Background: an optimization exercise with open tools, aiming at small area, a short achievable clock period and few clock cycles per item. Do not read the settings as production practice. At most, simulation tests tie the RTL to the original design; equivalence was not proved. Not every run is shown, and edits may drop behaviour that the tests do not exercise. For runs 3 to 5, only the layout was checked, not whether the RTL still works. Power and IR drop assume default switching activity.

[flow/run.sh]
#!/bin/bash
# Standard layout with two changes:
#  - the port buffers are buf_2 cells rather than the resizer's default pick
#    (a slow delay buffer);
#  - after the standard synthesis, polarity.py flips full adders (which are
#    self-dual) to remove inverters between them; registers are untouched.
set -euo pipefail
export BUFFER_PORTS_ARGS="-buffer_cell sky130_fd_sc_hd__buf_2"
R="$PWD/orfs/results/$FLOW_PLATFORM/single_prec_mult/base"
bash standard.sh "$R/1_2_yosys.v" > synth.log 2>&1
python3 flow/polarity.py "$R/1_2_yosys.v" "$R/1_2_yosys.pol.v" > polarity.log 2>&1
cp "$R/1_2_yosys.v" "$R/1_2_yosys.std.v"
mv "$R/1_2_yosys.pol.v" "$R/1_2_yosys.v"
bash standard.sh > standard.log 2>&1
[flow/polarity.py]
#!/usr/bin/env python3
"""Remove inverters around full adders in a mapped sky130 netlist.

A full adder is self-dual: FA(~a,~b,~c) = (~sum, ~cout).  So a full adder may be
replaced by the same cell fed with the complements of its inputs, its outputs then
carrying the complements.  This picks, by local search, which full adders to flip
so that fewest signals need an inverted copy, and rebuilds the inverters: one
inverter per signal whose inverted copy some load still needs.  Everything else
in the netlist (registers included) is kept as it is.

usage: polarity.py IN.v OUT.v
"""
import re, sys, collections

src = open(sys.argv[1]).read()
m = re.search(r'^(module .*?;\n)(.*)^endmodule', src, re.S | re.M)
head, body = m.group(1), m.group(2)
inst_re = re.compile(r'^\s*(sky130_fd_sc_hd__\w+)\s+(\S+)\s*\((.*?)\);\n', re.S | re.M)
decls = []
cells = []
pos = 0
for mm in inst_re.finditer(body):
    pre = body[pos:mm.start()]
    decls.append(pre)
    pins = [(p, n.strip()) for p, n in re.findall(r'\.(\w+)\(([^()]*)\)', mm.group(3))]
    cells.append([mm.group(1), mm.group(2), pins])
    pos = mm.end()
tail = body[pos:]
decl_txt = ''.join(decls)
assert 'assign' not in decl_txt and 'assign' not in tail, 'assign statements not handled'

OUTPINS = {'X', 'Y', 'Q', 'Q_N', 'SUM', 'COUT', 'HI', 'LO'}
def is_inv(t):
    return re.match(r'sky130_fd_sc_hd__(clk)?inv_\d+$', t) is not None
def is_fa(t):
    return re.match(r'sky130_fd_sc_hd__fa_\d+$', t) is not None

ports_out = set()
for mm in re.finditer(r'^\s*output\s+(\[(\d+):(\d+)\]\s+)?(\S+);', head + decl_txt, re.M):
    name = mm.group(4)
    if mm.group(1):
        hi, lo = int(mm.group(2)), int(mm.group(3))
        for i in range(min(hi, lo), max(hi, lo) + 1):
            ports_out.add('%s[%d]' % (name, i))
    else:
        ports_out.add(name)

driver = {}
for ci, (t, n, pins) in enumerate(cells):
    for p, net in pins:
        if p in OUTPINS:
            driver[net] = (ci, p)
invs = set(ci for ci, c in enumerate(cells) if is_inv(c[0]))
fas = [ci for ci, c in enumerate(cells) if is_fa(c[0])]

def base_of(net):
    par = 0
    seen = 0
    while net in driver and driver[net][0] in invs:
        ci = driver[net][0]
        net = dict(cells[ci][2])['A']
        par ^= 1
        seen += 1
        assert seen < 100
    return net, par

# loads: every input pin of a non-inverter cell, plus output ports driven through inverters
loads = []   # (cell index or None, pin, base, parity)
for ci, (t, n, pins) in enumerate(cells):
    if ci in invs:
        continue
    for pi, (p, net) in enumerate(pins):
        if p in OUTPINS:
            continue
        if net.startswith("1'") or net == '':
            continue
        b, par = base_of(net)
        loads.append((ci, pi, b, par))
# output ports driven by inverters need a load entry too
port_loads = []
for net in ports_out:
    if net in driver and driver[net][0] in invs:
        b, par = base_of(net)
        port_loads.append((net, b, par))

fixed = set()
for ci in fas:
    for p, net in cells[ci][2]:
        if p in ('SUM', 'COUT') and net in ports_out:
            fixed.add(ci)
fa_set = set(fas)
flip = collections.defaultdict(int)

by_base = collections.defaultdict(list)
for L in loads:
    by_base[L[2]].append(L)
for net, b, par in port_loads:
    by_base[b].append((None, net, b, par))
cell_bases = collections.defaultdict(set)   # bases touching an FA (as load or driver)
for b, Ls in by_base.items():
    for L in Ls:
        if L[0] is not None and L[0] in fa_set:
            cell_bases[L[0]].add(b)
    if b in driver and driver[b][0] in fa_set:
        cell_bases[driver[b][0]].add(b)

def need_inv(b):
    d = flip[driver[b][0]] if b in driver and driver[b][0] in fa_set else 0
    for ci, pi, bb, par in by_base[b]:
        f = flip[ci] if ci is not None and ci in fa_set else 0
        if par ^ f ^ d:
            return 1
    return 0

def cost_around(ci):
    return sum(need_inv(b) for b in cell_bases[ci])

before = sum(need_inv(b) for b in by_base)
changed = True
passes = 0
while changed and passes < 50:
    changed = False
    passes += 1
    for ci in fas:
        if ci in fixed:
            continue
        c0 = cost_around(ci)
        flip[ci] ^= 1
        c1 = cost_around(ci)
        if c1 < c0:
            changed = True
        else:
            flip[ci] ^= 1
# simulated annealing from the greedy result (deterministic seed)
import random, math
rng = random.Random(1)
cur = sum(need_inv(b) for b in by_base)
best = cur; best_flip = dict(flip)
free = [c for c in fas if c not in fixed]
T = 2.0
for it in range(200000):
    ci = free[rng.randrange(len(free))]
    c0 = cost_around(ci)
    flip[ci] ^= 1
    c1 = cost_around(ci)
    dlt = c1 - c0
    if dlt <= 0 or rng.random() < math.exp(-dlt / T):
        cur += dlt
        if cur < best:
            best = cur; best_flip = dict(flip)
    else:
        flip[ci] ^= 1
    T = max(0.05, 2.0 * (1 - it / 150000.0))
flip = collections.defaultdict(int, best_flip)
after = sum(need_inv(b) for b in by_base)

# rebuild
newcells = []
inv_net = {}
extra_wires = []
cnt = [0]
def inverted(b):
    if b not in inv_net:
        cnt[0] += 1
        nn = '_pol_n%d_' % cnt[0]
        extra_wires.append(nn)
        inv_net[b] = nn
        newcells.append(['sky130_fd_sc_hd__inv_1', '_pol_i%d_' % cnt[0], [('A', b), ('Y', nn)]])
    return inv_net[b]
load_map = {}
for b, Ls in by_base.items():
    d = flip[driver[b][0]] if b in driver and driver[b][0] in fa_set else 0
    for ci, pi, bb, par in Ls:
        f = flip[ci] if ci is not None and ci in fa_set else 0
        want_inv = par ^ f ^ d
        load_map[(ci, pi)] = inverted(b) if want_inv else b
out_cells = []
port_assign = []
for ci, (t, n, pins) in enumerate(cells):
    if ci in invs:
        continue
    newpins = []
    for pi, (p, net) in enumerate(pins):
        if (ci, pi) in load_map:
            net = load_map[(ci, pi)]
        newpins.append((p, net))
    out_cells.append([t, n, newpins])
# output ports that were driven by inverters: drive them with a buffer-free inverter or direct
for (ci, net), nn in ((k, v) for k, v in load_map.items() if k[0] is None):
    pass
for net, b, par in port_loads:
    d = flip[driver[b][0]] if b in driver and driver[b][0] in fa_set else 0
    if par ^ d:
        cnt[0] += 1
        out_cells.append(['sky130_fd_sc_hd__inv_1', '_pol_o%d_' % cnt[0], [('A', b), ('Y', net)]])
    else:
        cnt[0] += 1
        out_cells.append(['sky130_fd_sc_hd__buf_1', '_pol_o%d_' % cnt[0], [('A', b), ('X', net)]])
out_cells.extend(newcells)

# drop declarations of nets no longer used? keep them (dangling wires are harmless)
o = [head, decl_txt]
for w in extra_wires:
    o.append('  wire %s;\n' % w)
for t, n, pins in out_cells:
    o.append('  %s %s (\n%s\n  );\n' % (t, n, ',\n'.join('    .%s(%s%s)' % (p, net, ' ' if net.startswith('\\') else '') for p, net in pins)))
o.append(tail)
o.append('endmodule\n')
open(sys.argv[2], 'w').write(''.join(o) + src[m.end():])
sys.stderr.write('polarity: %d FAs, %d flipped, inverters %d -> %d (old inverter cells %d), %d passes\n'
                 % (len(fas), sum(flip[c] for c in fas), before, after, len(invs), passes))
[standard.sh]
#!/bin/bash
# synth_recipe.tcl (not shown) runs the flow's synth.tcl, then flattens the netlist and writes it again
# the make line also repeats each setting of config.mk as NAME=value (left out here)
make -C /OpenROAD-flow-scripts/flow DESIGN_CONFIG=/design/flow/config.mk WORK_HOME=/design/flow/orfs CLKGATE_MAP_FILE= SYNTH_SCRIPT=/design/flow/synth_recipe.tcl "${@:-finish}"
[config.mk]
export PLATFORM = sky130hd
export DESIGN_NAME = single_prec_mult
export DESIGN_NICKNAME = single_prec_mult
export VERILOG_FILES = /design/flow/design.v
export SDC_FILE = /design/flow/constraint.sdc
export NUM_CORES = 4
export LEC_CHECK = 0
export ABC_AREA = 1
export CAP_MARGIN = 20
export CORE_MARGIN = 2
export CORE_UTILIZATION = 60
export PLACE_DENSITY = 0.72
export SETUP_SLACK_MARGIN = 0.1
export SLEW_MARGIN = 20
[constraint.sdc]
create_clock -name core_clock -period 5.0 [get_ports {clk}]
set_input_delay 1.0000 -clock core_clock [delete_from_list [all_inputs] [get_ports {clk}]]
set_output_delay 1.0000 -clock core_clock [all_outputs]
set_load 0.01 [all_outputs]
[design.v]
module mant_l1
  (
    input  wire [22:0] x,
    input  wire [22:0] y,
    output wire [81:0] cut
  );
wire s1;
wire c2;
wire s3;
wire c4;
wire s5;
wire c6;
wire s7;
wire c8;
wire s9;
wire c10;
wire s11;
wire c12;
wire s13;
wire c14;
wire s15;
wire c16;
wire s17;
wire c18;
wire s19;
wire c20;
wire s21;
wire c22;
wire s23;
wire c24;
wire s25;
wire c26;
wire s27;
wire c28;
wire s29;
wire c30;
wire s31;
wire c32;
wire s33;
wire c34;
wire s35;
wire c36;
wire s37;
wire c38;
wire s39;
wire c40;
wire s41;
wire c42;
wire s43;
wire c44;
wire s45;
wire c46;
wire s47;
wire c48;
wire s49;
wire c50;
wire s51;
wire c52;
wire s53;
wire c54;
wire s55;
wire c56;
wire s57;
wire c58;
wire s59;
wire c60;
wire s61;
wire c62;
wire s63;
wire c64;
wire s65;
wire c66;
wire s67;
wire c68;
wire s69;
wire c70;
wire s71;
wire c72;
wire s73;
wire c74;
wire s75;
wire c76;
wire s77;
wire c78;
wire s79;
wire c80;
wire s81;
wire c82;
wire s83;
wire c84;
wire s85;
wire c86;
wire s87;
wire c88;
wire s89;
wire c90;
wire s91;
wire c92;
wire s93;
wire c94;
wire s95;
wire c96;
wire s97;
wire c98;
wire s99;
wire c100;
wire s101;
wire c102;
wire s103;
wire c104;
wire s105;
wire c106;
wire s107;
wire c108;
wire s109;
wire c110;
wire s111;
wire c112;
wire s113;
wire c114;
wire s115;
wire c116;
wire s117;
wire c118;
wire s119;
wire c120;
wire s121;
wire c122;
wire s123;
wire c124;
wire s125;
wire c126;
wire s127;
wire c128;
wire s129;
wire c130;
wire s131;
wire c132;
wire s133;
wire c134;
wire s135;
wire c136;
wire s137;
wire c138;
wire s139;
wire c140;
wire s141;
wire c142;
wire s143;
wire c144;
wire s145;
wire c146;
wire s147;
wire c148;
wire s149;
wire c150;
wire s151;
wire c152;
wire s153;
wire c154;
wire s155;
wire c156;
wire s157;
wire c158;
wire s159;
wire c160;
wire s161;
wire c162;
wire s163;
wire c164;
wire s165;
wire c166;
wire s167;
wire c168;
wire s169;
wire c170;
wire s171;
wire c172;
wire s173;
wire c174;
wire s175;
wire c176;
wire s177;
wire c178;
wire s179;
wire c180;
wire s181;
wire c182;
wire s183;
wire c184;
wire s185;
wire c186;
wire s187;
wire c188;
wire s189;
wire c190;
wire s191;
wire c192;
wire s193;
wire c194;
wire s195;
wire c196;
wire s197;
wire c198;
wire s199;
wire c200;
wire s201;
wire c202;
wire s203;
wire c204;
wire s205;
wire c206;
wire s207;
wire c208;
wire s209;
wire c210;
wire s211;
wire c212;
wire s213;
wire c214;
wire s215;
wire c216;
wire s217;
wire c218;
wire s219;
wire c220;
wire s221;
wire c222;
wire s223;
wire c224;
wire s225;
wire c226;
wire s227;
wire c228;
wire s229;
wire c230;
wire s231;
wire c232;
wire s233;
wire c234;
wire s235;
wire c236;
wire s237;
wire c238;
wire s239;
wire c240;
wire s241;
wire c242;
wire s243;
wire c244;
wire s245;
wire c246;
wire s247;
wire c248;
wire s249;
wire c250;
wire s251;
wire c252;
wire s253;
wire c254;
wire s255;
wire c256;
wire s257;
wire c258;
wire s259;
wire c260;
wire s261;
wire c262;
wire s263;
wire c264;
wire s265;
wire c266;
wire s267;
wire c268;
wire s269;
wire c270;
wire s271;
wire c272;
wire s273;
wire c274;
wire s275;
wire c276;
wire s277;
wire c278;
wire s279;
wire c280;
wire s281;
wire c282;
wire s283;
wire c284;
wire s285;
wire c286;
wire s287;
wire c288;
wire s289;
wire c290;
wire s291;
wire c292;
wire s293;
wire c294;
wire s295;
wire c296;
wire s297;
wire c298;
wire s299;
wire c300;
wire s301;
wire c302;
wire s303;
wire c304;
wire s305;
wire c306;
wire s307;
wire c308;
wire s309;
wire c310;
wire s311;
wire c312;
wire s313;
wire c314;
wire s315;
wire c316;
wire s317;
wire c318;
wire s319;
wire c320;
wire s321;
wire c322;
wire s323;
wire c324;
wire s325;
wire c326;
wire s327;
wire c328;
wire s329;
wire c330;
wire s331;
wire c332;
wire s333;
wire c334;
wire s335;
wire c336;
wire s337;
wire c338;
wire s339;
wire c340;
wire s341;
wire c342;
wire s343;
wire c344;
wire s345;
wire c346;
wire s347;
wire c348;
wire s349;
wire c350;
wire s351;
wire c352;
wire s353;
wire c354;
wire s355;
wire c356;
wire s357;
wire c358;
wire s359;
wire c360;
wire s361;
wire c362;
wire s363;
wire c364;
wire s365;
wire c366;
wire s367;
wire c368;
wire s369;
wire c370;
wire s371;
wire c372;
wire s373;
wire c374;
wire s375;
wire c376;
wire s377;
wire c378;
wire s379;
wire c380;
wire s381;
wire c382;
wire s383;
wire c384;
wire s385;
wire c386;
wire s387;
wire c388;
wire s389;
wire c390;
wire s391;
wire c392;
wire s393;
wire c394;
wire s395;
wire c396;
wire s397;
wire c398;
wire s399;
wire c400;
wire s401;
wire c402;
wire s403;
wire c404;
wire s405;
wire c406;
wire s407;
wire c408;
wire s409;
wire c410;
wire s411;
wire c412;
wire s413;
wire c414;
wire s415;
wire c416;
wire s417;
wire c418;
wire s419;
wire c420;
wire s421;
wire c422;
wire s423;
wire c424;
wire s425;
wire c426;
wire s427;
wire c428;
wire s429;
wire c430;
wire s431;
wire c432;
wire s433;
wire c434;
wire s435;
wire c436;
wire s437;
wire c438;
wire s439;
wire c440;
wire s441;
wire c442;
wire s443;
wire c444;
wire s445;
wire c446;
wire s447;
wire c448;
wire s449;
wire c450;
wire s451;
wire c452;
wire s453;
wire c454;
wire s455;
wire c456;
wire s457;
wire c458;
wire s459;
wire c460;
wire s461;
wire c462;
wire s463;
wire c464;
wire s465;
wire c466;
wire s467;
wire c468;
wire s469;
wire c470;
wire s471;
wire c472;
wire s473;
wire c474;
wire s475;
wire c476;
wire s477;
wire c478;
wire s479;
wire c480;
wire s481;
wire c482;
wire s483;
wire c484;
wire s485;
wire c486;
wire s487;
wire c488;
wire s489;
wire c490;
wire s491;
wire c492;
wire s493;
wire c494;
wire s495;
wire c496;
wire s497;
wire c498;
wire s499;
wire c500;
wire s501;
wire c502;
wire s503;
wire c504;
wire s505;
wire c506;
wire s507;
wire c508;
wire s509;
wire c510;
wire s511;
wire c512;
wire s513;
wire c514;
wire s515;
wire c516;
wire s517;
wire c518;
wire s519;
wire c520;
wire s521;
wire c522;
wire s523;
wire c524;
wire s525;
wire c526;
wire s527;
wire c528;
wire s529;
wire c530;
wire s531;
wire c532;
wire s533;
wire c534;
wire s535;
wire c536;
wire s537;
wire c538;
wire s539;
wire c540;
wire s541;
wire c542;
wire s543;
wire c544;
wire s545;
wire c546;
wire s547;
wire c548;
wire s549;
wire c550;
wire s551;
wire c552;
wire s553;
wire c554;
wire s555;
wire c556;
wire s557;
wire c558;
wire s559;
wire c560;
wire s561;
wire c562;
wire s563;
wire c564;
wire s565;
wire c566;
wire s567;
wire c568;
wire s569;
wire c570;
wire s571;
wire c572;
wire s573;
wire c574;
wire one0 = y[0] ^ 1'b0;
wire two0 = (y[1] & ~y[0] & ~1'b0) | (~y[1] & y[0] & 1'b0);
wire neg0 = y[1];
wire pp0_0 = ((one0 & x[0]) | (two0 & 1'b0)) ^ neg0;
wire pp0_1 = ((one0 & x[1]) | (two0 & x[0])) ^ neg0;
wire pp0_2 = ((one0 & x[2]) | (two0 & x[1])) ^ neg0;
wire pp0_3 = ((one0 & x[3]) | (two0 & x[2])) ^ neg0;
wire pp0_4 = ((one0 & x[4]) | (two0 & x[3])) ^ neg0;
wire pp0_5 = ((one0 & x[5]) | (two0 & x[4])) ^ neg0;
wire pp0_6 = ((one0 & x[6]) | (two0 & x[5])) ^ neg0;
wire pp0_7 = ((one0 & x[7]) | (two0 & x[6])) ^ neg0;
wire pp0_8 = ((one0 & x[8]) | (two0 & x[7])) ^ neg0;
wire pp0_9 = ((one0 & x[9]) | (two0 & x[8])) ^ neg0;
wire pp0_10 = ((one0 & x[10]) | (two0 & x[9])) ^ neg0;
wire pp0_11 = ((one0 & x[11]) | (two0 & x[10])) ^ neg0;
wire pp0_12 = ((one0 & x[12]) | (two0 & x[11])) ^ neg0;
wire pp0_13 = ((one0 & x[13]) | (two0 & x[12])) ^ neg0;
wire pp0_14 = ((one0 & x[14]) | (two0 & x[13])) ^ neg0;
wire pp0_15 = ((one0 & x[15]) | (two0 & x[14])) ^ neg0;
wire pp0_16 = ((one0 & x[16]) | (two0 & x[15])) ^ neg0;
wire pp0_17 = ((one0 & x[17]) | (two0 & x[16])) ^ neg0;
wire pp0_18 = ((one0 & x[18]) | (two0 & x[17])) ^ neg0;
wire pp0_19 = ((one0 & x[19]) | (two0 & x[18])) ^ neg0;
wire pp0_20 = ((one0 & x[20]) | (two0 & x[19])) ^ neg0;
wire pp0_21 = ((one0 & x[21]) | (two0 & x[20])) ^ neg0;
wire pp0_22 = ((one0 & x[22]) | (two0 & x[21])) ^ neg0;
wire pp0_23 = ((one0 & 1'b1) | (two0 & x[22])) ^ neg0;
wire pp0_24 = ((one0 & 1'b0) | (two0 & 1'b1)) ^ neg0;
wire one1 = y[2] ^ y[1];
wire two1 = (y[3] & ~y[2] & ~y[1]) | (~y[3] & y[2] & y[1]);
wire neg1 = y[3];
wire pp1_0 = ((one1 & x[0]) | (two1 & 1'b0)) ^ neg1;
wire pp1_1 = ((one1 & x[1]) | (two1 & x[0])) ^ neg1;
wire pp1_2 = ((one1 & x[2]) | (two1 & x[1])) ^ neg1;
wire pp1_3 = ((one1 & x[3]) | (two1 & x[2])) ^ neg1;
wire pp1_4 = ((one1 & x[4]) | (two1 & x[3])) ^ neg1;
wire pp1_5 = ((one1 & x[5]) | (two1 & x[4])) ^ neg1;
wire pp1_6 = ((one1 & x[6]) | (two1 & x[5])) ^ neg1;
wire pp1_7 = ((one1 & x[7]) | (two1 & x[6])) ^ neg1;
wire pp1_8 = ((one1 & x[8]) | (two1 & x[7])) ^ neg1;
wire pp1_9 = ((one1 & x[9]) | (two1 & x[8])) ^ neg1;
wire pp1_10 = ((one1 & x[10]) | (two1 & x[9])) ^ neg1;
wire pp1_11 = ((one1 & x[11]) | (two1 & x[10])) ^ neg1;
wire pp1_12 = ((one1 & x[12]) | (two1 & x[11])) ^ neg1;
wire pp1_13 = ((one1 & x[13]) | (two1 & x[12])) ^ neg1;
wire pp1_14 = ((one1 & x[14]) | (two1 & x[13])) ^ neg1;
wire pp1_15 = ((one1 & x[15]) | (two1 & x[14])) ^ neg1;
wire pp1_16 = ((one1 & x[16]) | (two1 & x[15])) ^ neg1;
wire pp1_17 = ((one1 & x[17]) | (two1 & x[16])) ^ neg1;
wire pp1_18 = ((one1 & x[18]) | (two1 & x[17])) ^ neg1;
wire pp1_19 = ((one1 & x[19]) | (two1 & x[18])) ^ neg1;
wire pp1_20 = ((one1 & x[20]) | (two1 & x[19])) ^ neg1;
wire pp1_21 = ((one1 & x[21]) | (two1 & x[20])) ^ neg1;
wire pp1_22 = ((one1 & x[22]) | (two1 & x[21])) ^ neg1;
wire pp1_23 = ((one1 & 1'b1) | (two1 & x[22])) ^ neg1;
wire pp1_24 = ((one1 & 1'b0) | (two1 & 1'b1)) ^ neg1;
wire one2 = y[4] ^ y[3];
wire two2 = (y[5] & ~y[4] & ~y[3]) | (~y[5] & y[4] & y[3]);
wire neg2 = y[5];
wire pp2_0 = ((one2 & x[0]) | (two2 & 1'b0)) ^ neg2;
wire pp2_1 = ((one2 & x[1]) | (two2 & x[0])) ^ neg2;
wire pp2_2 = ((one2 & x[2]) | (two2 & x[1])) ^ neg2;
wire pp2_3 = ((one2 & x[3]) | (two2 & x[2])) ^ neg2;
wire pp2_4 = ((one2 & x[4]) | (two2 & x[3])) ^ neg2;
wire pp2_5 = ((one2 & x[5]) | (two2 & x[4])) ^ neg2;
wire pp2_6 = ((one2 & x[6]) | (two2 & x[5])) ^ neg2;
wire pp2_7 = ((one2 & x[7]) | (two2 & x[6])) ^ neg2;
wire pp2_8 = ((one2 & x[8]) | (two2 & x[7])) ^ neg2;
wire pp2_9 = ((one2 & x[9]) | (two2 & x[8])) ^ neg2;
wire pp2_10 = ((one2 & x[10]) | (two2 & x[9])) ^ neg2;
wire pp2_11 = ((one2 & x[11]) | (two2 & x[10])) ^ neg2;
wire pp2_12 = ((one2 & x[12]) | (two2 & x[11])) ^ neg2;
wire pp2_13 = ((one2 & x[13]) | (two2 & x[12])) ^ neg2;
wire pp2_14 = ((one2 & x[14]) | (two2 & x[13])) ^ neg2;
wire pp2_15 = ((one2 & x[15]) | (two2 & x[14])) ^ neg2;
wire pp2_16 = ((one2 & x[16]) | (two2 & x[15])) ^ neg2;
wire pp2_17 = ((one2 & x[17]) | (two2 & x[16])) ^ neg2;
wire pp2_18 = ((one2 & x[18]) | (two2 & x[17])) ^ neg2;
wire pp2_19 = ((one2 & x[19]) | (two2 & x[18])) ^ neg2;
wire pp2_20 = ((one2 & x[20]) | (two2 & x[19])) ^ neg2;
wire pp2_21 = ((one2 & x[21]) | (two2 & x[20])) ^ neg2;
wire pp2_22 = ((one2 & x[22]) | (two2 & x[21])) ^ neg2;
wire pp2_23 = ((one2 & 1'b1) | (two2 & x[22])) ^ neg2;
wire pp2_24 = ((one2 & 1'b0) | (two2 & 1'b1)) ^ neg2;
wire one3 = y[6] ^ y[5];
wire two3 = (y[7] & ~y[6] & ~y[5]) | (~y[7] & y[6] & y[5]);
wire neg3 = y[7];
wire pp3_0 = ((one3 & x[0]) | (two3 & 1'b0)) ^ neg3;
wire pp3_1 = ((one3 & x[1]) | (two3 & x[0])) ^ neg3;
wire pp3_2 = ((one3 & x[2]) | (two3 & x[1])) ^ neg3;
wire pp3_3 = ((one3 & x[3]) | (two3 & x[2])) ^ neg3;
wire pp3_4 = ((one3 & x[4]) | (two3 & x[3])) ^ neg3;
wire pp3_5 = ((one3 & x[5]) | (two3 & x[4])) ^ neg3;
wire pp3_6 = ((one3 & x[6]) | (two3 & x[5])) ^ neg3;
wire pp3_7 = ((one3 & x[7]) | (two3 & x[6])) ^ neg3;
wire pp3_8 = ((one3 & x[8]) | (two3 & x[7])) ^ neg3;
wire pp3_9 = ((one3 & x[9]) | (two3 & x[8])) ^ neg3;
wire pp3_10 = ((one3 & x[10]) | (two3 & x[9])) ^ neg3;
wire pp3_11 = ((one3 & x[11]) | (two3 & x[10])) ^ neg3;
wire pp3_12 = ((one3 & x[12]) | (two3 & x[11])) ^ neg3;
wire pp3_13 = ((one3 & x[13]) | (two3 & x[12])) ^ neg3;
wire pp3_14 = ((one3 & x[14]) | (two3 & x[13])) ^ neg3;
wire pp3_15 = ((one3 & x[15]) | (two3 & x[14])) ^ neg3;
wire pp3_16 = ((one3 & x[16]) | (two3 & x[15])) ^ neg3;
wire pp3_17 = ((one3 & x[17]) | (two3 & x[16])) ^ neg3;
wire pp3_18 = ((one3 & x[18]) | (two3 & x[17])) ^ neg3;
wire pp3_19 = ((one3 & x[19]) | (two3 & x[18])) ^ neg3;
wire pp3_20 = ((one3 & x[20]) | (two3 & x[19])) ^ neg3;
wire pp3_21 = ((one3 & x[21]) | (two3 & x[20])) ^ neg3;
wire pp3_22 = ((one3 & x[22]) | (two3 & x[21])) ^ neg3;
wire pp3_23 = ((one3 & 1'b1) | (two3 & x[22])) ^ neg3;
wire pp3_24 = ((one3 & 1'b0) | (two3 & 1'b1)) ^ neg3;
wire one4 = y[8] ^ y[7];
wire two4 = (y[9] & ~y[8] & ~y[7]) | (~y[9] & y[8] & y[7]);
wire neg4 = y[9];
wire pp4_0 = ((one4 & x[0]) | (two4 & 1'b0)) ^ neg4;
wire pp4_1 = ((one4 & x[1]) | (two4 & x[0])) ^ neg4;
wire pp4_2 = ((one4 & x[2]) | (two4 & x[1])) ^ neg4;
wire pp4_3 = ((one4 & x[3]) | (two4 & x[2])) ^ neg4;
wire pp4_4 = ((one4 & x[4]) | (two4 & x[3])) ^ neg4;
wire pp4_5 = ((one4 & x[5]) | (two4 & x[4])) ^ neg4;
wire pp4_6 = ((one4 & x[6]) | (two4 & x[5])) ^ neg4;
wire pp4_7 = ((one4 & x[7]) | (two4 & x[6])) ^ neg4;
wire pp4_8 = ((one4 & x[8]) | (two4 & x[7])) ^ neg4;
wire pp4_9 = ((one4 & x[9]) | (two4 & x[8])) ^ neg4;
wire pp4_10 = ((one4 & x[10]) | (two4 & x[9])) ^ neg4;
wire pp4_11 = ((one4 & x[11]) | (two4 & x[10])) ^ neg4;
wire pp4_12 = ((one4 & x[12]) | (two4 & x[11])) ^ neg4;
wire pp4_13 = ((one4 & x[13]) | (two4 & x[12])) ^ neg4;
wire pp4_14 = ((one4 & x[14]) | (two4 & x[13])) ^ neg4;
wire pp4_15 = ((one4 & x[15]) | (two4 & x[14])) ^ neg4;
wire pp4_16 = ((one4 & x[16]) | (two4 & x[15])) ^ neg4;
wire pp4_17 = ((one4 & x[17]) | (two4 & x[16])) ^ neg4;
wire pp4_18 = ((one4 & x[18]) | (two4 & x[17])) ^ neg4;
wire pp4_19 = ((one4 & x[19]) | (two4 & x[18])) ^ neg4;
wire pp4_20 = ((one4 & x[20]) | (two4 & x[19])) ^ neg4;
wire pp4_21 = ((one4 & x[21]) | (two4 & x[20])) ^ neg4;
wire pp4_22 = ((one4 & x[22]) | (two4 & x[21])) ^ neg4;
wire pp4_23 = ((one4 & 1'b1) | (two4 & x[22])) ^ neg4;
wire pp4_24 = ((one4 & 1'b0) | (two4 & 1'b1)) ^ neg4;
wire one5 = y[10] ^ y[9];
wire two5 = (y[11] & ~y[10] & ~y[9]) | (~y[11] & y[10] & y[9]);
wire neg5 = y[11];
wire pp5_0 = ((one5 & x[0]) | (two5 & 1'b0)) ^ neg5;
wire pp5_1 = ((one5 & x[1]) | (two5 & x[0])) ^ neg5;
wire pp5_2 = ((one5 & x[2]) | (two5 & x[1])) ^ neg5;
wire pp5_3 = ((one5 & x[3]) | (two5 & x[2])) ^ neg5;
wire pp5_4 = ((one5 & x[4]) | (two5 & x[3])) ^ neg5;
wire pp5_5 = ((one5 & x[5]) | (two5 & x[4])) ^ neg5;
wire pp5_6 = ((one5 & x[6]) | (two5 & x[5])) ^ neg5;
wire pp5_7 = ((one5 & x[7]) | (two5 & x[6])) ^ neg5;
wire pp5_8 = ((one5 & x[8]) | (two5 & x[7])) ^ neg5;
wire pp5_9 = ((one5 & x[9]) | (two5 & x[8])) ^ neg5;
wire pp5_10 = ((one5 & x[10]) | (two5 & x[9])) ^ neg5;
wire pp5_11 = ((one5 & x[11]) | (two5 & x[10])) ^ neg5;
wire pp5_12 = ((one5 & x[12]) | (two5 & x[11])) ^ neg5;
wire pp5_13 = ((one5 & x[13]) | (two5 & x[12])) ^ neg5;
wire pp5_14 = ((one5 & x[14]) | (two5 & x[13])) ^ neg5;
wire pp5_15 = ((one5 & x[15]) | (two5 & x[14])) ^ neg5;
wire pp5_16 = ((one5 & x[16]) | (two5 & x[15])) ^ neg5;
wire pp5_17 = ((one5 & x[17]) | (two5 & x[16])) ^ neg5;
wire pp5_18 = ((one5 & x[18]) | (two5 & x[17])) ^ neg5;
wire pp5_19 = ((one5 & x[19]) | (two5 & x[18])) ^ neg5;
wire pp5_20 = ((one5 & x[20]) | (two5 & x[19])) ^ neg5;
wire pp5_21 = ((one5 & x[21]) | (two5 & x[20])) ^ neg5;
wire pp5_22 = ((one5 & x[22]) | (two5 & x[21])) ^ neg5;
wire pp5_23 = ((one5 & 1'b1) | (two5 & x[22])) ^ neg5;
wire pp5_24 = ((one5 & 1'b0) | (two5 & 1'b1)) ^ neg5;
wire one6 = y[12] ^ y[11];
wire two6 = (y[13] & ~y[12] & ~y[11]) | (~y[13] & y[12] & y[11]);
wire neg6 = y[13];
wire pp6_0 = ((one6 & x[0]) | (two6 & 1'b0)) ^ neg6;
wire pp6_1 = ((one6 & x[1]) | (two6 & x[0])) ^ neg6;
wire pp6_2 = ((one6 & x[2]) | (two6 & x[1])) ^ neg6;
wire pp6_3 = ((one6 & x[3]) | (two6 & x[2])) ^ neg6;
wire pp6_4 = ((one6 & x[4]) | (two6 & x[3])) ^ neg6;
wire pp6_5 = ((one6 & x[5]) | (two6 & x[4])) ^ neg6;
wire pp6_6 = ((one6 & x[6]) | (two6 & x[5])) ^ neg6;
wire pp6_7 = ((one6 & x[7]) | (two6 & x[6])) ^ neg6;
wire pp6_8 = ((one6 & x[8]) | (two6 & x[7])) ^ neg6;
wire pp6_9 = ((one6 & x[9]) | (two6 & x[8])) ^ neg6;
wire pp6_10 = ((one6 & x[10]) | (two6 & x[9])) ^ neg6;
wire pp6_11 = ((one6 & x[11]) | (two6 & x[10])) ^ neg6;
wire pp6_12 = ((one6 & x[12]) | (two6 & x[11])) ^ neg6;
wire pp6_13 = ((one6 & x[13]) | (two6 & x[12])) ^ neg6;
wire pp6_14 = ((one6 & x[14]) | (two6 & x[13])) ^ neg6;
wire pp6_15 = ((one6 & x[15]) | (two6 & x[14])) ^ neg6;
wire pp6_16 = ((one6 & x[16]) | (two6 & x[15])) ^ neg6;
wire pp6_17 = ((one6 & x[17]) | (two6 & x[16])) ^ neg6;
wire pp6_18 = ((one6 & x[18]) | (two6 & x[17])) ^ neg6;
wire pp6_19 = ((one6 & x[19]) | (two6 & x[18])) ^ neg6;
wire pp6_20 = ((one6 & x[20]) | (two6 & x[19])) ^ neg6;
wire pp6_21 = ((one6 & x[21]) | (two6 & x[20])) ^ neg6;
wire pp6_22 = ((one6 & x[22]) | (two6 & x[21])) ^ neg6;
wire pp6_23 = ((one6 & 1'b1) | (two6 & x[22])) ^ neg6;
wire pp6_24 = ((one6 & 1'b0) | (two6 & 1'b1)) ^ neg6;
wire one7 = y[14] ^ y[13];
wire two7 = (y[15] & ~y[14] & ~y[13]) | (~y[15] & y[14] & y[13]);
wire neg7 = y[15];
wire pp7_0 = ((one7 & x[0]) | (two7 & 1'b0)) ^ neg7;
wire pp7_1 = ((one7 & x[1]) | (two7 & x[0])) ^ neg7;
wire pp7_2 = ((one7 & x[2]) | (two7 & x[1])) ^ neg7;
wire pp7_3 = ((one7 & x[3]) | (two7 & x[2])) ^ neg7;
wire pp7_4 = ((one7 & x[4]) | (two7 & x[3])) ^ neg7;
wire pp7_5 = ((one7 & x[5]) | (two7 & x[4])) ^ neg7;
wire pp7_6 = ((one7 & x[6]) | (two7 & x[5])) ^ neg7;
wire pp7_7 = ((one7 & x[7]) | (two7 & x[6])) ^ neg7;
wire pp7_8 = ((one7 & x[8]) | (two7 & x[7])) ^ neg7;
wire pp7_9 = ((one7 & x[9]) | (two7 & x[8])) ^ neg7;
wire pp7_10 = ((one7 & x[10]) | (two7 & x[9])) ^ neg7;
wire pp7_11 = ((one7 & x[11]) | (two7 & x[10])) ^ neg7;
wire pp7_12 = ((one7 & x[12]) | (two7 & x[11])) ^ neg7;
wire pp7_13 = ((one7 & x[13]) | (two7 & x[12])) ^ neg7;
wire pp7_14 = ((one7 & x[14]) | (two7 & x[13])) ^ neg7;
wire pp7_15 = ((one7 & x[15]) | (two7 & x[14])) ^ neg7;
wire pp7_16 = ((one7 & x[16]) | (two7 & x[15])) ^ neg7;
wire pp7_17 = ((one7 & x[17]) | (two7 & x[16])) ^ neg7;
wire pp7_18 = ((one7 & x[18]) | (two7 & x[17])) ^ neg7;
wire pp7_19 = ((one7 & x[19]) | (two7 & x[18])) ^ neg7;
wire pp7_20 = ((one7 & x[20]) | (two7 & x[19])) ^ neg7;
wire pp7_21 = ((one7 & x[21]) | (two7 & x[20])) ^ neg7;
wire pp7_22 = ((one7 & x[22]) | (two7 & x[21])) ^ neg7;
wire pp7_23 = ((one7 & 1'b1) | (two7 & x[22])) ^ neg7;
wire pp7_24 = ((one7 & 1'b0) | (two7 & 1'b1)) ^ neg7;
wire one8 = y[16] ^ y[15];
wire two8 = (y[17] & ~y[16] & ~y[15]) | (~y[17] & y[16] & y[15]);
wire neg8 = y[17];
wire pp8_0 = ((one8 & x[0]) | (two8 & 1'b0)) ^ neg8;
wire pp8_1 = ((one8 & x[1]) | (two8 & x[0])) ^ neg8;
wire pp8_2 = ((one8 & x[2]) | (two8 & x[1])) ^ neg8;
wire pp8_3 = ((one8 & x[3]) | (two8 & x[2])) ^ neg8;
wire pp8_4 = ((one8 & x[4]) | (two8 & x[3])) ^ neg8;
wire pp8_5 = ((one8 & x[5]) | (two8 & x[4])) ^ neg8;
wire pp8_6 = ((one8 & x[6]) | (two8 & x[5])) ^ neg8;
wire pp8_7 = ((one8 & x[7]) | (two8 & x[6])) ^ neg8;
wire pp8_8 = ((one8 & x[8]) | (two8 & x[7])) ^ neg8;
wire pp8_9 = ((one8 & x[9]) | (two8 & x[8])) ^ neg8;
wire pp8_10 = ((one8 & x[10]) | (two8 & x[9])) ^ neg8;
wire pp8_11 = ((one8 & x[11]) | (two8 & x[10])) ^ neg8;
wire pp8_12 = ((one8 & x[12]) | (two8 & x[11])) ^ neg8;
wire pp8_13 = ((one8 & x[13]) | (two8 & x[12])) ^ neg8;
wire pp8_14 = ((one8 & x[14]) | (two8 & x[13])) ^ neg8;
wire pp8_15 = ((one8 & x[15]) | (two8 & x[14])) ^ neg8;
wire pp8_16 = ((one8 & x[16]) | (two8 & x[15])) ^ neg8;
wire pp8_17 = ((one8 & x[17]) | (two8 & x[16])) ^ neg8;
wire pp8_18 = ((one8 & x[18]) | (two8 & x[17])) ^ neg8;
wire pp8_19 = ((one8 & x[19]) | (two8 & x[18])) ^ neg8;
wire pp8_20 = ((one8 & x[20]) | (two8 & x[19])) ^ neg8;
wire pp8_21 = ((one8 & x[21]) | (two8 & x[20])) ^ neg8;
wire pp8_22 = ((one8 & x[22]) | (two8 & x[21])) ^ neg8;
wire pp8_23 = ((one8 & 1'b1) | (two8 & x[22])) ^ neg8;
wire pp8_24 = ((one8 & 1'b0) | (two8 & 1'b1)) ^ neg8;
wire one9 = y[18] ^ y[17];
wire two9 = (y[19] & ~y[18] & ~y[17]) | (~y[19] & y[18] & y[17]);
wire neg9 = y[19];
wire pp9_0 = ((one9 & x[0]) | (two9 & 1'b0)) ^ neg9;
wire pp9_1 = ((one9 & x[1]) | (two9 & x[0])) ^ neg9;
wire pp9_2 = ((one9 & x[2]) | (two9 & x[1])) ^ neg9;
wire pp9_3 = ((one9 & x[3]) | (two9 & x[2])) ^ neg9;
wire pp9_4 = ((one9 & x[4]) | (two9 & x[3])) ^ neg9;
wire pp9_5 = ((one9 & x[5]) | (two9 & x[4])) ^ neg9;
wire pp9_6 = ((one9 & x[6]) | (two9 & x[5])) ^ neg9;
wire pp9_7 = ((one9 & x[7]) | (two9 & x[6])) ^ neg9;
wire pp9_8 = ((one9 & x[8]) | (two9 & x[7])) ^ neg9;
wire pp9_9 = ((one9 & x[9]) | (two9 & x[8])) ^ neg9;
wire pp9_10 = ((one9 & x[10]) | (two9 & x[9])) ^ neg9;
wire pp9_11 = ((one9 & x[11]) | (two9 & x[10])) ^ neg9;
wire pp9_12 = ((one9 & x[12]) | (two9 & x[11])) ^ neg9;
wire pp9_13 = ((one9 & x[13]) | (two9 & x[12])) ^ neg9;
wire pp9_14 = ((one9 & x[14]) | (two9 & x[13])) ^ neg9;
wire pp9_15 = ((one9 & x[15]) | (two9 & x[14])) ^ neg9;
wire pp9_16 = ((one9 & x[16]) | (two9 & x[15])) ^ neg9;
wire pp9_17 = ((one9 & x[17]) | (two9 & x[16])) ^ neg9;
wire pp9_18 = ((one9 & x[18]) | (two9 & x[17])) ^ neg9;
wire pp9_19 = ((one9 & x[19]) | (two9 & x[18])) ^ neg9;
wire pp9_20 = ((one9 & x[20]) | (two9 & x[19])) ^ neg9;
wire pp9_21 = ((one9 & x[21]) | (two9 & x[20])) ^ neg9;
wire pp9_22 = ((one9 & x[22]) | (two9 & x[21])) ^ neg9;
wire pp9_23 = ((one9 & 1'b1) | (two9 & x[22])) ^ neg9;
wire pp9_24 = ((one9 & 1'b0) | (two9 & 1'b1)) ^ neg9;
wire one10 = y[20] ^ y[19];
wire two10 = (y[21] & ~y[20] & ~y[19]) | (~y[21] & y[20] & y[19]);
wire neg10 = y[21];
wire pp10_0 = ((one10 & x[0]) | (two10 & 1'b0)) ^ neg10;
wire pp10_1 = ((one10 & x[1]) | (two10 & x[0])) ^ neg10;
wire pp10_2 = ((one10 & x[2]) | (two10 & x[1])) ^ neg10;
wire pp10_3 = ((one10 & x[3]) | (two10 & x[2])) ^ neg10;
wire pp10_4 = ((one10 & x[4]) | (two10 & x[3])) ^ neg10;
wire pp10_5 = ((one10 & x[5]) | (two10 & x[4])) ^ neg10;
wire pp10_6 = ((one10 & x[6]) | (two10 & x[5])) ^ neg10;
wire pp10_7 = ((one10 & x[7]) | (two10 & x[6])) ^ neg10;
wire pp10_8 = ((one10 & x[8]) | (two10 & x[7])) ^ neg10;
wire pp10_9 = ((one10 & x[9]) | (two10 & x[8])) ^ neg10;
wire pp10_10 = ((one10 & x[10]) | (two10 & x[9])) ^ neg10;
wire pp10_11 = ((one10 & x[11]) | (two10 & x[10])) ^ neg10;
wire pp10_12 = ((one10 & x[12]) | (two10 & x[11])) ^ neg10;
wire pp10_13 = ((one10 & x[13]) | (two10 & x[12])) ^ neg10;
wire pp10_14 = ((one10 & x[14]) | (two10 & x[13])) ^ neg10;
wire pp10_15 = ((one10 & x[15]) | (two10 & x[14])) ^ neg10;
wire pp10_16 = ((one10 & x[16]) | (two10 & x[15])) ^ neg10;
wire pp10_17 = ((one10 & x[17]) | (two10 & x[16])) ^ neg10;
wire pp10_18 = ((one10 & x[18]) | (two10 & x[17])) ^ neg10;
wire pp10_19 = ((one10 & x[19]) | (two10 & x[18])) ^ neg10;
wire pp10_20 = ((one10 & x[20]) | (two10 & x[19])) ^ neg10;
wire pp10_21 = ((one10 & x[21]) | (two10 & x[20])) ^ neg10;
wire pp10_22 = ((one10 & x[22]) | (two10 & x[21])) ^ neg10;
wire pp10_23 = ((one10 & 1'b1) | (two10 & x[22])) ^ neg10;
wire pp10_24 = ((one10 & 1'b0) | (two10 & 1'b1)) ^ neg10;
wire one11 = y[22] ^ y[21];
wire two11 = (1'b1 & ~y[22] & ~y[21]) | (~1'b1 & y[22] & y[21]);
wire neg11 = 1'b1;
wire pp11_0 = ((one11 & x[0]) | (two11 & 1'b0)) ^ neg11;
wire pp11_1 = ((one11 & x[1]) | (two11 & x[0])) ^ neg11;
wire pp11_2 = ((one11 & x[2]) | (two11 & x[1])) ^ neg11;
wire pp11_3 = ((one11 & x[3]) | (two11 & x[2])) ^ neg11;
wire pp11_4 = ((one11 & x[4]) | (two11 & x[3])) ^ neg11;
wire pp11_5 = ((one11 & x[5]) | (two11 & x[4])) ^ neg11;
wire pp11_6 = ((one11 & x[6]) | (two11 & x[5])) ^ neg11;
wire pp11_7 = ((one11 & x[7]) | (two11 & x[6])) ^ neg11;
wire pp11_8 = ((one11 & x[8]) | (two11 & x[7])) ^ neg11;
wire pp11_9 = ((one11 & x[9]) | (two11 & x[8])) ^ neg11;
wire pp11_10 = ((one11 & x[10]) | (two11 & x[9])) ^ neg11;
wire pp11_11 = ((one11 & x[11]) | (two11 & x[10])) ^ neg11;
wire pp11_12 = ((one11 & x[12]) | (two11 & x[11])) ^ neg11;
wire pp11_13 = ((one11 & x[13]) | (two11 & x[12])) ^ neg11;
wire pp11_14 = ((one11 & x[14]) | (two11 & x[13])) ^ neg11;
wire pp11_15 = ((one11 & x[15]) | (two11 & x[14])) ^ neg11;
wire pp11_16 = ((one11 & x[16]) | (two11 & x[15])) ^ neg11;
wire pp11_17 = ((one11 & x[17]) | (two11 & x[16])) ^ neg11;
wire pp11_18 = ((one11 & x[18]) | (two11 & x[17])) ^ neg11;
wire pp11_19 = ((one11 & x[19]) | (two11 & x[18])) ^ neg11;
wire pp11_20 = ((one11 & x[20]) | (two11 & x[19])) ^ neg11;
wire pp11_21 = ((one11 & x[21]) | (two11 & x[20])) ^ neg11;
wire pp11_22 = ((one11 & x[22]) | (two11 & x[21])) ^ neg11;
wire pp11_23 = ((one11 & 1'b1) | (two11 & x[22])) ^ neg11;
wire pp11_24 = ((one11 & 1'b0) | (two11 & 1'b1)) ^ neg11;
assign s1 = neg1 ^ pp0_2;
assign c2 = neg1 & pp0_2;
assign s3 = pp0_3 ^ pp1_1;
assign c4 = pp0_3 & pp1_1;
assign s5 = neg2 ^ pp0_4 ^ pp1_2;
assign c6 = (neg2 & pp0_4) | (pp1_2 & (neg2 ^ pp0_4));
assign s7 = pp2_0 ^ c4;
assign c8 = pp2_0 & c4;
assign s9 = pp0_5 ^ pp1_3 ^ pp2_1;
assign c10 = (pp0_5 & pp1_3) | (pp2_1 & (pp0_5 ^ pp1_3));
assign s11 = c6 ^ c8;
assign c12 = c6 & c8;
assign s13 = neg3 ^ pp0_6 ^ pp1_4;
assign c14 = (neg3 & pp0_6) | (pp1_4 & (neg3 ^ pp0_6));
assign s15 = pp2_2 ^ pp3_0 ^ c10;
assign c16 = (pp2_2 & pp3_0) | (c10 & (pp2_2 ^ pp3_0));
assign s17 = s13 ^ c12;
assign c18 = s13 & c12;
assign s19 = pp0_7 ^ pp1_5 ^ pp2_3;
assign c20 = (pp0_7 & pp1_5) | (pp2_3 & (pp0_7 ^ pp1_5));
assign s21 = pp3_1 ^ c14 ^ s19;
assign c22 = (pp3_1 & c14) | (s19 & (pp3_1 ^ c14));
assign s23 = c16 ^ c18;
assign c24 = c16 & c18;
assign s25 = neg4 ^ pp0_8 ^ pp1_6;
assign c26 = (neg4 & pp0_8) | (pp1_6 & (neg4 ^ pp0_8));
assign s27 = pp2_4 ^ pp3_2 ^ pp4_0;
assign c28 = (pp2_4 & pp3_2) | (pp4_0 & (pp2_4 ^ pp3_2));
assign s29 = c20 ^ s25 ^ s27;
assign c30 = (c20 & s25) | (s27 & (c20 ^ s25));
assign s31 = c22 ^ s29;
assign c32 = c22 & s29;
assign s33 = pp0_9 ^ pp1_7 ^ pp2_5;
assign c34 = (pp0_9 & pp1_7) | (pp2_5 & (pp0_9 ^ pp1_7));
assign s35 = pp3_3 ^ pp4_1 ^ c26;
assign c36 = (pp3_3 & pp4_1) | (c26 & (pp3_3 ^ pp4_1));
assign s37 = c28 ^ s33 ^ s35;
assign c38 = (c28 & s33) | (s35 & (c28 ^ s33));
assign s39 = c30 ^ c32;
assign c40 = c30 & c32;
wire [10:0] lowsum = {1'b0, s37, c24, s21, s15, s9, s5, c2, pp1_0, pp0_1, neg0} + {1'b0, s39, s31, s23, s17, s11, s7, s3, s1, 1'b0, pp0_0};
assign s41 = neg5 ^ pp0_10 ^ pp1_8;
assign c42 = (neg5 & pp0_10) | (pp1_8 & (neg5 ^ pp0_10));
assign s43 = pp2_6 ^ pp3_4 ^ pp4_2;
assign c44 = (pp2_6 & pp3_4) | (pp4_2 & (pp2_6 ^ pp3_4));
assign s45 = pp5_0 ^ c34 ^ s41;
assign c46 = (pp5_0 & c34) | (s41 & (pp5_0 ^ c34));
assign s47 = s43 ^ c36 ^ s45;
assign c48 = (s43 & c36) | (s45 & (s43 ^ c36));
assign s49 = c38 ^ s47 ^ c40;
assign c50 = (c38 & s47) | (c40 & (c38 ^ s47));
assign s51 = pp0_11 ^ pp1_9 ^ pp2_7;
assign c52 = (pp0_11 & pp1_9) | (pp2_7 & (pp0_11 ^ pp1_9));
assign s53 = pp3_5 ^ pp4_3 ^ pp5_1;
assign c54 = (pp3_5 & pp4_3) | (pp5_1 & (pp3_5 ^ pp4_3));
assign s55 = c42 ^ c44 ^ s51;
assign c56 = (c42 & c44) | (s51 & (c42 ^ c44));
assign s57 = s53 ^ c46 ^ s55;
assign c58 = (s53 & c46) | (s55 & (s53 ^ c46));
assign s59 = c48 ^ s57;
assign c60 = c48 & s57;
assign s61 = neg6 ^ pp0_12 ^ pp1_10;
assign c62 = (neg6 & pp0_12) | (pp1_10 & (neg6 ^ pp0_12));
assign s63 = pp2_8 ^ pp3_6 ^ pp4_4;
assign c64 = (pp2_8 & pp3_6) | (pp4_4 & (pp2_8 ^ pp3_6));
assign s65 = pp5_2 ^ pp6_0 ^ c52;
assign c66 = (pp5_2 & pp6_0) | (c52 & (pp5_2 ^ pp6_0));
assign s67 = c54 ^ s61 ^ s63;
assign c68 = (c54 & s61) | (s63 & (c54 ^ s61));
assign s69 = s65 ^ c56 ^ s67;
assign c70 = (s65 & c56) | (s67 & (s65 ^ c56));
assign s71 = c58 ^ s69;
assign c72 = c58 & s69;
assign s73 = pp0_13 ^ pp1_11 ^ pp2_9;
assign c74 = (pp0_13 & pp1_11) | (pp2_9 & (pp0_13 ^ pp1_11));
assign s75 = pp3_7 ^ pp4_5 ^ pp5_3;
assign c76 = (pp3_7 & pp4_5) | (pp5_3 & (pp3_7 ^ pp4_5));
assign s77 = pp6_1 ^ c62 ^ c64;
assign c78 = (pp6_1 & c62) | (c64 & (pp6_1 ^ c62));
assign s79 = s73 ^ s75 ^ c66;
assign c80 = (s73 & s75) | (c66 & (s73 ^ s75));
assign s81 = c68 ^ s77 ^ s79;
assign c82 = (c68 & s77) | (s79 & (c68 ^ s77));
assign s83 = c70 ^ c72;
assign c84 = c70 & c72;
assign s85 = neg7 ^ pp0_14 ^ pp1_12;
assign c86 = (neg7 & pp0_14) | (pp1_12 & (neg7 ^ pp0_14));
assign s87 = pp2_10 ^ pp3_8 ^ pp4_6;
assign c88 = (pp2_10 & pp3_8) | (pp4_6 & (pp2_10 ^ pp3_8));
assign s89 = pp5_4 ^ pp6_2 ^ pp7_0;
assign c90 = (pp5_4 & pp6_2) | (pp7_0 & (pp5_4 ^ pp6_2));
assign s91 = c74 ^ c76 ^ s85;
assign c92 = (c74 & c76) | (s85 & (c74 ^ c76));
assign s93 = s87 ^ s89 ^ c78;
assign c94 = (s87 & s89) | (c78 & (s87 ^ s89));
assign s95 = s91 ^ c80 ^ s93;
assign c96 = (s91 & c80) | (s93 & (s91 ^ c80));
assign s97 = c82 ^ s95;
assign c98 = c82 & s95;
assign s99 = pp0_15 ^ pp1_13 ^ pp2_11;
assign c100 = (pp0_15 & pp1_13) | (pp2_11 & (pp0_15 ^ pp1_13));
assign s101 = pp3_9 ^ pp4_7 ^ pp5_5;
assign c102 = (pp3_9 & pp4_7) | (pp5_5 & (pp3_9 ^ pp4_7));
assign s103 = pp6_3 ^ pp7_1 ^ c86;
assign c104 = (pp6_3 & pp7_1) | (c86 & (pp6_3 ^ pp7_1));
assign s105 = c88 ^ c90 ^ s101;
assign c106 = (c88 & c90) | (s101 & (c88 ^ c90));
assign s107 = s99 ^ s103 ^ c92;
assign c108 = (s99 & s103) | (c92 & (s99 ^ s103));
assign s109 = s105 ^ c94 ^ s107;
assign c110 = (s105 & c94) | (s107 & (s105 ^ c94));
assign s111 = c96 ^ s109;
assign c112 = c96 & s109;
assign s113 = neg8 ^ pp0_16 ^ pp1_14;
assign c114 = (neg8 & pp0_16) | (pp1_14 & (neg8 ^ pp0_16));
assign s115 = pp2_12 ^ pp3_10 ^ pp4_8;
assign c116 = (pp2_12 & pp3_10) | (pp4_8 & (pp2_12 ^ pp3_10));
assign s117 = pp5_6 ^ pp6_4 ^ pp7_2;
assign c118 = (pp5_6 & pp6_4) | (pp7_2 & (pp5_6 ^ pp6_4));
assign s119 = pp8_0 ^ c100 ^ c102;
assign c120 = (pp8_0 & c100) | (c102 & (pp8_0 ^ c100));
assign s121 = s113 ^ s115 ^ s117;
assign c122 = (s113 & s115) | (s117 & (s113 ^ s115));
assign s123 = c104 ^ c106 ^ s119;
assign c124 = (c104 & c106) | (s119 & (c104 ^ c106));
assign s125 = s121 ^ c108 ^ s123;
assign c126 = (s121 & c108) | (s123 & (s121 ^ c108));
assign s127 = c110 ^ s125;
assign c128 = c110 & s125;
assign s129 = pp0_17 ^ pp1_15 ^ pp2_13;
assign c130 = (pp0_17 & pp1_15) | (pp2_13 & (pp0_17 ^ pp1_15));
assign s131 = pp3_11 ^ pp4_9 ^ pp5_7;
assign c132 = (pp3_11 & pp4_9) | (pp5_7 & (pp3_11 ^ pp4_9));
assign s133 = pp6_5 ^ pp7_3 ^ pp8_1;
assign c134 = (pp6_5 & pp7_3) | (pp8_1 & (pp6_5 ^ pp7_3));
assign s135 = c114 ^ c116 ^ c118;
assign c136 = (c114 & c116) | (c118 & (c114 ^ c116));
assign s137 = s129 ^ s131 ^ s133;
assign c138 = (s129 & s131) | (s133 & (s129 ^ s131));
assign s139 = c120 ^ c122 ^ s135;
assign c140 = (c120 & c122) | (s135 & (c120 ^ c122));
assign s141 = s137 ^ c124 ^ s139;
assign c142 = (s137 & c124) | (s139 & (s137 ^ c124));
assign s143 = c126 ^ s141;
assign c144 = c126 & s141;
assign s145 = neg9 ^ pp0_18 ^ pp1_16;
assign c146 = (neg9 & pp0_18) | (pp1_16 & (neg9 ^ pp0_18));
assign s147 = pp2_14 ^ pp3_12 ^ pp4_10;
assign c148 = (pp2_14 & pp3_12) | (pp4_10 & (pp2_14 ^ pp3_12));
assign s149 = pp5_8 ^ pp6_6 ^ pp7_4;
assign c150 = (pp5_8 & pp6_6) | (pp7_4 & (pp5_8 ^ pp6_6));
assign s151 = pp8_2 ^ pp9_0 ^ c130;
assign c152 = (pp8_2 & pp9_0) | (c130 & (pp8_2 ^ pp9_0));
assign s153 = c132 ^ c134 ^ s145;
assign c154 = (c132 & c134) | (s145 & (c132 ^ c134));
assign s155 = s147 ^ s149 ^ c136;
assign c156 = (s147 & s149) | (c136 & (s147 ^ s149));
assign s157 = s151 ^ c138 ^ s153;
assign c158 = (s151 & c138) | (s153 & (s151 ^ c138));
assign s159 = s155 ^ c140 ^ s157;
assign c160 = (s155 & c140) | (s157 & (s155 ^ c140));
assign s161 = c142 ^ s159;
assign c162 = c142 & s159;
assign s163 = pp0_19 ^ pp1_17 ^ pp2_15;
assign c164 = (pp0_19 & pp1_17) | (pp2_15 & (pp0_19 ^ pp1_17));
assign s165 = pp3_13 ^ pp4_11 ^ pp5_9;
assign c166 = (pp3_13 & pp4_11) | (pp5_9 & (pp3_13 ^ pp4_11));
assign s167 = pp6_7 ^ pp7_5 ^ pp8_3;
assign c168 = (pp6_7 & pp7_5) | (pp8_3 & (pp6_7 ^ pp7_5));
assign s169 = pp9_1 ^ c146 ^ c148;
assign c170 = (pp9_1 & c146) | (c148 & (pp9_1 ^ c146));
assign s171 = c150 ^ s163 ^ s165;
assign c172 = (c150 & s163) | (s165 & (c150 ^ s163));
assign s173 = s167 ^ c152 ^ c154;
assign c174 = (s167 & c152) | (c154 & (s167 ^ c152));
assign s175 = s169 ^ s171 ^ c156;
assign c176 = (s169 & s171) | (c156 & (s169 ^ s171));
assign s177 = s173 ^ c158 ^ s175;
assign c178 = (s173 & c158) | (s175 & (s173 ^ c158));
assign s179 = c160 ^ c162;
assign c180 = c160 & c162;
assign s181 = neg10 ^ pp0_20 ^ pp10_0;
assign c182 = (neg10 & pp0_20) | (pp10_0 & (neg10 ^ pp0_20));
assign s183 = pp1_18 ^ pp2_16 ^ pp3_14;
assign c184 = (pp1_18 & pp2_16) | (pp3_14 & (pp1_18 ^ pp2_16));
assign s185 = pp4_12 ^ pp5_10 ^ pp6_8;
assign c186 = (pp4_12 & pp5_10) | (pp6_8 & (pp4_12 ^ pp5_10));
assign s187 = pp7_6 ^ pp8_4 ^ pp9_2;
assign c188 = (pp7_6 & pp8_4) | (pp9_2 & (pp7_6 ^ pp8_4));
assign s189 = c164 ^ c166 ^ c168;
assign c190 = (c164 & c166) | (c168 & (c164 ^ c166));
assign s191 = s181 ^ s183 ^ s185;
assign c192 = (s181 & s183) | (s185 & (s181 ^ s183));
assign s193 = s187 ^ c170 ^ c172;
assign c194 = (s187 & c170) | (c172 & (s187 ^ c170));
assign s195 = s189 ^ s191 ^ c174;
assign c196 = (s189 & s191) | (c174 & (s189 ^ s191));
assign s197 = s193 ^ c176 ^ s195;
assign c198 = (s193 & c176) | (s195 & (s193 ^ c176));
assign s199 = pp0_21 ^ pp10_1 ^ pp1_19;
assign c200 = (pp0_21 & pp10_1) | (pp1_19 & (pp0_21 ^ pp10_1));
assign s201 = pp2_17 ^ pp3_15 ^ pp4_13;
assign c202 = (pp2_17 & pp3_15) | (pp4_13 & (pp2_17 ^ pp3_15));
assign s203 = pp5_11 ^ pp6_9 ^ pp7_7;
assign c204 = (pp5_11 & pp6_9) | (pp7_7 & (pp5_11 ^ pp6_9));
assign s205 = pp8_5 ^ pp9_3 ^ c182;
assign c206 = (pp8_5 & pp9_3) | (c182 & (pp8_5 ^ pp9_3));
assign s207 = c184 ^ c186 ^ c188;
assign c208 = (c184 & c186) | (c188 & (c184 ^ c186));
assign s209 = s199 ^ s201 ^ s203;
assign c210 = (s199 & s201) | (s203 & (s199 ^ s201));
assign s211 = c190 ^ s205 ^ c192;
assign c212 = (c190 & s205) | (c192 & (c190 ^ s205));
assign s213 = s207 ^ s209 ^ c194;
assign c214 = (s207 & s209) | (c194 & (s207 ^ s209));
assign s215 = s211 ^ c196 ^ s213;
assign c216 = (s211 & c196) | (s213 & (s211 ^ c196));
assign s217 = 1'b1 ^ pp0_22 ^ pp10_2;
assign c218 = (1'b1 & pp0_22) | (pp10_2 & (1'b1 ^ pp0_22));
assign s219 = pp11_0 ^ pp1_20 ^ pp2_18;
assign c220 = (pp11_0 & pp1_20) | (pp2_18 & (pp11_0 ^ pp1_20));
assign s221 = pp3_16 ^ pp4_14 ^ pp5_12;
assign c222 = (pp3_16 & pp4_14) | (pp5_12 & (pp3_16 ^ pp4_14));
assign s223 = pp6_10 ^ pp7_8 ^ pp8_6;
assign c224 = (pp6_10 & pp7_8) | (pp8_6 & (pp6_10 ^ pp7_8));
assign s225 = pp9_4 ^ c200 ^ c202;
assign c226 = (pp9_4 & c200) | (c202 & (pp9_4 ^ c200));
assign s227 = c204 ^ s217 ^ s219;
assign c228 = (c204 & s217) | (s219 & (c204 ^ s217));
assign s229 = s221 ^ s223 ^ c206;
assign c230 = (s221 & s223) | (c206 & (s221 ^ s223));
assign s231 = c208 ^ c210 ^ s225;
assign c232 = (c208 & c210) | (s225 & (c208 ^ c210));
assign s233 = s227 ^ s229 ^ c212;
assign c234 = (s227 & s229) | (c212 & (s227 ^ s229));
assign s235 = s231 ^ c214 ^ s233;
assign c236 = (s231 & c214) | (s233 & (s231 ^ c214));
assign s237 = pp0_23 ^ pp10_3 ^ pp11_1;
assign c238 = (pp0_23 & pp10_3) | (pp11_1 & (pp0_23 ^ pp10_3));
assign s239 = pp1_21 ^ pp2_19 ^ pp3_17;
assign c240 = (pp1_21 & pp2_19) | (pp3_17 & (pp1_21 ^ pp2_19));
assign s241 = pp4_15 ^ pp5_13 ^ pp6_11;
assign c242 = (pp4_15 & pp5_13) | (pp6_11 & (pp4_15 ^ pp5_13));
assign s243 = pp7_9 ^ pp8_7 ^ pp9_5;
assign c244 = (pp7_9 & pp8_7) | (pp9_5 & (pp7_9 ^ pp8_7));
assign s245 = c218 ^ c220 ^ c222;
assign c246 = (c218 & c220) | (c222 & (c218 ^ c220));
assign s247 = c224 ^ s237 ^ s239;
assign c248 = (c224 & s237) | (s239 & (c224 ^ s237));
assign s249 = s241 ^ s243 ^ c226;
assign c250 = (s241 & s243) | (c226 & (s241 ^ s243));
assign s251 = c228 ^ s245 ^ s247;
assign c252 = (c228 & s245) | (s247 & (c228 ^ s245));
assign s253 = c230 ^ s249 ^ c232;
assign c254 = (c230 & s249) | (c232 & (c230 ^ s249));
assign s255 = s251 ^ c234 ^ s253;
assign c256 = (s251 & c234) | (s253 & (s251 ^ c234));
assign s257 = x[0] ^ pp0_24 ^ pp10_4;
assign c258 = (x[0] & pp0_24) | (pp10_4 & (x[0] ^ pp0_24));
assign s259 = pp11_2 ^ pp1_22 ^ pp2_20;
assign c260 = (pp11_2 & pp1_22) | (pp2_20 & (pp11_2 ^ pp1_22));
assign s261 = pp3_18 ^ pp4_16 ^ pp5_14;
assign c262 = (pp3_18 & pp4_16) | (pp5_14 & (pp3_18 ^ pp4_16));
assign s263 = pp6_12 ^ pp7_10 ^ pp8_8;
assign c264 = (pp6_12 & pp7_10) | (pp8_8 & (pp6_12 ^ pp7_10));
assign s265 = pp9_6 ^ c238 ^ c240;
assign c266 = (pp9_6 & c238) | (c240 & (pp9_6 ^ c238));
assign s267 = c242 ^ c244 ^ s257;
assign c268 = (c242 & c244) | (s257 & (c242 ^ c244));
assign s269 = s259 ^ s261 ^ s263;
assign c270 = (s259 & s261) | (s263 & (s259 ^ s261));
assign s271 = c246 ^ c248 ^ s265;
assign c272 = (c246 & c248) | (s265 & (c246 ^ c248));
assign s273 = s267 ^ s269 ^ c250;
assign c274 = (s267 & s269) | (c250 & (s267 ^ s269));
assign s275 = c252 ^ s271 ^ s273;
assign c276 = (c252 & s271) | (s273 & (c252 ^ s271));
assign s277 = c254 ^ s275;
assign c278 = c254 & s275;
assign s279 = 1'b1 ^ x[1] ^ ~neg0;
assign c280 = (1'b1 & x[1]) | (~neg0 & (1'b1 ^ x[1]));
assign s281 = pp10_5 ^ pp11_3 ^ pp1_23;
assign c282 = (pp10_5 & pp11_3) | (pp1_23 & (pp10_5 ^ pp11_3));
assign s283 = pp2_21 ^ pp3_19 ^ pp4_17;
assign c284 = (pp2_21 & pp3_19) | (pp4_17 & (pp2_21 ^ pp3_19));
assign s285 = pp5_15 ^ pp6_13 ^ pp7_11;
assign c286 = (pp5_15 & pp6_13) | (pp7_11 & (pp5_15 ^ pp6_13));
assign s287 = pp8_9 ^ pp9_7 ^ s279;
assign c288 = (pp8_9 & pp9_7) | (s279 & (pp8_9 ^ pp9_7));
assign s289 = c258 ^ c260 ^ c262;
assign c290 = (c258 & c260) | (c262 & (c258 ^ c260));
assign s291 = c264 ^ s281 ^ s283;
assign c292 = (c264 & s281) | (s283 & (c264 ^ s281));
assign s293 = s285 ^ s287 ^ c266;
assign c294 = (s285 & s287) | (c266 & (s285 ^ s287));
assign s295 = c268 ^ c270 ^ s289;
assign c296 = (c268 & c270) | (s289 & (c268 ^ c270));
assign s297 = s291 ^ s293 ^ c272;
assign c298 = (s291 & s293) | (c272 & (s291 ^ s293));
assign s299 = s295 ^ c274 ^ s297;
assign c300 = (s295 & c274) | (s297 & (s295 ^ c274));
assign s301 = 1'b1 ^ x[2] ^ pp10_6;
assign c302 = (1'b1 & x[2]) | (pp10_6 & (1'b1 ^ x[2]));
assign s303 = pp11_4 ^ pp1_24 ^ pp2_22;
assign c304 = (pp11_4 & pp1_24) | (pp2_22 & (pp11_4 ^ pp1_24));
assign s305 = pp3_20 ^ pp4_18 ^ pp5_16;
assign c306 = (pp3_20 & pp4_18) | (pp5_16 & (pp3_20 ^ pp4_18));
assign s307 = pp6_14 ^ pp7_12 ^ pp8_10;
assign c308 = (pp6_14 & pp7_12) | (pp8_10 & (pp6_14 ^ pp7_12));
assign s309 = pp9_8 ^ c280 ^ c282;
assign c310 = (pp9_8 & c280) | (c282 & (pp9_8 ^ c280));
assign s311 = c284 ^ c286 ^ s301;
assign c312 = (c284 & c286) | (s301 & (c284 ^ c286));
assign s313 = s303 ^ s305 ^ s307;
assign c314 = (s303 & s305) | (s307 & (s303 ^ s305));
assign s315 = c288 ^ c290 ^ s309;
assign c316 = (c288 & c290) | (s309 & (c288 ^ c290));
assign s317 = c292 ^ s311 ^ s313;
assign c318 = (c292 & s311) | (s313 & (c292 ^ s311));
assign s319 = c294 ^ c296 ^ s315;
assign c320 = (c294 & c296) | (s315 & (c294 ^ c296));
assign s321 = s317 ^ c298 ^ s319;
assign c322 = (s317 & c298) | (s319 & (s317 ^ c298));
assign s323 = x[3] ^ ~neg1 ^ pp10_7;
assign c324 = (x[3] & ~neg1) | (pp10_7 & (x[3] ^ ~neg1));
assign s325 = pp11_5 ^ pp2_23 ^ pp3_21;
assign c326 = (pp11_5 & pp2_23) | (pp3_21 & (pp11_5 ^ pp2_23));
assign s327 = pp4_19 ^ pp5_17 ^ pp6_15;
assign c328 = (pp4_19 & pp5_17) | (pp6_15 & (pp4_19 ^ pp5_17));
assign s329 = pp7_13 ^ pp8_11 ^ pp9_9;
assign c330 = (pp7_13 & pp8_11) | (pp9_9 & (pp7_13 ^ pp8_11));
assign s331 = c302 ^ c304 ^ c306;
assign c332 = (c302 & c304) | (c306 & (c302 ^ c304));
assign s333 = c308 ^ s323 ^ s325;
assign c334 = (c308 & s323) | (s325 & (c308 ^ s323));
assign s335 = s327 ^ s329 ^ c310;
assign c336 = (s327 & s329) | (c310 & (s327 ^ s329));
assign s337 = c312 ^ c314 ^ s331;
assign c338 = (c312 & c314) | (s331 & (c312 ^ c314));
assign s339 = s333 ^ s335 ^ c316;
assign c340 = (s333 & s335) | (c316 & (s333 ^ s335));
assign s341 = c318 ^ s337 ^ s339;
assign c342 = (c318 & s337) | (s339 & (c318 ^ s337));
assign s343 = 1'b1 ^ x[4] ^ pp10_8;
assign c344 = (1'b1 & x[4]) | (pp10_8 & (1'b1 ^ x[4]));
assign s345 = pp11_6 ^ pp2_24 ^ pp3_22;
assign c346 = (pp11_6 & pp2_24) | (pp3_22 & (pp11_6 ^ pp2_24));
assign s347 = pp4_20 ^ pp5_18 ^ pp6_16;
assign c348 = (pp4_20 & pp5_18) | (pp6_16 & (pp4_20 ^ pp5_18));
assign s349 = pp7_14 ^ pp8_12 ^ pp9_10;
assign c350 = (pp7_14 & pp8_12) | (pp9_10 & (pp7_14 ^ pp8_12));
assign s351 = c324 ^ c326 ^ c328;
assign c352 = (c324 & c326) | (c328 & (c324 ^ c326));
assign s353 = c330 ^ s343 ^ s345;
assign c354 = (c330 & s343) | (s345 & (c330 ^ s343));
assign s355 = s347 ^ s349 ^ c332;
assign c356 = (s347 & s349) | (c332 & (s347 ^ s349));
assign s357 = c334 ^ s351 ^ s353;
assign c358 = (c334 & s351) | (s353 & (c334 ^ s351));
assign s359 = c336 ^ s355 ^ c338;
assign c360 = (c336 & s355) | (c338 & (c336 ^ s355));
assign s361 = s357 ^ c340 ^ s359;
assign c362 = (s357 & c340) | (s359 & (s357 ^ c340));
assign s363 = x[5] ^ ~neg2 ^ pp10_9;
assign c364 = (x[5] & ~neg2) | (pp10_9 & (x[5] ^ ~neg2));
assign s365 = pp11_7 ^ pp3_23 ^ pp4_21;
assign c366 = (pp11_7 & pp3_23) | (pp4_21 & (pp11_7 ^ pp3_23));
assign s367 = pp5_19 ^ pp6_17 ^ pp7_15;
assign c368 = (pp5_19 & pp6_17) | (pp7_15 & (pp5_19 ^ pp6_17));
assign s369 = pp8_13 ^ pp9_11 ^ c344;
assign c370 = (pp8_13 & pp9_11) | (c344 & (pp8_13 ^ pp9_11));
assign s371 = c346 ^ c348 ^ c350;
assign c372 = (c346 & c348) | (c350 & (c346 ^ c348));
assign s373 = s363 ^ s365 ^ s367;
assign c374 = (s363 & s365) | (s367 & (s363 ^ s365));
assign s375 = s369 ^ c352 ^ c354;
assign c376 = (s369 & c352) | (c354 & (s369 ^ c352));
assign s377 = s371 ^ s373 ^ c356;
assign c378 = (s371 & s373) | (c356 & (s371 ^ s373));
assign s379 = c358 ^ s375 ^ s377;
assign c380 = (c358 & s375) | (s377 & (c358 ^ s375));
assign s381 = c360 ^ s379;
assign c382 = c360 & s379;
assign s383 = 1'b1 ^ x[6] ^ pp10_10;
assign c384 = (1'b1 & x[6]) | (pp10_10 & (1'b1 ^ x[6]));
assign s385 = pp11_8 ^ pp3_24 ^ pp4_22;
assign c386 = (pp11_8 & pp3_24) | (pp4_22 & (pp11_8 ^ pp3_24));
assign s387 = pp5_20 ^ pp6_18 ^ pp7_16;
assign c388 = (pp5_20 & pp6_18) | (pp7_16 & (pp5_20 ^ pp6_18));
assign s389 = pp8_14 ^ pp9_12 ^ c364;
assign c390 = (pp8_14 & pp9_12) | (c364 & (pp8_14 ^ pp9_12));
assign s391 = c366 ^ c368 ^ s383;
assign c392 = (c366 & c368) | (s383 & (c366 ^ c368));
assign s393 = s385 ^ s387 ^ c370;
assign c394 = (s385 & s387) | (c370 & (s385 ^ s387));
assign s395 = s389 ^ c372 ^ c374;
assign c396 = (s389 & c372) | (c374 & (s389 ^ c372));
assign s397 = s391 ^ s393 ^ c376;
assign c398 = (s391 & s393) | (c376 & (s391 ^ s393));
assign s399 = s395 ^ c378 ^ s397;
assign c400 = (s395 & c378) | (s397 & (s395 ^ c378));
assign s401 = x[7] ^ ~neg3 ^ pp10_11;
assign c402 = (x[7] & ~neg3) | (pp10_11 & (x[7] ^ ~neg3));
assign s403 = pp11_9 ^ pp4_23 ^ pp5_21;
assign c404 = (pp11_9 & pp4_23) | (pp5_21 & (pp11_9 ^ pp4_23));
assign s405 = pp6_19 ^ pp7_17 ^ pp8_15;
assign c406 = (pp6_19 & pp7_17) | (pp8_15 & (pp6_19 ^ pp7_17));
assign s407 = pp9_13 ^ c384 ^ c386;
assign c408 = (pp9_13 & c384) | (c386 & (pp9_13 ^ c384));
assign s409 = c388 ^ s401 ^ s403;
assign c410 = (c388 & s401) | (s403 & (c388 ^ s401));
assign s411 = s405 ^ c390 ^ c392;
assign c412 = (s405 & c390) | (c392 & (s405 ^ c390));
assign s413 = s407 ^ s409 ^ c394;
assign c414 = (s407 & s409) | (c394 & (s407 ^ s409));
assign s415 = s411 ^ c396 ^ s413;
assign c416 = (s411 & c396) | (s413 & (s411 ^ c396));
assign s417 = c398 ^ s415;
assign c418 = c398 & s415;
assign s419 = 1'b1 ^ x[8] ^ pp10_12;
assign c420 = (1'b1 & x[8]) | (pp10_12 & (1'b1 ^ x[8]));
assign s421 = pp11_10 ^ pp4_24 ^ pp5_22;
assign c422 = (pp11_10 & pp4_24) | (pp5_22 & (pp11_10 ^ pp4_24));
assign s423 = pp6_20 ^ pp7_18 ^ pp8_16;
assign c424 = (pp6_20 & pp7_18) | (pp8_16 & (pp6_20 ^ pp7_18));
assign s425 = pp9_14 ^ c402 ^ c404;
assign c426 = (pp9_14 & c402) | (c404 & (pp9_14 ^ c402));
assign s427 = c406 ^ s419 ^ s421;
assign c428 = (c406 & s419) | (s421 & (c406 ^ s419));
assign s429 = s423 ^ c408 ^ c410;
assign c430 = (s423 & c408) | (c410 & (s423 ^ c408));
assign s431 = s425 ^ s427 ^ c412;
assign c432 = (s425 & s427) | (c412 & (s425 ^ s427));
assign s433 = s429 ^ c414 ^ s431;
assign c434 = (s429 & c414) | (s431 & (s429 ^ c414));
assign s435 = c416 ^ s433;
assign c436 = c416 & s433;
assign s437 = x[9] ^ ~neg4 ^ pp10_13;
assign c438 = (x[9] & ~neg4) | (pp10_13 & (x[9] ^ ~neg4));
assign s439 = pp11_11 ^ pp5_23 ^ pp6_21;
assign c440 = (pp11_11 & pp5_23) | (pp6_21 & (pp11_11 ^ pp5_23));
assign s441 = pp7_19 ^ pp8_17 ^ pp9_15;
assign c442 = (pp7_19 & pp8_17) | (pp9_15 & (pp7_19 ^ pp8_17));
assign s443 = c420 ^ c422 ^ c424;
assign c444 = (c420 & c422) | (c424 & (c420 ^ c422));
assign s445 = s437 ^ s439 ^ s441;
assign c446 = (s437 & s439) | (s441 & (s437 ^ s439));
assign s447 = c426 ^ c428 ^ s443;
assign c448 = (c426 & c428) | (s443 & (c426 ^ c428));
assign s449 = s445 ^ c430 ^ s447;
assign c450 = (s445 & c430) | (s447 & (s445 ^ c430));
assign s451 = 1'b1 ^ x[10] ^ pp10_14;
assign c452 = (1'b1 & x[10]) | (pp10_14 & (1'b1 ^ x[10]));
assign s453 = pp11_12 ^ pp5_24 ^ pp6_22;
assign c454 = (pp11_12 & pp5_24) | (pp6_22 & (pp11_12 ^ pp5_24));
assign s455 = pp7_20 ^ pp8_18 ^ pp9_16;
assign c456 = (pp7_20 & pp8_18) | (pp9_16 & (pp7_20 ^ pp8_18));
assign s457 = c438 ^ c440 ^ c442;
assign c458 = (c438 & c440) | (c442 & (c438 ^ c440));
assign s459 = s451 ^ s453 ^ s455;
assign c460 = (s451 & s453) | (s455 & (s451 ^ s453));
assign s461 = c444 ^ c446 ^ s457;
assign c462 = (c444 & c446) | (s457 & (c444 ^ c446));
assign s463 = s459 ^ c448 ^ s461;
assign c464 = (s459 & c448) | (s461 & (s459 ^ c448));
assign s465 = x[11] ^ ~neg5 ^ pp10_15;
assign c466 = (x[11] & ~neg5) | (pp10_15 & (x[11] ^ ~neg5));
assign s467 = pp11_13 ^ pp6_23 ^ pp7_21;
assign c468 = (pp11_13 & pp6_23) | (pp7_21 & (pp11_13 ^ pp6_23));
assign s469 = pp8_19 ^ pp9_17 ^ c452;
assign c470 = (pp8_19 & pp9_17) | (c452 & (pp8_19 ^ pp9_17));
assign s471 = c454 ^ c456 ^ s465;
assign c472 = (c454 & c456) | (s465 & (c454 ^ c456));
assign s473 = s467 ^ s469 ^ c458;
assign c474 = (s467 & s469) | (c458 & (s467 ^ s469));
assign s475 = c460 ^ s471 ^ s473;
assign c476 = (c460 & s471) | (s473 & (c460 ^ s471));
assign s477 = c462 ^ s475;
assign c478 = c462 & s475;
assign s479 = 1'b1 ^ x[12] ^ pp10_16;
assign c480 = (1'b1 & x[12]) | (pp10_16 & (1'b1 ^ x[12]));
assign s481 = pp11_14 ^ pp6_24 ^ pp7_22;
assign c482 = (pp11_14 & pp6_24) | (pp7_22 & (pp11_14 ^ pp6_24));
assign s483 = pp8_20 ^ pp9_18 ^ c466;
assign c484 = (pp8_20 & pp9_18) | (c466 & (pp8_20 ^ pp9_18));
assign s485 = c468 ^ s479 ^ s481;
assign c486 = (c468 & s479) | (s481 & (c468 ^ s479));
assign s487 = c470 ^ s483 ^ c472;
assign c488 = (c470 & s483) | (c472 & (c470 ^ s483));
assign s489 = s485 ^ c474 ^ s487;
assign c490 = (s485 & c474) | (s487 & (s485 ^ c474));
assign s491 = c476 ^ s489;
assign c492 = c476 & s489;
assign s493 = x[13] ^ ~neg6 ^ pp10_17;
assign c494 = (x[13] & ~neg6) | (pp10_17 & (x[13] ^ ~neg6));
assign s495 = pp11_15 ^ pp7_23 ^ pp8_21;
assign c496 = (pp11_15 & pp7_23) | (pp8_21 & (pp11_15 ^ pp7_23));
assign s497 = pp9_19 ^ c480 ^ c482;
assign c498 = (pp9_19 & c480) | (c482 & (pp9_19 ^ c480));
assign s499 = s493 ^ s495 ^ c484;
assign c500 = (s493 & s495) | (c484 & (s493 ^ s495));
assign s501 = c486 ^ s497 ^ s499;
assign c502 = (c486 & s497) | (s499 & (c486 ^ s497));
assign s503 = c488 ^ s501 ^ c490;
assign c504 = (c488 & s501) | (c490 & (c488 ^ s501));
assign s505 = 1'b1 ^ x[14] ^ pp10_18;
assign c506 = (1'b1 & x[14]) | (pp10_18 & (1'b1 ^ x[14]));
assign s507 = pp11_16 ^ pp7_24 ^ pp8_22;
assign c508 = (pp11_16 & pp7_24) | (pp8_22 & (pp11_16 ^ pp7_24));
assign s509 = pp9_20 ^ c494 ^ c496;
assign c510 = (pp9_20 & c494) | (c496 & (pp9_20 ^ c494));
assign s511 = s505 ^ s507 ^ c498;
assign c512 = (s505 & s507) | (c498 & (s505 ^ s507));
assign s513 = s509 ^ c500 ^ s511;
assign c514 = (s509 & c500) | (s511 & (s509 ^ c500));
assign s515 = c502 ^ s513;
assign c516 = c502 & s513;
assign s517 = x[15] ^ ~neg7 ^ pp10_19;
assign c518 = (x[15] & ~neg7) | (pp10_19 & (x[15] ^ ~neg7));
assign s519 = pp11_17 ^ pp8_23 ^ pp9_21;
assign c520 = (pp11_17 & pp8_23) | (pp9_21 & (pp11_17 ^ pp8_23));
assign s521 = c506 ^ c508 ^ s517;
assign c522 = (c506 & c508) | (s517 & (c506 ^ c508));
assign s523 = s519 ^ c510 ^ s521;
assign c524 = (s519 & c510) | (s521 & (s519 ^ c510));
assign s525 = c512 ^ s523 ^ c514;
assign c526 = (c512 & s523) | (c514 & (c512 ^ s523));
assign s527 = 1'b1 ^ x[16] ^ pp10_20;
assign c528 = (1'b1 & x[16]) | (pp10_20 & (1'b1 ^ x[16]));
assign s529 = pp11_18 ^ pp8_24 ^ pp9_22;
assign c530 = (pp11_18 & pp8_24) | (pp9_22 & (pp11_18 ^ pp8_24));
assign s531 = c518 ^ c520 ^ s527;
assign c532 = (c518 & c520) | (s527 & (c518 ^ c520));
assign s533 = s529 ^ c522 ^ s531;
assign c534 = (s529 & c522) | (s531 & (s529 ^ c522));
assign s535 = c524 ^ s533;
assign c536 = c524 & s533;
assign s537 = x[17] ^ ~neg8 ^ pp10_21;
assign c538 = (x[17] & ~neg8) | (pp10_21 & (x[17] ^ ~neg8));
assign s539 = pp11_19 ^ pp9_23 ^ c528;
assign c540 = (pp11_19 & pp9_23) | (c528 & (pp11_19 ^ pp9_23));
assign s541 = c530 ^ s537 ^ s539;
assign c542 = (c530 & s537) | (s539 & (c530 ^ s537));
assign s543 = c532 ^ s541 ^ c534;
assign c544 = (c532 & s541) | (c534 & (c532 ^ s541));
assign s545 = 1'b1 ^ x[18] ^ pp10_22;
assign c546 = (1'b1 & x[18]) | (pp10_22 & (1'b1 ^ x[18]));
assign s547 = pp11_20 ^ pp9_24 ^ c538;
assign c548 = (pp11_20 & pp9_24) | (c538 & (pp11_20 ^ pp9_24));
assign s549 = s545 ^ c540 ^ s547;
assign c550 = (s545 & c540) | (s547 & (s545 ^ c540));
assign s551 = c542 ^ s549;
assign c552 = c542 & s549;
assign s553 = x[19] ^ ~neg9 ^ pp10_23;
assign c554 = (x[19] & ~neg9) | (pp10_23 & (x[19] ^ ~neg9));
assign s555 = pp11_21 ^ c546 ^ s553;
assign c556 = (pp11_21 & c546) | (s553 & (pp11_21 ^ c546));
assign s557 = c548 ^ s555 ^ c550;
assign c558 = (c548 & s555) | (c550 & (c548 ^ s555));
assign s559 = 1'b1 ^ x[20] ^ pp10_24;
assign c560 = (1'b1 & x[20]) | (pp10_24 & (1'b1 ^ x[20]));
assign s561 = pp11_22 ^ c554 ^ s559;
assign c562 = (pp11_22 & c554) | (s559 & (pp11_22 ^ c554));
assign s563 = c556 ^ s561;
assign c564 = c556 & s561;
assign s565 = x[21] ^ ~neg10 ^ pp11_23;
assign c566 = (x[21] & ~neg10) | (pp11_23 & (x[21] ^ ~neg10));
assign s567 = c560 ^ s565 ^ c562;
assign c568 = (c560 & s565) | (c562 & (c560 ^ s565));
assign s569 = 1'b1 ^ x[22] ^ pp11_24;
assign c570 = (1'b1 & x[22]) | (pp11_24 & (1'b1 ^ x[22]));
assign s571 = c566 ^ s569;
assign c572 = c566 & s569;
assign s573 = 1'b1 ^ c570;
assign c574 = 1'b1 & c570;
assign cut = {c572, s573, c568, s571, s567, c564, c558, s563, s557, c552, c544, s551, s543, c536, c526, s535, s525, c516, c504, s515, s503, c492, s491, c478, s477, c464, s463, c450, c436, c434, s449, c432, s435, c418, s417, c400, c382, s399, c380, s381, c362, s361, c342, c322, s341, c320, s321, c300, c278, s299, c276, s277, c256, s255, c236, s235, c216, s215, c198, c180, s197, c178, s179, s177, s161, c144, s143, c128, s127, c112, s111, c98, s97, c84, s83, s81, s71, c60, c50, s59, lowsum[10], s49};
endmodule
module mant_l2
  (
    input  wire [81:0] q,
    output wire [24:0] p
  );
wire s575;
wire c576;
wire s577;
wire c578;
wire s579;
wire c580;
wire s581;
wire c582;
wire s583;
wire c584;
wire s585;
wire c586;
wire s587;
wire c588;
wire s589;
wire c590;
wire s591;
wire c592;
wire s593;
wire c594;
wire s595;
wire c596;
wire s597;
wire c598;
wire s599;
wire c600;
wire s601;
wire c602;
wire s603;
wire c604;
wire s605;
wire c606;
wire s607;
wire c608;
wire s609;
wire c610;
wire s611;
wire c612;
wire s613;
wire c614;
wire s615;
wire c616;
wire s617;
wire c618;
wire s619;
wire c620;
wire s621;
wire c622;
wire s623;
wire c624;
wire s625;
wire c626;
wire s627;
wire c628;
wire s629;
wire c630;
wire s631;
wire c632;
assign s575 = q[20] ^ q[21];
assign c576 = q[20] & q[21];
assign s577 = q[23] ^ q[24];
assign c578 = q[23] & q[24];
assign s579 = q[25] ^ q[26];
assign c580 = q[25] & q[26];
assign s581 = q[27] ^ q[28];
assign c582 = q[27] & q[28];
assign s583 = q[29] ^ q[30];
assign c584 = q[29] & q[30];
assign s585 = q[31] ^ q[32] ^ q[33];
assign c586 = (q[31] & q[32]) | (q[33] & (q[31] ^ q[32]));
assign s587 = q[34] ^ q[35];
assign c588 = q[34] & q[35];
assign s589 = q[36] ^ q[37] ^ q[38];
assign c590 = (q[36] & q[37]) | (q[38] & (q[36] ^ q[37]));
assign s591 = q[39] ^ q[40];
assign c592 = q[39] & q[40];
assign s593 = q[41] ^ q[42];
assign c594 = q[41] & q[42];
assign s595 = q[43] ^ q[44] ^ q[45];
assign c596 = (q[43] & q[44]) | (q[45] & (q[43] ^ q[44]));
assign s597 = q[46] ^ q[47];
assign c598 = q[46] & q[47];
assign s599 = q[48] ^ q[49];
assign c600 = q[48] & q[49];
assign s601 = q[50] ^ q[51] ^ q[52];
assign c602 = (q[50] & q[51]) | (q[52] & (q[50] ^ q[51]));
assign s603 = q[53] ^ c600;
assign c604 = q[53] & c600;
assign s605 = q[54] ^ q[55] ^ c602;
assign c606 = (q[54] & q[55]) | (c602 & (q[54] ^ q[55]));
assign s607 = q[56] ^ q[57];
assign c608 = q[56] & q[57];
assign s609 = q[58] ^ q[59];
assign c610 = q[58] & q[59];
assign s611 = q[60] ^ q[61];
assign c612 = q[60] & q[61];
assign s613 = q[62] ^ q[63];
assign c614 = q[62] & q[63];
assign s615 = q[64] ^ q[65];
assign c616 = q[64] & q[65];
assign s617 = q[66] ^ q[67];
assign c618 = q[66] & q[67];
assign s619 = q[68] ^ q[69];
assign c620 = q[68] & q[69];
assign s621 = q[70] ^ q[71];
assign c622 = q[70] & q[71];
assign s623 = q[72] ^ q[73];
assign c624 = q[72] & q[73];
assign s625 = q[74] ^ q[75];
assign c626 = q[74] & q[75];
assign s627 = q[76] ^ q[77];
assign c628 = q[76] & q[77];
assign s629 = q[78] ^ q[79];
assign c630 = q[78] & q[79];
assign s631 = q[80] ^ q[81];
assign c632 = q[80] & q[81];
wire [37:0] fa_a = {c630, c628, c626, c624, c622, c620, c618, c616, c614, c612, c610, c608, s607, c604, s601, c598, s597, c594, c592, s591, c588, s587, c584, c582, c580, c578, c576, q[22], q[18], q[16], q[14], q[12], q[10], q[8], q[6], q[4], q[2], q[0]};
wire [37:0] fa_b = {s631, s629, s627, s625, s623, s621, s619, s617, s615, s613, s611, s609, c606, s605, s603, s599, c596, s595, s593, c590, s589, c586, s585, s583, s581, s579, s577, s575, q[19], q[17], q[15], q[13], q[11], q[9], q[7], q[5], q[3], q[1]};
wire [37:0] fg = fa_a & fa_b;
wire [37:0] fp = fa_a ^ fa_b;
wire bg1 = fg[1] | (fp[1] & fg[0]);
wire bp1 = fp[1] & fp[0];
wire bg2 = fg[3] | (fp[3] & fg[2]);
wire bp2 = fp[3] & fp[2];
wire bg3 = fg[5] | (fp[5] & fg[4]);
wire bp3 = fp[5] & fp[4];
wire bg4 = fg[7] | (fp[7] & fg[6]);
wire bp4 = fp[7] & fp[6];
wire bg5 = fg[9] | (fp[9] & fg[8]);
wire bp5 = fp[9] & fp[8];
wire bg6 = fg[11] | (fp[11] & fg[10]);
wire bp6 = fp[11] & fp[10];
wire bg7 = fg[13] | (fp[13] & fg[12]);
wire bp7 = fp[13] & fp[12];
wire bg8 = fg[15] | (fp[15] & fg[14]);
wire bp8 = fp[15] & fp[14];
wire bg9 = fg[17] | (fp[17] & fg[16]);
wire bp9 = fp[17] & fp[16];
wire bg10 = fg[19] | (fp[19] & fg[18]);
wire bp10 = fp[19] & fp[18];
wire bg11 = fg[21] | (fp[21] & fg[20]);
wire bp11 = fp[21] & fp[20];
wire bg12 = fg[23] | (fp[23] & fg[22]);
wire bp12 = fp[23] & fp[22];
wire bg13 = fg[25] | (fp[25] & fg[24]);
wire bp13 = fp[25] & fp[24];
wire bg14 = fg[27] | (fp[27] & fg[26]);
wire bp14 = fp[27] & fp[26];
wire bg15 = fg[29] | (fp[29] & fg[28]);
wire bp15 = fp[29] & fp[28];
wire bg16 = fg[31] | (fp[31] & fg[30]);
wire bp16 = fp[31] & fp[30];
wire bg17 = fg[33] | (fp[33] & fg[32]);
wire bp17 = fp[33] & fp[32];
wire bg18 = fg[35] | (fp[35] & fg[34]);
wire bp18 = fp[35] & fp[34];
wire bg19 = fg[37] | (fp[37] & fg[36]);
wire bp19 = fp[37] & fp[36];
wire bg20 = fg[2] | (fp[2] & bg1);
wire bp20 = fp[2] & bp1;
wire bg21 = bg2 | (bp2 & bg1);
wire bp21 = bp2 & bp1;
wire bg22 = fg[6] | (fp[6] & bg3);
wire bp22 = fp[6] & bp3;
wire bg23 = bg4 | (bp4 & bg3);
wire bp23 = bp4 & bp3;
wire bg24 = fg[10] | (fp[10] & bg5);
wire bp24 = fp[10] & bp5;
wire bg25 = bg6 | (bp6 & bg5);
wire bp25 = bp6 & bp5;
wire bg26 = fg[14] | (fp[14] & bg7);
wire bp26 = fp[14] & bp7;
wire bg27 = bg8 | (bp8 & bg7);
wire bp27 = bp8 & bp7;
wire bg28 = fg[18] | (fp[18] & bg9);
wire bp28 = fp[18] & bp9;
wire bg29 = bg10 | (bp10 & bg9);
wire bp29 = bp10 & bp9;
wire bg30 = fg[22] | (fp[22] & bg11);
wire bp30 = fp[22] & bp11;
wire bg31 = bg12 | (bp12 & bg11);
wire bp31 = bp12 & bp11;
wire bg32 = fg[26] | (fp[26] & bg13);
wire bp32 = fp[26] & bp13;
wire bg33 = bg14 | (bp14 & bg13);
wire bp33 = bp14 & bp13;
wire bg34 = fg[30] | (fp[30] & bg15);
wire bp34 = fp[30] & bp15;
wire bg35 = bg16 | (bp16 & bg15);
wire bp35 = bp16 & bp15;
wire bg36 = fg[34] | (fp[34] & bg17);
wire bp36 = fp[34] & bp17;
wire bg37 = bg18 | (bp18 & bg17);
wire bp37 = bp18 & bp17;
wire bg38 = fg[4] | (fp[4] & bg21);
wire bp38 = fp[4] & bp21;
wire bg39 = bg3 | (bp3 & bg21);
wire bp39 = bp3 & bp21;
wire bg40 = bg22 | (bp22 & bg21);
wire bp40 = bp22 & bp21;
wire bg41 = bg23 | (bp23 & bg21);
wire bp41 = bp23 & bp21;
wire bg42 = fg[12] | (fp[12] & bg25);
wire bp42 = fp[12] & bp25;
wire bg43 = bg7 | (bp7 & bg25);
wire bp43 = bp7 & bp25;
wire bg44 = bg26 | (bp26 & bg25);
wire bp44 = bp26 & bp25;
wire bg45 = bg27 | (bp27 & bg25);
wire bp45 = bp27 & bp25;
wire bg46 = fg[20] | (fp[20] & bg29);
wire bp46 = fp[20] & bp29;
wire bg47 = bg11 | (bp11 & bg29);
wire bp47 = bp11 & bp29;
wire bg48 = bg30 | (bp30 & bg29);
wire bp48 = bp30 & bp29;
wire bg49 = bg31 | (bp31 & bg29);
wire bp49 = bp31 & bp29;
wire bg50 = fg[28] | (fp[28] & bg33);
wire bp50 = fp[28] & bp33;
wire bg51 = bg15 | (bp15 & bg33);
wire bp51 = bp15 & bp33;
wire bg52 = bg34 | (bp34 & bg33);
wire bp52 = bp34 & bp33;
wire bg53 = bg35 | (bp35 & bg33);
wire bp53 = bp35 & bp33;
wire bg54 = fg[36] | (fp[36] & bg37);
wire bp54 = fp[36] & bp37;
wire bg55 = bg19 | (bp19 & bg37);
wire bp55 = bp19 & bp37;
wire bg56 = fg[8] | (fp[8] & bg41);
wire bp56 = fp[8] & bp41;
wire bg57 = bg5 | (bp5 & bg41);
wire bp57 = bp5 & bp41;
wire bg58 = bg24 | (bp24 & bg41);
wire bp58 = bp24 & bp41;
wire bg59 = bg25 | (bp25 & bg41);
wire bp59 = bp25 & bp41;
wire bg60 = bg42 | (bp42 & bg41);
wire bp60 = bp42 & bp41;
wire bg61 = bg43 | (bp43 & bg41);
wire bp61 = bp43 & bp41;
wire bg62 = bg44 | (bp44 & bg41);
wire bp62 = bp44 & bp41;
wire bg63 = bg45 | (bp45 & bg41);
wire bp63 = bp45 & bp41;
wire bg64 = fg[24] | (fp[24] & bg49);
wire bp64 = fp[24] & bp49;
wire bg65 = bg13 | (bp13 & bg49);
wire bp65 = bp13 & bp49;
wire bg66 = bg32 | (bp32 & bg49);
wire bp66 = bp32 & bp49;
wire bg67 = bg33 | (bp33 & bg49);
wire bp67 = bp33 & bp49;
wire bg68 = bg50 | (bp50 & bg49);
wire bp68 = bp50 & bp49;
wire bg69 = bg51 | (bp51 & bg49);
wire bp69 = bp51 & bp49;
wire bg70 = bg52 | (bp52 & bg49);
wire bp70 = bp52 & bp49;
wire bg71 = bg53 | (bp53 & bg49);
wire bp71 = bp53 & bp49;
wire bg72 = fg[16] | (fp[16] & bg63);
wire bp72 = fp[16] & bp63;
wire bg73 = bg9 | (bp9 & bg63);
wire bp73 = bp9 & bp63;
wire bg74 = bg28 | (bp28 & bg63);
wire bp74 = bp28 & bp63;
wire bg75 = bg29 | (bp29 & bg63);
wire bp75 = bp29 & bp63;
wire bg76 = bg46 | (bp46 & bg63);
wire bp76 = bp46 & bp63;
wire bg77 = bg47 | (bp47 & bg63);
wire bp77 = bp47 & bp63;
wire bg78 = bg48 | (bp48 & bg63);
wire bp78 = bp48 & bp63;
wire bg79 = bg49 | (bp49 & bg63);
wire bp79 = bp49 & bp63;
wire bg80 = bg64 | (bp64 & bg63);
wire bp80 = bp64 & bp63;
wire bg81 = bg65 | (bp65 & bg63);
wire bp81 = bp65 & bp63;
wire bg82 = bg66 | (bp66 & bg63);
wire bp82 = bp66 & bp63;
wire bg83 = bg67 | (bp67 & bg63);
wire bp83 = bp67 & bp63;
wire bg84 = bg68 | (bp68 & bg63);
wire bp84 = bp68 & bp63;
wire bg85 = bg69 | (bp69 & bg63);
wire bp85 = bp69 & bp63;
wire bg86 = bg70 | (bp70 & bg63);
wire bp86 = bp70 & bp63;
wire bg87 = bg71 | (bp71 & bg63);
wire bp87 = bp71 & bp63;
wire bg88 = fg[32] | (fp[32] & bg87);
wire bp88 = fp[32] & bp87;
wire bg89 = bg17 | (bp17 & bg87);
wire bp89 = bp17 & bp87;
wire bg90 = bg36 | (bp36 & bg87);
wire bp90 = bp36 & bp87;
wire bg91 = bg37 | (bp37 & bg87);
wire bp91 = bp37 & bp87;
wire bg92 = bg54 | (bp54 & bg87);
wire bp92 = bp54 & bp87;
wire bg93 = bg55 | (bp55 & bg87);
wire bp93 = bp55 & bp87;
wire [37:0] fsum = {fp[37] ^ bg92, fp[36] ^ bg91, fp[35] ^ bg90, fp[34] ^ bg89, fp[33] ^ bg88, fp[32] ^ bg87, fp[31] ^ bg86, fp[30] ^ bg85, fp[29] ^ bg84, fp[28] ^ bg83, fp[27] ^ bg82, fp[26] ^ bg81, fp[25] ^ bg80, fp[24] ^ bg79, fp[23] ^ bg78, fp[22] ^ bg77, fp[21] ^ bg76, fp[20] ^ bg75, fp[19] ^ bg74, fp[18] ^ bg73, fp[17] ^ bg72, fp[16] ^ bg63, fp[15] ^ bg62, fp[14] ^ bg61, fp[13] ^ bg60, fp[12] ^ bg59, fp[11] ^ bg58, fp[10] ^ bg57, fp[9] ^ bg56, fp[8] ^ bg41, fp[7] ^ bg40, fp[6] ^ bg39, fp[5] ^ bg38, fp[4] ^ bg21, fp[3] ^ bg20, fp[2] ^ bg1, fp[1] ^ fg[0], fp[0]};
assign p = fsum[37:13];
endmodule
module mant_pipe
  (
    input  wire        clk,
    input  wire        en,
    input  wire [22:0] x,
    input  wire [22:0] y,
    output wire [24:0] p
  );
wire [81:0] cut;
reg  [81:0] cut_q;
mant_l1 mant_l1 (.x(x), .y(y), .cut(cut));
always @(posedge clk)
  if (en)
    cut_q <= cut;
mant_l2 mant_l2 (.q(cut_q), .p(p));
endmodule
module single_prec_mult
  (
    input  wire        clk,
    input  wire        reset,
    input  wire        start,
    input  wire [31:0] a,
    input  wire [31:0] b,
    output wire [31:0] product,
    output reg         mult_done
  );
wire        prod0 = (a[30:0] == 31'd0) || (b[30:0] == 31'd0);
wire [24:0] p;                    
reg  [ 7:0] e_q;                  
reg         s_q;
reg         z_q;
always @(posedge clk, posedge reset)
  if (reset)
    mult_done <= 1'b0;
  else if (start)
    mult_done <= 1'b1;
always @(posedge clk)
  if (start) begin
    e_q <= a[30:23] + b[30:23] + 8'd129;
    s_q <= a[31] ^ b[31];
    z_q <= prod0;
  end
mant_pipe mant_pipe (.clk(clk), .en(start), .x(a[22:0]), .y(b[22:0]), .p(p));
wire        sel_hi = ~z_q &  p[24];
wire        sel_lo = ~z_q & ~p[24];
wire [ 7:0] e_inc  = e_q + 8'd1;
wire [ 7:0] o_exp  = ({8{sel_hi}} & e_inc) | ({8{sel_lo}} & e_q);
wire [22:0] o_man  = ({23{sel_hi}} & p[23:1]) | ({23{sel_lo}} & p[22:0]);
assign product = {s_q, o_exp, o_man};
endmodule
Run 1, placement density heat map:
Scale: 2 px per um. 17 x 17 tiles, from dark blue (low) to red (high), 0 to 100% covered.
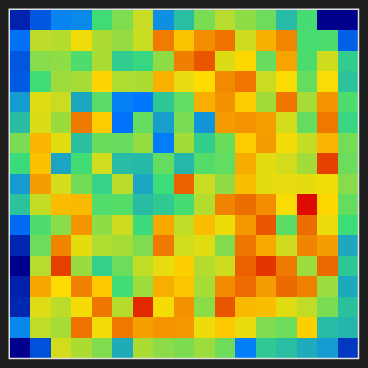
emptiest ninth of the die	top left
nearly empty tiles	1.4%
fullest tile	99%
tiles over 75% full	29%
Starting Density: 60.7%
final core occ: 67.3%
Core Region: 28500 um^2

Run 1, register map, names as in the netlist:
Scale: 3 px per um. Other sequential cells in the stronger gray, the rest of the logic in the fainter gray.
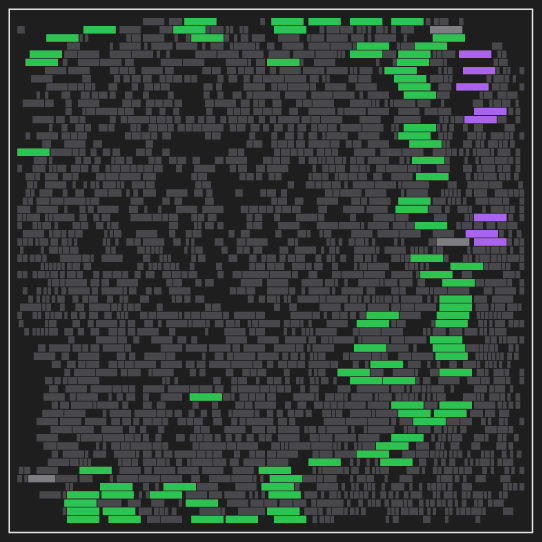
color	netlist name	sequential cells	where
green	mant_pipe.cut_q	82	all over the die
purple	e_q	8	top right
Seq. pwr: 0.00192 W
fraction of area in registers: 14.5%
FF/Latch Area: 2790 um^2

==> out/qor.yml, run 1 <==
p_per_area_nw_per_um2: 658
routed_wl_um: 54000
maxCapViolCount: 0
tightest_slew_ns: 1.07
syn_area_um2: 17300
dr.pass1.iters: 6
grt.overflow.total: 0
grt_pass1_wl_um: 82800
cts.sinks: 93
clock_path_buffers: 2
clock.fmax_mhz: 211
p_total_w: 0.0127
post-route-cell-area_um2: 19200
insertion_delay_ns: 0.37
cpLargestDelayFamily: "simple AND/OR/NAND/NOR gates"
slowest_stage: "fa_1"
ctsRootBufferMaster: "clkbuf_16"
status: "timing/DRC/antenna clean"
synthCells: 1833
startpoint_type: "register"
cp.arrival_ns: 3.74
slew-limit-headroom_pct: 28.0
place_ws_ns: 0.0932
sequentialPowerShare_pct: 15.2
crit_top_cell: "nand2_4"
ir_worst_vdd_uv: 465
ios: 100
synthesis.nets: 2276
routabilityCongestion: 0.987
final_cell_mix: "xor2_1 (281), o22ai_1 (262), inv_1 (254), fa_1 (251), nand2_1 (157)"
r2r_cells: 1
fin_skew_ns: 0
n_fill_cell: 2355
drc_errors: 0
r2r_end: "mult_done"
crit_buf_inv: 1
tns_ns: 0
crit_chain: "fa_2 -> fa_1 -> ha_4 -> nand2_2 -> nor2_4 -> nand2_4 -> nor2_4 -> nand2_2 -> nor2_1 -> a21oi_2 -> nand2_4 -> nand2_4 -> nand2_4 -> nand2_4 -> nand2_4 -> nand3_2 -> nand2_1 -> buf_2"
power_frac_clock_pct: 5.5
placed_area_um2: 18900
layout_setup_ws_ns: 0.258
Testbench counts for the RTL of run 1, summed over its fixed seeds: cycles 2,048, items 2,048.
Run 1, pin placement:
Scale: 2 px per um. Pins as bars across the die edge, other pins in gray.
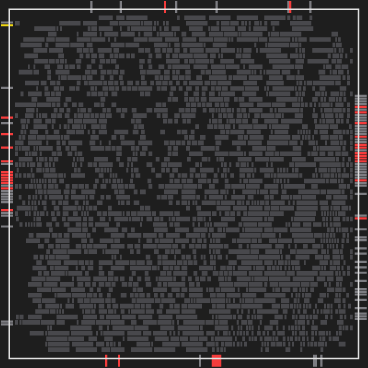
color	port	pins	direction	edge
yellow	start	1	input	left
red	a	32	input	12 right, 11 left, 7 bottom, 2 top
I/O Buffers: 99
Die W: 174 um
die height: 174 um

## run 1: worst max-delay path by stage
stage / from / to / slack (ns) / cells after the start
after floorplan: b[21] / mant_pipe.cut_q[49] / 0.13 / 14
after global routing: mant_pipe.cut_q[50] / product[3] / 0.11 / 18
after CTS: mant_pipe.cut_q[50] / product[0] / 0.12 / 18
after global placement: b[15] / mant_pipe.cut_q[44] / 0.14 / 12
after detailed placement: b[13] / mant_pipe.cut_q[44] / 0.09 / 12
final: mant_pipe.cut_q[50] / product[24] / 0.26 / 18
## run 1: metrics by stage
step | hold WS [ns] | cells
after global placement | 0.448 | 2300
after floorplan | 0.512 | 1833
after detailed placement | 0.450 | 2301
after global routing | 0.445 | 2320
after CTS | 0.444 | 2317
final | 0.449 | 2321
## run 1: timing repair
action | 4_1_cts | 5_1_grt
pin swaps | 0 | 2
gates cloned | 0 | 3
resized for setup | 2 | 6
endpoints found under the setup margin | 15 | 31
## run 1: power by group through the flow
stage	Clock (W)	Sequential [W]	Combinational (W)
2_1_floorplan	0	0.00188	0.00703
3_3_place_gp	0	0.00192	0.00947
3_5_place_dp	0	0.00194	0.00983
4_1_cts	0.000706	0.00192	0.00992
5_1_grt	0.000731	0.00195	0.0114
6_report	0.000696	0.00192	0.0100
## run 1: state kept, by name (all words and copies together) (netlist names)
name / flops
s_q: 1
e_q: 8
z_q: 1
mant_pipe.cut_q: 82
mult_done: 1
## run 1: area by class of cell
cell class              count  area [um^2]  area share (%)
clock inverters             4         51.3           0.267
clock buffers              12          236            1.23
repair buffers            224         1700            8.84
inverters                 256          961            5.00
flip-flops and latches     93         2790            14.5
well taps                 384          480            2.50
diodes                      1         2.50          0.0130
multi-input cells        1347        13000            67.7
## run 1: layer usage
layer | wire length [um] | up-vias | GRT usage, %
met3 | 5990 | 141 | 9.19
met2 | 24100 | 843 | 55.1
met1 | 22000 | 7051 | 50.5
met4 | 1880 | 0 | 12.4
met5 | 0 | - | 0
li1 | - | 6323 | -
==> run 2: changes to the inputs <==
--- a/flow/run.sh
+++ b/flow/run.sh
@@ -2,3 +2,3 @@
 # Standard layout with two changes:
-#  - the port buffers are buf_2 cells rather than the resizer's default pick
+#  - the port buffers are buf_1 cells rather than the resizer's default pick
 #    (a slow delay buffer);
@@ -7,3 +7,3 @@
 set -euo pipefail
-export BUFFER_PORTS_ARGS="-buffer_cell sky130_fd_sc_hd__buf_2"
+export BUFFER_PORTS_ARGS="-buffer_cell sky130_fd_sc_hd__buf_1"
 R="$PWD/orfs/results/$FLOW_PLATFORM/single_prec_mult/base"
--- a/config.mk
+++ b/config.mk
@@ -10,4 +10,4 @@
 export CORE_MARGIN = 2
-export CORE_UTILIZATION = 60
-export PLACE_DENSITY = 0.72
+export CORE_UTILIZATION = 70
+export PLACE_DENSITY = 0.8
 export SETUP_SLACK_MARGIN = 0.1
Run 2, placement density heat map:
Scale: 2 px per um. 16 x 16 tiles, from dark blue (low) to red (high), 0 to 100% covered.
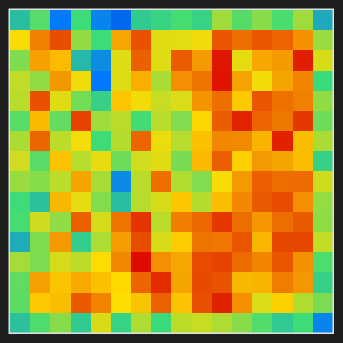
fullest tile	99%
tiles over 75% full	49%
mean over tiles	72%
Starting Density: 71.2%
Core Region: 24300 um^2

Run 2, the clock network:
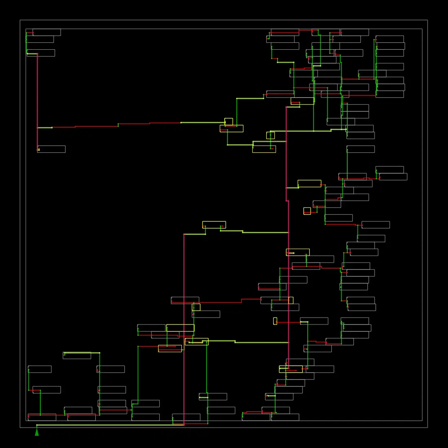
Clock Skews: 0 ns
Skew-Pair Late Insertion Delay: 0.36 ns
layout sequential cell count: 93
clock buffer count: 10
Num CTS Buffers: 9

Run 2, pin placement:
Scale: 2 px per um. Pins as bars across the die edge, other pins in gray.
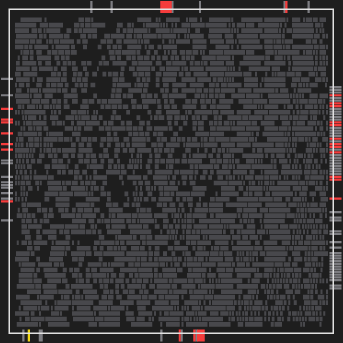
color	port	pins	direction	edge
red	a	32	input	12 right, 7 left, 7 top, 6 bottom
yellow	start	1	input	bottom
die height: 161 um
Die W: 161 um

==> out/qor.yml, run 2 <==
status: "timing/DRC/antenna clean"  # unchanged
crit_top_cell: "nand2_4"  # unchanged
cts.sinks: 93  # unchanged
crit_chain: "fa_2 -> fa_1 -> ha_4 -> nand2_2 -> nor2_4 -> nand2_4 -> nor2_4 -> nand2_2 -> nor3_2 -> nand2_2 -> nand2_4 -> nand2_4 -> nand2_4 -> nand2_4 -> nand2_8 -> nand3_2 -> nand2_1 -> buf_1"  # was fa_2 -> fa_1 -> ha_4 -> nand2_2 -> nor2_4 -> nand2_4 -> nor2_4 -> nand2_2 -> nor2_1 -> a21oi_2 -> nand2_4 -> nand2_4 -> nand2_4 -> nand2_4 -> nand2_4 -> nand3_2 -> nand2_1 -> buf_2
syn_to_final_growth_pct: 10.3  # was 11.0%
utilization_pct: 78.5  # was 67.3%
clock.fmax_mhz: 209  # was 211 MHz
crit_buf_inv: 1  # unchanged
hold_viol_final: 0  # unchanged
place_ws_ns: 0.0171  # was 0.0932 ns
post-route-cell-area_um2: 19100  # was 19200 um^2
vias_per_cell: 6.56  # was 6.19
cp.arrival_ns: 3.78  # was 3.74 ns
top_layer: "met5"  # was met4
p_per_area_nw_per_um2: 672  # was 658 nW/um^2
routabilityCongestion: 1.03  # was 0.987
final_common_cell: "xor2_1"  # unchanged
wl_per_cell_um: 24.1  # was 23.3 um
grt_antenna_before_repair: 2  # was 0
drt-met1-wl_um: 20500  # was 22000 um
cpLargestDelayFamily: "simple AND/OR/NAND/NOR gates"  # unchanged
synthesis.nets: 2276  # unchanged
cts_tree: "yes"  # unchanged
synthCells: 1833  # unchanged
startpoint_type: "register"  # unchanged
grt.overflow.total: 0  # unchanged
routed_wl_um: 54900  # was 54000 um
ir_worst_vdd_uv: 731  # was 465 uV
tns_ns: 0  # unchanged
largest_reg_flops: 82  # unchanged
drc_errors: 0  # unchanged
core.rowCount: 57  # was 62
clock_path_buffers: 2  # unchanged
top_register: "mant_pipe.cut_q"  # unchanged
endpoint_kind: "primary output"  # unchanged
finalSetupViolCount: 0  # unchanged
dr.pass1.iters: 7  # was 6
ios: 100  # unchanged
layout_setup_ws_ns: 0.219  # was 0.258 ns
maxSlewViolCount: 0  # unchanged
postSynthAreaPerCell_um2: 9.45  # unchanged
slew-limit-headroom_pct: 34.2  # was 28.0%
wl_met3_um: 6730  # was 5990 um
port_buffers: 99  # unchanged
path_clk_slew_ns: 0.08  # was 0.07 ns
post-route-period-util_pct: 95.6  # was 94.8%
grt_max_degree: 60  # was 49
syn_area_um2: 17300  # unchanged
tightest_slew_ns: 0.978  # was 1.07 ns
final_cell_mix: "xor2_1 (281), o22ai_1 (262), inv_1 (254), fa_1 (251), nand2_1 (156)"  # was xor2_1 (281), o22ai_1 (262), inv_1 (254), fa_1 (251), nand2_1 (157)
grt_pass1_wl_um: 84000  # was 82800 um
ctsRootBufferMaster: "clkbuf_16"  # unchanged
wl_met2_um: 25000  # was 24100 um
maxCapViolCount: 0  # unchanged
placed_area_um2: 18700  # was 18900 um^2
rsz0062_at_grt: "false"  # unchanged
reg_top3: "mant_pipe.cut_q x82, e_q x8"  # unchanged
timing.hold.ws_ns: 0.436  # was 0.449 ns
die_area_um2: 26000  # was 30200 um^2
slowest_stage: "fa_1"  # unchanged
==> run 2: cell types whose count changed in the layout (fill, tap and decap cells not counted), moves of 2 or more <==
cell / delta
nand2_8: +2
buf_12: -5
buf_4: +16
clkbuf_1: -2
inv_6: +2
buf_2: -98
buf_1: +98
==> run 2: metal layers <==
layer,vias up,track usage (%)
li1,6348,-
met1,7211,56.3
met2,1141,68.1
met3,217,11.4
met4,2,18.2
met5,-,0
==> run 2: layout make-up <==
type | count | area [um^2]
clock buffers | 10 | 229
repair buffers | 236 | 1600
flip-flops and latches | 93 | 2790
fillers | 1651 | 5230
clock inverters | 6 | 68.8
inverters | 256 | 961
diodes | 2 | 5.00
multi-input cells | 1348 | 13000
well taps | 324 | 405
==> run 2: through the flow <==
step / cells / total power (W)
global route: 2273 / 0.0141
floorplan: 1833 / 0.00891
detailed placement: 2253 / 0.0117
CTS: 2271 / 0.0127
finish: 2275 / 0.0128
global placement: 2253 / 0.0111
==> run 2: final timing paths <==
path,start,endpoint,slack [ns],cells after the start
setup reg to reg,mult_done,mult_done,4.19,1
max in group asynchronous,reset,mult_done,4.47,2
hold / removal,reset,mult_done,0.44,2
min in group core_clock,mult_done,mult_done,0.50,1
hold reg to reg,mult_done,mult_done,0.50,1
setup / recovery,mant_pipe.cut_q[50],product[5],0.22,18
==> run 2: timing repair <==
action | in CTS | in global routing
setup buffers | 0 | 0
pin swaps | 1 | 4
endpoints found under the setup margin | 31 | 31
gates cloned | 2 | 2
gates resized for setup | 3 | 6
==> run 2: power by group <==
group | switching, W | total (W) | internal (W)
registers | 0.000159 | 0.00193 | 0.00177
clock network | 0.000342 | 0.000735 | 0.000393
logic | 0.00615 | 0.0102 | 0.00401
total | 0.00666 | 0.0128 | 0.00618
==> run 3: changes to the inputs <==
--- a/design.v
+++ b/design.v
@@ -4,3 +4,3 @@
     input  wire [22:0] y,
-    output wire [81:0] cut
+    output wire [80:0] cut
   );
@@ -580,2 +580,6 @@
 wire c574;
+wire s575;
+wire c576;
+wire s577;
+wire c578;
 wire one0 = y[0] ^ 1'b0;
@@ -1367,127 +1371,131 @@
 assign c450 = (s445 & c430) | (s447 & (s445 ^ c430));
-assign s451 = 1'b1 ^ x[10] ^ pp10_14;
-assign c452 = (1'b1 & x[10]) | (pp10_14 & (1'b1 ^ x[10]));
-assign s453 = pp11_12 ^ pp5_24 ^ pp6_22;
-assign c454 = (pp11_12 & pp5_24) | (pp6_22 & (pp11_12 ^ pp5_24));
-assign s455 = pp7_20 ^ pp8_18 ^ pp9_16;
-assign c456 = (pp7_20 & pp8_18) | (pp9_16 & (pp7_20 ^ pp8_18));
-assign s457 = c438 ^ c440 ^ c442;
-assign c458 = (c438 & c440) | (c442 & (c438 ^ c440));
-assign s459 = s451 ^ s453 ^ s455;
-assign c460 = (s451 & s453) | (s455 & (s451 ^ s453));
-assign s461 = c444 ^ c446 ^ s457;
-assign c462 = (c444 & c446) | (s457 & (c444 ^ c446));
-assign s463 = s459 ^ c448 ^ s461;
-assign c464 = (s459 & c448) | (s461 & (s459 ^ c448));
-assign s465 = x[11] ^ ~neg5 ^ pp10_15;
-assign c466 = (x[11] & ~neg5) | (pp10_15 & (x[11] ^ ~neg5));
-assign s467 = pp11_13 ^ pp6_23 ^ pp7_21;
-assign c468 = (pp11_13 & pp6_23) | (pp7_21 & (pp11_13 ^ pp6_23));
-assign s469 = pp8_19 ^ pp9_17 ^ c452;
-assign c470 = (pp8_19 & pp9_17) | (c452 & (pp8_19 ^ pp9_17));
-assign s471 = c454 ^ c456 ^ s465;
-assign c472 = (c454 & c456) | (s465 & (c454 ^ c456));
-assign s473 = s467 ^ s469 ^ c458;
-assign c474 = (s467 & s469) | (c458 & (s467 ^ s469));
-assign s475 = c460 ^ s471 ^ s473;
-assign c476 = (c460 & s471) | (s473 & (c460 ^ s471));
-assign s477 = c462 ^ s475;
-assign c478 = c462 & s475;
-assign s479 = 1'b1 ^ x[12] ^ pp10_16;
-assign c480 = (1'b1 & x[12]) | (pp10_16 & (1'b1 ^ x[12]));
-assign s481 = pp11_14 ^ pp6_24 ^ pp7_22;
-assign c482 = (pp11_14 & pp6_24) | (pp7_22 & (pp11_14 ^ pp6_24));
-assign s483 = pp8_20 ^ pp9_18 ^ c466;
-assign c484 = (pp8_20 & pp9_18) | (c466 & (pp8_20 ^ pp9_18));
-assign s485 = c468 ^ s479 ^ s481;
-assign c486 = (c468 & s479) | (s481 & (c468 ^ s479));
-assign s487 = c470 ^ s483 ^ c472;
-assign c488 = (c470 & s483) | (c472 & (c470 ^ s483));
-assign s489 = s485 ^ c474 ^ s487;
-assign c490 = (s485 & c474) | (s487 & (s485 ^ c474));
-assign s491 = c476 ^ s489;
-assign c492 = c476 & s489;
-assign s493 = x[13] ^ ~neg6 ^ pp10_17;
-assign c494 = (x[13] & ~neg6) | (pp10_17 & (x[13] ^ ~neg6));
-assign s495 = pp11_15 ^ pp7_23 ^ pp8_21;
-assign c496 = (pp11_15 & pp7_23) | (pp8_21 & (pp11_15 ^ pp7_23));
-assign s497 = pp9_19 ^ c480 ^ c482;
-assign c498 = (pp9_19 & c480) | (c482 & (pp9_19 ^ c480));
-assign s499 = s493 ^ s495 ^ c484;
-assign c500 = (s493 & s495) | (c484 & (s493 ^ s495));
-assign s501 = c486 ^ s497 ^ s499;
-assign c502 = (c486 & s497) | (s499 & (c486 ^ s497));
-assign s503 = c488 ^ s501 ^ c490;
-assign c504 = (c488 & s501) | (c490 & (c488 ^ s501));
-assign s505 = 1'b1 ^ x[14] ^ pp10_18;
-assign c506 = (1'b1 & x[14]) | (pp10_18 & (1'b1 ^ x[14]));
-assign s507 = pp11_16 ^ pp7_24 ^ pp8_22;
-assign c508 = (pp11_16 & pp7_24) | (pp8_22 & (pp11_16 ^ pp7_24));
-assign s509 = pp9_20 ^ c494 ^ c496;
-assign c510 = (pp9_20 & c494) | (c496 & (pp9_20 ^ c494));
-assign s511 = s505 ^ s507 ^ c498;
-assign c512 = (s505 & s507) | (c498 & (s505 ^ s507));
-assign s513 = s509 ^ c500 ^ s511;
-assign c514 = (s509 & c500) | (s511 & (s509 ^ c500));
-assign s515 = c502 ^ s513;
-assign c516 = c502 & s513;
-assign s517 = x[15] ^ ~neg7 ^ pp10_19;
-assign c518 = (x[15] & ~neg7) | (pp10_19 & (x[15] ^ ~neg7));
-assign s519 = pp11_17 ^ pp8_23 ^ pp9_21;
-assign c520 = (pp11_17 & pp8_23) | (pp9_21 & (pp11_17 ^ pp8_23));
-assign s521 = c506 ^ c508 ^ s517;
-assign c522 = (c506 & c508) | (s517 & (c506 ^ c508));
-assign s523 = s519 ^ c510 ^ s521;
-assign c524 = (s519 & c510) | (s521 & (s519 ^ c510));
-assign s525 = c512 ^ s523 ^ c514;
-assign c526 = (c512 & s523) | (c514 & (c512 ^ s523));
-assign s527 = 1'b1 ^ x[16] ^ pp10_20;
-assign c528 = (1'b1 & x[16]) | (pp10_20 & (1'b1 ^ x[16]));
-assign s529 = pp11_18 ^ pp8_24 ^ pp9_22;
-assign c530 = (pp11_18 & pp8_24) | (pp9_22 & (pp11_18 ^ pp8_24));
-assign s531 = c518 ^ c520 ^ s527;
-assign c532 = (c518 & c520) | (s527 & (c518 ^ c520));
-assign s533 = s529 ^ c522 ^ s531;
-assign c534 = (s529 & c522) | (s531 & (s529 ^ c522));
-assign s535 = c524 ^ s533;
-assign c536 = c524 & s533;
-assign s537 = x[17] ^ ~neg8 ^ pp10_21;
-assign c538 = (x[17] & ~neg8) | (pp10_21 & (x[17] ^ ~neg8));
-assign s539 = pp11_19 ^ pp9_23 ^ c528;
-assign c540 = (pp11_19 & pp9_23) | (c528 & (pp11_19 ^ pp9_23));
-assign s541 = c530 ^ s537 ^ s539;
-assign c542 = (c530 & s537) | (s539 & (c530 ^ s537));
-assign s543 = c532 ^ s541 ^ c534;
-assign c544 = (c532 & s541) | (c534 & (c532 ^ s541));
-assign s545 = 1'b1 ^ x[18] ^ pp10_22;
-assign c546 = (1'b1 & x[18]) | (pp10_22 & (1'b1 ^ x[18]));
-assign s547 = pp11_20 ^ pp9_24 ^ c538;
-assign c548 = (pp11_20 & pp9_24) | (c538 & (pp11_20 ^ pp9_24));
-assign s549 = s545 ^ c540 ^ s547;
-assign c550 = (s545 & c540) | (s547 & (s545 ^ c540));
-assign s551 = c542 ^ s549;
-assign c552 = c542 & s549;
-assign s553 = x[19] ^ ~neg9 ^ pp10_23;
-assign c554 = (x[19] & ~neg9) | (pp10_23 & (x[19] ^ ~neg9));
-assign s555 = pp11_21 ^ c546 ^ s553;
-assign c556 = (pp11_21 & c546) | (s553 & (pp11_21 ^ c546));
-assign s557 = c548 ^ s555 ^ c550;
-assign c558 = (c548 & s555) | (c550 & (c548 ^ s555));
-assign s559 = 1'b1 ^ x[20] ^ pp10_24;
-assign c560 = (1'b1 & x[20]) | (pp10_24 & (1'b1 ^ x[20]));
-assign s561 = pp11_22 ^ c554 ^ s559;
-assign c562 = (pp11_22 & c554) | (s559 & (pp11_22 ^ c554));
-assign s563 = c556 ^ s561;
-assign c564 = c556 & s561;
-assign s565 = x[21] ^ ~neg10 ^ pp11_23;
-assign c566 = (x[21] & ~neg10) | (pp11_23 & (x[21] ^ ~neg10));
-assign s567 = c560 ^ s565 ^ c562;
-assign c568 = (c560 & s565) | (c562 & (c560 ^ s565));
-assign s569 = 1'b1 ^ x[22] ^ pp11_24;
-assign c570 = (1'b1 & x[22]) | (pp11_24 & (1'b1 ^ x[22]));
-assign s571 = c566 ^ s569;
-assign c572 = c566 & s569;
-assign s573 = 1'b1 ^ c570;
-assign c574 = 1'b1 & c570;
-assign cut = {c572, s573, c568, s571, s567, c564, c558, s563, s557, c552, c544, s551, s543, c536, c526, s535, s525, c516, c504, s515, s503, c492, s491, c478, s477, c464, s463, c450, c436, c434, s449, c432, s435, c418, s417, c400, c382, s399, c380, s381, c362, s361, c342, c322, s341, c320, s321, c300, c278, s299, c276, s277, c256, s255, c236, s235, c216, s215, c198, c180, s197, c178, s179, s177, s161, c144, s143, c128, s127, c112, s111, c98, s97, c84, s83, s81, s71, c60, c50, s59, lowsum[10], s49};
+assign s451 = c432 ^ s449;
+assign c452 = c432 & s449;
+assign s453 = 1'b1 ^ x[10] ^ pp10_14;
+assign c454 = (1'b1 & x[10]) | (pp10_14 & (1'b1 ^ x[10]));
+assign s455 = pp11_12 ^ pp5_24 ^ pp6_22;
+assign c456 = (pp11_12 & pp5_24) | (pp6_22 & (pp11_12 ^ pp5_24));
+assign s457 = pp7_20 ^ pp8_18 ^ pp9_16;
+assign c458 = (pp7_20 & pp8_18) | (pp9_16 & (pp7_20 ^ pp8_18));
+assign s459 = c438 ^ c440 ^ c442;
+assign c460 = (c438 & c440) | (c442 & (c438 ^ c440));
+assign s461 = s453 ^ s455 ^ s457;
+assign c462 = (s453 & s455) | (s457 & (s453 ^ s455));
+assign s463 = c444 ^ c446 ^ s459;
+assign c464 = (c444 & c446) | (s459 & (c444 ^ c446));
+assign s465 = s461 ^ c448 ^ s463;
+assign c466 = (s461 & c448) | (s463 & (s461 ^ c448));
+assign s467 = c450 ^ s465;
+assign c468 = c450 & s465;
+assign s469 = x[11] ^ ~neg5 ^ pp10_15;
+assign c470 = (x[11] & ~neg5) | (pp10_15 & (x[11] ^ ~neg5));
+assign s471 = pp11_13 ^ pp6_23 ^ pp7_21;
+assign c472 = (pp11_13 & pp6_23) | (pp7_21 & (pp11_13 ^ pp6_23));
+assign s473 = pp8_19 ^ pp9_17 ^ c454;
+assign c474 = (pp8_19 & pp9_17) | (c454 & (pp8_19 ^ pp9_17));
+assign s475 = c456 ^ c458 ^ s469;
+assign c476 = (c456 & c458) | (s469 & (c456 ^ c458));
+assign s477 = s471 ^ s473 ^ c460;
+assign c478 = (s471 & s473) | (c460 & (s471 ^ s473));
+assign s479 = c462 ^ s475 ^ s477;
+assign c480 = (c462 & s475) | (s477 & (c462 ^ s475));
+assign s481 = c464 ^ s479 ^ c466;
+assign c482 = (c464 & s479) | (c466 & (c464 ^ s479));
+assign s483 = 1'b1 ^ x[12] ^ pp10_16;
+assign c484 = (1'b1 & x[12]) | (pp10_16 & (1'b1 ^ x[12]));
+assign s485 = pp11_14 ^ pp6_24 ^ pp7_22;
+assign c486 = (pp11_14 & pp6_24) | (pp7_22 & (pp11_14 ^ pp6_24));
+assign s487 = pp8_20 ^ pp9_18 ^ c470;
+assign c488 = (pp8_20 & pp9_18) | (c470 & (pp8_20 ^ pp9_18));
+assign s489 = c472 ^ s483 ^ s485;
+assign c490 = (c472 & s483) | (s485 & (c472 ^ s483));
+assign s491 = c474 ^ s487 ^ c476;
+assign c492 = (c474 & s487) | (c476 & (c474 ^ s487));
+assign s493 = s489 ^ c478 ^ s491;
+assign c494 = (s489 & c478) | (s491 & (s489 ^ c478));
+assign s495 = c480 ^ s493;
+assign c496 = c480 & s493;
+assign s497 = x[13] ^ ~neg6 ^ pp10_17;
+assign c498 = (x[13] & ~neg6) | (pp10_17 & (x[13] ^ ~neg6));
+assign s499 = pp11_15 ^ pp7_23 ^ pp8_21;
+assign c500 = (pp11_15 & pp7_23) | (pp8_21 & (pp11_15 ^ pp7_23));
+assign s501 = pp9_19 ^ c484 ^ c486;
+assign c502 = (pp9_19 & c484) | (c486 & (pp9_19 ^ c484));
+assign s503 = s497 ^ s499 ^ c488;
+assign c504 = (s497 & s499) | (c488 & (s497 ^ s499));
+assign s505 = c490 ^ s501 ^ s503;
+assign c506 = (c490 & s501) | (s503 & (c490 ^ s501));
+assign s507 = c492 ^ s505 ^ c494;
+assign c508 = (c492 & s505) | (c494 & (c492 ^ s505));
+assign s509 = 1'b1 ^ x[14] ^ pp10_18;
+assign c510 = (1'b1 & x[14]) | (pp10_18 & (1'b1 ^ x[14]));
+assign s511 = pp11_16 ^ pp7_24 ^ pp8_22;
+assign c512 = (pp11_16 & pp7_24) | (pp8_22 & (pp11_16 ^ pp7_24));
+assign s513 = pp9_20 ^ c498 ^ c500;
+assign c514 = (pp9_20 & c498) | (c500 & (pp9_20 ^ c498));
+assign s515 = s509 ^ s511 ^ c502;
+assign c516 = (s509 & s511) | (c502 & (s509 ^ s511));
+assign s517 = s513 ^ c504 ^ s515;
+assign c518 = (s513 & c504) | (s515 & (s513 ^ c504));
+assign s519 = c506 ^ s517;
+assign c520 = c506 & s517;
+assign s521 = x[15] ^ ~neg7 ^ pp10_19;
+assign c522 = (x[15] & ~neg7) | (pp10_19 & (x[15] ^ ~neg7));
+assign s523 = pp11_17 ^ pp8_23 ^ pp9_21;
+assign c524 = (pp11_17 & pp8_23) | (pp9_21 & (pp11_17 ^ pp8_23));
+assign s525 = c510 ^ c512 ^ s521;
+assign c526 = (c510 & c512) | (s521 & (c510 ^ c512));
+assign s527 = s523 ^ c514 ^ s525;
+assign c528 = (s523 & c514) | (s525 & (s523 ^ c514));
+assign s529 = c516 ^ s527 ^ c518;
+assign c530 = (c516 & s527) | (c518 & (c516 ^ s527));
+assign s531 = 1'b1 ^ x[16] ^ pp10_20;
+assign c532 = (1'b1 & x[16]) | (pp10_20 & (1'b1 ^ x[16]));
+assign s533 = pp11_18 ^ pp8_24 ^ pp9_22;
+assign c534 = (pp11_18 & pp8_24) | (pp9_22 & (pp11_18 ^ pp8_24));
+assign s535 = c522 ^ c524 ^ s531;
+assign c536 = (c522 & c524) | (s531 & (c522 ^ c524));
+assign s537 = s533 ^ c526 ^ s535;
+assign c538 = (s533 & c526) | (s535 & (s533 ^ c526));
+assign s539 = c528 ^ s537;
+assign c540 = c528 & s537;
+assign s541 = x[17] ^ ~neg8 ^ pp10_21;
+assign c542 = (x[17] & ~neg8) | (pp10_21 & (x[17] ^ ~neg8));
+assign s543 = pp11_19 ^ pp9_23 ^ c532;
+assign c544 = (pp11_19 & pp9_23) | (c532 & (pp11_19 ^ pp9_23));
+assign s545 = c534 ^ s541 ^ s543;
+assign c546 = (c534 & s541) | (s543 & (c534 ^ s541));
+assign s547 = c536 ^ s545 ^ c538;
+assign c548 = (c536 & s545) | (c538 & (c536 ^ s545));
+assign s549 = 1'b1 ^ x[18] ^ pp10_22;
+assign c550 = (1'b1 & x[18]) | (pp10_22 & (1'b1 ^ x[18]));
+assign s551 = pp11_20 ^ pp9_24 ^ c542;
+assign c552 = (pp11_20 & pp9_24) | (c542 & (pp11_20 ^ pp9_24));
+assign s553 = s549 ^ c544 ^ s551;
+assign c554 = (s549 & c544) | (s551 & (s549 ^ c544));
+assign s555 = c546 ^ s553;
+assign c556 = c546 & s553;
+assign s557 = x[19] ^ ~neg9 ^ pp10_23;
+assign c558 = (x[19] & ~neg9) | (pp10_23 & (x[19] ^ ~neg9));
+assign s559 = pp11_21 ^ c550 ^ s557;
+assign c560 = (pp11_21 & c550) | (s557 & (pp11_21 ^ c550));
+assign s561 = c552 ^ s559 ^ c554;
+assign c562 = (c552 & s559) | (c554 & (c552 ^ s559));
+assign s563 = 1'b1 ^ x[20] ^ pp10_24;
+assign c564 = (1'b1 & x[20]) | (pp10_24 & (1'b1 ^ x[20]));
+assign s565 = pp11_22 ^ c558 ^ s563;
+assign c566 = (pp11_22 & c558) | (s563 & (pp11_22 ^ c558));
+assign s567 = c560 ^ s565;
+assign c568 = c560 & s565;
+assign s569 = x[21] ^ ~neg10 ^ pp11_23;
+assign c570 = (x[21] & ~neg10) | (pp11_23 & (x[21] ^ ~neg10));
+assign s571 = c564 ^ s569 ^ c566;
+assign c572 = (c564 & s569) | (c566 & (c564 ^ s569));
+assign s573 = 1'b1 ^ x[22] ^ pp11_24;
+assign c574 = (1'b1 & x[22]) | (pp11_24 & (1'b1 ^ x[22]));
+assign s575 = c570 ^ s573;
+assign c576 = c570 & s573;
+assign s577 = 1'b1 ^ c574;
+assign c578 = 1'b1 & c574;
+assign cut = {c576, s577, c572, s575, s571, c568, c562, s567, s561, c556, c548, s555, s547, c540, c530, s539, s529, c520, c508, s519, s507, c496, c482, s495, s481, c468, s467, c452, c436, s451, c434, s435, c418, s417, c400, c382, s399, c380, s381, c362, s361, c342, c322, s341, c320, s321, c300, c278, s299, c276, s277, c256, s255, c236, s235, c216, s215, c198, c180, s197, c178, s179, s177, s161, c144, s143, c128, s127, c112, s111, c98, s97, c84, s83, s81, s71, c60, c50, s59, lowsum[10], s49};
 endmodule
@@ -1495,9 +1503,5 @@
   (
-    input  wire [81:0] q,
+    input  wire [80:0] q,
     output wire [24:0] p
   );
-wire s575;
-wire c576;
-wire s577;
-wire c578;
 wire s579;
@@ -1556,62 +1560,62 @@
 wire c632;
-assign s575 = q[20] ^ q[21];
-assign c576 = q[20] & q[21];
-assign s577 = q[23] ^ q[24];
-assign c578 = q[23] & q[24];
-assign s579 = q[25] ^ q[26];
-assign c580 = q[25] & q[26];
-assign s581 = q[27] ^ q[28];
-assign c582 = q[27] & q[28];
-assign s583 = q[29] ^ q[30];
-assign c584 = q[29] & q[30];
-assign s585 = q[31] ^ q[32] ^ q[33];
-assign c586 = (q[31] & q[32]) | (q[33] & (q[31] ^ q[32]));
-assign s587 = q[34] ^ q[35];
-assign c588 = q[34] & q[35];
-assign s589 = q[36] ^ q[37] ^ q[38];
-assign c590 = (q[36] & q[37]) | (q[38] & (q[36] ^ q[37]));
-assign s591 = q[39] ^ q[40];
-assign c592 = q[39] & q[40];
-assign s593 = q[41] ^ q[42];
-assign c594 = q[41] & q[42];
-assign s595 = q[43] ^ q[44] ^ q[45];
-assign c596 = (q[43] & q[44]) | (q[45] & (q[43] ^ q[44]));
-assign s597 = q[46] ^ q[47];
-assign c598 = q[46] & q[47];
-assign s599 = q[48] ^ q[49];
-assign c600 = q[48] & q[49];
-assign s601 = q[50] ^ q[51] ^ q[52];
-assign c602 = (q[50] & q[51]) | (q[52] & (q[50] ^ q[51]));
-assign s603 = q[53] ^ c600;
-assign c604 = q[53] & c600;
-assign s605 = q[54] ^ q[55] ^ c602;
-assign c606 = (q[54] & q[55]) | (c602 & (q[54] ^ q[55]));
-assign s607 = q[56] ^ q[57];
-assign c608 = q[56] & q[57];
-assign s609 = q[58] ^ q[59];
-assign c610 = q[58] & q[59];
-assign s611 = q[60] ^ q[61];
-assign c612 = q[60] & q[61];
-assign s613 = q[62] ^ q[63];
-assign c614 = q[62] & q[63];
-assign s615 = q[64] ^ q[65];
-assign c616 = q[64] & q[65];
-assign s617 = q[66] ^ q[67];
-assign c618 = q[66] & q[67];
-assign s619 = q[68] ^ q[69];
-assign c620 = q[68] & q[69];
-assign s621 = q[70] ^ q[71];
-assign c622 = q[70] & q[71];
-assign s623 = q[72] ^ q[73];
-assign c624 = q[72] & q[73];
-assign s625 = q[74] ^ q[75];
-assign c626 = q[74] & q[75];
-assign s627 = q[76] ^ q[77];
-assign c628 = q[76] & q[77];
-assign s629 = q[78] ^ q[79];
-assign c630 = q[78] & q[79];
-assign s631 = q[80] ^ q[81];
-assign c632 = q[80] & q[81];
-wire [37:0] fa_a = {c630, c628, c626, c624, c622, c620, c618, c616, c614, c612, c610, c608, s607, c604, s601, c598, s597, c594, c592, s591, c588, s587, c584, c582, c580, c578, c576, q[22], q[18], q[16], q[14], q[12], q[10], q[8], q[6], q[4], q[2], q[0]};
-wire [37:0] fa_b = {s631, s629, s627, s625, s623, s621, s619, s617, s615, s613, s611, s609, c606, s605, s603, s599, c596, s595, s593, c590, s589, c586, s585, s583, s581, s579, s577, s575, q[19], q[17], q[15], q[13], q[11], q[9], q[7], q[5], q[3], q[1]};
+wire s633;
+wire c634;
+assign s579 = q[20] ^ q[21];
+assign c580 = q[20] & q[21];
+assign s581 = q[23] ^ q[24];
+assign c582 = q[23] & q[24];
+assign s583 = q[25] ^ q[26];
+assign c584 = q[25] & q[26];
+assign s585 = q[27] ^ q[28];
+assign c586 = q[27] & q[28];
+assign s587 = q[29] ^ q[30];
+assign c588 = q[29] & q[30];
+assign s589 = q[31] ^ q[32] ^ q[33];
+assign c590 = (q[31] & q[32]) | (q[33] & (q[31] ^ q[32]));
+assign s591 = q[34] ^ q[35];
+assign c592 = q[34] & q[35];
+assign s593 = q[36] ^ q[37] ^ q[38];
+assign c594 = (q[36] & q[37]) | (q[38] & (q[36] ^ q[37]));
+assign s595 = q[39] ^ q[40];
+assign c596 = q[39] & q[40];
+assign s597 = q[41] ^ q[42];
+assign c598 = q[41] & q[42];
+assign s599 = q[43] ^ q[44] ^ q[45];
+assign c600 = (q[43] & q[44]) | (q[45] & (q[43] ^ q[44]));
+assign s601 = q[46] ^ q[47];
+assign c602 = q[46] & q[47];
+assign s603 = q[48] ^ q[49];
+assign c604 = q[48] & q[49];
+assign s605 = q[50] ^ q[51] ^ q[52];
+assign c606 = (q[50] & q[51]) | (q[52] & (q[50] ^ q[51]));
+assign s607 = q[53] ^ q[54];
+assign c608 = q[53] & q[54];
+assign s609 = q[55] ^ q[56];
+assign c610 = q[55] & q[56];
+assign s611 = q[57] ^ q[58];
+assign c612 = q[57] & q[58];
+assign s613 = q[59] ^ q[60];
+assign c614 = q[59] & q[60];
+assign s615 = q[61] ^ q[62];
+assign c616 = q[61] & q[62];
+assign s617 = q[63] ^ q[64];
+assign c618 = q[63] & q[64];
+assign s619 = q[65] ^ q[66];
+assign c620 = q[65] & q[66];
+assign s621 = q[67] ^ q[68];
+assign c622 = q[67] & q[68];
+assign s623 = q[69] ^ q[70];
+assign c624 = q[69] & q[70];
+assign s625 = q[71] ^ q[72];
+assign c626 = q[71] & q[72];
+assign s627 = q[73] ^ q[74];
+assign c628 = q[73] & q[74];
+assign s629 = q[75] ^ q[76];
+assign c630 = q[75] & q[76];
+assign s631 = q[77] ^ q[78];
+assign c632 = q[77] & q[78];
+assign s633 = q[79] ^ q[80];
+assign c634 = q[79] & q[80];
+wire [37:0] fa_a = {c632, c630, c628, c626, c624, c622, c620, c618, c616, c614, c612, c610, c608, s607, c604, c602, s601, c598, c596, s595, c592, s591, c588, c586, c584, c582, c580, q[22], q[18], q[16], q[14], q[12], q[10], q[8], q[6], q[4], q[2], q[0]};
+wire [37:0] fa_b = {s633, s631, s629, s627, s625, s623, s621, s619, s617, s615, s613, s611, s609, c606, s605, s603, c600, s599, s597, c594, s593, c590, s589, s587, s585, s583, s581, s579, q[19], q[17], q[15], q[13], q[11], q[9], q[7], q[5], q[3], q[1]};
 wire [37:0] fg = fa_a & fa_b;
@@ -1815,4 +1819,4 @@
   );
-wire [81:0] cut;
-reg  [81:0] cut_q;
+wire [80:0] cut;
+reg  [80:0] cut_q;
 mant_l1 mant_l1 (.x(x), .y(y), .cut(cut));
--- a/flow/run.sh
+++ b/flow/run.sh
@@ -2,3 +2,3 @@
 # Standard layout with two changes:
-#  - the port buffers are buf_1 cells rather than the resizer's default pick
+#  - the port buffers are buf_2 cells rather than the resizer's default pick
 #    (a slow delay buffer);
@@ -7,3 +7,3 @@
 set -euo pipefail
-export BUFFER_PORTS_ARGS="-buffer_cell sky130_fd_sc_hd__buf_1"
+export BUFFER_PORTS_ARGS="-buffer_cell sky130_fd_sc_hd__buf_2"
 R="$PWD/orfs/results/$FLOW_PLATFORM/single_prec_mult/base"
Run 3, the clock network:
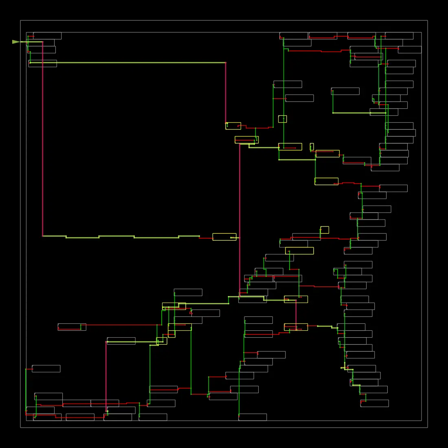
layout sequential cell count: 92
clock buffer count: 9

Run 3, layout detail:
Window x 30 to 50, y 30 to 50 um. Cells in gray, sequential cells in the stronger gray; small squares are vias.
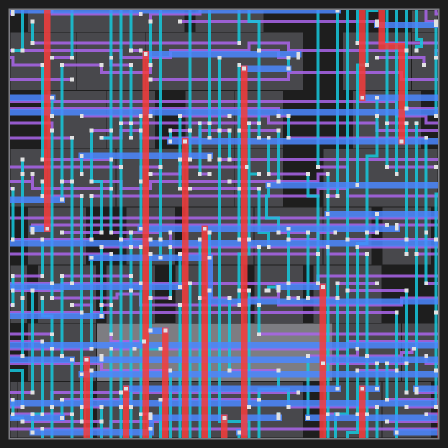
color	layer
cyan	met2
purple	met1
blue	met3
red	met4
netlist names of flops here include	mant_pipe.cut_q (1)
cells with their middle in the window	36
most frequent	o22ai_1 (15), xor2_1 (12), buf_4 (4)
sequential cells in the window	1

Run 3, pin placement:
Scale: 2 px per um. Pins as bars across the die edge, other pins in gray.
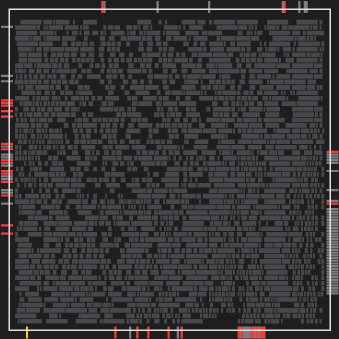
color	port	pins	direction	edge
yellow	start	1	input	bottom
red	a	32	input	15 left, 13 bottom, 2 top, 2 right
Die W: 160 um
die height: 160 um

==> out/qor.yml, run 3 <==
status: "timing/DRC/antenna clean"  # unchanged
ir_worst_vdd_uv: 613  # was 731 uV
core.rowCount: 56  # was 57
fin_skew_ns: 0  # unchanged
clock_path_buffers: 2  # unchanged
grt_pass1_wl_um: 84800  # was 84000 um
final_cell_mix: "xor2_1 (282), o22ai_1 (263), fa_1 (252), inv_1 (228), nand2_1 (168)"  # was xor2_1 (281), o22ai_1 (262), inv_1 (254), fa_1 (251), nand2_1 (156)
post-route-period-util_pct: 93.4  # was 95.6%
p_total_w: 0.0128  # about the same
initial_core_util_pct: 71.9  # was 71.2%
n_fill_cell: 1507  # was 1651
postSynthAreaPerCell_um2: 9.42  # was 9.45 um^2
drc_errors: 0  # unchanged
ctsRootBufferMaster: "clkbuf_16"  # unchanged
largest_reg_flops: 81  # was 82
cts_tree: "yes"  # unchanged
slowest_stage: "fa_1"  # unchanged
syn_area_um2: 17000  # was 17300 um^2
grt_max_degree: 63  # was 60
syn_to_final_growth_pct: 10.8  # was 10.3%
startpoint_type: "input pin"  # was register
path_clk_slew_ns: 0.08  # about the same
reg_top3: "mant_pipe.cut_q x81, e_q x8"  # was mant_pipe.cut_q x82, e_q x8
crit_top_cell: "fa_1"  # was nand2_4
clock.fmax_mhz: 214  # was 209 MHz
cpLargestDelayFamily: "adder cells"  # was simple AND/OR/NAND/NOR gates
## run 3: layout make-up
class                      instances  area (um^2)  area share [%]
inverter                         229          860            4.57
clock inverter                     7         86.3           0.459
antenna                            1         2.50          0.0133
timing repair buffer             243         1720            9.13
tap                              319          399            2.12
multi-input combinational       1341        12800            67.9
sequential                        92         2760            14.7
clock buffer                       9          225            1.20
## run 3: worst paths after layout
kind                       startpoint             endpoint  slack, ns  cells after the start
hold reg to reg             mult_done            mult_done       0.49                      1
setup / recovery                 b[3]  mant_pipe.cut_q[30]       0.33                     12
max in group asynchronous       reset            mult_done       4.45                      2
min in group core_clock     mult_done            mult_done       0.49                      1
hold / removal                  reset            mult_done       0.47                      2
setup reg to reg            mult_done            mult_done       4.21                      1
## run 3: report_power, final
group	leakage, nW	internal [W]	switching [W]	total [W]
clock	0.148	0.000398	0.000362	0.000760
combinational	7.83	0.00403	0.00609	0.0101
sequential	0.896	0.00177	0.000155	0.00193
## run 3: per-layer routing
layer  global-route usage (%)  up-vias  wire [um]
met4                     17.6        0       2630
met1                     59.6     7014      20600
met3                     15.5      234       8270
li1                         -     6259          -
met2                     64.9     1169      23700
met5                        0        -          0
## run 3: repair_timing
item / 4_1_cts / 5_1_grt
hold endpoints to repair: 0 / 0
buffers inserted: 0 / 0
endpoints found under the setup margin: 0 / 31
resized for setup: 0 / 2
## run 3: stage by stage
step | std cells | hold slack, ns | setup WS (ns) | cell area (um^2)
floorplan | 1802 | 0.512 | 0.134 | 17000
global placement | 2224 | 0.448 | 0.0532 | 18500
detailed placement | 2224 | 0.474 | 0.00352 | 18500
CTS | 2240 | 0.462 | 0.344 | 18800
global route | 2240 | 0.455 | 0.196 | 18800
finish | 2241 | 0.465 | 0.330 | 18800
==> run 4: changes to the inputs <==
--- a/design.v
+++ b/design.v
@@ -4,3 +4,3 @@
     input  wire [22:0] y,
-    output wire [80:0] cut
+    output wire [72:0] cut
   );
@@ -960,3 +960,2 @@
 assign c40 = c30 & c32;
-wire [10:0] lowsum = {1'b0, s37, c24, s21, s15, s9, s5, c2, pp1_0, pp0_1, neg0} + {1'b0, s39, s31, s23, s17, s11, s7, s3, s1, 1'b0, pp0_0};
 assign s41 = neg5 ^ pp0_10 ^ pp1_8;
@@ -969,4 +968,4 @@
 assign c48 = (s43 & c36) | (s45 & (s43 ^ c36));
-assign s49 = c38 ^ s47 ^ c40;
-assign c50 = (c38 & s47) | (c40 & (c38 ^ s47));
+assign s49 = c38 ^ s47;
+assign c50 = c38 & s47;
 assign s51 = pp0_11 ^ pp1_9 ^ pp2_7;
@@ -1005,2 +1004,3 @@
 assign c84 = c70 & c72;
+wire [14:0] lowsum = {1'b0, s81, c60, c50, c40, s37, c24, s21, s15, s9, s5, c2, pp1_0, pp0_1, neg0} + {1'b0, s83, s71, s59, s49, s39, s31, s23, s17, s11, s7, s3, s1, 1'b0, pp0_0};
 assign s85 = neg7 ^ pp0_14 ^ pp1_12;
@@ -1017,4 +1017,4 @@
 assign c96 = (s91 & c80) | (s93 & (s91 ^ c80));
-assign s97 = c82 ^ s95;
-assign c98 = c82 & s95;
+assign s97 = c82 ^ s95 ^ c84;
+assign c98 = (c82 & s95) | (c84 & (c82 ^ s95));
 assign s99 = pp0_15 ^ pp1_13 ^ pp2_11;
@@ -1499,3 +1499,3 @@
 assign c578 = 1'b1 & c574;
-assign cut = {c576, s577, c572, s575, s571, c568, c562, s567, s561, c556, c548, s555, s547, c540, c530, s539, s529, c520, c508, s519, s507, c496, c482, s495, s481, c468, s467, c452, c436, s451, c434, s435, c418, s417, c400, c382, s399, c380, s381, c362, s361, c342, c322, s341, c320, s321, c300, c278, s299, c276, s277, c256, s255, c236, s235, c216, s215, c198, c180, s197, c178, s179, s177, s161, c144, s143, c128, s127, c112, s111, c98, s97, c84, s83, s81, s71, c60, c50, s59, lowsum[10], s49};
+assign cut = {c576, s577, c572, s575, s571, c568, c562, s567, s561, c556, c548, s555, s547, c540, c530, s539, s529, c520, c508, s519, s507, c496, c482, s495, s481, c468, s467, c452, c436, s451, c434, s435, c418, s417, c400, c382, s399, c380, s381, c362, s361, c342, c322, s341, c320, s321, c300, c278, s299, c276, s277, c256, s255, c236, s235, c216, s215, c198, c180, s197, c178, s179, s177, s161, c144, s143, c128, s127, c112, c98, s111, lowsum[14], s97};
 endmodule
@@ -1503,3 +1503,3 @@
   (
-    input  wire [80:0] q,
+    input  wire [72:0] q,
     output wire [24:0] p
@@ -1562,62 +1562,62 @@
 wire c634;
-assign s579 = q[20] ^ q[21];
-assign c580 = q[20] & q[21];
-assign s581 = q[23] ^ q[24];
-assign c582 = q[23] & q[24];
-assign s583 = q[25] ^ q[26];
-assign c584 = q[25] & q[26];
-assign s585 = q[27] ^ q[28];
-assign c586 = q[27] & q[28];
-assign s587 = q[29] ^ q[30];
-assign c588 = q[29] & q[30];
-assign s589 = q[31] ^ q[32] ^ q[33];
-assign c590 = (q[31] & q[32]) | (q[33] & (q[31] ^ q[32]));
-assign s591 = q[34] ^ q[35];
-assign c592 = q[34] & q[35];
-assign s593 = q[36] ^ q[37] ^ q[38];
-assign c594 = (q[36] & q[37]) | (q[38] & (q[36] ^ q[37]));
-assign s595 = q[39] ^ q[40];
-assign c596 = q[39] & q[40];
-assign s597 = q[41] ^ q[42];
-assign c598 = q[41] & q[42];
-assign s599 = q[43] ^ q[44] ^ q[45];
-assign c600 = (q[43] & q[44]) | (q[45] & (q[43] ^ q[44]));
-assign s601 = q[46] ^ q[47];
-assign c602 = q[46] & q[47];
-assign s603 = q[48] ^ q[49];
-assign c604 = q[48] & q[49];
-assign s605 = q[50] ^ q[51] ^ q[52];
-assign c606 = (q[50] & q[51]) | (q[52] & (q[50] ^ q[51]));
-assign s607 = q[53] ^ q[54];
-assign c608 = q[53] & q[54];
-assign s609 = q[55] ^ q[56];
-assign c610 = q[55] & q[56];
-assign s611 = q[57] ^ q[58];
-assign c612 = q[57] & q[58];
-assign s613 = q[59] ^ q[60];
-assign c614 = q[59] & q[60];
-assign s615 = q[61] ^ q[62];
-assign c616 = q[61] & q[62];
-assign s617 = q[63] ^ q[64];
-assign c618 = q[63] & q[64];
-assign s619 = q[65] ^ q[66];
-assign c620 = q[65] & q[66];
-assign s621 = q[67] ^ q[68];
-assign c622 = q[67] & q[68];
-assign s623 = q[69] ^ q[70];
-assign c624 = q[69] & q[70];
-assign s625 = q[71] ^ q[72];
-assign c626 = q[71] & q[72];
-assign s627 = q[73] ^ q[74];
-assign c628 = q[73] & q[74];
-assign s629 = q[75] ^ q[76];
-assign c630 = q[75] & q[76];
-assign s631 = q[77] ^ q[78];
-assign c632 = q[77] & q[78];
-assign s633 = q[79] ^ q[80];
-assign c634 = q[79] & q[80];
-wire [37:0] fa_a = {c632, c630, c628, c626, c624, c622, c620, c618, c616, c614, c612, c610, c608, s607, c604, c602, s601, c598, c596, s595, c592, s591, c588, c586, c584, c582, c580, q[22], q[18], q[16], q[14], q[12], q[10], q[8], q[6], q[4], q[2], q[0]};
-wire [37:0] fa_b = {s633, s631, s629, s627, s625, s623, s621, s619, s617, s615, s613, s611, s609, c606, s605, s603, c600, s599, s597, c594, s593, c590, s589, s587, s585, s583, s581, s579, q[19], q[17], q[15], q[13], q[11], q[9], q[7], q[5], q[3], q[1]};
-wire [37:0] fg = fa_a & fa_b;
-wire [37:0] fp = fa_a ^ fa_b;
+assign s579 = q[12] ^ q[13];
+assign c580 = q[12] & q[13];
+assign s581 = q[15] ^ q[16];
+assign c582 = q[15] & q[16];
+assign s583 = q[17] ^ q[18];
+assign c584 = q[17] & q[18];
+assign s585 = q[19] ^ q[20];
+assign c586 = q[19] & q[20];
+assign s587 = q[21] ^ q[22];
+assign c588 = q[21] & q[22];
+assign s589 = q[23] ^ q[24] ^ q[25];
+assign c590 = (q[23] & q[24]) | (q[25] & (q[23] ^ q[24]));
+assign s591 = q[26] ^ q[27];
+assign c592 = q[26] & q[27];
+assign s593 = q[28] ^ q[29] ^ q[30];
+assign c594 = (q[28] & q[29]) | (q[30] & (q[28] ^ q[29]));
+assign s595 = q[31] ^ q[32];
+assign c596 = q[31] & q[32];
+assign s597 = q[33] ^ q[34];
+assign c598 = q[33] & q[34];
+assign s599 = q[35] ^ q[36] ^ q[37];
+assign c600 = (q[35] & q[36]) | (q[37] & (q[35] ^ q[36]));
+assign s601 = q[38] ^ q[39];
+assign c602 = q[38] & q[39];
+assign s603 = q[40] ^ q[41];
+assign c604 = q[40] & q[41];
+assign s605 = q[42] ^ q[43] ^ q[44];
+assign c606 = (q[42] & q[43]) | (q[44] & (q[42] ^ q[43]));
+assign s607 = q[45] ^ q[46];
+assign c608 = q[45] & q[46];
+assign s609 = q[47] ^ q[48];
+assign c610 = q[47] & q[48];
+assign s611 = q[49] ^ q[50];
+assign c612 = q[49] & q[50];
+assign s613 = q[51] ^ q[52];
+assign c614 = q[51] & q[52];
+assign s615 = q[53] ^ q[54];
+assign c616 = q[53] & q[54];
+assign s617 = q[55] ^ q[56];
+assign c618 = q[55] & q[56];
+assign s619 = q[57] ^ q[58];
+assign c620 = q[57] & q[58];
+assign s621 = q[59] ^ q[60];
+assign c622 = q[59] & q[60];
+assign s623 = q[61] ^ q[62];
+assign c624 = q[61] & q[62];
+assign s625 = q[63] ^ q[64];
+assign c626 = q[63] & q[64];
+assign s627 = q[65] ^ q[66];
+assign c628 = q[65] & q[66];
+assign s629 = q[67] ^ q[68];
+assign c630 = q[67] & q[68];
+assign s631 = q[69] ^ q[70];
+assign c632 = q[69] & q[70];
+assign s633 = q[71] ^ q[72];
+assign c634 = q[71] & q[72];
+wire [33:0] fa_a = {c632, c630, c628, c626, c624, c622, c620, c618, c616, c614, c612, c610, c608, s607, c604, c602, s601, c598, c596, s595, c592, s591, c588, c586, c584, c582, c580, q[14], q[10], q[8], q[6], q[4], q[2], q[0]};
+wire [33:0] fa_b = {s633, s631, s629, s627, s625, s623, s621, s619, s617, s615, s613, s611, s609, c606, s605, s603, c600, s599, s597, c594, s593, c590, s589, s587, s585, s583, s581, s579, q[11], q[9], q[7], q[5], q[3], q[1]};
+wire [33:0] fg = fa_a & fa_b;
+wire [33:0] fp = fa_a ^ fa_b;
 wire bg1 = fg[1] | (fp[1] & fg[0]);
@@ -1656,156 +1656,136 @@
 wire bp17 = fp[33] & fp[32];
-wire bg18 = fg[35] | (fp[35] & fg[34]);
-wire bp18 = fp[35] & fp[34];
-wire bg19 = fg[37] | (fp[37] & fg[36]);
-wire bp19 = fp[37] & fp[36];
-wire bg20 = fg[2] | (fp[2] & bg1);
-wire bp20 = fp[2] & bp1;
-wire bg21 = bg2 | (bp2 & bg1);
-wire bp21 = bp2 & bp1;
-wire bg22 = fg[6] | (fp[6] & bg3);
-wire bp22 = fp[6] & bp3;
-wire bg23 = bg4 | (bp4 & bg3);
-wire bp23 = bp4 & bp3;
-wire bg24 = fg[10] | (fp[10] & bg5);
-wire bp24 = fp[10] & bp5;
-wire bg25 = bg6 | (bp6 & bg5);
-wire bp25 = bp6 & bp5;
-wire bg26 = fg[14] | (fp[14] & bg7);
-wire bp26 = fp[14] & bp7;
-wire bg27 = bg8 | (bp8 & bg7);
-wire bp27 = bp8 & bp7;
-wire bg28 = fg[18] | (fp[18] & bg9);
-wire bp28 = fp[18] & bp9;
-wire bg29 = bg10 | (bp10 & bg9);
-wire bp29 = bp10 & bp9;
-wire bg30 = fg[22] | (fp[22] & bg11);
-wire bp30 = fp[22] & bp11;
-wire bg31 = bg12 | (bp12 & bg11);
-wire bp31 = bp12 & bp11;
-wire bg32 = fg[26] | (fp[26] & bg13);
-wire bp32 = fp[26] & bp13;
-wire bg33 = bg14 | (bp14 & bg13);
-wire bp33 = bp14 & bp13;
-wire bg34 = fg[30] | (fp[30] & bg15);
-wire bp34 = fp[30] & bp15;
-wire bg35 = bg16 | (bp16 & bg15);
-wire bp35 = bp16 & bp15;
-wire bg36 = fg[34] | (fp[34] & bg17);
-wire bp36 = fp[34] & bp17;
-wire bg37 = bg18 | (bp18 & bg17);
-wire bp37 = bp18 & bp17;
-wire bg38 = fg[4] | (fp[4] & bg21);
-wire bp38 = fp[4] & bp21;
-wire bg39 = bg3 | (bp3 & bg21);
-wire bp39 = bp3 & bp21;
-wire bg40 = bg22 | (bp22 & bg21);
-wire bp40 = bp22 & bp21;
-wire bg41 = bg23 | (bp23 & bg21);
-wire bp41 = bp23 & bp21;
-wire bg42 = fg[12] | (fp[12] & bg25);
-wire bp42 = fp[12] & bp25;
-wire bg43 = bg7 | (bp7 & bg25);
-wire bp43 = bp7 & bp25;
-wire bg44 = bg26 | (bp26 & bg25);
-wire bp44 = bp26 & bp25;
-wire bg45 = bg27 | (bp27 & bg25);
-wire bp45 = bp27 & bp25;
-wire bg46 = fg[20] | (fp[20] & bg29);
-wire bp46 = fp[20] & bp29;
-wire bg47 = bg11 | (bp11 & bg29);
-wire bp47 = bp11 & bp29;
-wire bg48 = bg30 | (bp30 & bg29);
-wire bp48 = bp30 & bp29;
-wire bg49 = bg31 | (bp31 & bg29);
-wire bp49 = bp31 & bp29;
-wire bg50 = fg[28] | (fp[28] & bg33);
-wire bp50 = fp[28] & bp33;
-wire bg51 = bg15 | (bp15 & bg33);
-wire bp51 = bp15 & bp33;
-wire bg52 = bg34 | (bp34 & bg33);
-wire bp52 = bp34 & bp33;
-wire bg53 = bg35 | (bp35 & bg33);
-wire bp53 = bp35 & bp33;
-wire bg54 = fg[36] | (fp[36] & bg37);
-wire bp54 = fp[36] & bp37;
-wire bg55 = bg19 | (bp19 & bg37);
-wire bp55 = bp19 & bp37;
-wire bg56 = fg[8] | (fp[8] & bg41);
-wire bp56 = fp[8] & bp41;
-wire bg57 = bg5 | (bp5 & bg41);
-wire bp57 = bp5 & bp41;
-wire bg58 = bg24 | (bp24 & bg41);
-wire bp58 = bp24 & bp41;
-wire bg59 = bg25 | (bp25 & bg41);
-wire bp59 = bp25 & bp41;
-wire bg60 = bg42 | (bp42 & bg41);
-wire bp60 = bp42 & bp41;
-wire bg61 = bg43 | (bp43 & bg41);
-wire bp61 = bp43 & bp41;
-wire bg62 = bg44 | (bp44 & bg41);
-wire bp62 = bp44 & bp41;
-wire bg63 = bg45 | (bp45 & bg41);
-wire bp63 = bp45 & bp41;
-wire bg64 = fg[24] | (fp[24] & bg49);
-wire bp64 = fp[24] & bp49;
-wire bg65 = bg13 | (bp13 & bg49);
-wire bp65 = bp13 & bp49;
-wire bg66 = bg32 | (bp32 & bg49);
-wire bp66 = bp32 & bp49;
-wire bg67 = bg33 | (bp33 & bg49);
-wire bp67 = bp33 & bp49;
-wire bg68 = bg50 | (bp50 & bg49);
-wire bp68 = bp50 & bp49;
-wire bg69 = bg51 | (bp51 & bg49);
-wire bp69 = bp51 & bp49;
-wire bg70 = bg52 | (bp52 & bg49);
-wire bp70 = bp52 & bp49;
-wire bg71 = bg53 | (bp53 & bg49);
-wire bp71 = bp53 & bp49;
-wire bg72 = fg[16] | (fp[16] & bg63);
-wire bp72 = fp[16] & bp63;
-wire bg73 = bg9 | (bp9 & bg63);
-wire bp73 = bp9 & bp63;
-wire bg74 = bg28 | (bp28 & bg63);
-wire bp74 = bp28 & bp63;
-wire bg75 = bg29 | (bp29 & bg63);
-wire bp75 = bp29 & bp63;
-wire bg76 = bg46 | (bp46 & bg63);
-wire bp76 = bp46 & bp63;
-wire bg77 = bg47 | (bp47 & bg63);
-wire bp77 = bp47 & bp63;
-wire bg78 = bg48 | (bp48 & bg63);
-wire bp78 = bp48 & bp63;
-wire bg79 = bg49 | (bp49 & bg63);
-wire bp79 = bp49 & bp63;
-wire bg80 = bg64 | (bp64 & bg63);
-wire bp80 = bp64 & bp63;
-wire bg81 = bg65 | (bp65 & bg63);
-wire bp81 = bp65 & bp63;
-wire bg82 = bg66 | (bp66 & bg63);
-wire bp82 = bp66 & bp63;
-wire bg83 = bg67 | (bp67 & bg63);
-wire bp83 = bp67 & bp63;
-wire bg84 = bg68 | (bp68 & bg63);
-wire bp84 = bp68 & bp63;
-wire bg85 = bg69 | (bp69 & bg63);
-wire bp85 = bp69 & bp63;
-wire bg86 = bg70 | (bp70 & bg63);
-wire bp86 = bp70 & bp63;
-wire bg87 = bg71 | (bp71 & bg63);
-wire bp87 = bp71 & bp63;
-wire bg88 = fg[32] | (fp[32] & bg87);
-wire bp88 = fp[32] & bp87;
-wire bg89 = bg17 | (bp17 & bg87);
-wire bp89 = bp17 & bp87;
-wire bg90 = bg36 | (bp36 & bg87);
-wire bp90 = bp36 & bp87;
-wire bg91 = bg37 | (bp37 & bg87);
-wire bp91 = bp37 & bp87;
-wire bg92 = bg54 | (bp54 & bg87);
-wire bp92 = bp54 & bp87;
-wire bg93 = bg55 | (bp55 & bg87);
-wire bp93 = bp55 & bp87;
-wire [37:0] fsum = {fp[37] ^ bg92, fp[36] ^ bg91, fp[35] ^ bg90, fp[34] ^ bg89, fp[33] ^ bg88, fp[32] ^ bg87, fp[31] ^ bg86, fp[30] ^ bg85, fp[29] ^ bg84, fp[28] ^ bg83, fp[27] ^ bg82, fp[26] ^ bg81, fp[25] ^ bg80, fp[24] ^ bg79, fp[23] ^ bg78, fp[22] ^ bg77, fp[21] ^ bg76, fp[20] ^ bg75, fp[19] ^ bg74, fp[18] ^ bg73, fp[17] ^ bg72, fp[16] ^ bg63, fp[15] ^ bg62, fp[14] ^ bg61, fp[13] ^ bg60, fp[12] ^ bg59, fp[11] ^ bg58, fp[10] ^ bg57, fp[9] ^ bg56, fp[8] ^ bg41, fp[7] ^ bg40, fp[6] ^ bg39, fp[5] ^ bg38, fp[4] ^ bg21, fp[3] ^ bg20, fp[2] ^ bg1, fp[1] ^ fg[0], fp[0]};
-assign p = fsum[37:13];
+wire bg18 = fg[2] | (fp[2] & bg1);
+wire bp18 = fp[2] & bp1;
+wire bg19 = bg2 | (bp2 & bg1);
+wire bp19 = bp2 & bp1;
+wire bg20 = fg[6] | (fp[6] & bg3);
+wire bp20 = fp[6] & bp3;
+wire bg21 = bg4 | (bp4 & bg3);
+wire bp21 = bp4 & bp3;
+wire bg22 = fg[10] | (fp[10] & bg5);
+wire bp22 = fp[10] & bp5;
+wire bg23 = bg6 | (bp6 & bg5);
+wire bp23 = bp6 & bp5;
+wire bg24 = fg[14] | (fp[14] & bg7);
+wire bp24 = fp[14] & bp7;
+wire bg25 = bg8 | (bp8 & bg7);
+wire bp25 = bp8 & bp7;
+wire bg26 = fg[18] | (fp[18] & bg9);
+wire bp26 = fp[18] & bp9;
+wire bg27 = bg10 | (bp10 & bg9);
+wire bp27 = bp10 & bp9;
+wire bg28 = fg[22] | (fp[22] & bg11);
+wire bp28 = fp[22] & bp11;
+wire bg29 = bg12 | (bp12 & bg11);
+wire bp29 = bp12 & bp11;
+wire bg30 = fg[26] | (fp[26] & bg13);
+wire bp30 = fp[26] & bp13;
+wire bg31 = bg14 | (bp14 & bg13);
+wire bp31 = bp14 & bp13;
+wire bg32 = fg[30] | (fp[30] & bg15);
+wire bp32 = fp[30] & bp15;
+wire bg33 = bg16 | (bp16 & bg15);
+wire bp33 = bp16 & bp15;
+wire bg34 = fg[4] | (fp[4] & bg19);
+wire bp34 = fp[4] & bp19;
+wire bg35 = bg3 | (bp3 & bg19);
+wire bp35 = bp3 & bp19;
+wire bg36 = bg20 | (bp20 & bg19);
+wire bp36 = bp20 & bp19;
+wire bg37 = bg21 | (bp21 & bg19);
+wire bp37 = bp21 & bp19;
+wire bg38 = fg[12] | (fp[12] & bg23);
+wire bp38 = fp[12] & bp23;
+wire bg39 = bg7 | (bp7 & bg23);
+wire bp39 = bp7 & bp23;
+wire bg40 = bg24 | (bp24 & bg23);
+wire bp40 = bp24 & bp23;
+wire bg41 = bg25 | (bp25 & bg23);
+wire bp41 = bp25 & bp23;
+wire bg42 = fg[20] | (fp[20] & bg27);
+wire bp42 = fp[20] & bp27;
+wire bg43 = bg11 | (bp11 & bg27);
+wire bp43 = bp11 & bp27;
+wire bg44 = bg28 | (bp28 & bg27);
+wire bp44 = bp28 & bp27;
+wire bg45 = bg29 | (bp29 & bg27);
+wire bp45 = bp29 & bp27;
+wire bg46 = fg[28] | (fp[28] & bg31);
+wire bp46 = fp[28] & bp31;
+wire bg47 = bg15 | (bp15 & bg31);
+wire bp47 = bp15 & bp31;
+wire bg48 = bg32 | (bp32 & bg31);
+wire bp48 = bp32 & bp31;
+wire bg49 = bg33 | (bp33 & bg31);
+wire bp49 = bp33 & bp31;
+wire bg50 = fg[8] | (fp[8] & bg37);
+wire bp50 = fp[8] & bp37;
+wire bg51 = bg5 | (bp5 & bg37);
+wire bp51 = bp5 & bp37;
+wire bg52 = bg22 | (bp22 & bg37);
+wire bp52 = bp22 & bp37;
+wire bg53 = bg23 | (bp23 & bg37);
+wire bp53 = bp23 & bp37;
+wire bg54 = bg38 | (bp38 & bg37);
+wire bp54 = bp38 & bp37;
+wire bg55 = bg39 | (bp39 & bg37);
+wire bp55 = bp39 & bp37;
+wire bg56 = bg40 | (bp40 & bg37);
+wire bp56 = bp40 & bp37;
+wire bg57 = bg41 | (bp41 & bg37);
+wire bp57 = bp41 & bp37;
+wire bg58 = fg[24] | (fp[24] & bg45);
+wire bp58 = fp[24] & bp45;
+wire bg59 = bg13 | (bp13 & bg45);
+wire bp59 = bp13 & bp45;
+wire bg60 = bg30 | (bp30 & bg45);
+wire bp60 = bp30 & bp45;
+wire bg61 = bg31 | (bp31 & bg45);
+wire bp61 = bp31 & bp45;
+wire bg62 = bg46 | (bp46 & bg45);
+wire bp62 = bp46 & bp45;
+wire bg63 = bg47 | (bp47 & bg45);
+wire bp63 = bp47 & bp45;
+wire bg64 = bg48 | (bp48 & bg45);
+wire bp64 = bp48 & bp45;
+wire bg65 = bg49 | (bp49 & bg45);
+wire bp65 = bp49 & bp45;
+wire bg66 = fg[16] | (fp[16] & bg57);
+wire bp66 = fp[16] & bp57;
+wire bg67 = bg9 | (bp9 & bg57);
+wire bp67 = bp9 & bp57;
+wire bg68 = bg26 | (bp26 & bg57);
+wire bp68 = bp26 & bp57;
+wire bg69 = bg27 | (bp27 & bg57);
+wire bp69 = bp27 & bp57;
+wire bg70 = bg42 | (bp42 & bg57);
+wire bp70 = bp42 & bp57;
+wire bg71 = bg43 | (bp43 & bg57);
+wire bp71 = bp43 & bp57;
+wire bg72 = bg44 | (bp44 & bg57);
+wire bp72 = bp44 & bp57;
+wire bg73 = bg45 | (bp45 & bg57);
+wire bp73 = bp45 & bp57;
+wire bg74 = bg58 | (bp58 & bg57);
+wire bp74 = bp58 & bp57;
+wire bg75 = bg59 | (bp59 & bg57);
+wire bp75 = bp59 & bp57;
+wire bg76 = bg60 | (bp60 & bg57);
+wire bp76 = bp60 & bp57;
+wire bg77 = bg61 | (bp61 & bg57);
+wire bp77 = bp61 & bp57;
+wire bg78 = bg62 | (bp62 & bg57);
+wire bp78 = bp62 & bp57;
+wire bg79 = bg63 | (bp63 & bg57);
+wire bp79 = bp63 & bp57;
+wire bg80 = bg64 | (bp64 & bg57);
+wire bp80 = bp64 & bp57;
+wire bg81 = bg65 | (bp65 & bg57);
+wire bp81 = bp65 & bp57;
+wire bg82 = fg[32] | (fp[32] & bg81);
+wire bp82 = fp[32] & bp81;
+wire bg83 = bg17 | (bp17 & bg81);
+wire bp83 = bp17 & bp81;
+wire [33:0] fsum = {fp[33] ^ bg82, fp[32] ^ bg81, fp[31] ^ bg80, fp[30] ^ bg79, fp[29] ^ bg78, fp[28] ^ bg77, fp[27] ^ bg76, fp[26] ^ bg75, fp[25] ^ bg74, fp[24] ^ bg73, fp[23] ^ bg72, fp[22] ^ bg71, fp[21] ^ bg70, fp[20] ^ bg69, fp[19] ^ bg68, fp[18] ^ bg67, fp[17] ^ bg66, fp[16] ^ bg57, fp[15] ^ bg56, fp[14] ^ bg55, fp[13] ^ bg54, fp[12] ^ bg53, fp[11] ^ bg52, fp[10] ^ bg51, fp[9] ^ bg50, fp[8] ^ bg37, fp[7] ^ bg36, fp[6] ^ bg35, fp[5] ^ bg34, fp[4] ^ bg19, fp[3] ^ bg18, fp[2] ^ bg1, fp[1] ^ fg[0], fp[0]};
+assign p = fsum[33:9];
 endmodule
@@ -1819,4 +1799,4 @@
   );
-wire [80:0] cut;
-reg  [80:0] cut_q;
+wire [72:0] cut;
+reg  [72:0] cut_q;
 mant_l1 mant_l1 (.x(x), .y(y), .cut(cut));
Run 4, the clock network:
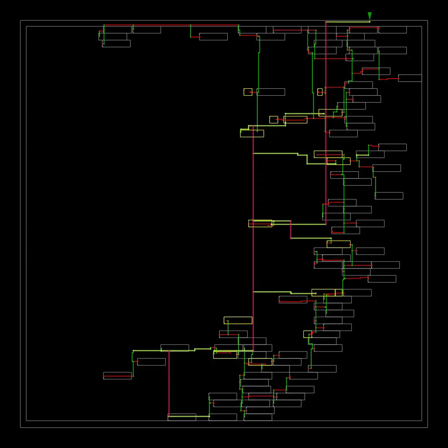
Power Clock: 0.000747 W
layout sequential cell count: 84
Sinks on Clock Net: 84

Run 4, register map, names as in the netlist:
Scale: 3 px per um. Other sequential cells in the stronger gray, the rest of the logic in the fainter gray.
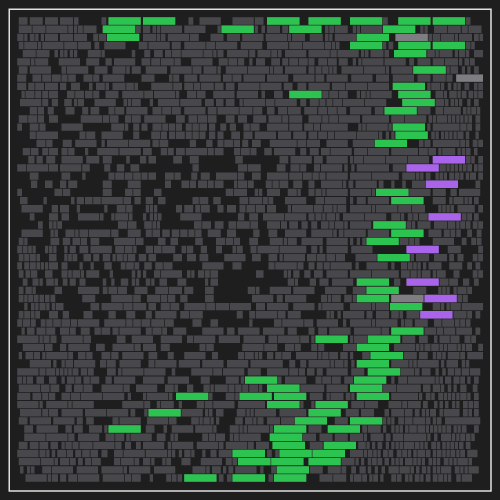
color	netlist name	sequential cells
purple	e_q	8
green	mant_pipe.cut_q	73
Seq. pwr: 0.00178 W
final core occ: 79.6%
FF/Latch Area: 2520 um^2

Run 4, placement density heat map:
Scale: 2 px per um. 16 x 16 tiles, from dark blue (low) to red (high), 0 to 100% covered.
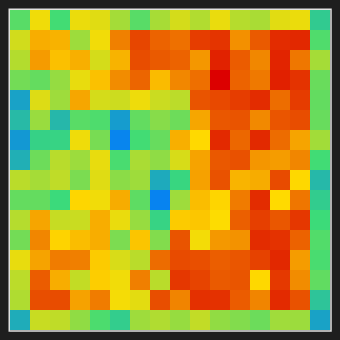
mean over tiles	73%
tiles over 75% full	51%
fullest tile	100%
Starting Density: 70.7%
Core Region: 24100 um^2

==> out/qor.yml, run 4 <==
status: "failed layout checks"  # was timing/DRC/antenna clean
violations: "negative setup slack"
ir_worst_vdd_uv: 639  # was 613 uV
routabilityCongestion: 1.02  # was 1.01
port_buffers: 99  # unchanged
cp.arrival_ns: 4.04  # was 4.78 ns
finalSetupViolCount: 13  # was 0
grt.overflow.total: 0  # unchanged
r2r_cells: 1  # unchanged
cts_made_buffers: 9  # unchanged
p_per_area_nw_per_um2: 689  # was 681 nW/um^2
fin_skew_ns: 0  # unchanged
grt_max_degree: 54  # was 63
hold_viol_final: 0  # unchanged
wl_per_cell_um: 25.5  # was 24.6 um
grt_antenna_before_repair: 0  # was 1
ctsRootBufferMaster: "clkbuf_16"  # unchanged
cts_tree: "yes"  # unchanged
tns_ns: -0.209  # was 0 ns
drc_errors: 0  # unchanged
die_area_um2: 25600  # was 25500 um^2
endpoint_kind: "primary output"  # was register
num_antenna_cells: 0  # was 1
insertion_delay_ns: 0.36  # about the same
largest_reg_flops: 73  # was 81
synthesis.nets: 2242  # was 2246
maxSlewViolCount: 0  # unchanged
die_x_um: 160  # about the same
final_cell_mix: "xor2_1 (269), fa_1 (250), inv_1 (247), o22ai_1 (223), nand2_1 (169)"  # was xor2_1 (282), o22ai_1 (263), fa_1 (252), inv_1 (228), nand2_1 (168)
die_h_um: 160  # about the same
vias_per_cell: 6.66  # was 6.55
placed_area_um2: 18500  # about the same
final_common_cell: "xor2_1"  # unchanged
n_fill_cell: 1530  # was 1507
post-route-period-util_pct: 101  # was 93.4%
rsz0062_at_grt: "true"  # was false
layout_setup_ws_ns: -0.0364  # was 0.330 ns
clock_path_buffers: 2  # unchanged
-- run 4: cell count changes in the layout (fill, tap and decap cells not counted), sizes merged, moves of 6 or more --
cell    delta
inv       +21
nor4       +6
edfxtp     -8
xnor2      -7
nand3     -35
o21ai      +9
xor2      -12
nor2      +22
-- run 4: metrics by stage --
step / worst slack (ns) / instances / hold WS, ns / total power (W)
final: -0.0364 / 2257 / 0.460 / 0.0132
after global routing: -0.184 / 2257 / 0.465 / 0.0144
after detailed placement: 0.0496 / 2228 / 0.491 / 0.0114
after floorplan: 0.119 / 1799 / 0.512 / 0.00831
after CTS: 0.0666 / 2255 / 0.463 / 0.0126
after global placement: 0.199 / 2228 / 0.446 / 0.0107
-- run 4: metal layers --
metal	track usage, %	wire, um
met2	70.2	25500
met1	60.1	20900
met4	19.6	3010
met3	14.1	8090
met5	0	0
-- run 4: power breakdown --
group	leakage (nW)	internal [W]	switching, W
Sequential	0.818	0.00164	0.000147
Combinational	7.98	0.00440	0.00630
Clock	0.156	0.000441	0.000306
Total	8.95	0.00648	0.00675
-- run 4: cell type report --
cell class / instances / area, um^2 / area share (%)
clock inverters: 7 / 98.8 / 0.515
clock buffers: 9 / 225 / 1.17
multi-input cells: 1333 / 13100 / 68.3
inverters: 251 / 951 / 4.96
flip-flops and latches: 84 / 2520 / 13.1
well taps: 324 / 405 / 2.11
repair buffers: 249 / 1880 / 9.82
-- run 4: worst paths after layout --
| check | start | endpoint | slack (ns) |
|---|---|---|---|
| worst min-delay path | reset | mult_done | 0.46 |
| worst max-delay path | mant_pipe.cut_q[23] | product[16] | -0.04 |
| worst max register to register | mult_done | mult_done | 4.20 |
| max in group asynchronous | reset | mult_done | 4.45 |
| min in group core_clock | mult_done | mult_done | 0.50 |
| worst min register to register | mult_done | mult_done | 0.50 |
-- run 4: repair_timing --
action	CTS	global route
cloned	2	0
endpoints found under the setup margin	27	30
gates resized for setup	24	30
buffers inserted	9	3
pin swaps	7	17
-- run 4: worst max-delay path, cell delays in order (launching register included) --
cell        delay, ns
edfxtp_1         0.40
fa_1             0.54
ha_4             0.31
nand2_4          0.06
inv_2            0.05
nand2_2          0.06
nor3_2           0.11
nand2_1          0.12
nand2_2          0.14
nand2_2          0.08
nand2_2          0.09
a31oi_4          0.09
fa_2             0.37
xor2_2           0.19
or2_1            0.27
nand3_2          0.10
clkinvlp_4       0.13
bufbuf_16        0.29
nand3_1          0.08
nand2_1          0.06
buf_2            0.13
==> run 5: changes to the inputs <==
--- a/design.v
+++ b/design.v
@@ -1004,3 +1004,16 @@
 assign c84 = c70 & c72;
-wire [14:0] lowsum = {1'b0, s81, c60, c50, c40, s37, c24, s21, s15, s9, s5, c2, pp1_0, pp0_1, neg0} + {1'b0, s83, s71, s59, s49, s39, s31, s23, s17, s11, s7, s3, s1, 1'b0, pp0_0};
+wire lc0 = (neg0 & pp0_0);
+wire lc1 = (pp0_1 & 1'b0) | ((pp0_1 | 1'b0) & lc0);
+wire lc2 = (pp1_0 & s1) | ((pp1_0 | s1) & lc1);
+wire lc3 = (c2 & s3) | ((c2 | s3) & lc2);
+wire lc4 = (s5 & s7) | ((s5 | s7) & lc3);
+wire lc5 = (s9 & s11) | ((s9 | s11) & lc4);
+wire lc6 = (s15 & s17) | ((s15 | s17) & lc5);
+wire lc7 = (s21 & s23) | ((s21 | s23) & lc6);
+wire lc8 = (c24 & s31) | ((c24 | s31) & lc7);
+wire lc9 = (s37 & s39) | ((s37 | s39) & lc8);
+wire lc10 = (c40 & s49) | ((c40 | s49) & lc9);
+wire lc11 = (c50 & s59) | ((c50 | s59) & lc10);
+wire lc12 = (c60 & s71) | ((c60 | s71) & lc11);
+wire lc13 = (s81 & s83) | ((s81 | s83) & lc12);
 assign s85 = neg7 ^ pp0_14 ^ pp1_12;
@@ -1499,3 +1512,3 @@
 assign c578 = 1'b1 & c574;
-assign cut = {c576, s577, c572, s575, s571, c568, c562, s567, s561, c556, c548, s555, s547, c540, c530, s539, s529, c520, c508, s519, s507, c496, c482, s495, s481, c468, s467, c452, c436, s451, c434, s435, c418, s417, c400, c382, s399, c380, s381, c362, s361, c342, c322, s341, c320, s321, c300, c278, s299, c276, s277, c256, s255, c236, s235, c216, s215, c198, c180, s197, c178, s179, s177, s161, c144, s143, c128, s127, c112, c98, s111, lowsum[14], s97};
+assign cut = {c576, s577, c572, s575, s571, c568, c562, s567, s561, c556, c548, s555, s547, c540, c530, s539, s529, c520, c508, s519, s507, c496, c482, s495, s481, c468, s467, c452, c436, s451, c434, s435, c418, s417, c400, c382, s399, c380, s381, c362, s361, c342, c322, s341, c320, s321, c300, c278, s299, c276, s277, c256, s255, c236, s235, c216, s215, c198, c180, s197, c178, s179, s177, s161, c144, s143, c128, s127, c112, c98, s111, lc13, s97};
 endmodule
--- a/flow/run.sh
+++ b/flow/run.sh
@@ -5,3 +5,4 @@
 #  - after the standard synthesis, polarity.py flips full adders (which are
-#    self-dual) to remove inverters between them; registers are untouched.
+#    self-dual) and swaps XOR/XNOR gates to remove inverters around them;
+#    registers are untouched.
 set -euo pipefail
--- a/flow/polarity.py
+++ b/flow/polarity.py
@@ -1,3 +1,3 @@
 #!/usr/bin/env python3
-"""Remove inverters around full adders in a mapped sky130 netlist.
+"""Remove inverters around full adders and XOR gates in a mapped sky130 netlist.
 
@@ -5,4 +5,5 @@
 replaced by the same cell fed with the complements of its inputs, its outputs then
-carrying the complements.  This picks, by local search, which full adders to flip
-so that fewest signals need an inverted copy, and rebuilds the inverters: one
+carrying the complements.  A 2-input XOR absorbs an inversion of any input or of
+its output by becoming an XNOR (and the other way round).  This picks, by local
+search, which full adders to flip so that fewest signals need an inverted copy, and rebuilds the inverters: one
 inverter per signal whose inverted copy some load still needs.  Everything else
@@ -34,2 +35,6 @@
     return re.match(r'sky130_fd_sc_hd__(clk)?inv_\d+$', t) is not None
+def is_xor(t):
+    return re.match(r'sky130_fd_sc_hd__x(n)?or2_\d+$', t) is not None
+def xor_swap(t):
+    return t.replace('__xor2_', '__XNOR2_').replace('__xnor2_', '__xor2_').replace('__XNOR2_', '__xnor2_')
 def is_fa(t):
@@ -54,2 +59,3 @@
 fas = [ci for ci, c in enumerate(cells) if is_fa(c[0])]
+xors = set(ci for ci, c in enumerate(cells) if is_xor(c[0]))
 
@@ -103,2 +109,3 @@
             cell_bases[L[0]].add(b)
+            # an FA output feeding an xor: the xor's output base is unaffected
     if b in driver and driver[b][0] in fa_set:
@@ -106,9 +113,28 @@
 
+def wants(b):
+    w = set()
+    for ci, pi, bb, par in by_base[b]:
+        if ci is not None and ci in xors:
+            continue
+        f = flip[ci] if ci is not None and ci in fa_set else 0
+        w.add(par ^ f)
+    return w
+
+def out_pol(b):
+    # polarity of the physical net b relative to its original value
+    if b in driver:
+        dc = driver[b][0]
+        if dc in fa_set:
+            return flip[dc]
+        if dc in xors:
+            w = wants(b)
+            return min(w) if len(w) == 1 else 0
+    return 0
+
 def need_inv(b):
-    d = flip[driver[b][0]] if b in driver and driver[b][0] in fa_set else 0
-    for ci, pi, bb, par in by_base[b]:
-        f = flip[ci] if ci is not None and ci in fa_set else 0
-        if par ^ f ^ d:
-            return 1
-    return 0
+    w = wants(b)
+    if b in driver and driver[b][0] in xors:
+        return 1 if len(w) > 1 else 0
+    d = out_pol(b)
+    return 1 if any(x != d for x in w) else 0
 
@@ -170,5 +196,10 @@
 load_map = {}
+xor_fix = collections.defaultdict(int)   # parity of input corrections per xor cell
 for b, Ls in by_base.items():
-    d = flip[driver[b][0]] if b in driver and driver[b][0] in fa_set else 0
+    d = out_pol(b)
     for ci, pi, bb, par in Ls:
+        if ci is not None and ci in xors:
+            load_map[(ci, pi)] = b
+            xor_fix[ci] ^= par ^ d
+            continue
         f = flip[ci] if ci is not None and ci in fa_set else 0
@@ -176,2 +207,8 @@
         load_map[(ci, pi)] = inverted(b) if want_inv else b
+for ci in xors:
+    onet = [net for p, net in cells[ci][2] if p in OUTPINS][0]
+    if xor_fix[ci] ^ out_pol(onet):
+        cells[ci][0] = xor_swap(cells[ci][0])
+        newout = 'Y' if '__xnor2_' in cells[ci][0] else 'X'
+        cells[ci][2] = [((newout if p in ('X', 'Y') else p), net) for p, net in cells[ci][2]]
 out_cells = []
@@ -191,3 +228,3 @@
 for net, b, par in port_loads:
-    d = flip[driver[b][0]] if b in driver and driver[b][0] in fa_set else 0
+    d = out_pol(b)
     if par ^ d:
--- a/config.mk
+++ b/config.mk
@@ -11,2 +11,3 @@
 export CORE_UTILIZATION = 70
+export CTS_BUF_LIST = sky130_fd_sc_hd__clkbuf_4 sky130_fd_sc_hd__clkbuf_8
 export PLACE_DENSITY = 0.8
Run 5, register map, names as in the netlist:
Scale: 3 px per um. Other sequential cells in the stronger gray, the rest of the logic in the fainter gray.
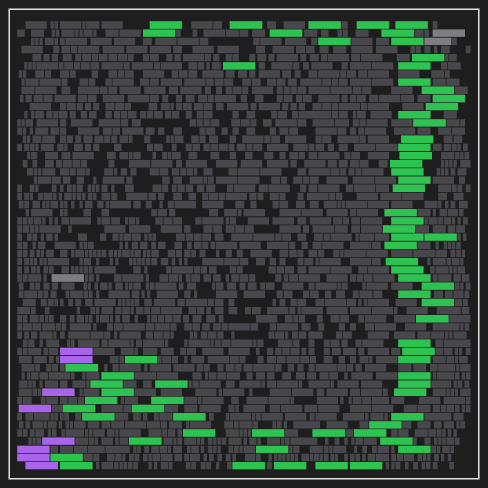
color	netlist name	sequential cells	where
purple	e_q	8	bottom left
green	mant_pipe.cut_q	73	all over the die
fraction of area in registers: 13.8%
Seq. pwr: 0.00176 W
final core occ: 80.4%

Run 5, placement density heat map:
Scale: 2 px per um. 16 x 16 tiles, from dark blue (low) to red (high), 0 to 100% covered.
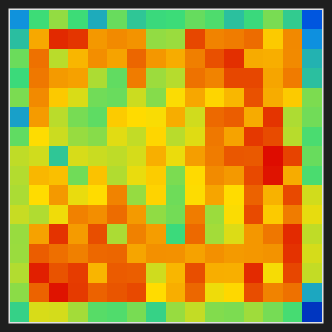
fullest tile	99%
tiles over 75% full	54%
mean over tiles	73%
Starting Density: 71.4%
Core Region: 22600 um^2

Run 5, pin placement:
Scale: 2 px per um. Pins as bars across the die edge, other pins in gray.
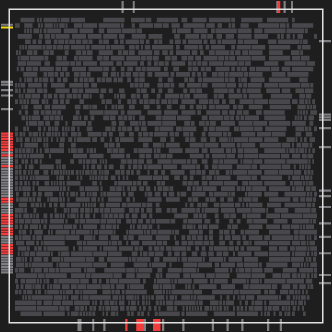
color	port	pins	direction	edge
yellow	start	1	input	left
red	a	32	input	22 left, 9 bottom, 1 top
die height: 156 um
Die W: 156 um

==> out/qor.yml, run 5 <==
endpoint_kind: "primary output"  # unchanged
tightest_slew_ns: 0.768  # was 1.04 ns
sequentialPowerShare_pct: 14.5  # was 13.5%
dr.pass1.iters: 7  # was 9
num_antenna_cells: 0  # unchanged
power_frac_comb_pct: 81.1  # was 80.9%
p_sw_share_pct: 49.6  # was 51.0%
insertion_delay_ns: 0.38  # was 0.36 ns
startpoint_type: "register"  # unchanged
wl_per_cell_um: 24.1  # was 25.5 um
maxCapViolCount: 0  # unchanged
port_buffers: 99  # unchanged
cts.sinks: 84  # unchanged
fin_skew_ns: 0  # unchanged
maxSlewViolCount: 0  # unchanged
top_register: "mant_pipe.cut_q"  # unchanged
layout_setup_ws_ns: -0.353  # was -0.0364 ns
grt_max_degree: 48  # was 54
path_clk_slew_ns: 0.09  # was 0.07 ns
ctsRootBufferMaster: "clkbuf_8"  # was clkbuf_16
place_ws_ns: -0.138  # was 0.0496 ns
intPower_w: 0.00613  # was 0.00648 W
rsz0062_at_grt: "true"  # unchanged
largest_reg_flops: 73  # unchanged
violations: "negative setup slack"  # unchanged
clock.fmax_mhz: 187  # was 199 MHz
status: "failed layout checks"  # unchanged
ios: 100  # unchanged
power_frac_clock_pct: 4.5  # was 5.7%
grt_antenna_before_repair: 0  # unchanged
slew-limit-headroom_pct: 48.4  # was 29.8%
hold_viol_final: 0  # unchanged
p_total_w: 0.0122  # was 0.0132 W
grt_pass1_wl_um: 78100  # was 88300 um
syn_area_um2: 16200  # was 17100 um^2
p_switching_w: 0.00602  # was 0.00675 W
finalSetupViolCount: 31  # was 13
syn_to_final_growth_pct: 12.6  # was 12.5%
routabilityCongestion: 1.07  # was 1.02
cp.arrival_ns: 4.35  # was 4.04 ns
drc_errors: 0  # unchanged
post-route-period-util_pct: 107  # was 101%
core.rowCount: 55  # was 57
tns_ns: -7.74  # was -0.209 ns
cts_made_buffers: 9  # unchanged
ir_worst_vdd_uv: 522  # was 639 uV
cts_tree: "yes"  # unchanged
## run 5: final timing paths
check / cells past startpoint / to / from
max in group asynchronous: 2 / mult_done / reset
min in group core_clock: 1 / mult_done / mult_done
worst min-delay path: 2 / mult_done / reset
worst max register to register: 1 / mult_done / mult_done
worst min register to register: 1 / mult_done / mult_done
worst max-delay path: 20 / product[0] / mant_pipe.cut_q[28]
## run 5: per-layer routing
layer  share of wire (%)  vias up  GRT usage (%)
li1                    -     5990              -
met5                   0        -              0
met1                  37     6817           57.7
met2                  45     1081           65.4
met3                  14      179           11.9
met4                 3.8        0           14.5
## run 5: what timing repair did
| item | in CTS | in global routing |
|---|---|---|
| endpoints found under the setup margin | 31 | 31 |
| setup buffers | 16 | 5 |
| pin swaps | 24 | 23 |
| gates resized for setup | 39 | 39 |
## run 5: through the flow
step                area, um^2  util [%]  hold WS, ns  std cells
CTS                      18000      79.5        0.426       2088
global route             18200      80.4        0.431       2092
finish                   18200      80.4        0.434       2092
floorplan                16200         -        0.512       1690
global placement         17600      77.6        0.446       2060
detailed placement       17600      77.6        0.462       2060
## run 5: power by group through the flow
| stage | clock (W) | combinational [W] | sequential, W |
|---|---|---|---|
| after floorplan | 0 | 0.00625 | 0.00173 |
| after global routing | 0.000564 | 0.0110 | 0.00179 |
| after global placement | 0 | 0.00838 | 0.00175 |
| after detailed placement | 0 | 0.00903 | 0.00177 |
| final | 0.000542 | 0.00986 | 0.00176 |
| after CTS | 0.000544 | 0.00936 | 0.00175 |
## run 5: area by class of cell
type	instances	area, um^2
timing repair buffer	233	1760
inverter	172	652
clock buffer	9	124
sequential	84	2520
clock inverter	7	76.3
fill	1449	4430
tap	285	357
multi-input combinational	1302	12700
## run 5: worst max-delay path, cell delays in order, from the launching register on
cell	delay [ns]
edfxtp_1	0.41
fa_1	0.50
ha_1	0.36
a21oi_2	0.21
o21ai_0	0.12
a21oi_2	0.18
nand2_4	0.13
nand3b_1	0.15
nand2_2	0.08
a21oi_2	0.11
inv_1	0.06
fa_2	0.35
xnor2_2	0.15
or2_4	0.24
nand2_4	0.08
inv_4	0.04
nor2_4	0.09
buf_8	0.16
clkinvlp_4	0.20
o22ai_1	0.20
buf_2	0.16
==> run 6: changes to the inputs <==
--- a/design.v
+++ b/design.v
@@ -4,3 +4,3 @@
     input  wire [22:0] y,
-    output wire [72:0] cut
+    output wire [76:0] cut
   );
@@ -980,2 +980,3 @@
 assign c60 = c48 & s57;
+wire [12:0] lowsum = {1'b0, c50, c40, s37, c24, s21, s15, s9, s5, c2, pp1_0, pp0_1, neg0} + {1'b0, s59, s49, s39, s31, s23, s17, s11, s7, s3, s1, 1'b0, pp0_0};
 assign s61 = neg6 ^ pp0_12 ^ pp1_10;
@@ -990,4 +991,4 @@
 assign c70 = (s65 & c56) | (s67 & (s65 ^ c56));
-assign s71 = c58 ^ s69;
-assign c72 = c58 & s69;
+assign s71 = c58 ^ s69 ^ c60;
+assign c72 = (c58 & s69) | (c60 & (c58 ^ s69));
 assign s73 = pp0_13 ^ pp1_11 ^ pp2_9;
@@ -1002,18 +1003,4 @@
 assign c82 = (c68 & s77) | (s79 & (c68 ^ s77));
-assign s83 = c70 ^ c72;
-assign c84 = c70 & c72;
-wire lc0 = (neg0 & pp0_0);
-wire lc1 = (pp0_1 & 1'b0) | ((pp0_1 | 1'b0) & lc0);
-wire lc2 = (pp1_0 & s1) | ((pp1_0 | s1) & lc1);
-wire lc3 = (c2 & s3) | ((c2 | s3) & lc2);
-wire lc4 = (s5 & s7) | ((s5 | s7) & lc3);
-wire lc5 = (s9 & s11) | ((s9 | s11) & lc4);
-wire lc6 = (s15 & s17) | ((s15 | s17) & lc5);
-wire lc7 = (s21 & s23) | ((s21 | s23) & lc6);
-wire lc8 = (c24 & s31) | ((c24 | s31) & lc7);
-wire lc9 = (s37 & s39) | ((s37 | s39) & lc8);
-wire lc10 = (c40 & s49) | ((c40 | s49) & lc9);
-wire lc11 = (c50 & s59) | ((c50 | s59) & lc10);
-wire lc12 = (c60 & s71) | ((c60 | s71) & lc11);
-wire lc13 = (s81 & s83) | ((s81 | s83) & lc12);
+assign s83 = c70 ^ s81;
+assign c84 = c70 & s81;
 assign s85 = neg7 ^ pp0_14 ^ pp1_12;
@@ -1030,4 +1017,4 @@
 assign c96 = (s91 & c80) | (s93 & (s91 ^ c80));
-assign s97 = c82 ^ s95 ^ c84;
-assign c98 = (c82 & s95) | (c84 & (c82 ^ s95));
+assign s97 = c82 ^ s95;
+assign c98 = c82 & s95;
 assign s99 = pp0_15 ^ pp1_13 ^ pp2_11;
@@ -1512,3 +1499,3 @@
 assign c578 = 1'b1 & c574;
-assign cut = {c576, s577, c572, s575, s571, c568, c562, s567, s561, c556, c548, s555, s547, c540, c530, s539, s529, c520, c508, s519, s507, c496, c482, s495, s481, c468, s467, c452, c436, s451, c434, s435, c418, s417, c400, c382, s399, c380, s381, c362, s361, c342, c322, s341, c320, s321, c300, c278, s299, c276, s277, c256, s255, c236, s235, c216, s215, c198, c180, s197, c178, s179, s177, s161, c144, s143, c128, s127, c112, c98, s111, lc13, s97};
+assign cut = {c576, s577, c572, s575, s571, c568, c562, s567, s561, c556, c548, s555, s547, c540, c530, s539, s529, c520, c508, s519, s507, c496, c482, s495, s481, c468, s467, c452, c436, s451, c434, s435, c418, s417, c400, c382, s399, c380, s381, c362, s361, c342, c322, s341, c320, s321, c300, c278, s299, c276, s277, c256, s255, c236, s235, c216, s215, c198, c180, s197, c178, s179, s177, s161, c144, s143, c128, s127, c112, s111, c98, s97, c84, c72, s83, lowsum[12], s71};
 endmodule
@@ -1516,3 +1503,3 @@
   (
-    input  wire [72:0] q,
+    input  wire [76:0] q,
     output wire [24:0] p
@@ -1575,62 +1562,62 @@
 wire c634;
-assign s579 = q[12] ^ q[13];
-assign c580 = q[12] & q[13];
-assign s581 = q[15] ^ q[16];
-assign c582 = q[15] & q[16];
-assign s583 = q[17] ^ q[18];
-assign c584 = q[17] & q[18];
-assign s585 = q[19] ^ q[20];
-assign c586 = q[19] & q[20];
-assign s587 = q[21] ^ q[22];
-assign c588 = q[21] & q[22];
-assign s589 = q[23] ^ q[24] ^ q[25];
-assign c590 = (q[23] & q[24]) | (q[25] & (q[23] ^ q[24]));
-assign s591 = q[26] ^ q[27];
-assign c592 = q[26] & q[27];
-assign s593 = q[28] ^ q[29] ^ q[30];
-assign c594 = (q[28] & q[29]) | (q[30] & (q[28] ^ q[29]));
-assign s595 = q[31] ^ q[32];
-assign c596 = q[31] & q[32];
-assign s597 = q[33] ^ q[34];
-assign c598 = q[33] & q[34];
-assign s599 = q[35] ^ q[36] ^ q[37];
-assign c600 = (q[35] & q[36]) | (q[37] & (q[35] ^ q[36]));
-assign s601 = q[38] ^ q[39];
-assign c602 = q[38] & q[39];
-assign s603 = q[40] ^ q[41];
-assign c604 = q[40] & q[41];
-assign s605 = q[42] ^ q[43] ^ q[44];
-assign c606 = (q[42] & q[43]) | (q[44] & (q[42] ^ q[43]));
-assign s607 = q[45] ^ q[46];
-assign c608 = q[45] & q[46];
-assign s609 = q[47] ^ q[48];
-assign c610 = q[47] & q[48];
-assign s611 = q[49] ^ q[50];
-assign c612 = q[49] & q[50];
-assign s613 = q[51] ^ q[52];
-assign c614 = q[51] & q[52];
-assign s615 = q[53] ^ q[54];
-assign c616 = q[53] & q[54];
-assign s617 = q[55] ^ q[56];
-assign c618 = q[55] & q[56];
-assign s619 = q[57] ^ q[58];
-assign c620 = q[57] & q[58];
-assign s621 = q[59] ^ q[60];
-assign c622 = q[59] & q[60];
-assign s623 = q[61] ^ q[62];
-assign c624 = q[61] & q[62];
-assign s625 = q[63] ^ q[64];
-assign c626 = q[63] & q[64];
-assign s627 = q[65] ^ q[66];
-assign c628 = q[65] & q[66];
-assign s629 = q[67] ^ q[68];
-assign c630 = q[67] & q[68];
-assign s631 = q[69] ^ q[70];
-assign c632 = q[69] & q[70];
-assign s633 = q[71] ^ q[72];
-assign c634 = q[71] & q[72];
-wire [33:0] fa_a = {c632, c630, c628, c626, c624, c622, c620, c618, c616, c614, c612, c610, c608, s607, c604, c602, s601, c598, c596, s595, c592, s591, c588, c586, c584, c582, c580, q[14], q[10], q[8], q[6], q[4], q[2], q[0]};
-wire [33:0] fa_b = {s633, s631, s629, s627, s625, s623, s621, s619, s617, s615, s613, s611, s609, c606, s605, s603, c600, s599, s597, c594, s593, c590, s589, s587, s585, s583, s581, s579, q[11], q[9], q[7], q[5], q[3], q[1]};
-wire [33:0] fg = fa_a & fa_b;
-wire [33:0] fp = fa_a ^ fa_b;
+assign s579 = q[16] ^ q[17];
+assign c580 = q[16] & q[17];
+assign s581 = q[19] ^ q[20];
+assign c582 = q[19] & q[20];
+assign s583 = q[21] ^ q[22];
+assign c584 = q[21] & q[22];
+assign s585 = q[23] ^ q[24];
+assign c586 = q[23] & q[24];
+assign s587 = q[25] ^ q[26];
+assign c588 = q[25] & q[26];
+assign s589 = q[27] ^ q[28] ^ q[29];
+assign c590 = (q[27] & q[28]) | (q[29] & (q[27] ^ q[28]));
+assign s591 = q[30] ^ q[31];
+assign c592 = q[30] & q[31];
+assign s593 = q[32] ^ q[33] ^ q[34];
+assign c594 = (q[32] & q[33]) | (q[34] & (q[32] ^ q[33]));
+assign s595 = q[35] ^ q[36];
+assign c596 = q[35] & q[36];
+assign s597 = q[37] ^ q[38];
+assign c598 = q[37] & q[38];
+assign s599 = q[39] ^ q[40] ^ q[41];
+assign c600 = (q[39] & q[40]) | (q[41] & (q[39] ^ q[40]));
+assign s601 = q[42] ^ q[43];
+assign c602 = q[42] & q[43];
+assign s603 = q[44] ^ q[45];
+assign c604 = q[44] & q[45];
+assign s605 = q[46] ^ q[47] ^ q[48];
+assign c606 = (q[46] & q[47]) | (q[48] & (q[46] ^ q[47]));
+assign s607 = q[49] ^ q[50];
+assign c608 = q[49] & q[50];
+assign s609 = q[51] ^ q[52];
+assign c610 = q[51] & q[52];
+assign s611 = q[53] ^ q[54];
+assign c612 = q[53] & q[54];
+assign s613 = q[55] ^ q[56];
+assign c614 = q[55] & q[56];
+assign s615 = q[57] ^ q[58];
+assign c616 = q[57] & q[58];
+assign s617 = q[59] ^ q[60];
+assign c618 = q[59] & q[60];
+assign s619 = q[61] ^ q[62];
+assign c620 = q[61] & q[62];
+assign s621 = q[63] ^ q[64];
+assign c622 = q[63] & q[64];
+assign s623 = q[65] ^ q[66];
+assign c624 = q[65] & q[66];
+assign s625 = q[67] ^ q[68];
+assign c626 = q[67] & q[68];
+assign s627 = q[69] ^ q[70];
+assign c628 = q[69] & q[70];
+assign s629 = q[71] ^ q[72];
+assign c630 = q[71] & q[72];
+assign s631 = q[73] ^ q[74];
+assign c632 = q[73] & q[74];
+assign s633 = q[75] ^ q[76];
+assign c634 = q[75] & q[76];
+wire [35:0] fa_a = {c632, c630, c628, c626, c624, c622, c620, c618, c616, c614, c612, c610, c608, s607, c604, c602, s601, c598, c596, s595, c592, s591, c588, c586, c584, c582, c580, q[18], q[14], q[12], q[10], q[8], q[6], q[4], q[2], q[0]};
+wire [35:0] fa_b = {s633, s631, s629, s627, s625, s623, s621, s619, s617, s615, s613, s611, s609, c606, s605, s603, c600, s599, s597, c594, s593, c590, s589, s587, s585, s583, s581, s579, q[15], q[13], q[11], q[9], q[7], q[5], q[3], q[1]};
+wire [35:0] fg = fa_a & fa_b;
+wire [35:0] fp = fa_a ^ fa_b;
 wire bg1 = fg[1] | (fp[1] & fg[0]);
@@ -1669,136 +1656,146 @@
 wire bp17 = fp[33] & fp[32];
-wire bg18 = fg[2] | (fp[2] & bg1);
-wire bp18 = fp[2] & bp1;
-wire bg19 = bg2 | (bp2 & bg1);
-wire bp19 = bp2 & bp1;
-wire bg20 = fg[6] | (fp[6] & bg3);
-wire bp20 = fp[6] & bp3;
-wire bg21 = bg4 | (bp4 & bg3);
-wire bp21 = bp4 & bp3;
-wire bg22 = fg[10] | (fp[10] & bg5);
-wire bp22 = fp[10] & bp5;
-wire bg23 = bg6 | (bp6 & bg5);
-wire bp23 = bp6 & bp5;
-wire bg24 = fg[14] | (fp[14] & bg7);
-wire bp24 = fp[14] & bp7;
-wire bg25 = bg8 | (bp8 & bg7);
-wire bp25 = bp8 & bp7;
-wire bg26 = fg[18] | (fp[18] & bg9);
-wire bp26 = fp[18] & bp9;
-wire bg27 = bg10 | (bp10 & bg9);
-wire bp27 = bp10 & bp9;
-wire bg28 = fg[22] | (fp[22] & bg11);
-wire bp28 = fp[22] & bp11;
-wire bg29 = bg12 | (bp12 & bg11);
-wire bp29 = bp12 & bp11;
-wire bg30 = fg[26] | (fp[26] & bg13);
-wire bp30 = fp[26] & bp13;
-wire bg31 = bg14 | (bp14 & bg13);
-wire bp31 = bp14 & bp13;
-wire bg32 = fg[30] | (fp[30] & bg15);
-wire bp32 = fp[30] & bp15;
-wire bg33 = bg16 | (bp16 & bg15);
-wire bp33 = bp16 & bp15;
-wire bg34 = fg[4] | (fp[4] & bg19);
-wire bp34 = fp[4] & bp19;
-wire bg35 = bg3 | (bp3 & bg19);
-wire bp35 = bp3 & bp19;
-wire bg36 = bg20 | (bp20 & bg19);
-wire bp36 = bp20 & bp19;
-wire bg37 = bg21 | (bp21 & bg19);
-wire bp37 = bp21 & bp19;
-wire bg38 = fg[12] | (fp[12] & bg23);
-wire bp38 = fp[12] & bp23;
-wire bg39 = bg7 | (bp7 & bg23);
-wire bp39 = bp7 & bp23;
-wire bg40 = bg24 | (bp24 & bg23);
-wire bp40 = bp24 & bp23;
-wire bg41 = bg25 | (bp25 & bg23);
-wire bp41 = bp25 & bp23;
-wire bg42 = fg[20] | (fp[20] & bg27);
-wire bp42 = fp[20] & bp27;
-wire bg43 = bg11 | (bp11 & bg27);
-wire bp43 = bp11 & bp27;
-wire bg44 = bg28 | (bp28 & bg27);
-wire bp44 = bp28 & bp27;
-wire bg45 = bg29 | (bp29 & bg27);
-wire bp45 = bp29 & bp27;
-wire bg46 = fg[28] | (fp[28] & bg31);
-wire bp46 = fp[28] & bp31;
-wire bg47 = bg15 | (bp15 & bg31);
-wire bp47 = bp15 & bp31;
-wire bg48 = bg32 | (bp32 & bg31);
-wire bp48 = bp32 & bp31;
-wire bg49 = bg33 | (bp33 & bg31);
-wire bp49 = bp33 & bp31;
-wire bg50 = fg[8] | (fp[8] & bg37);
-wire bp50 = fp[8] & bp37;
-wire bg51 = bg5 | (bp5 & bg37);
-wire bp51 = bp5 & bp37;
-wire bg52 = bg22 | (bp22 & bg37);
-wire bp52 = bp22 & bp37;
-wire bg53 = bg23 | (bp23 & bg37);
-wire bp53 = bp23 & bp37;
-wire bg54 = bg38 | (bp38 & bg37);
-wire bp54 = bp38 & bp37;
-wire bg55 = bg39 | (bp39 & bg37);
-wire bp55 = bp39 & bp37;
-wire bg56 = bg40 | (bp40 & bg37);
-wire bp56 = bp40 & bp37;
-wire bg57 = bg41 | (bp41 & bg37);
-wire bp57 = bp41 & bp37;
-wire bg58 = fg[24] | (fp[24] & bg45);
-wire bp58 = fp[24] & bp45;
-wire bg59 = bg13 | (bp13 & bg45);
-wire bp59 = bp13 & bp45;
-wire bg60 = bg30 | (bp30 & bg45);
-wire bp60 = bp30 & bp45;
-wire bg61 = bg31 | (bp31 & bg45);
-wire bp61 = bp31 & bp45;
-wire bg62 = bg46 | (bp46 & bg45);
-wire bp62 = bp46 & bp45;
-wire bg63 = bg47 | (bp47 & bg45);
-wire bp63 = bp47 & bp45;
-wire bg64 = bg48 | (bp48 & bg45);
-wire bp64 = bp48 & bp45;
-wire bg65 = bg49 | (bp49 & bg45);
-wire bp65 = bp49 & bp45;
-wire bg66 = fg[16] | (fp[16] & bg57);
-wire bp66 = fp[16] & bp57;
-wire bg67 = bg9 | (bp9 & bg57);
-wire bp67 = bp9 & bp57;
-wire bg68 = bg26 | (bp26 & bg57);
-wire bp68 = bp26 & bp57;
-wire bg69 = bg27 | (bp27 & bg57);
-wire bp69 = bp27 & bp57;
-wire bg70 = bg42 | (bp42 & bg57);
-wire bp70 = bp42 & bp57;
-wire bg71 = bg43 | (bp43 & bg57);
-wire bp71 = bp43 & bp57;
-wire bg72 = bg44 | (bp44 & bg57);
-wire bp72 = bp44 & bp57;
-wire bg73 = bg45 | (bp45 & bg57);
-wire bp73 = bp45 & bp57;
-wire bg74 = bg58 | (bp58 & bg57);
-wire bp74 = bp58 & bp57;
-wire bg75 = bg59 | (bp59 & bg57);
-wire bp75 = bp59 & bp57;
-wire bg76 = bg60 | (bp60 & bg57);
-wire bp76 = bp60 & bp57;
-wire bg77 = bg61 | (bp61 & bg57);
-wire bp77 = bp61 & bp57;
-wire bg78 = bg62 | (bp62 & bg57);
-wire bp78 = bp62 & bp57;
-wire bg79 = bg63 | (bp63 & bg57);
-wire bp79 = bp63 & bp57;
-wire bg80 = bg64 | (bp64 & bg57);
-wire bp80 = bp64 & bp57;
-wire bg81 = bg65 | (bp65 & bg57);
-wire bp81 = bp65 & bp57;
-wire bg82 = fg[32] | (fp[32] & bg81);
-wire bp82 = fp[32] & bp81;
-wire bg83 = bg17 | (bp17 & bg81);
-wire bp83 = bp17 & bp81;
-wire [33:0] fsum = {fp[33] ^ bg82, fp[32] ^ bg81, fp[31] ^ bg80, fp[30] ^ bg79, fp[29] ^ bg78, fp[28] ^ bg77, fp[27] ^ bg76, fp[26] ^ bg75, fp[25] ^ bg74, fp[24] ^ bg73, fp[23] ^ bg72, fp[22] ^ bg71, fp[21] ^ bg70, fp[20] ^ bg69, fp[19] ^ bg68, fp[18] ^ bg67, fp[17] ^ bg66, fp[16] ^ bg57, fp[15] ^ bg56, fp[14] ^ bg55, fp[13] ^ bg54, fp[12] ^ bg53, fp[11] ^ bg52, fp[10] ^ bg51, fp[9] ^ bg50, fp[8] ^ bg37, fp[7] ^ bg36, fp[6] ^ bg35, fp[5] ^ bg34, fp[4] ^ bg19, fp[3] ^ bg18, fp[2] ^ bg1, fp[1] ^ fg[0], fp[0]};
-assign p = fsum[33:9];
+wire bg18 = fg[35] | (fp[35] & fg[34]);
+wire bp18 = fp[35] & fp[34];
+wire bg19 = fg[2] | (fp[2] & bg1);
+wire bp19 = fp[2] & bp1;
+wire bg20 = bg2 | (bp2 & bg1);
+wire bp20 = bp2 & bp1;
+wire bg21 = fg[6] | (fp[6] & bg3);
+wire bp21 = fp[6] & bp3;
+wire bg22 = bg4 | (bp4 & bg3);
+wire bp22 = bp4 & bp3;
+wire bg23 = fg[10] | (fp[10] & bg5);
+wire bp23 = fp[10] & bp5;
+wire bg24 = bg6 | (bp6 & bg5);
+wire bp24 = bp6 & bp5;
+wire bg25 = fg[14] | (fp[14] & bg7);
+wire bp25 = fp[14] & bp7;
+wire bg26 = bg8 | (bp8 & bg7);
+wire bp26 = bp8 & bp7;
+wire bg27 = fg[18] | (fp[18] & bg9);
+wire bp27 = fp[18] & bp9;
+wire bg28 = bg10 | (bp10 & bg9);
+wire bp28 = bp10 & bp9;
+wire bg29 = fg[22] | (fp[22] & bg11);
+wire bp29 = fp[22] & bp11;
+wire bg30 = bg12 | (bp12 & bg11);
+wire bp30 = bp12 & bp11;
+wire bg31 = fg[26] | (fp[26] & bg13);
+wire bp31 = fp[26] & bp13;
+wire bg32 = bg14 | (bp14 & bg13);
+wire bp32 = bp14 & bp13;
+wire bg33 = fg[30] | (fp[30] & bg15);
+wire bp33 = fp[30] & bp15;
+wire bg34 = bg16 | (bp16 & bg15);
+wire bp34 = bp16 & bp15;
+wire bg35 = fg[34] | (fp[34] & bg17);
+wire bp35 = fp[34] & bp17;
+wire bg36 = bg18 | (bp18 & bg17);
+wire bp36 = bp18 & bp17;
+wire bg37 = fg[4] | (fp[4] & bg20);
+wire bp37 = fp[4] & bp20;
+wire bg38 = bg3 | (bp3 & bg20);
+wire bp38 = bp3 & bp20;
+wire bg39 = bg21 | (bp21 & bg20);
+wire bp39 = bp21 & bp20;
+wire bg40 = bg22 | (bp22 & bg20);
+wire bp40 = bp22 & bp20;
+wire bg41 = fg[12] | (fp[12] & bg24);
+wire bp41 = fp[12] & bp24;
+wire bg42 = bg7 | (bp7 & bg24);
+wire bp42 = bp7 & bp24;
+wire bg43 = bg25 | (bp25 & bg24);
+wire bp43 = bp25 & bp24;
+wire bg44 = bg26 | (bp26 & bg24);
+wire bp44 = bp26 & bp24;
+wire bg45 = fg[20] | (fp[20] & bg28);
+wire bp45 = fp[20] & bp28;
+wire bg46 = bg11 | (bp11 & bg28);
+wire bp46 = bp11 & bp28;
+wire bg47 = bg29 | (bp29 & bg28);
+wire bp47 = bp29 & bp28;
+wire bg48 = bg30 | (bp30 & bg28);
+wire bp48 = bp30 & bp28;
+wire bg49 = fg[28] | (fp[28] & bg32);
+wire bp49 = fp[28] & bp32;
+wire bg50 = bg15 | (bp15 & bg32);
+wire bp50 = bp15 & bp32;
+wire bg51 = bg33 | (bp33 & bg32);
+wire bp51 = bp33 & bp32;
+wire bg52 = bg34 | (bp34 & bg32);
+wire bp52 = bp34 & bp32;
+wire bg53 = fg[8] | (fp[8] & bg40);
+wire bp53 = fp[8] & bp40;
+wire bg54 = bg5 | (bp5 & bg40);
+wire bp54 = bp5 & bp40;
+wire bg55 = bg23 | (bp23 & bg40);
+wire bp55 = bp23 & bp40;
+wire bg56 = bg24 | (bp24 & bg40);
+wire bp56 = bp24 & bp40;
+wire bg57 = bg41 | (bp41 & bg40);
+wire bp57 = bp41 & bp40;
+wire bg58 = bg42 | (bp42 & bg40);
+wire bp58 = bp42 & bp40;
+wire bg59 = bg43 | (bp43 & bg40);
+wire bp59 = bp43 & bp40;
+wire bg60 = bg44 | (bp44 & bg40);
+wire bp60 = bp44 & bp40;
+wire bg61 = fg[24] | (fp[24] & bg48);
+wire bp61 = fp[24] & bp48;
+wire bg62 = bg13 | (bp13 & bg48);
+wire bp62 = bp13 & bp48;
+wire bg63 = bg31 | (bp31 & bg48);
+wire bp63 = bp31 & bp48;
+wire bg64 = bg32 | (bp32 & bg48);
+wire bp64 = bp32 & bp48;
+wire bg65 = bg49 | (bp49 & bg48);
+wire bp65 = bp49 & bp48;
+wire bg66 = bg50 | (bp50 & bg48);
+wire bp66 = bp50 & bp48;
+wire bg67 = bg51 | (bp51 & bg48);
+wire bp67 = bp51 & bp48;
+wire bg68 = bg52 | (bp52 & bg48);
+wire bp68 = bp52 & bp48;
+wire bg69 = fg[16] | (fp[16] & bg60);
+wire bp69 = fp[16] & bp60;
+wire bg70 = bg9 | (bp9 & bg60);
+wire bp70 = bp9 & bp60;
+wire bg71 = bg27 | (bp27 & bg60);
+wire bp71 = bp27 & bp60;
+wire bg72 = bg28 | (bp28 & bg60);
+wire bp72 = bp28 & bp60;
+wire bg73 = bg45 | (bp45 & bg60);
+wire bp73 = bp45 & bp60;
+wire bg74 = bg46 | (bp46 & bg60);
+wire bp74 = bp46 & bp60;
+wire bg75 = bg47 | (bp47 & bg60);
+wire bp75 = bp47 & bp60;
+wire bg76 = bg48 | (bp48 & bg60);
+wire bp76 = bp48 & bp60;
+wire bg77 = bg61 | (bp61 & bg60);
+wire bp77 = bp61 & bp60;
+wire bg78 = bg62 | (bp62 & bg60);
+wire bp78 = bp62 & bp60;
+wire bg79 = bg63 | (bp63 & bg60);
+wire bp79 = bp63 & bp60;
+wire bg80 = bg64 | (bp64 & bg60);
+wire bp80 = bp64 & bp60;
+wire bg81 = bg65 | (bp65 & bg60);
+wire bp81 = bp65 & bp60;
+wire bg82 = bg66 | (bp66 & bg60);
+wire bp82 = bp66 & bp60;
+wire bg83 = bg67 | (bp67 & bg60);
+wire bp83 = bp67 & bp60;
+wire bg84 = bg68 | (bp68 & bg60);
+wire bp84 = bp68 & bp60;
+wire bg85 = fg[32] | (fp[32] & bg84);
+wire bp85 = fp[32] & bp84;
+wire bg86 = bg17 | (bp17 & bg84);
+wire bp86 = bp17 & bp84;
+wire bg87 = bg35 | (bp35 & bg84);
+wire bp87 = bp35 & bp84;
+wire bg88 = bg36 | (bp36 & bg84);
+wire bp88 = bp36 & bp84;
+wire [35:0] fsum = {fp[35] ^ bg87, fp[34] ^ bg86, fp[33] ^ bg85, fp[32] ^ bg84, fp[31] ^ bg83, fp[30] ^ bg82, fp[29] ^ bg81, fp[28] ^ bg80, fp[27] ^ bg79, fp[26] ^ bg78, fp[25] ^ bg77, fp[24] ^ bg76, fp[23] ^ bg75, fp[22] ^ bg74, fp[21] ^ bg73, fp[20] ^ bg72, fp[19] ^ bg71, fp[18] ^ bg70, fp[17] ^ bg69, fp[16] ^ bg60, fp[15] ^ bg59, fp[14] ^ bg58, fp[13] ^ bg57, fp[12] ^ bg56, fp[11] ^ bg55, fp[10] ^ bg54, fp[9] ^ bg53, fp[8] ^ bg40, fp[7] ^ bg39, fp[6] ^ bg38, fp[5] ^ bg37, fp[4] ^ bg20, fp[3] ^ bg19, fp[2] ^ bg1, fp[1] ^ fg[0], fp[0]};
+assign p = fsum[35:11];
 endmodule
@@ -1812,4 +1809,4 @@
   );
-wire [72:0] cut;
-reg  [72:0] cut_q;
+wire [76:0] cut;
+reg  [76:0] cut_q;
 mant_l1 mant_l1 (.x(x), .y(y), .cut(cut));
--- a/config.mk
+++ b/config.mk
@@ -11,3 +11,2 @@
 export CORE_UTILIZATION = 70
-export CTS_BUF_LIST = sky130_fd_sc_hd__clkbuf_4 sky130_fd_sc_hd__clkbuf_8
 export PLACE_DENSITY = 0.8
Run 6, placement density heat map:
Scale: 2 px per um. 16 x 16 tiles, from dark blue (low) to red (high), 0 to 100% covered.
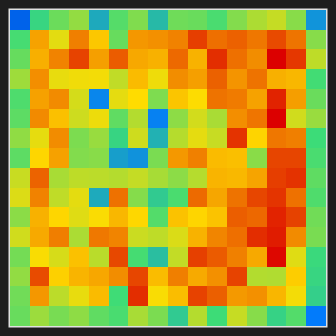
fullest tile	100%
tiles over 75% full	49%
mean over tiles	72%
final core occ: 78.3%
Starting Density: 71.0%
Core Region: 23400 um^2

Run 6, pin placement:
Scale: 2 px per um. Pins as bars across the die edge, other pins in gray.
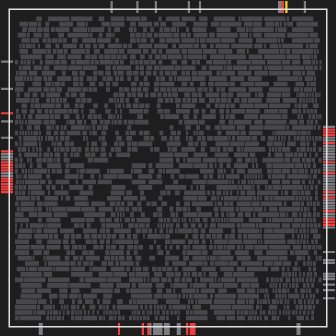
color	port	pins	direction	edge
yellow	start	1	input	top
red	a	32	input	12 right, 12 left, 7 bottom, 1 top
all pins by edge	47 right, 22 bottom, 21 left, 10 top
die height: 158 um
Die W: 158 um

Run 6, the clock network:
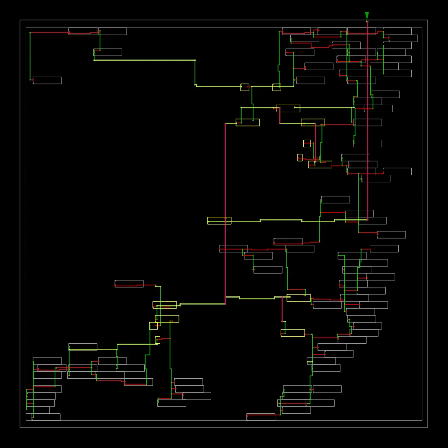
Sinks on Clock Net: 88
Power Clock: 0.000675 W
Skew-Pair Late Insertion Delay: 0.35 ns

==> out/qor.yml, run 6 <==
hold_depth: 1
clock_path_buffers: 2  # unchanged
maxSlewViolCount: 0  # unchanged
crit_chain: "buf_2 -> nor2_1 -> nor2_1 -> inv_1 -> buf_4 -> o22ai_1 -> xor2_1 -> fa_1 -> fa_1 -> fa_1 -> ha_1 -> ha_1 -> nand2_1 -> nor4_1 -> o21ai_0 -> o2111ai_1"  # was fa_1 -> ha_1 -> a21oi_2 -> o21ai_0 -> a21oi_2 -> nand2_4 -> nand3b_1 -> nand2_2 -> a21oi_2 -> inv_1 -> fa_2 -> xnor2_2 -> or2_4 -> nand2_4 -> inv_4 -> nor2_4 -> buf_8 -> clkinvlp_4 -> o22ai_1 -> buf_2
reg_top3: "mant_pipe.cut_q x77, e_q x8"  # was mant_pipe.cut_q x73, e_q x8
clock.fmax_mhz: 214  # was 187 MHz
tns_ns: 0  # was -7.74 ns
endpoint_kind: "register"  # was primary output
r2r_slack_ns: 4.23  # was 4.22 ns
drc_errors: 0  # unchanged
tightest_slew_ns: 0.973  # was 0.768 ns
dr.pass1.iters: 5  # was 7
sequentialPowerShare_pct: 15.1  # was 14.5%
p_sw_share_pct: 50.7  # was 49.6%
final_cell_mix: "o22ai_1 (262), fa_1 (252), inv_1 (162), xnor2_1 (161), nand2_1 (150)"  # was o22ai_1 (265), fa_1 (250), inv_1 (168), nand2_1 (153), xor2_1 (151)
slew-limit-headroom_pct: 35.0  # was 48.4%
dp_cells: 2134  # was 2060
power_frac_comb_pct: 79.5  # was 81.1%
final_cells: 2152  # was 2092
min_from: "mult_done"
syn_to_final_growth_pct: 10.3  # was 12.6%
rsz0062_at_grt: "false"  # was true
finalSetupViolCount: 0  # was 31
path_clk_slew_ns: 0.08  # was 0.09 ns
status: "timing/DRC/antenna clean"  # was failed layout checks
core.rowCount: 56  # was 55
ios: 100  # unchanged
wl_per_cell_um: 25.0  # was 24.1 um
grt_max_degree: 68  # was 48
p_per_area_nw_per_um2: 671  # was 668 nW/um^2
synthesis.nets: 2182  # was 2121
cts_made_buffers: 9  # unchanged
post_cts_buffers: 0  # was 16
crit_buf_inv: 3  # was 5
ctsRootBufferMaster: "clkbuf_16"  # was clkbuf_8
cts_tree: "yes"  # unchanged
p_switching_w: 0.00623  # was 0.00602 W
die_area_um2: 25000  # was 24300 um^2
grt_pass1_wl_um: 82200  # was 78100 um
crit_top_cell: "fa_1"  # was a21oi_2
startpoint_type: "input pin"  # was register
top_register: "mant_pipe.cut_q"  # unchanged
hold_viol_final: 0  # unchanged
n_fill_cell: 1644  # was 1449
cp.arrival_ns: 4.87  # was 4.35 ns
intPower_w: 0.00606  # was 0.00613 W
grt.overflow.total: 0  # unchanged
hold_end: "mult_done"
Testbench counts for the RTL of run 6, summed over its fixed seeds: cycles 2,048, items 2,048.
[run 6: power by group through the flow]
stage	registers, W	clock network, W	logic, W
floorplan	0.00181	0	0.00659
global placement	0.00184	0	0.00894
detailed placement	0.00187	0	0.00953
CTS	0.00185	0.000670	0.00960
global route	0.00188	0.000711	0.0110
finish	0.00185	0.000675	0.00977
[run 6: layer usage]
| layer | track usage [%] | wire length [um] | vias up |
|---|---|---|---|
| met2 | 68.7 | 23600 | 1114 |
| li1 | - | - | 6111 |
| met4 | 19.9 | 2860 | 0 |
| met1 | 59.1 | 20000 | 6966 |
| met3 | 12.7 | 7250 | 275 |
| met5 | 0 | 0 | - |
[run 6: how the worst max path moves through the flow]
stage                             start             endpoint  slack [ns]  cells past startpoint
floorplan                         b[21]  mant_pipe.cut_q[45]        0.03                     14
CTS                 mant_pipe.cut_q[32]           product[0]        0.34                     16
finish                             b[1]   mant_pipe.cut_q[1]        0.33                     16
global placement                   b[9]  mant_pipe.cut_q[52]        0.14                     13
global route                       b[1]   mant_pipe.cut_q[1]        0.13                     16
detailed placement                 b[1]   mant_pipe.cut_q[1]        0.07                     16
[run 6: timing repair]
action                                  CTS  global route
resized for setup                         0             3
endpoints found under the hold margin     0             0
endpoints found under the setup margin    0            23
[run 6: area by class of cell]
class / count / area (um^2) / area share (%)
Clock buffer: 9 / 225 / 1.23
Clock inverter: 6 / 43.8 / 0.239
Inverter: 163 / 612 / 3.34
Timing Repair Buffer: 217 / 1640 / 8.94
Tap cell: 319 / 399 / 2.18
Antenna cell: 3 / 7.51 / 0.0410
Multi-Input combinational cell: 1347 / 12800 / 69.6
Sequential cell: 88 / 2640 / 14.4
[run 6: per-stage QoR]
stage          area (um^2)  hold slack [ns]  setup WS (ns)  util, %  total power (W)
2_1_floorplan        16600            0.512         0.0294        -          0.00839
6_report             18300            0.471          0.334     78.3           0.0123
4_1_cts              18300            0.471          0.339     78.2           0.0121
3_3_place_gp         18000            0.448          0.143     77.1           0.0108
3_5_place_dp         18000            0.456         0.0734     77.1           0.0114
5_1_grt              18300            0.490          0.132     78.3           0.0136
==> run 7: changes to the inputs <==
--- a/flow/run.sh
+++ b/flow/run.sh
@@ -9,2 +9,3 @@
 export BUFFER_PORTS_ARGS="-buffer_cell sky130_fd_sc_hd__buf_2"
+export RECOVER_POWER=100
 R="$PWD/orfs/results/$FLOW_PLATFORM/single_prec_mult/base"
Run 7, the clock network:
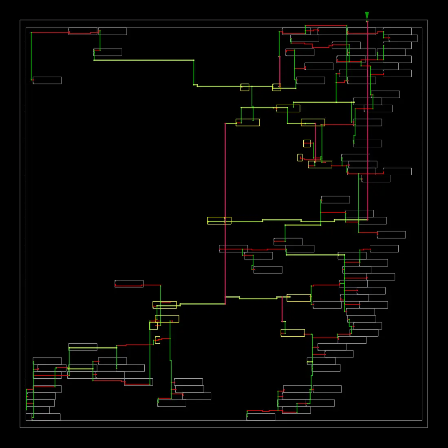
Power Clock: 0.000679 W
layout sequential cell count: 88

Run 7, pin placement:
Scale: 2 px per um. Pins as bars across the die edge, other pins in gray.
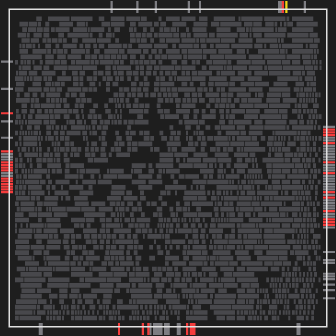
color	port	pins	direction	edge
red	a	32	input	12 right, 12 left, 7 bottom, 1 top
yellow	start	1	input	top

Run 7, register map, names as in the netlist:
Scale: 3 px per um. Other sequential cells in the stronger gray, the rest of the logic in the fainter gray.
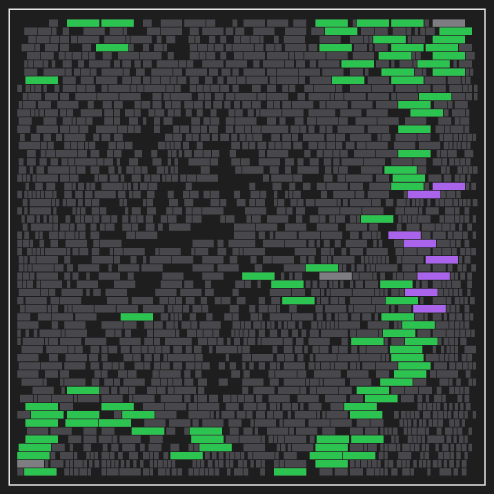
color	netlist name	sequential cells	where
purple	e_q	8	right middle
green	mant_pipe.cut_q	77	all over the die
not colored	3
final core occ: 78.0%
fraction of area in registers: 14.4%
Seq. pwr: 0.00185 W
FF/Latch Area: 2640 um^2

==> out/qor.yml, run 7 <==
rsz0062_at_grt: "false"  # unchanged
cts_tree: "yes"  # unchanged
die_h_um: 158  # unchanged
p_per_area_nw_per_um2: 671  # about the same
cts.sinks: 88  # unchanged
initial_core_util_pct: 71.0  # unchanged
clock_path_buffers: 2  # unchanged
post-route-period-util_pct: 95.6  # was 93.3%
maxSlewViolCount: 68  # was 0
clock.fmax_mhz: 209  # was 214 MHz
maxCapViolCount: 1  # was 0
slew-limit-headroom_pct: -150  # was 35.0%
top_register: "mant_pipe.cut_q"  # unchanged
insertion_delay_ns: 0.35  # about the same
reg_top3: "mant_pipe.cut_q x77, e_q x8"  # unchanged
violations: "max-capacitance violations, max-slew violations"
placed_area_um2: 18000  # unchanged
synthesis.nets: 2182  # unchanged
fin_skew_ns: 0  # unchanged
core.rowCount: 56  # unchanged
layout_setup_ws_ns: 0.218  # was 0.334 ns
final_cell_mix: "o22ai_1 (262), fa_1 (252), inv_1 (162), xnor2_1 (161), nand2_1 (150)"  # unchanged
routabilityCongestion: 0.976  # unchanged
synthCells: 1738  # unchanged
port_buffers: 99  # unchanged
status: "failed layout checks"  # was timing/DRC/antenna clean
drc_errors: 0  # unchanged
wl_per_cell_um: 24.9  # was 25.0 um
final_common_cell: "o22ai_1"  # unchanged
tns_ns: 0  # unchanged
cts_made_buffers: 9  # unchanged
largest_reg_flops: 77  # unchanged
post_cts_buffers: 0  # unchanged
grt_max_degree: 68  # unchanged
grt_antenna_before_repair: 2  # unchanged
run 7: area by class of cell:
class                   count  area (um^2)
clock buffers               9          225
repair buffers            217         1580
multi-input cells        1347        12800
well taps                 319          399
inverters                 163          612
clock inverters             6         43.8
flip-flops and latches     88         2640
diodes                      2         5.00
fillers                  1676         5140
run 7: through the flow:
step	cells	power (W)	hold WS (ns)
after CTS	2149	0.0121	0.471
after detailed placement	2134	0.0114	0.456
after global routing	2149	0.0135	0.493
final	2151	0.0122	0.475
after global placement	2134	0.0108	0.448
after floorplan	1738	0.00839	0.512
run 7: final timing paths:
check | startpoint | end | slack, ns | depth (start not counted)
min in group core_clock | mult_done | mult_done | 0.48 | 1
worst max-delay path | a[21] | mant_pipe.cut_q[31] | 0.22 | 10
worst min-delay path | reset | mult_done | 0.48 | 2
worst min register to register | mult_done | mult_done | 0.48 | 1
max in group asynchronous | reset | mult_done | 4.42 | 2
worst max register to register | mult_done | mult_done | 4.21 | 1
run 7: report_power, final:
group	switching, W	total, W	internal, W
sequential	0.000144	0.00185	0.00171
combinational	0.00577	0.00972	0.00395
clock	0.000341	0.000679	0.000338
total	0.00625	0.0122	0.00600
run 7: per-layer routing:
metal / part of all wire (%) / track usage (%)
met4: 5.8 / 19.9
met2: 44 / 68.7
met1: 37 / 59.1
met3: 14 / 12.7
met5: 0 / 0
run 7: critical path, stage by stage:
cell	delay, ns
clkbuf_1	0.08
inv_1	0.52
clkbuf_1	0.56
o22ai_1	0.20
xor2_1	0.23
fa_1	0.47
fa_1	0.45
fa_1	0.43
fa_1	0.53
fa_1	0.40
run 7: repair_timing:
action | in CTS | in global routing
resized for setup | 0 | 3
endpoints found under the setup margin | 0 | 23
hold buffers | 0 | 0
==> run 8: changes to the inputs <==
--- a/flow/run.sh
+++ b/flow/run.sh
@@ -9,3 +9,2 @@
 export BUFFER_PORTS_ARGS="-buffer_cell sky130_fd_sc_hd__buf_2"
-export RECOVER_POWER=100
 R="$PWD/orfs/results/$FLOW_PLATFORM/single_prec_mult/base"
--- a/config.mk
+++ b/config.mk
@@ -11,2 +11,3 @@
 export CORE_UTILIZATION = 70
+export CTS_BUF_LIST = sky130_fd_sc_hd__clkbuf_8
 export PLACE_DENSITY = 0.8
Run 8, layout detail:
Window x 30 to 50, y 30 to 50 um. Cells in gray, sequential cells in the stronger gray; small squares are vias.
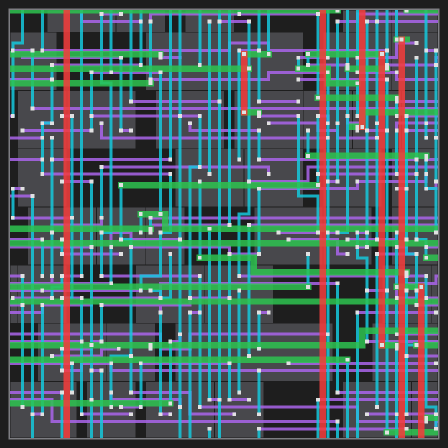
color	layer
red	met4
cyan	met2
purple	met1
green	met3
cells with their middle in the window	34
sequential cells in the window	0
most frequent	o22ai_1 (15), xnor2_1 (12)

Run 8, the clock network:
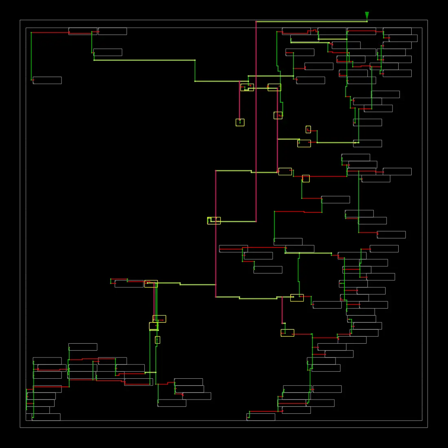
Power Clock: 0.000502 W
Skew-Pair Late Insertion Delay: 0.39 ns

Run 8, placement density heat map:
Scale: 2 px per um. 16 x 16 tiles, from dark blue (low) to red (high), 0 to 100% covered.
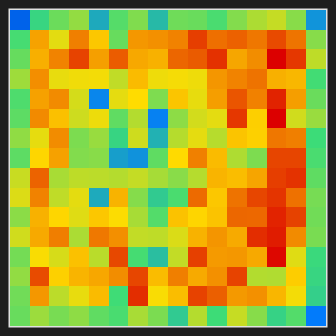
tiles over 75% full	47%
mean over tiles	71%
fullest tile	100%
final core occ: 77.9%

==> out/qor.yml, run 8 <==
final_common_cell: "o22ai_1"  # unchanged
fin_skew_ns: 0  # unchanged
wl_per_cell_um: 24.7  # was 24.9 um
multi_input_area_um2: 12800  # about the same
routed_wl_um: 53200  # was 53700 um
vias_per_cell: 6.69  # was 6.73
synthCells: 1738  # unchanged
maxCapViolCount: 0  # was 1
die_x_um: 158  # unchanged
layout_setup_ws_ns: 0.301  # was 0.218 ns
core.rowCount: 56  # unchanged
clock.fmax_mhz: 213  # was 209 MHz
r2r_slack_ns: 4.22  # was 4.21 ns
grt_pass1_wl_um: 81700  # was 82200 um
drc_errors: 0  # unchanged
n_fill_cell: 1664  # was 1676
initial_core_util_pct: 71.0  # unchanged
post-route-cell-area_um2: 18200  # was 18300 um^2
regArea_um2: 2640  # unchanged
synthesis.nets: 2182  # unchanged
endpoint_kind: "primary output"  # was register
ir_worst_vdd_uv: 791  # was 790 uV
largest_reg_flops: 77  # unchanged
grt_antenna_before_repair: 3  # was 2
top_register: "mant_pipe.cut_q"  # unchanged
status: "timing/DRC/antenna clean"  # was failed layout checks
syn_area_um2: 16600  # unchanged
grt.overflow.total: 0  # unchanged
cts_tree: "yes"  # unchanged
slew-limit-headroom_pct: 35.0  # was -150%
startpoint_type: "register"  # was input pin
die_h_um: 158  # unchanged
ios: 100  # unchanged
clock_path_buffers: 2  # unchanged
rsz0062_at_grt: "false"  # unchanged
routabilityCongestion: 0.976  # unchanged
final_cell_mix: "o22ai_1 (262), fa_1 (252), inv_1 (162), xnor2_1 (161), nand2_1 (150)"  # unchanged
cp.arrival_ns: 3.70  # was 4.89 ns
dr.pass1.iters: 9  # was 6
[run 8: final cells by class]
| cell class | instances | share of cell area [%] |
|---|---|---|
| Timing Repair Buffer | 217 | 8.99 |
| Clock buffer | 9 | 0.680 |
| Inverter | 163 | 3.36 |
| Antenna cell | 1 | 0.0137 |
| Tap cell | 319 | 2.19 |
| Multi-Input combinational cell | 1347 | 70.1 |
| Clock inverter | 6 | 0.240 |
| Sequential cell | 88 | 14.5 |
[run 8: what timing repair did]
action | 4_1_cts | 5_1_grt
setup buffers | 0 | 0
setup endpoints to repair | 0 | 31
gates resized for setup | 0 | 4
[run 8: final timing paths]
kind                                   end  cells past startpoint           startpoint
worst max-delay path            product[0]                     16  mant_pipe.cut_q[32]
worst min-delay path             mult_done                      2                reset
worst max register to register   mult_done                      1            mult_done
worst min register to register   mult_done                      1            mult_done
max in group asynchronous        mult_done                      2                reset
min in group core_clock          mult_done                      1            mult_done
[run 8: metrics by stage]
step           utilization, %  cells  hold WS, ns  total power (W)
6_report                 77.9   2150        0.436           0.0121
3_5_place_dp             77.1   2134        0.456           0.0114
3_3_place_gp             77.1   2134        0.448           0.0108
4_1_cts                  77.8   2149        0.439           0.0120
5_1_grt                  77.9   2149        0.444           0.0134
2_1_floorplan               -   1738        0.512          0.00839
[run 8: per-layer routing]
layer | up-vias | track usage (%) | part of all wire [%] | routed length, um
met5 | - | 0 | 0.032 | 17
met1 | 6958 | 58.4 | 37 | 19800
met3 | 232 | 13.2 | 13 | 7180
li1 | 6107 | - | - | -
met2 | 1091 | 68.0 | 44 | 23500
met4 | 2 | 19.9 | 5.1 | 2710
[run 8: critical path: stages, from the launching register on]
cell      delay (ns)
edfxtp_1        0.43
fa_1            0.56
ha_1            0.36
nand2_1         0.11
nor4_2          0.27
nand2_1         0.22
nand2_2         0.13
nand2_2         0.07
nand2_4         0.08
nand2_2         0.08
nand2_2         0.08
nand2_2         0.07
nand2_4         0.17
buf_4           0.22
nand3_1         0.09
nand2_1         0.19
buf_2           0.16
[run 8: report_power, final]
part	internal, W	switching (W)
logic	0.00402	0.00576
clock network	0.000181	0.000321
registers	0.00171	0.000143
total	0.00591	0.00622
==> run 9: changes to the inputs <==
--- a/config.mk
+++ b/config.mk
@@ -11,3 +11,3 @@
 export CORE_UTILIZATION = 70
-export CTS_BUF_LIST = sky130_fd_sc_hd__clkbuf_8
+export CTS_BUF_LIST = sky130_fd_sc_hd__clkbuf_4 sky130_fd_sc_hd__clkbuf_8
 export PLACE_DENSITY = 0.8
Run 9, pin placement:
Scale: 2 px per um. Pins as bars across the die edge, other pins in gray.
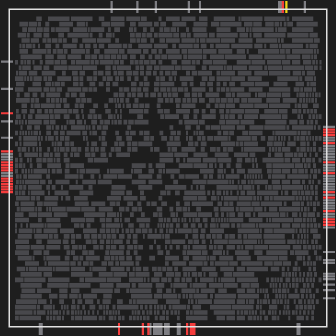
color	port	pins	direction	edge
yellow	start	1	input	top
red	a	32	input	12 right, 12 left, 7 bottom, 1 top
all pins by edge	47 right, 22 bottom, 21 left, 10 top

Run 9, register map, names as in the netlist:
Scale: 3 px per um. Other sequential cells in the stronger gray, the rest of the logic in the fainter gray.
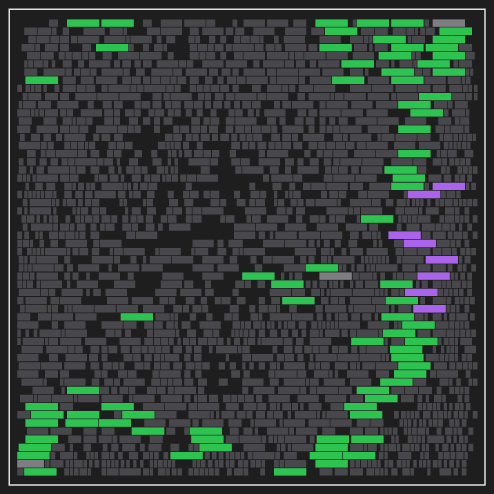
color	netlist name	sequential cells	where
purple	e_q	8	right middle
green	mant_pipe.cut_q	77	all over the die
not colored	3
fraction of area in registers: 14.5%

==> out/qor.yml, run 9 <==
timing.hold.ws_ns: 0.436  # unchanged
initial_core_util_pct: 71.0  # unchanged
routed_wl_um: 53200  # unchanged
cts_made_buffers: 9  # unchanged
tns_ns: 0  # unchanged
post-route-period-util_pct: 94.0  # unchanged
n_fill_cell: 1664  # unchanged
synthesis.nets: 2182  # unchanged
grt_max_degree: 68  # unchanged
layout_setup_ws_ns: 0.301  # unchanged
postSynthAreaPerCell_um2: 9.56  # unchanged
fin_skew_ns: 0  # unchanged
slew-limit-headroom_pct: 35.0  # unchanged
wl_per_cell_um: 24.7  # unchanged
insertion_delay_ns: 0.39  # about the same
final_common_cell: "o22ai_1"  # unchanged
ir_worst_vdd_uv: 791  # unchanged
grt_antenna_before_repair: 3  # unchanged
endpoint_kind: "primary output"  # unchanged
syn_to_final_growth_pct: 9.72  # unchanged
die_h_um: 158  # unchanged
core_area_um2: 23400  # unchanged
cts_tree: "yes"  # unchanged
largest_reg_flops: 77  # unchanged
status: "timing/DRC/antenna clean"  # unchanged
dr.pass1.iters: 9  # unchanged
vias_per_cell: 6.69  # unchanged
final_cell_mix: "o22ai_1 (262), fa_1 (252), inv_1 (162), xnor2_1 (161), nand2_1 (150)"  # unchanged
p_leak_nw: 7.87  # unchanged
synthCells: 1738  # unchanged
drc_errors: 0  # unchanged
hold_viol_final: 0  # unchanged
cts.sinks: 88  # unchanged
reg_top3: "mant_pipe.cut_q x77, e_q x8"  # unchanged
grt.overflow.total: 0  # unchanged
ios: 100  # unchanged
die_x_um: 158  # unchanged
syn_area_um2: 16600  # unchanged
finalSetupViolCount: 0  # unchanged
core.rowCount: 56  # unchanged
rsz0062_at_grt: "false"  # unchanged
post_cts_buffers: 0  # unchanged
port_buffers: 99  # unchanged
path_clk_slew_ns: 0.10  # about the same
die_area_um2: 25000  # unchanged
place_ws_ns: 0.0734  # unchanged
## run 9: cell type report
class	count	area, um^2	area share, %
flip-flops and latches	88	2640	14.5
repair buffers	217	1640	8.99
inverters	163	612	3.36
clock buffers	9	124	0.680
diodes	1	2.50	0.0137
clock inverters	6	43.8	0.240
well taps	319	399	2.19
multi-input cells	1347	12800	70.1
## run 9: path summary, 6_finish.rpt
kind,start,endpoint,slack [ns],depth (start not counted)
worst min register to register,mult_done,mult_done,0.48,1
worst min-delay path,reset,mult_done,0.44,2
worst max-delay path,mant_pipe.cut_q[32],product[0],0.30,16
max in group asynchronous,reset,mult_done,4.47,2
min in group core_clock,mult_done,mult_done,0.48,1
worst max register to register,mult_done,mult_done,4.22,1
## run 9: metrics by stage
stage / cells / util [%] / power, W / cell area [um^2]
4_1_cts: 2149 / 77.8 / 0.0120 / 18200
2_1_floorplan: 1738 / - / 0.00839 / 16600
6_report: 2150 / 77.9 / 0.0121 / 18200
3_3_place_gp: 2134 / 77.1 / 0.0108 / 18000
3_5_place_dp: 2134 / 77.1 / 0.0114 / 18000
5_1_grt: 2149 / 77.9 / 0.0134 / 18200
## run 9: layer usage
layer  track usage (%)  share of wire (%)
met1              58.4                 37
met2              68.0                 44
met3              13.2                 13
met4              19.9                5.1
met5                 0              0.032
## run 9: power by group
group	total (W)	internal, W	leakage [nW]	switching (W)
registers	0.00185	0.00171	0.857	0.000143
logic	0.00978	0.00402	6.92	0.00576
clock network	0.000502	0.000181	0.0859	0.000321
## run 9: critical path: stages, from the launching register on
cell and delay (ns):
edfxtp_1 0.43, fa_1 0.56, ha_1 0.36, nand2_1 0.11, nor4_2 0.27, nand2_1 0.22, nand2_2 0.13, nand2_2 0.07
nand2_4 0.08, nand2_2 0.08, nand2_2 0.08, nand2_2 0.07, nand2_4 0.17, buf_4 0.22, nand3_1 0.09, nand2_1 0.19
buf_2 0.16
## run 9: what timing repair did
action,4_1_cts,5_1_grt
setup endpoints to repair,0,31
hold buffers,0,0
resized for setup,0,4
==> run 10: changes to the inputs <==
--- a/flow/run.sh
+++ b/flow/run.sh
@@ -2,3 +2,3 @@
 # Standard layout with two changes:
-#  - the port buffers are buf_2 cells rather than the resizer's default pick
+#  - the port buffers are buf_4 cells rather than the resizer's default pick
 #    (a slow delay buffer);
@@ -8,3 +8,3 @@
 set -euo pipefail
-export BUFFER_PORTS_ARGS="-buffer_cell sky130_fd_sc_hd__buf_2"
+export BUFFER_PORTS_ARGS="-buffer_cell sky130_fd_sc_hd__buf_4"
 R="$PWD/orfs/results/$FLOW_PLATFORM/single_prec_mult/base"
Run 10, layout detail:
Window x 30 to 50, y 30 to 50 um. Cells in gray, sequential cells in the stronger gray; small squares are vias.
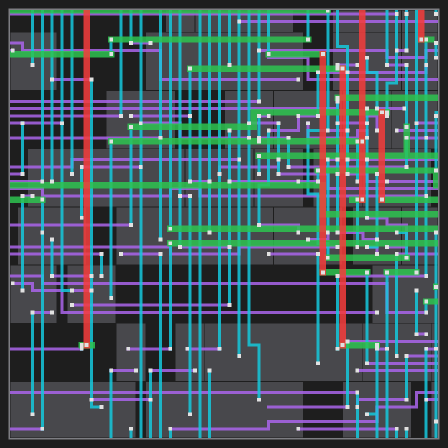
color	layer
red	met4
purple	met1
green	met3
cyan	met2
sequential cells in the window	0
most frequent	xnor2_1 (10), o22ai_1 (7), fa_1 (6)
cells with their middle in the window	26

Run 10, pin placement:
Scale: 2 px per um. Pins as bars across the die edge, other pins in gray.
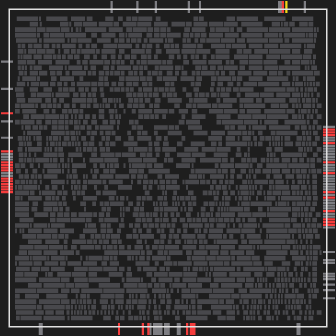
color	port	pins	direction	edge
yellow	start	1	input	top
red	a	32	input	12 right, 12 left, 7 bottom, 1 top
all pins by edge	47 right, 22 bottom, 21 left, 10 top

Run 10, register map, names as in the netlist:
Scale: 3 px per um. Other sequential cells in the stronger gray, the rest of the logic in the fainter gray.
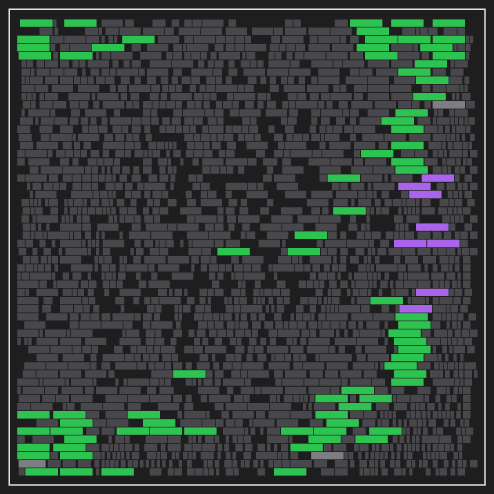
color	netlist name	sequential cells	where
purple	e_q	8	right middle
green	mant_pipe.cut_q	77	all over the die
not colored	3
Seq. pwr: 0.00184 W
fraction of area in registers: 14.3%
final core occ: 78.8%

==> out/qor.yml, run 10 <==
status: "timing/DRC/antenna clean"  # unchanged
largest_reg_flops: 77  # unchanged
slew-limit-headroom_pct: 42.7  # was 35.0%
synthesis.nets: 2182  # unchanged
post_cts_buffers: 0  # unchanged
timing.hold.ws_ns: 0.439  # was 0.436 ns
p_leak_nw: 7.92  # was 7.87 nW
p_switching_w: 0.00630  # was 0.00622 W
clock_path_buffers: 2  # unchanged
core_area_um2: 23400  # unchanged
final_cells: 2149  # was 2150
final_cell_mix: "o22ai_1 (262), fa_1 (252), buf_4 (199), inv_1 (162), xnor2_1 (161)"  # was o22ai_1 (262), fa_1 (252), inv_1 (162), xnor2_1 (161), nand2_1 (150)
slowest_stage: "fa_1"  # unchanged
p_per_area_nw_per_um2: 676  # was 666 nW/um^2
maxSlewViolCount: 0  # unchanged
insertion_delay_ns: 0.40  # was 0.39 ns
sequentialPowerShare_pct: 14.8  # was 15.2%
num_antenna_cells: 0  # was 1
die_x_um: 158  # unchanged
vias_per_cell: 6.71  # was 6.69
postSynthAreaPerCell_um2: 9.56  # unchanged
cts_resized: 0  # unchanged
maxCapViolCount: 0  # unchanged
use_met2_pct: 67.0  # was 68.0%
endpoint_kind: "primary output"  # unchanged
top_register: "mant_pipe.cut_q"  # unchanged
core.rowCount: 56  # unchanged
ios: 100  # unchanged
cts_made_buffers: 9  # unchanged
die_area_um2: 25000  # unchanged
grt_max_degree: 63  # was 68
synthCells: 1738  # unchanged
power_frac_clock_pct: 4.4  # was 4.1%
hold_viol_final: 0  # unchanged
power_frac_comb_pct: 80.8  # was 80.6%
met1_usage_pct: 58.0  # was 58.4%
drc_errors: 0  # unchanged
grt.overflow.total: 0  # unchanged
clock.fmax_mhz: 213  # about the same
dr.pass1.iters: 6  # was 9
ir_worst_vdd_uv: 786  # was 791 uV
[run 10: critical path: cells and delay by family, from the launching register on]
family	cells	cell delay (ns)
and+or+nand+nor	12	1.53
buffers and inverters	2	0.36
adders and majority gates	2	0.93
DFF	1	0.44
[run 10: area by class of cell]
class	count	area [um^2]	share of cell area, %
clock buffer	10	131	0.712
timing repair buffer	216	1830	9.90
clock inverter	6	68.8	0.373
sequential	88	2640	14.3
inverter	163	612	3.32
multi-input combinational	1347	12800	69.2
tap	319	399	2.16
[run 10: worst paths after layout]
path | cells after the start | slack, ns | start | to
worst max-delay path | 16 | 0.31 | mant_pipe.cut_q[33] | product[8]
worst min-delay path | 2 | 0.44 | reset | mult_done
worst max register to register | 1 | 4.22 | mult_done | mult_done
worst min register to register | 1 | 0.49 | mult_done | mult_done
max in group asynchronous | 2 | 4.46 | reset | mult_done
min in group core_clock | 1 | 0.49 | mult_done | mult_done
[run 10: per-layer routing]
| layer | share of wire, % | up-vias | wire length [um] |
|---|---|---|---|
| met2 | 44 | 1096 | 23300 |
| met3 | 13 | 240 | 7000 |
| li1 | - | 6102 | - |
| met5 | 0.025 | - | 13 |
| met4 | 5.5 | 2 | 2920 |
| met1 | 37 | 6980 | 19500 |
[run 10: stage by stage]
| stage | instance area, um^2 | utilization (%) | setup WS [ns] | total power [W] |
|---|---|---|---|---|
| 2_1_floorplan | 16600 | - | 0.0294 | 0.00839 |
| 3_5_place_dp | 18200 | 77.9 | 0.138 | 0.0117 |
| 3_3_place_gp | 18200 | 77.9 | 0.242 | 0.0109 |
| 6_report | 18400 | 78.8 | 0.315 | 0.0125 |
| 4_1_cts | 18400 | 78.7 | 0.293 | 0.0123 |
| 5_1_grt | 18400 | 78.8 | 0.119 | 0.0137 |
[run 10: power groups by stage]
| stage | logic, W | registers, W | clock network [W] |
|---|---|---|---|
| floorplan | 0.00659 | 0.00181 | 0 |
| global placement | 0.00908 | 0.00184 | 0 |
| detailed placement | 0.00982 | 0.00186 | 0 |
| CTS | 0.00992 | 0.00184 | 0.000550 |
| global route | 0.0113 | 0.00188 | 0.000576 |
| finish | 0.0101 | 0.00184 | 0.000554 |
==> run 11: changes to the inputs <==
==> flow/run.sh (replaced) <==
#!/bin/bash
# Standard layout with two changes:
#  - the port buffers are buf_2 cells rather than the resizer's default pick
#    (a slow delay buffer);
#  - after the standard synthesis, polarity.py flips full adders (which are
#    self-dual) to remove inverters between them; registers are untouched.
set -euo pipefail
export BUFFER_PORTS_ARGS="-buffer_cell sky130_fd_sc_hd__buf_2"
R="$PWD/orfs/results/$FLOW_PLATFORM/single_prec_mult/base"
bash standard.sh "$R/1_2_yosys.v" > synth.log 2>&1
python3 flow/polarity.py "$R/1_2_yosys.v" "$R/1_2_yosys.pol.v" > polarity.log 2>&1
cp "$R/1_2_yosys.v" "$R/1_2_yosys.std.v"
mv "$R/1_2_yosys.pol.v" "$R/1_2_yosys.v"
bash standard.sh > standard.log 2>&1
--- a/flow/polarity.py
+++ b/flow/polarity.py
@@ -1,3 +1,3 @@
 #!/usr/bin/env python3
-"""Remove inverters around full adders and XOR gates in a mapped sky130 netlist.
+"""Remove inverters around full adders in a mapped sky130 netlist.
 
@@ -5,5 +5,4 @@
 replaced by the same cell fed with the complements of its inputs, its outputs then
-carrying the complements.  A 2-input XOR absorbs an inversion of any input or of
-its output by becoming an XNOR (and the other way round).  This picks, by local
-search, which full adders to flip so that fewest signals need an inverted copy, and rebuilds the inverters: one
+carrying the complements.  This picks, by local search, which full adders to flip
+so that fewest signals need an inverted copy, and rebuilds the inverters: one
 inverter per signal whose inverted copy some load still needs.  Everything else
@@ -35,6 +34,2 @@
     return re.match(r'sky130_fd_sc_hd__(clk)?inv_\d+$', t) is not None
-def is_xor(t):
-    return re.match(r'sky130_fd_sc_hd__x(n)?or2_\d+$', t) is not None
-def xor_swap(t):
-    return t.replace('__xor2_', '__XNOR2_').replace('__xnor2_', '__xor2_').replace('__XNOR2_', '__xnor2_')
 def is_fa(t):
@@ -59,3 +54,2 @@
 fas = [ci for ci, c in enumerate(cells) if is_fa(c[0])]
-xors = set(ci for ci, c in enumerate(cells) if is_xor(c[0]))
 
@@ -109,3 +103,2 @@
             cell_bases[L[0]].add(b)
-            # an FA output feeding an xor: the xor's output base is unaffected
     if b in driver and driver[b][0] in fa_set:
@@ -113,28 +106,9 @@
 
-def wants(b):
-    w = set()
+def need_inv(b):
+    d = flip[driver[b][0]] if b in driver and driver[b][0] in fa_set else 0
     for ci, pi, bb, par in by_base[b]:
-        if ci is not None and ci in xors:
-            continue
         f = flip[ci] if ci is not None and ci in fa_set else 0
-        w.add(par ^ f)
-    return w
-
-def out_pol(b):
-    # polarity of the physical net b relative to its original value
-    if b in driver:
-        dc = driver[b][0]
-        if dc in fa_set:
-            return flip[dc]
-        if dc in xors:
-            w = wants(b)
-            return min(w) if len(w) == 1 else 0
+        if par ^ f ^ d:
+            return 1
     return 0
-
-def need_inv(b):
-    w = wants(b)
-    if b in driver and driver[b][0] in xors:
-        return 1 if len(w) > 1 else 0
-    d = out_pol(b)
-    return 1 if any(x != d for x in w) else 0
 
@@ -196,10 +170,5 @@
 load_map = {}
-xor_fix = collections.defaultdict(int)   # parity of input corrections per xor cell
 for b, Ls in by_base.items():
-    d = out_pol(b)
+    d = flip[driver[b][0]] if b in driver and driver[b][0] in fa_set else 0
     for ci, pi, bb, par in Ls:
-        if ci is not None and ci in xors:
-            load_map[(ci, pi)] = b
-            xor_fix[ci] ^= par ^ d
-            continue
         f = flip[ci] if ci is not None and ci in fa_set else 0
@@ -207,8 +176,2 @@
         load_map[(ci, pi)] = inverted(b) if want_inv else b
-for ci in xors:
-    onet = [net for p, net in cells[ci][2] if p in OUTPINS][0]
-    if xor_fix[ci] ^ out_pol(onet):
-        cells[ci][0] = xor_swap(cells[ci][0])
-        newout = 'Y' if '__xnor2_' in cells[ci][0] else 'X'
-        cells[ci][2] = [((newout if p in ('X', 'Y') else p), net) for p, net in cells[ci][2]]
 out_cells = []
@@ -228,3 +191,3 @@
 for net, b, par in port_loads:
-    d = out_pol(b)
+    d = flip[driver[b][0]] if b in driver and driver[b][0] in fa_set else 0
     if par ^ d:
--- a/config.mk
+++ b/config.mk
@@ -10,5 +10,4 @@
 export CORE_MARGIN = 2
-export CORE_UTILIZATION = 70
-export CTS_BUF_LIST = sky130_fd_sc_hd__clkbuf_4 sky130_fd_sc_hd__clkbuf_8
-export PLACE_DENSITY = 0.8
+export CORE_UTILIZATION = 76
+export PLACE_DENSITY = 0.86
 export SETUP_SLACK_MARGIN = 0.1
Run 11, register map, names as in the netlist:
Scale: 3 px per um. Other sequential cells in the stronger gray, the rest of the logic in the fainter gray.
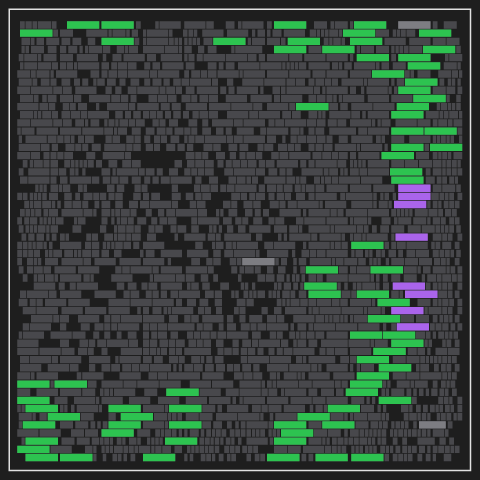
color	netlist name	sequential cells	where
purple	e_q	8	right middle
green	mant_pipe.cut_q	77	all over the die
not colored	3
Seq. pwr: 0.00185 W
fraction of area in registers: 14.1%
final core occ: 85.5%

Run 11, placement density heat map:
Scale: 2 px per um. 15 x 15 tiles, from dark blue (low) to red (high), 0 to 100% covered.
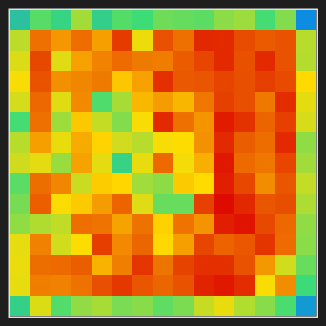
mean over tiles	78%
fullest tile	99%
tiles over 75% full	61%
Core Region: 21800 um^2
Starting Density: 77.6%

Run 11, pin placement:
Scale: 2 px per um. Pins as bars across the die edge, other pins in gray.
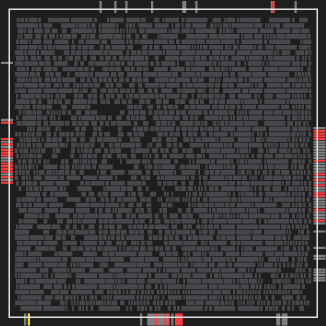
color	port	pins	direction	edge
red	a	32	input	12 right, 12 left, 7 bottom, 1 top
yellow	start	1	input	bottom
Die W: 153 um
die height: 153 um

==> out/qor.yml, run 11 <==
cts.sinks: 88  # unchanged
syn_area_um2: 16900  # was 16600 um^2
dp_cells: 2204  # was 2133
power_frac_clock_pct: 6.0  # was 4.4%
ctsRootBufferMaster: "clkbuf_16"  # was clkbuf_8
crit_top_cell: "nand2_2"  # unchanged
fin_skew_ns: 0  # unchanged
drc_errors: 0  # unchanged
die_area_um2: 23500  # was 25000 um^2
p_sw_share_pct: 51.7  # was 50.5%
synthesis.nets: 2266  # was 2182
cp.arrival_ns: 3.72  # was 3.69 ns
rr_startpoint: "mult_done"  # unchanged
hold_viol_final: 0  # unchanged
tns_ns: 0  # unchanged
rsz0062_at_grt: "false"  # unchanged
maxCapViolCount: 0  # unchanged
multi_input_area_um2: 12800  # unchanged
core.rowCount: 54  # was 56
path_clk_slew_ns: 0.08  # was 0.11 ns
status: "timing/DRC/antenna clean"  # unchanged
ctsHoldBuffers: 0  # unchanged
post-route-period-util_pct: 94.4  # was 93.7%
cpLargestDelayFamily: "simple AND/OR/NAND/NOR gates"  # unchanged
post-route-cell-area_um2: 18700  # was 18400 um^2
slew-limit-headroom_pct: 32.8  # was 42.7%
final_common_cell: "xor2_1"  # was o22ai_1
vias_per_cell: 6.81  # was 6.71
crit_buf_inv: 1  # was 2
insertion_delay_ns: 0.36  # was 0.40 ns
regArea_um2: 2640  # unchanged
dr.pass1.iters: 13  # was 6
port_buffers: 99  # unchanged
sequentialPowerShare_pct: 14.5  # was 14.8%
reg_top3: "mant_pipe.cut_q x77, e_q x8"  # unchanged
## run 11: cell count changes in the layout (fill, tap and decap cells not counted), sizes merged
cell and delta:
xnor2 -155, xor2 +155, inv +86, buf +26, diode +2, clkinv -1, clkinvlp -1
## run 11: path summary, 6_finish.rpt
path	endpoint	cells after the start	slack, ns
worst max-delay path	product[4]	15	0.28
worst min-delay path	mult_done	2	0.46
worst max register to register	mult_done	1	4.21
worst min register to register	mult_done	1	0.49
max in group asynchronous	mult_done	2	4.45
min in group core_clock	mult_done	1	0.49
## run 11: layout make-up
class / instances / share of cell area [%]
well taps: 280 / 1.88
diodes: 2 / 0.0268
repair buffers: 242 / 8.91
multi-input cells: 1347 / 68.4
flip-flops and latches: 88 / 14.1
clock buffers: 10 / 1.28
inverters: 247 / 4.97
clock inverters: 6 / 0.416
## run 11: per-layer routing
layer,vias up,routed length [um],track usage [%]
met5,-,13,0
met4,2,4060,25.8
met3,363,7770,14.3
met2,1284,24200,73.7
met1,7153,18700,61.2
li1,6328,-,-
## run 11: power groups by stage
stage	sequential, W	combinational (W)	clock [W]
floorplan	0.00181	0.00680	0
finish	0.00185	0.0102	0.000762
global route	0.00188	0.0113	0.000783
detailed placement	0.00187	0.00983	0
CTS	0.00185	0.00993	0.000758
global placement	0.00184	0.00907	0
## run 11: per-stage QoR
| step | setup slack (ns) | power, W |
|---|---|---|
| after detailed placement | 0.0311 | 0.0117 |
| after floorplan | 0.120 | 0.00861 |
| after global routing | 0.117 | 0.0139 |
| after CTS | 0.135 | 0.0125 |
| after global placement | 0.130 | 0.0109 |
| final | 0.282 | 0.0128 |
## run 11: timing repair
item	in CTS	in global routing
gates resized for setup	0	3
setup buffers	0	0
endpoints found under the hold margin	0	0
setup endpoints to repair	0	24
==> run 12: changes to the inputs <==
--- a/config.mk
+++ b/config.mk
@@ -10,4 +10,4 @@
 export CORE_MARGIN = 2
-export CORE_UTILIZATION = 76
-export PLACE_DENSITY = 0.86
+export CORE_UTILIZATION = 70
+export PLACE_DENSITY = 0.8
 export SETUP_SLACK_MARGIN = 0.1
Run 12, the clock network:
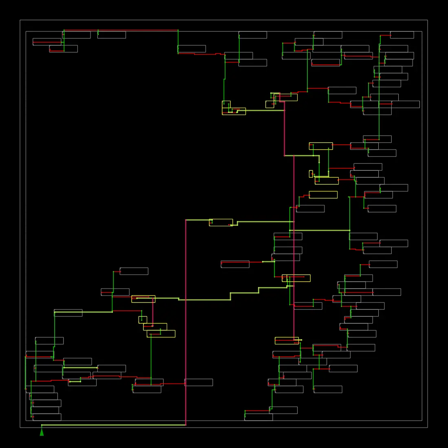
Skew-Pair Late Insertion Delay: 0.37 ns
Power Clock: 0.000778 W
clock buffer count: 10

Run 12, pin placement:
Scale: 2 px per um. Pins as bars across the die edge, other pins in gray.
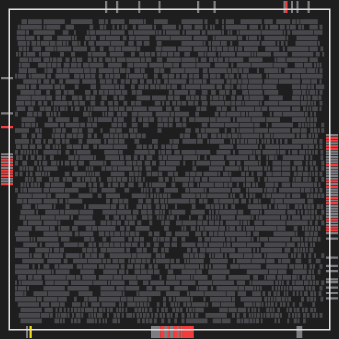
color	port	pins	direction	edge
red	a	32	input	12 right, 12 bottom, 7 left, 1 top
yellow	start	1	input	bottom
all pins by edge	46 right, 28 bottom, 15 left, 11 top
Die W: 160 um
die height: 160 um

Run 12, layout detail:
Window x 30 to 50, y 30 to 50 um. Cells in gray, sequential cells in the stronger gray; small squares are vias.
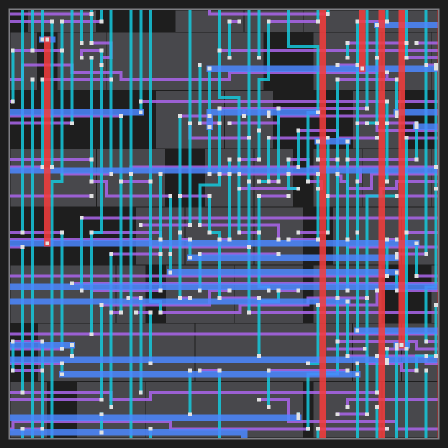
color	layer
blue	met3
cyan	met2
red	met4
purple	met1
most frequent	o22ai_1 (10), xor2_1 (10), fa_1 (6)
cells with their middle in the window	29
sequential cells in the window	0

==> out/qor.yml, run 12 <==
hold_viol_final: 0  # unchanged
wl_per_cell_um: 24.0  # was 24.6 um
cts_tree: "yes"  # unchanged
final_cell_mix: "xor2_1 (280), o22ai_1 (262), fa_1 (252), inv_1 (245), nand2_1 (149)"  # was xor2_1 (280), o22ai_1 (262), fa_1 (252), inv_1 (245), nand2_1 (150)
dr.pass1.iters: 6  # was 13
ctsHoldBuffers: 0  # unchanged
routed_wl_um: 53900  # was 54700 um
final_cells: 2243  # was 2222
ios: 100  # unchanged
initial_core_util_pct: 71.7  # was 77.6%
clock.fmax_mhz: 216  # was 212 MHz
core.rowCount: 56  # was 54
intPower_w: 0.00621  # was 0.00617 W
post-route-period-util_pct: 92.7  # was 94.4%
power_frac_comb_pct: 79.3  # was 79.5%
endpoint_kind: "primary output"  # unchanged
startpoint_type: "register"  # unchanged
top_register: "mant_pipe.cut_q"  # unchanged
drc_errors: 0  # unchanged
p_sw_share_pct: 51.1  # was 51.7%
tns_ns: 0  # unchanged
routabilityCongestion: 1.05  # was 1.03
dp_cells: 2226  # was 2204
grt_pass1_wl_um: 84700  # was 85300 um
status: "timing/DRC/antenna clean"  # unchanged
tightest_slew_ns: 0.977  # was 1.01 ns
cp.arrival_ns: 3.63  # was 3.72 ns
maxCapViolCount: 0  # unchanged
ctsRootBufferMaster: "clkbuf_16"  # unchanged
p_switching_w: 0.00648  # was 0.00660 W
crit_buf_inv: 2  # was 1
-- run 12: path summary, 6_finish.rpt --
path	cells past startpoint	endpoint	slack, ns	from
worst max-delay path	16	product[8]	0.37	mant_pipe.cut_q[32]
worst min-delay path	2	mult_done	0.45	reset
worst max register to register	1	mult_done	4.22	mult_done
worst min register to register	1	mult_done	0.48	mult_done
max in group asynchronous	2	mult_done	4.46	reset
min in group core_clock	1	mult_done	0.48	mult_done
-- run 12: power groups by stage --
| stage | sequential, W | combinational (W) | clock (W) |
|---|---|---|---|
| after floorplan | 0.00181 | 0.00680 | 0 |
| after global placement | 0.00185 | 0.00923 | 0 |
| after detailed placement | 0.00187 | 0.00986 | 0 |
| after CTS | 0.00185 | 0.00995 | 0.000776 |
| after global routing | 0.00188 | 0.0113 | 0.000799 |
| final | 0.00185 | 0.0101 | 0.000778 |
-- run 12: what timing repair did --
item / CTS / global route
gates resized for setup: 0 / 1
endpoints found under the hold margin: 0 / 0
endpoints found under the setup margin: 0 / 13
-- run 12: final cells by class --
cell class                      instances  area, um^2  share of cell area, %
Multi-Input combinational cell       1347       12800                   68.2
Sequential cell                        88        2640                   14.1
Timing Repair Buffer                  225        1660                   8.86
Inverter                              247         927                   4.96
Tap cell                              319         399                   2.13
Clock buffer                           10         229                   1.22
Clock inverter                          6        91.3                  0.488
Antenna cell                            1        2.50                 0.0134
-- run 12: routing by layer --
metal  up-vias  part of all wire [%]
met2      1172                    44
met4         0                   5.2
met3       236                    14
met1      7021                    36
li1       6299                     -
met5         -                     0
-- run 12: metrics by stage --
step / worst slack, ns / area [um^2] / util, %
final: 0.365 / 18700 / 79.2
after global routing: 0.151 / 18700 / 79.2
after floorplan: 0.120 / 16900 / -
after global placement: 0.144 / 18400 / 77.8
after CTS: 0.379 / 18700 / 79.2
after detailed placement: 0.0614 / 18400 / 77.8
==> run 13: changes to the inputs <==
--- a/config.mk
+++ b/config.mk
@@ -8,3 +8,3 @@
 export ABC_AREA = 1
-export CAP_MARGIN = 20
+export CAP_MARGIN = 10
 export CORE_MARGIN = 2
@@ -12,3 +12,3 @@
 export PLACE_DENSITY = 0.8
-export SETUP_SLACK_MARGIN = 0.1
-export SLEW_MARGIN = 20
+export SETUP_SLACK_MARGIN = 0.0
+export SLEW_MARGIN = 10
Run 13, placement density heat map:
Scale: 2 px per um. 16 x 16 tiles, from dark blue (low) to red (high), 0 to 100% covered.
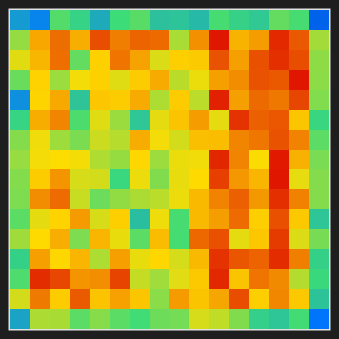
tiles over 75% full	51%
mean over tiles	72%
fullest tile	98%
Starting Density: 71.7%
Core Region: 23600 um^2
final core occ: 79.1%

Run 13, register map, names as in the netlist:
Scale: 3 px per um. Other sequential cells in the stronger gray, the rest of the logic in the fainter gray.
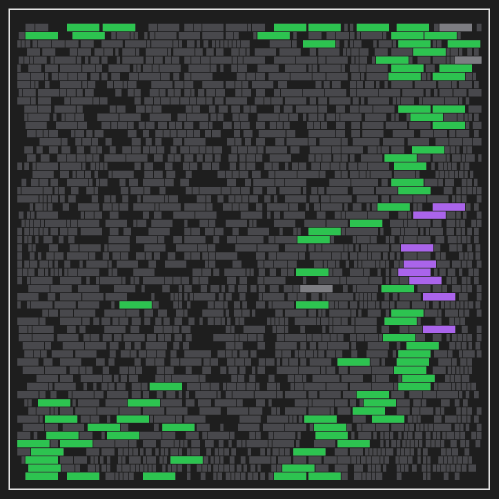
color	netlist name	sequential cells	where
purple	e_q	8	right middle
green	mant_pipe.cut_q	77	all over the die
not colored	3
fraction of area in registers: 14.1%

Run 13, layout detail:
Window x 30 to 50, y 30 to 50 um. Cells in gray, sequential cells in the stronger gray; small squares are vias.
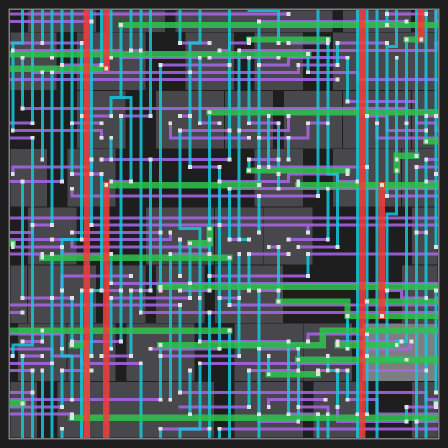
color	layer
cyan	met2
green	met3
red	met4
purple	met1
sequential cells in the window	0
most frequent	o22ai_1 (15), xor2_1 (13), fa_1 (2)
cells with their middle in the window	32

==> out/qor.yml, run 13 <==
die_area_um2: 25400  # unchanged
top_layer: "met5"  # was met4
ctsHoldBuffers: 0  # unchanged
clock.fmax_mhz: 216  # about the same
core.rowCount: 56  # unchanged
cts_tree: "yes"  # unchanged
grt_max_degree: 46  # was 74
tns_ns: 0  # unchanged
synthCells: 1822  # unchanged
startpoint_type: "register"  # unchanged
finalSetupViolCount: 0  # unchanged
die_x_um: 160  # unchanged
routed_wl_um: 54500  # was 53900 um
final_cells: 2234  # was 2243
drc_errors: 0  # unchanged
final_common_cell: "xor2_1"  # unchanged
largest_reg_flops: 77  # unchanged
hold_viol_final: 0  # unchanged
ctsRootBufferMaster: "clkbuf_16"  # unchanged
die_h_um: 160  # unchanged
cp.arrival_ns: 3.64  # was 3.63 ns
routabilityCongestion: 1.00  # was 1.05
grt.overflow.total: 0  # unchanged
max_stage_delay_ns: 0.56  # about the same
wl_met3_um: 7620  # was 7680 um
maxSlewViolCount: 0  # unchanged
cts.sinks: 88  # unchanged
slew-limit-headroom_pct: 40.7  # was 34.9%
p_per_area_nw_per_um2: 678  # was 679 nW/um^2
endpoint_kind: "primary output"  # unchanged
path_clk_slew_ns: 0.07  # about the same
syn_to_final_growth_pct: 10.4  # was 10.5%
insertion_delay_ns: 0.36  # was 0.37 ns
fin_skew_ns: 0  # unchanged
layout_setup_ws_ns: 0.365  # about the same
ir_worst_vdd_uv: 691  # was 733 uV
dr.pass1.iters: 8  # was 6
cts_made_buffers: 9  # unchanged
status: "timing/DRC/antenna clean"  # unchanged
vias_per_cell: 6.61  # was 6.57
run 13: final cells by class:
type,instances,area (um^2),area share (%)
antenna,1,2.50,0.0134
clock buffer,9,225,1.21
clock inverter,7,77.6,0.415
inverter,247,927,4.96
multi-input combinational,1347,12800,68.3
sequential,88,2640,14.1
tap,319,399,2.14
timing repair buffer,216,1650,8.84
run 13: layer usage:
layer | up-vias | GRT usage [%]
li1 | 6277 | -
met1 | 7066 | 59.3
met2 | 1190 | 65.9
met3 | 242 | 11.7
met4 | 2 | 22.3
met5 | - | 0
run 13: where the power goes:
| part | internal [W] | switching (W) |
|---|---|---|
| combinational | 0.00408 | 0.00602 |
| clock | 0.000393 | 0.000344 |
| sequential | 0.00171 | 0.000140 |
run 13: what timing repair did:
action	in CTS	in global routing
hold endpoints to repair	0	0
resized for setup	0	1
endpoints found under the setup margin	0	5
setup buffers	0	0
run 13: metrics by stage:
step	power [W]	cell area [um^2]	util, %
after floorplan	0.00861	16900	-
after global placement	0.0110	18400	77.8
after detailed placement	0.0117	18400	77.8
after CTS	0.0125	18700	79.1
after global routing	0.0140	18700	79.1
final	0.0127	18700	79.1
run 13: worst max-delay path, delay by kind of cell (launching register included):
kind / cells / cell delay [ns]
and+or+nand+nor: 12 / 1.56
buffers and inverters: 2 / 0.43
DFF: 1 / 0.40
adders and majority gates: 2 / 0.89
run 13: path summary, 6_finish.rpt:
check	from	to	slack, ns	depth (start not counted)
max reg2reg	mult_done	mult_done	4.22	1
max	mant_pipe.cut_q[32]	product[9]	0.36	16
max in group asynchronous	reset	mult_done	4.44	2
min reg2reg	mult_done	mult_done	0.47	1
min	reset	mult_done	0.47	2
min in group core_clock	mult_done	mult_done	0.47	1

==> layout pictures side by side <==
Placement density heat map.
Scale: 2 px per um. 16 x 16 tiles, from dark blue (low) to red (high), 0 to 100% covered.
Plate I
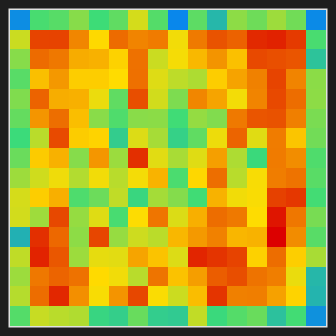
Plate II
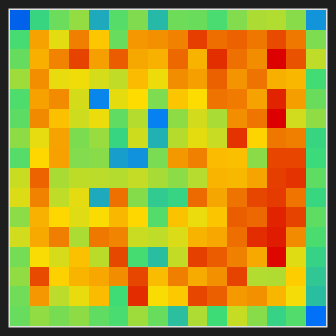
Plate III
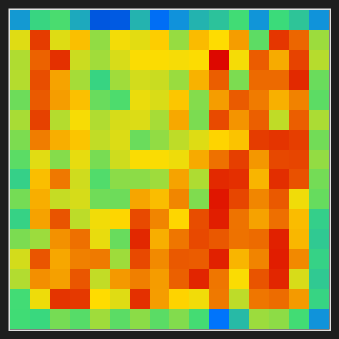
Plate IV
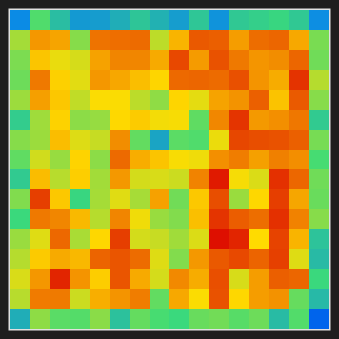
- Plate II = run 7
- Plate I = run 10
- Plate III = run 3
- Plate IV = run 12

Key to Plate II:
mean over tiles	72%
tiles over 75% full	48%
fullest tile	100%

==> afterwards: timing with drivers on the ports <==
Ports are ideal in the flow. The routed layouts listed here were re-timed in OpenROAD.
Step 1 sets driving cells, clkbuf_16 on the clock port and buf_2 on the other inputs (assumed; they add their load-dependent delay and slew).
Step 2 moves the port delays by t, midway between the first and last clock arrival at a register: inputs arrive t later, outputs are due t later. That takes back most of the time a late clock gives input paths.
a / b / c = no drivers / after step 1 / after step 2; a / b = the first two.
run | shift t [ns] | slack for setup (ns) | worst setup path after step 2 | latest minus earliest clock arrival (ns) | worst register clock-pin slew, ns
run 1 | 0.416 | 0.258 / 0.206 / 0.050 | input to register | 0.016 / 0.016 | 0.07 / 0.07
run 2 | 0.408 | 0.219 / 0.171 / -0.148 | input to register | 0.019 / 0.019 | 0.08 / 0.08
run 3 | 0.408 | 0.330 / 0.350 / -0.058 | input to register | 0.017 / 0.017 | 0.09 / 0.09
run 4 | 0.402 | -0.036 / -0.082 / 0.002 | input to register | 0.013 / 0.014 | 0.07 / 0.07
run 5 | 0.435 | -0.353 / -0.401 / -0.054 | input to register | 0.033 / 0.033 | 0.12 / 0.12
run 6 | 0.404 | 0.334 / 0.303 / -0.053 | input to register | 0.016 / 0.016 | 0.08 / 0.08
run 7 | 0.404 | 0.218 / 0.211 / -0.161 | input to register | 0.017 / 0.017 | 0.08 / 0.08
run 8 | 0.437 | 0.301 / 0.258 / -0.048 | input to register | 0.026 / 0.026 | 0.12 / 0.12
run 9 | 0.437 | 0.301 / 0.258 / -0.048 | input to register | 0.026 / 0.026 | 0.12 / 0.12
run 10 | 0.440 | 0.315 / 0.274 / 0.093 | input to register | 0.021 / 0.021 | 0.11 / 0.11
run 11 | 0.409 | 0.282 / 0.233 / -0.074 | input to register | 0.018 / 0.018 | 0.08 / 0.08
run 12 | 0.413 | 0.365 / 0.317 / 0.008 | input to register | 0.009 / 0.008 | 0.07 / 0.07
run 13 | 0.409 | 0.365 / 0.318 / -0.015 | input to register | 0.008 / 0.008 | 0.08 / 0.08
The setup slack of run 3, which loses most, moves by +0.020 ns with the drivers and by -0.388 ns with both steps.
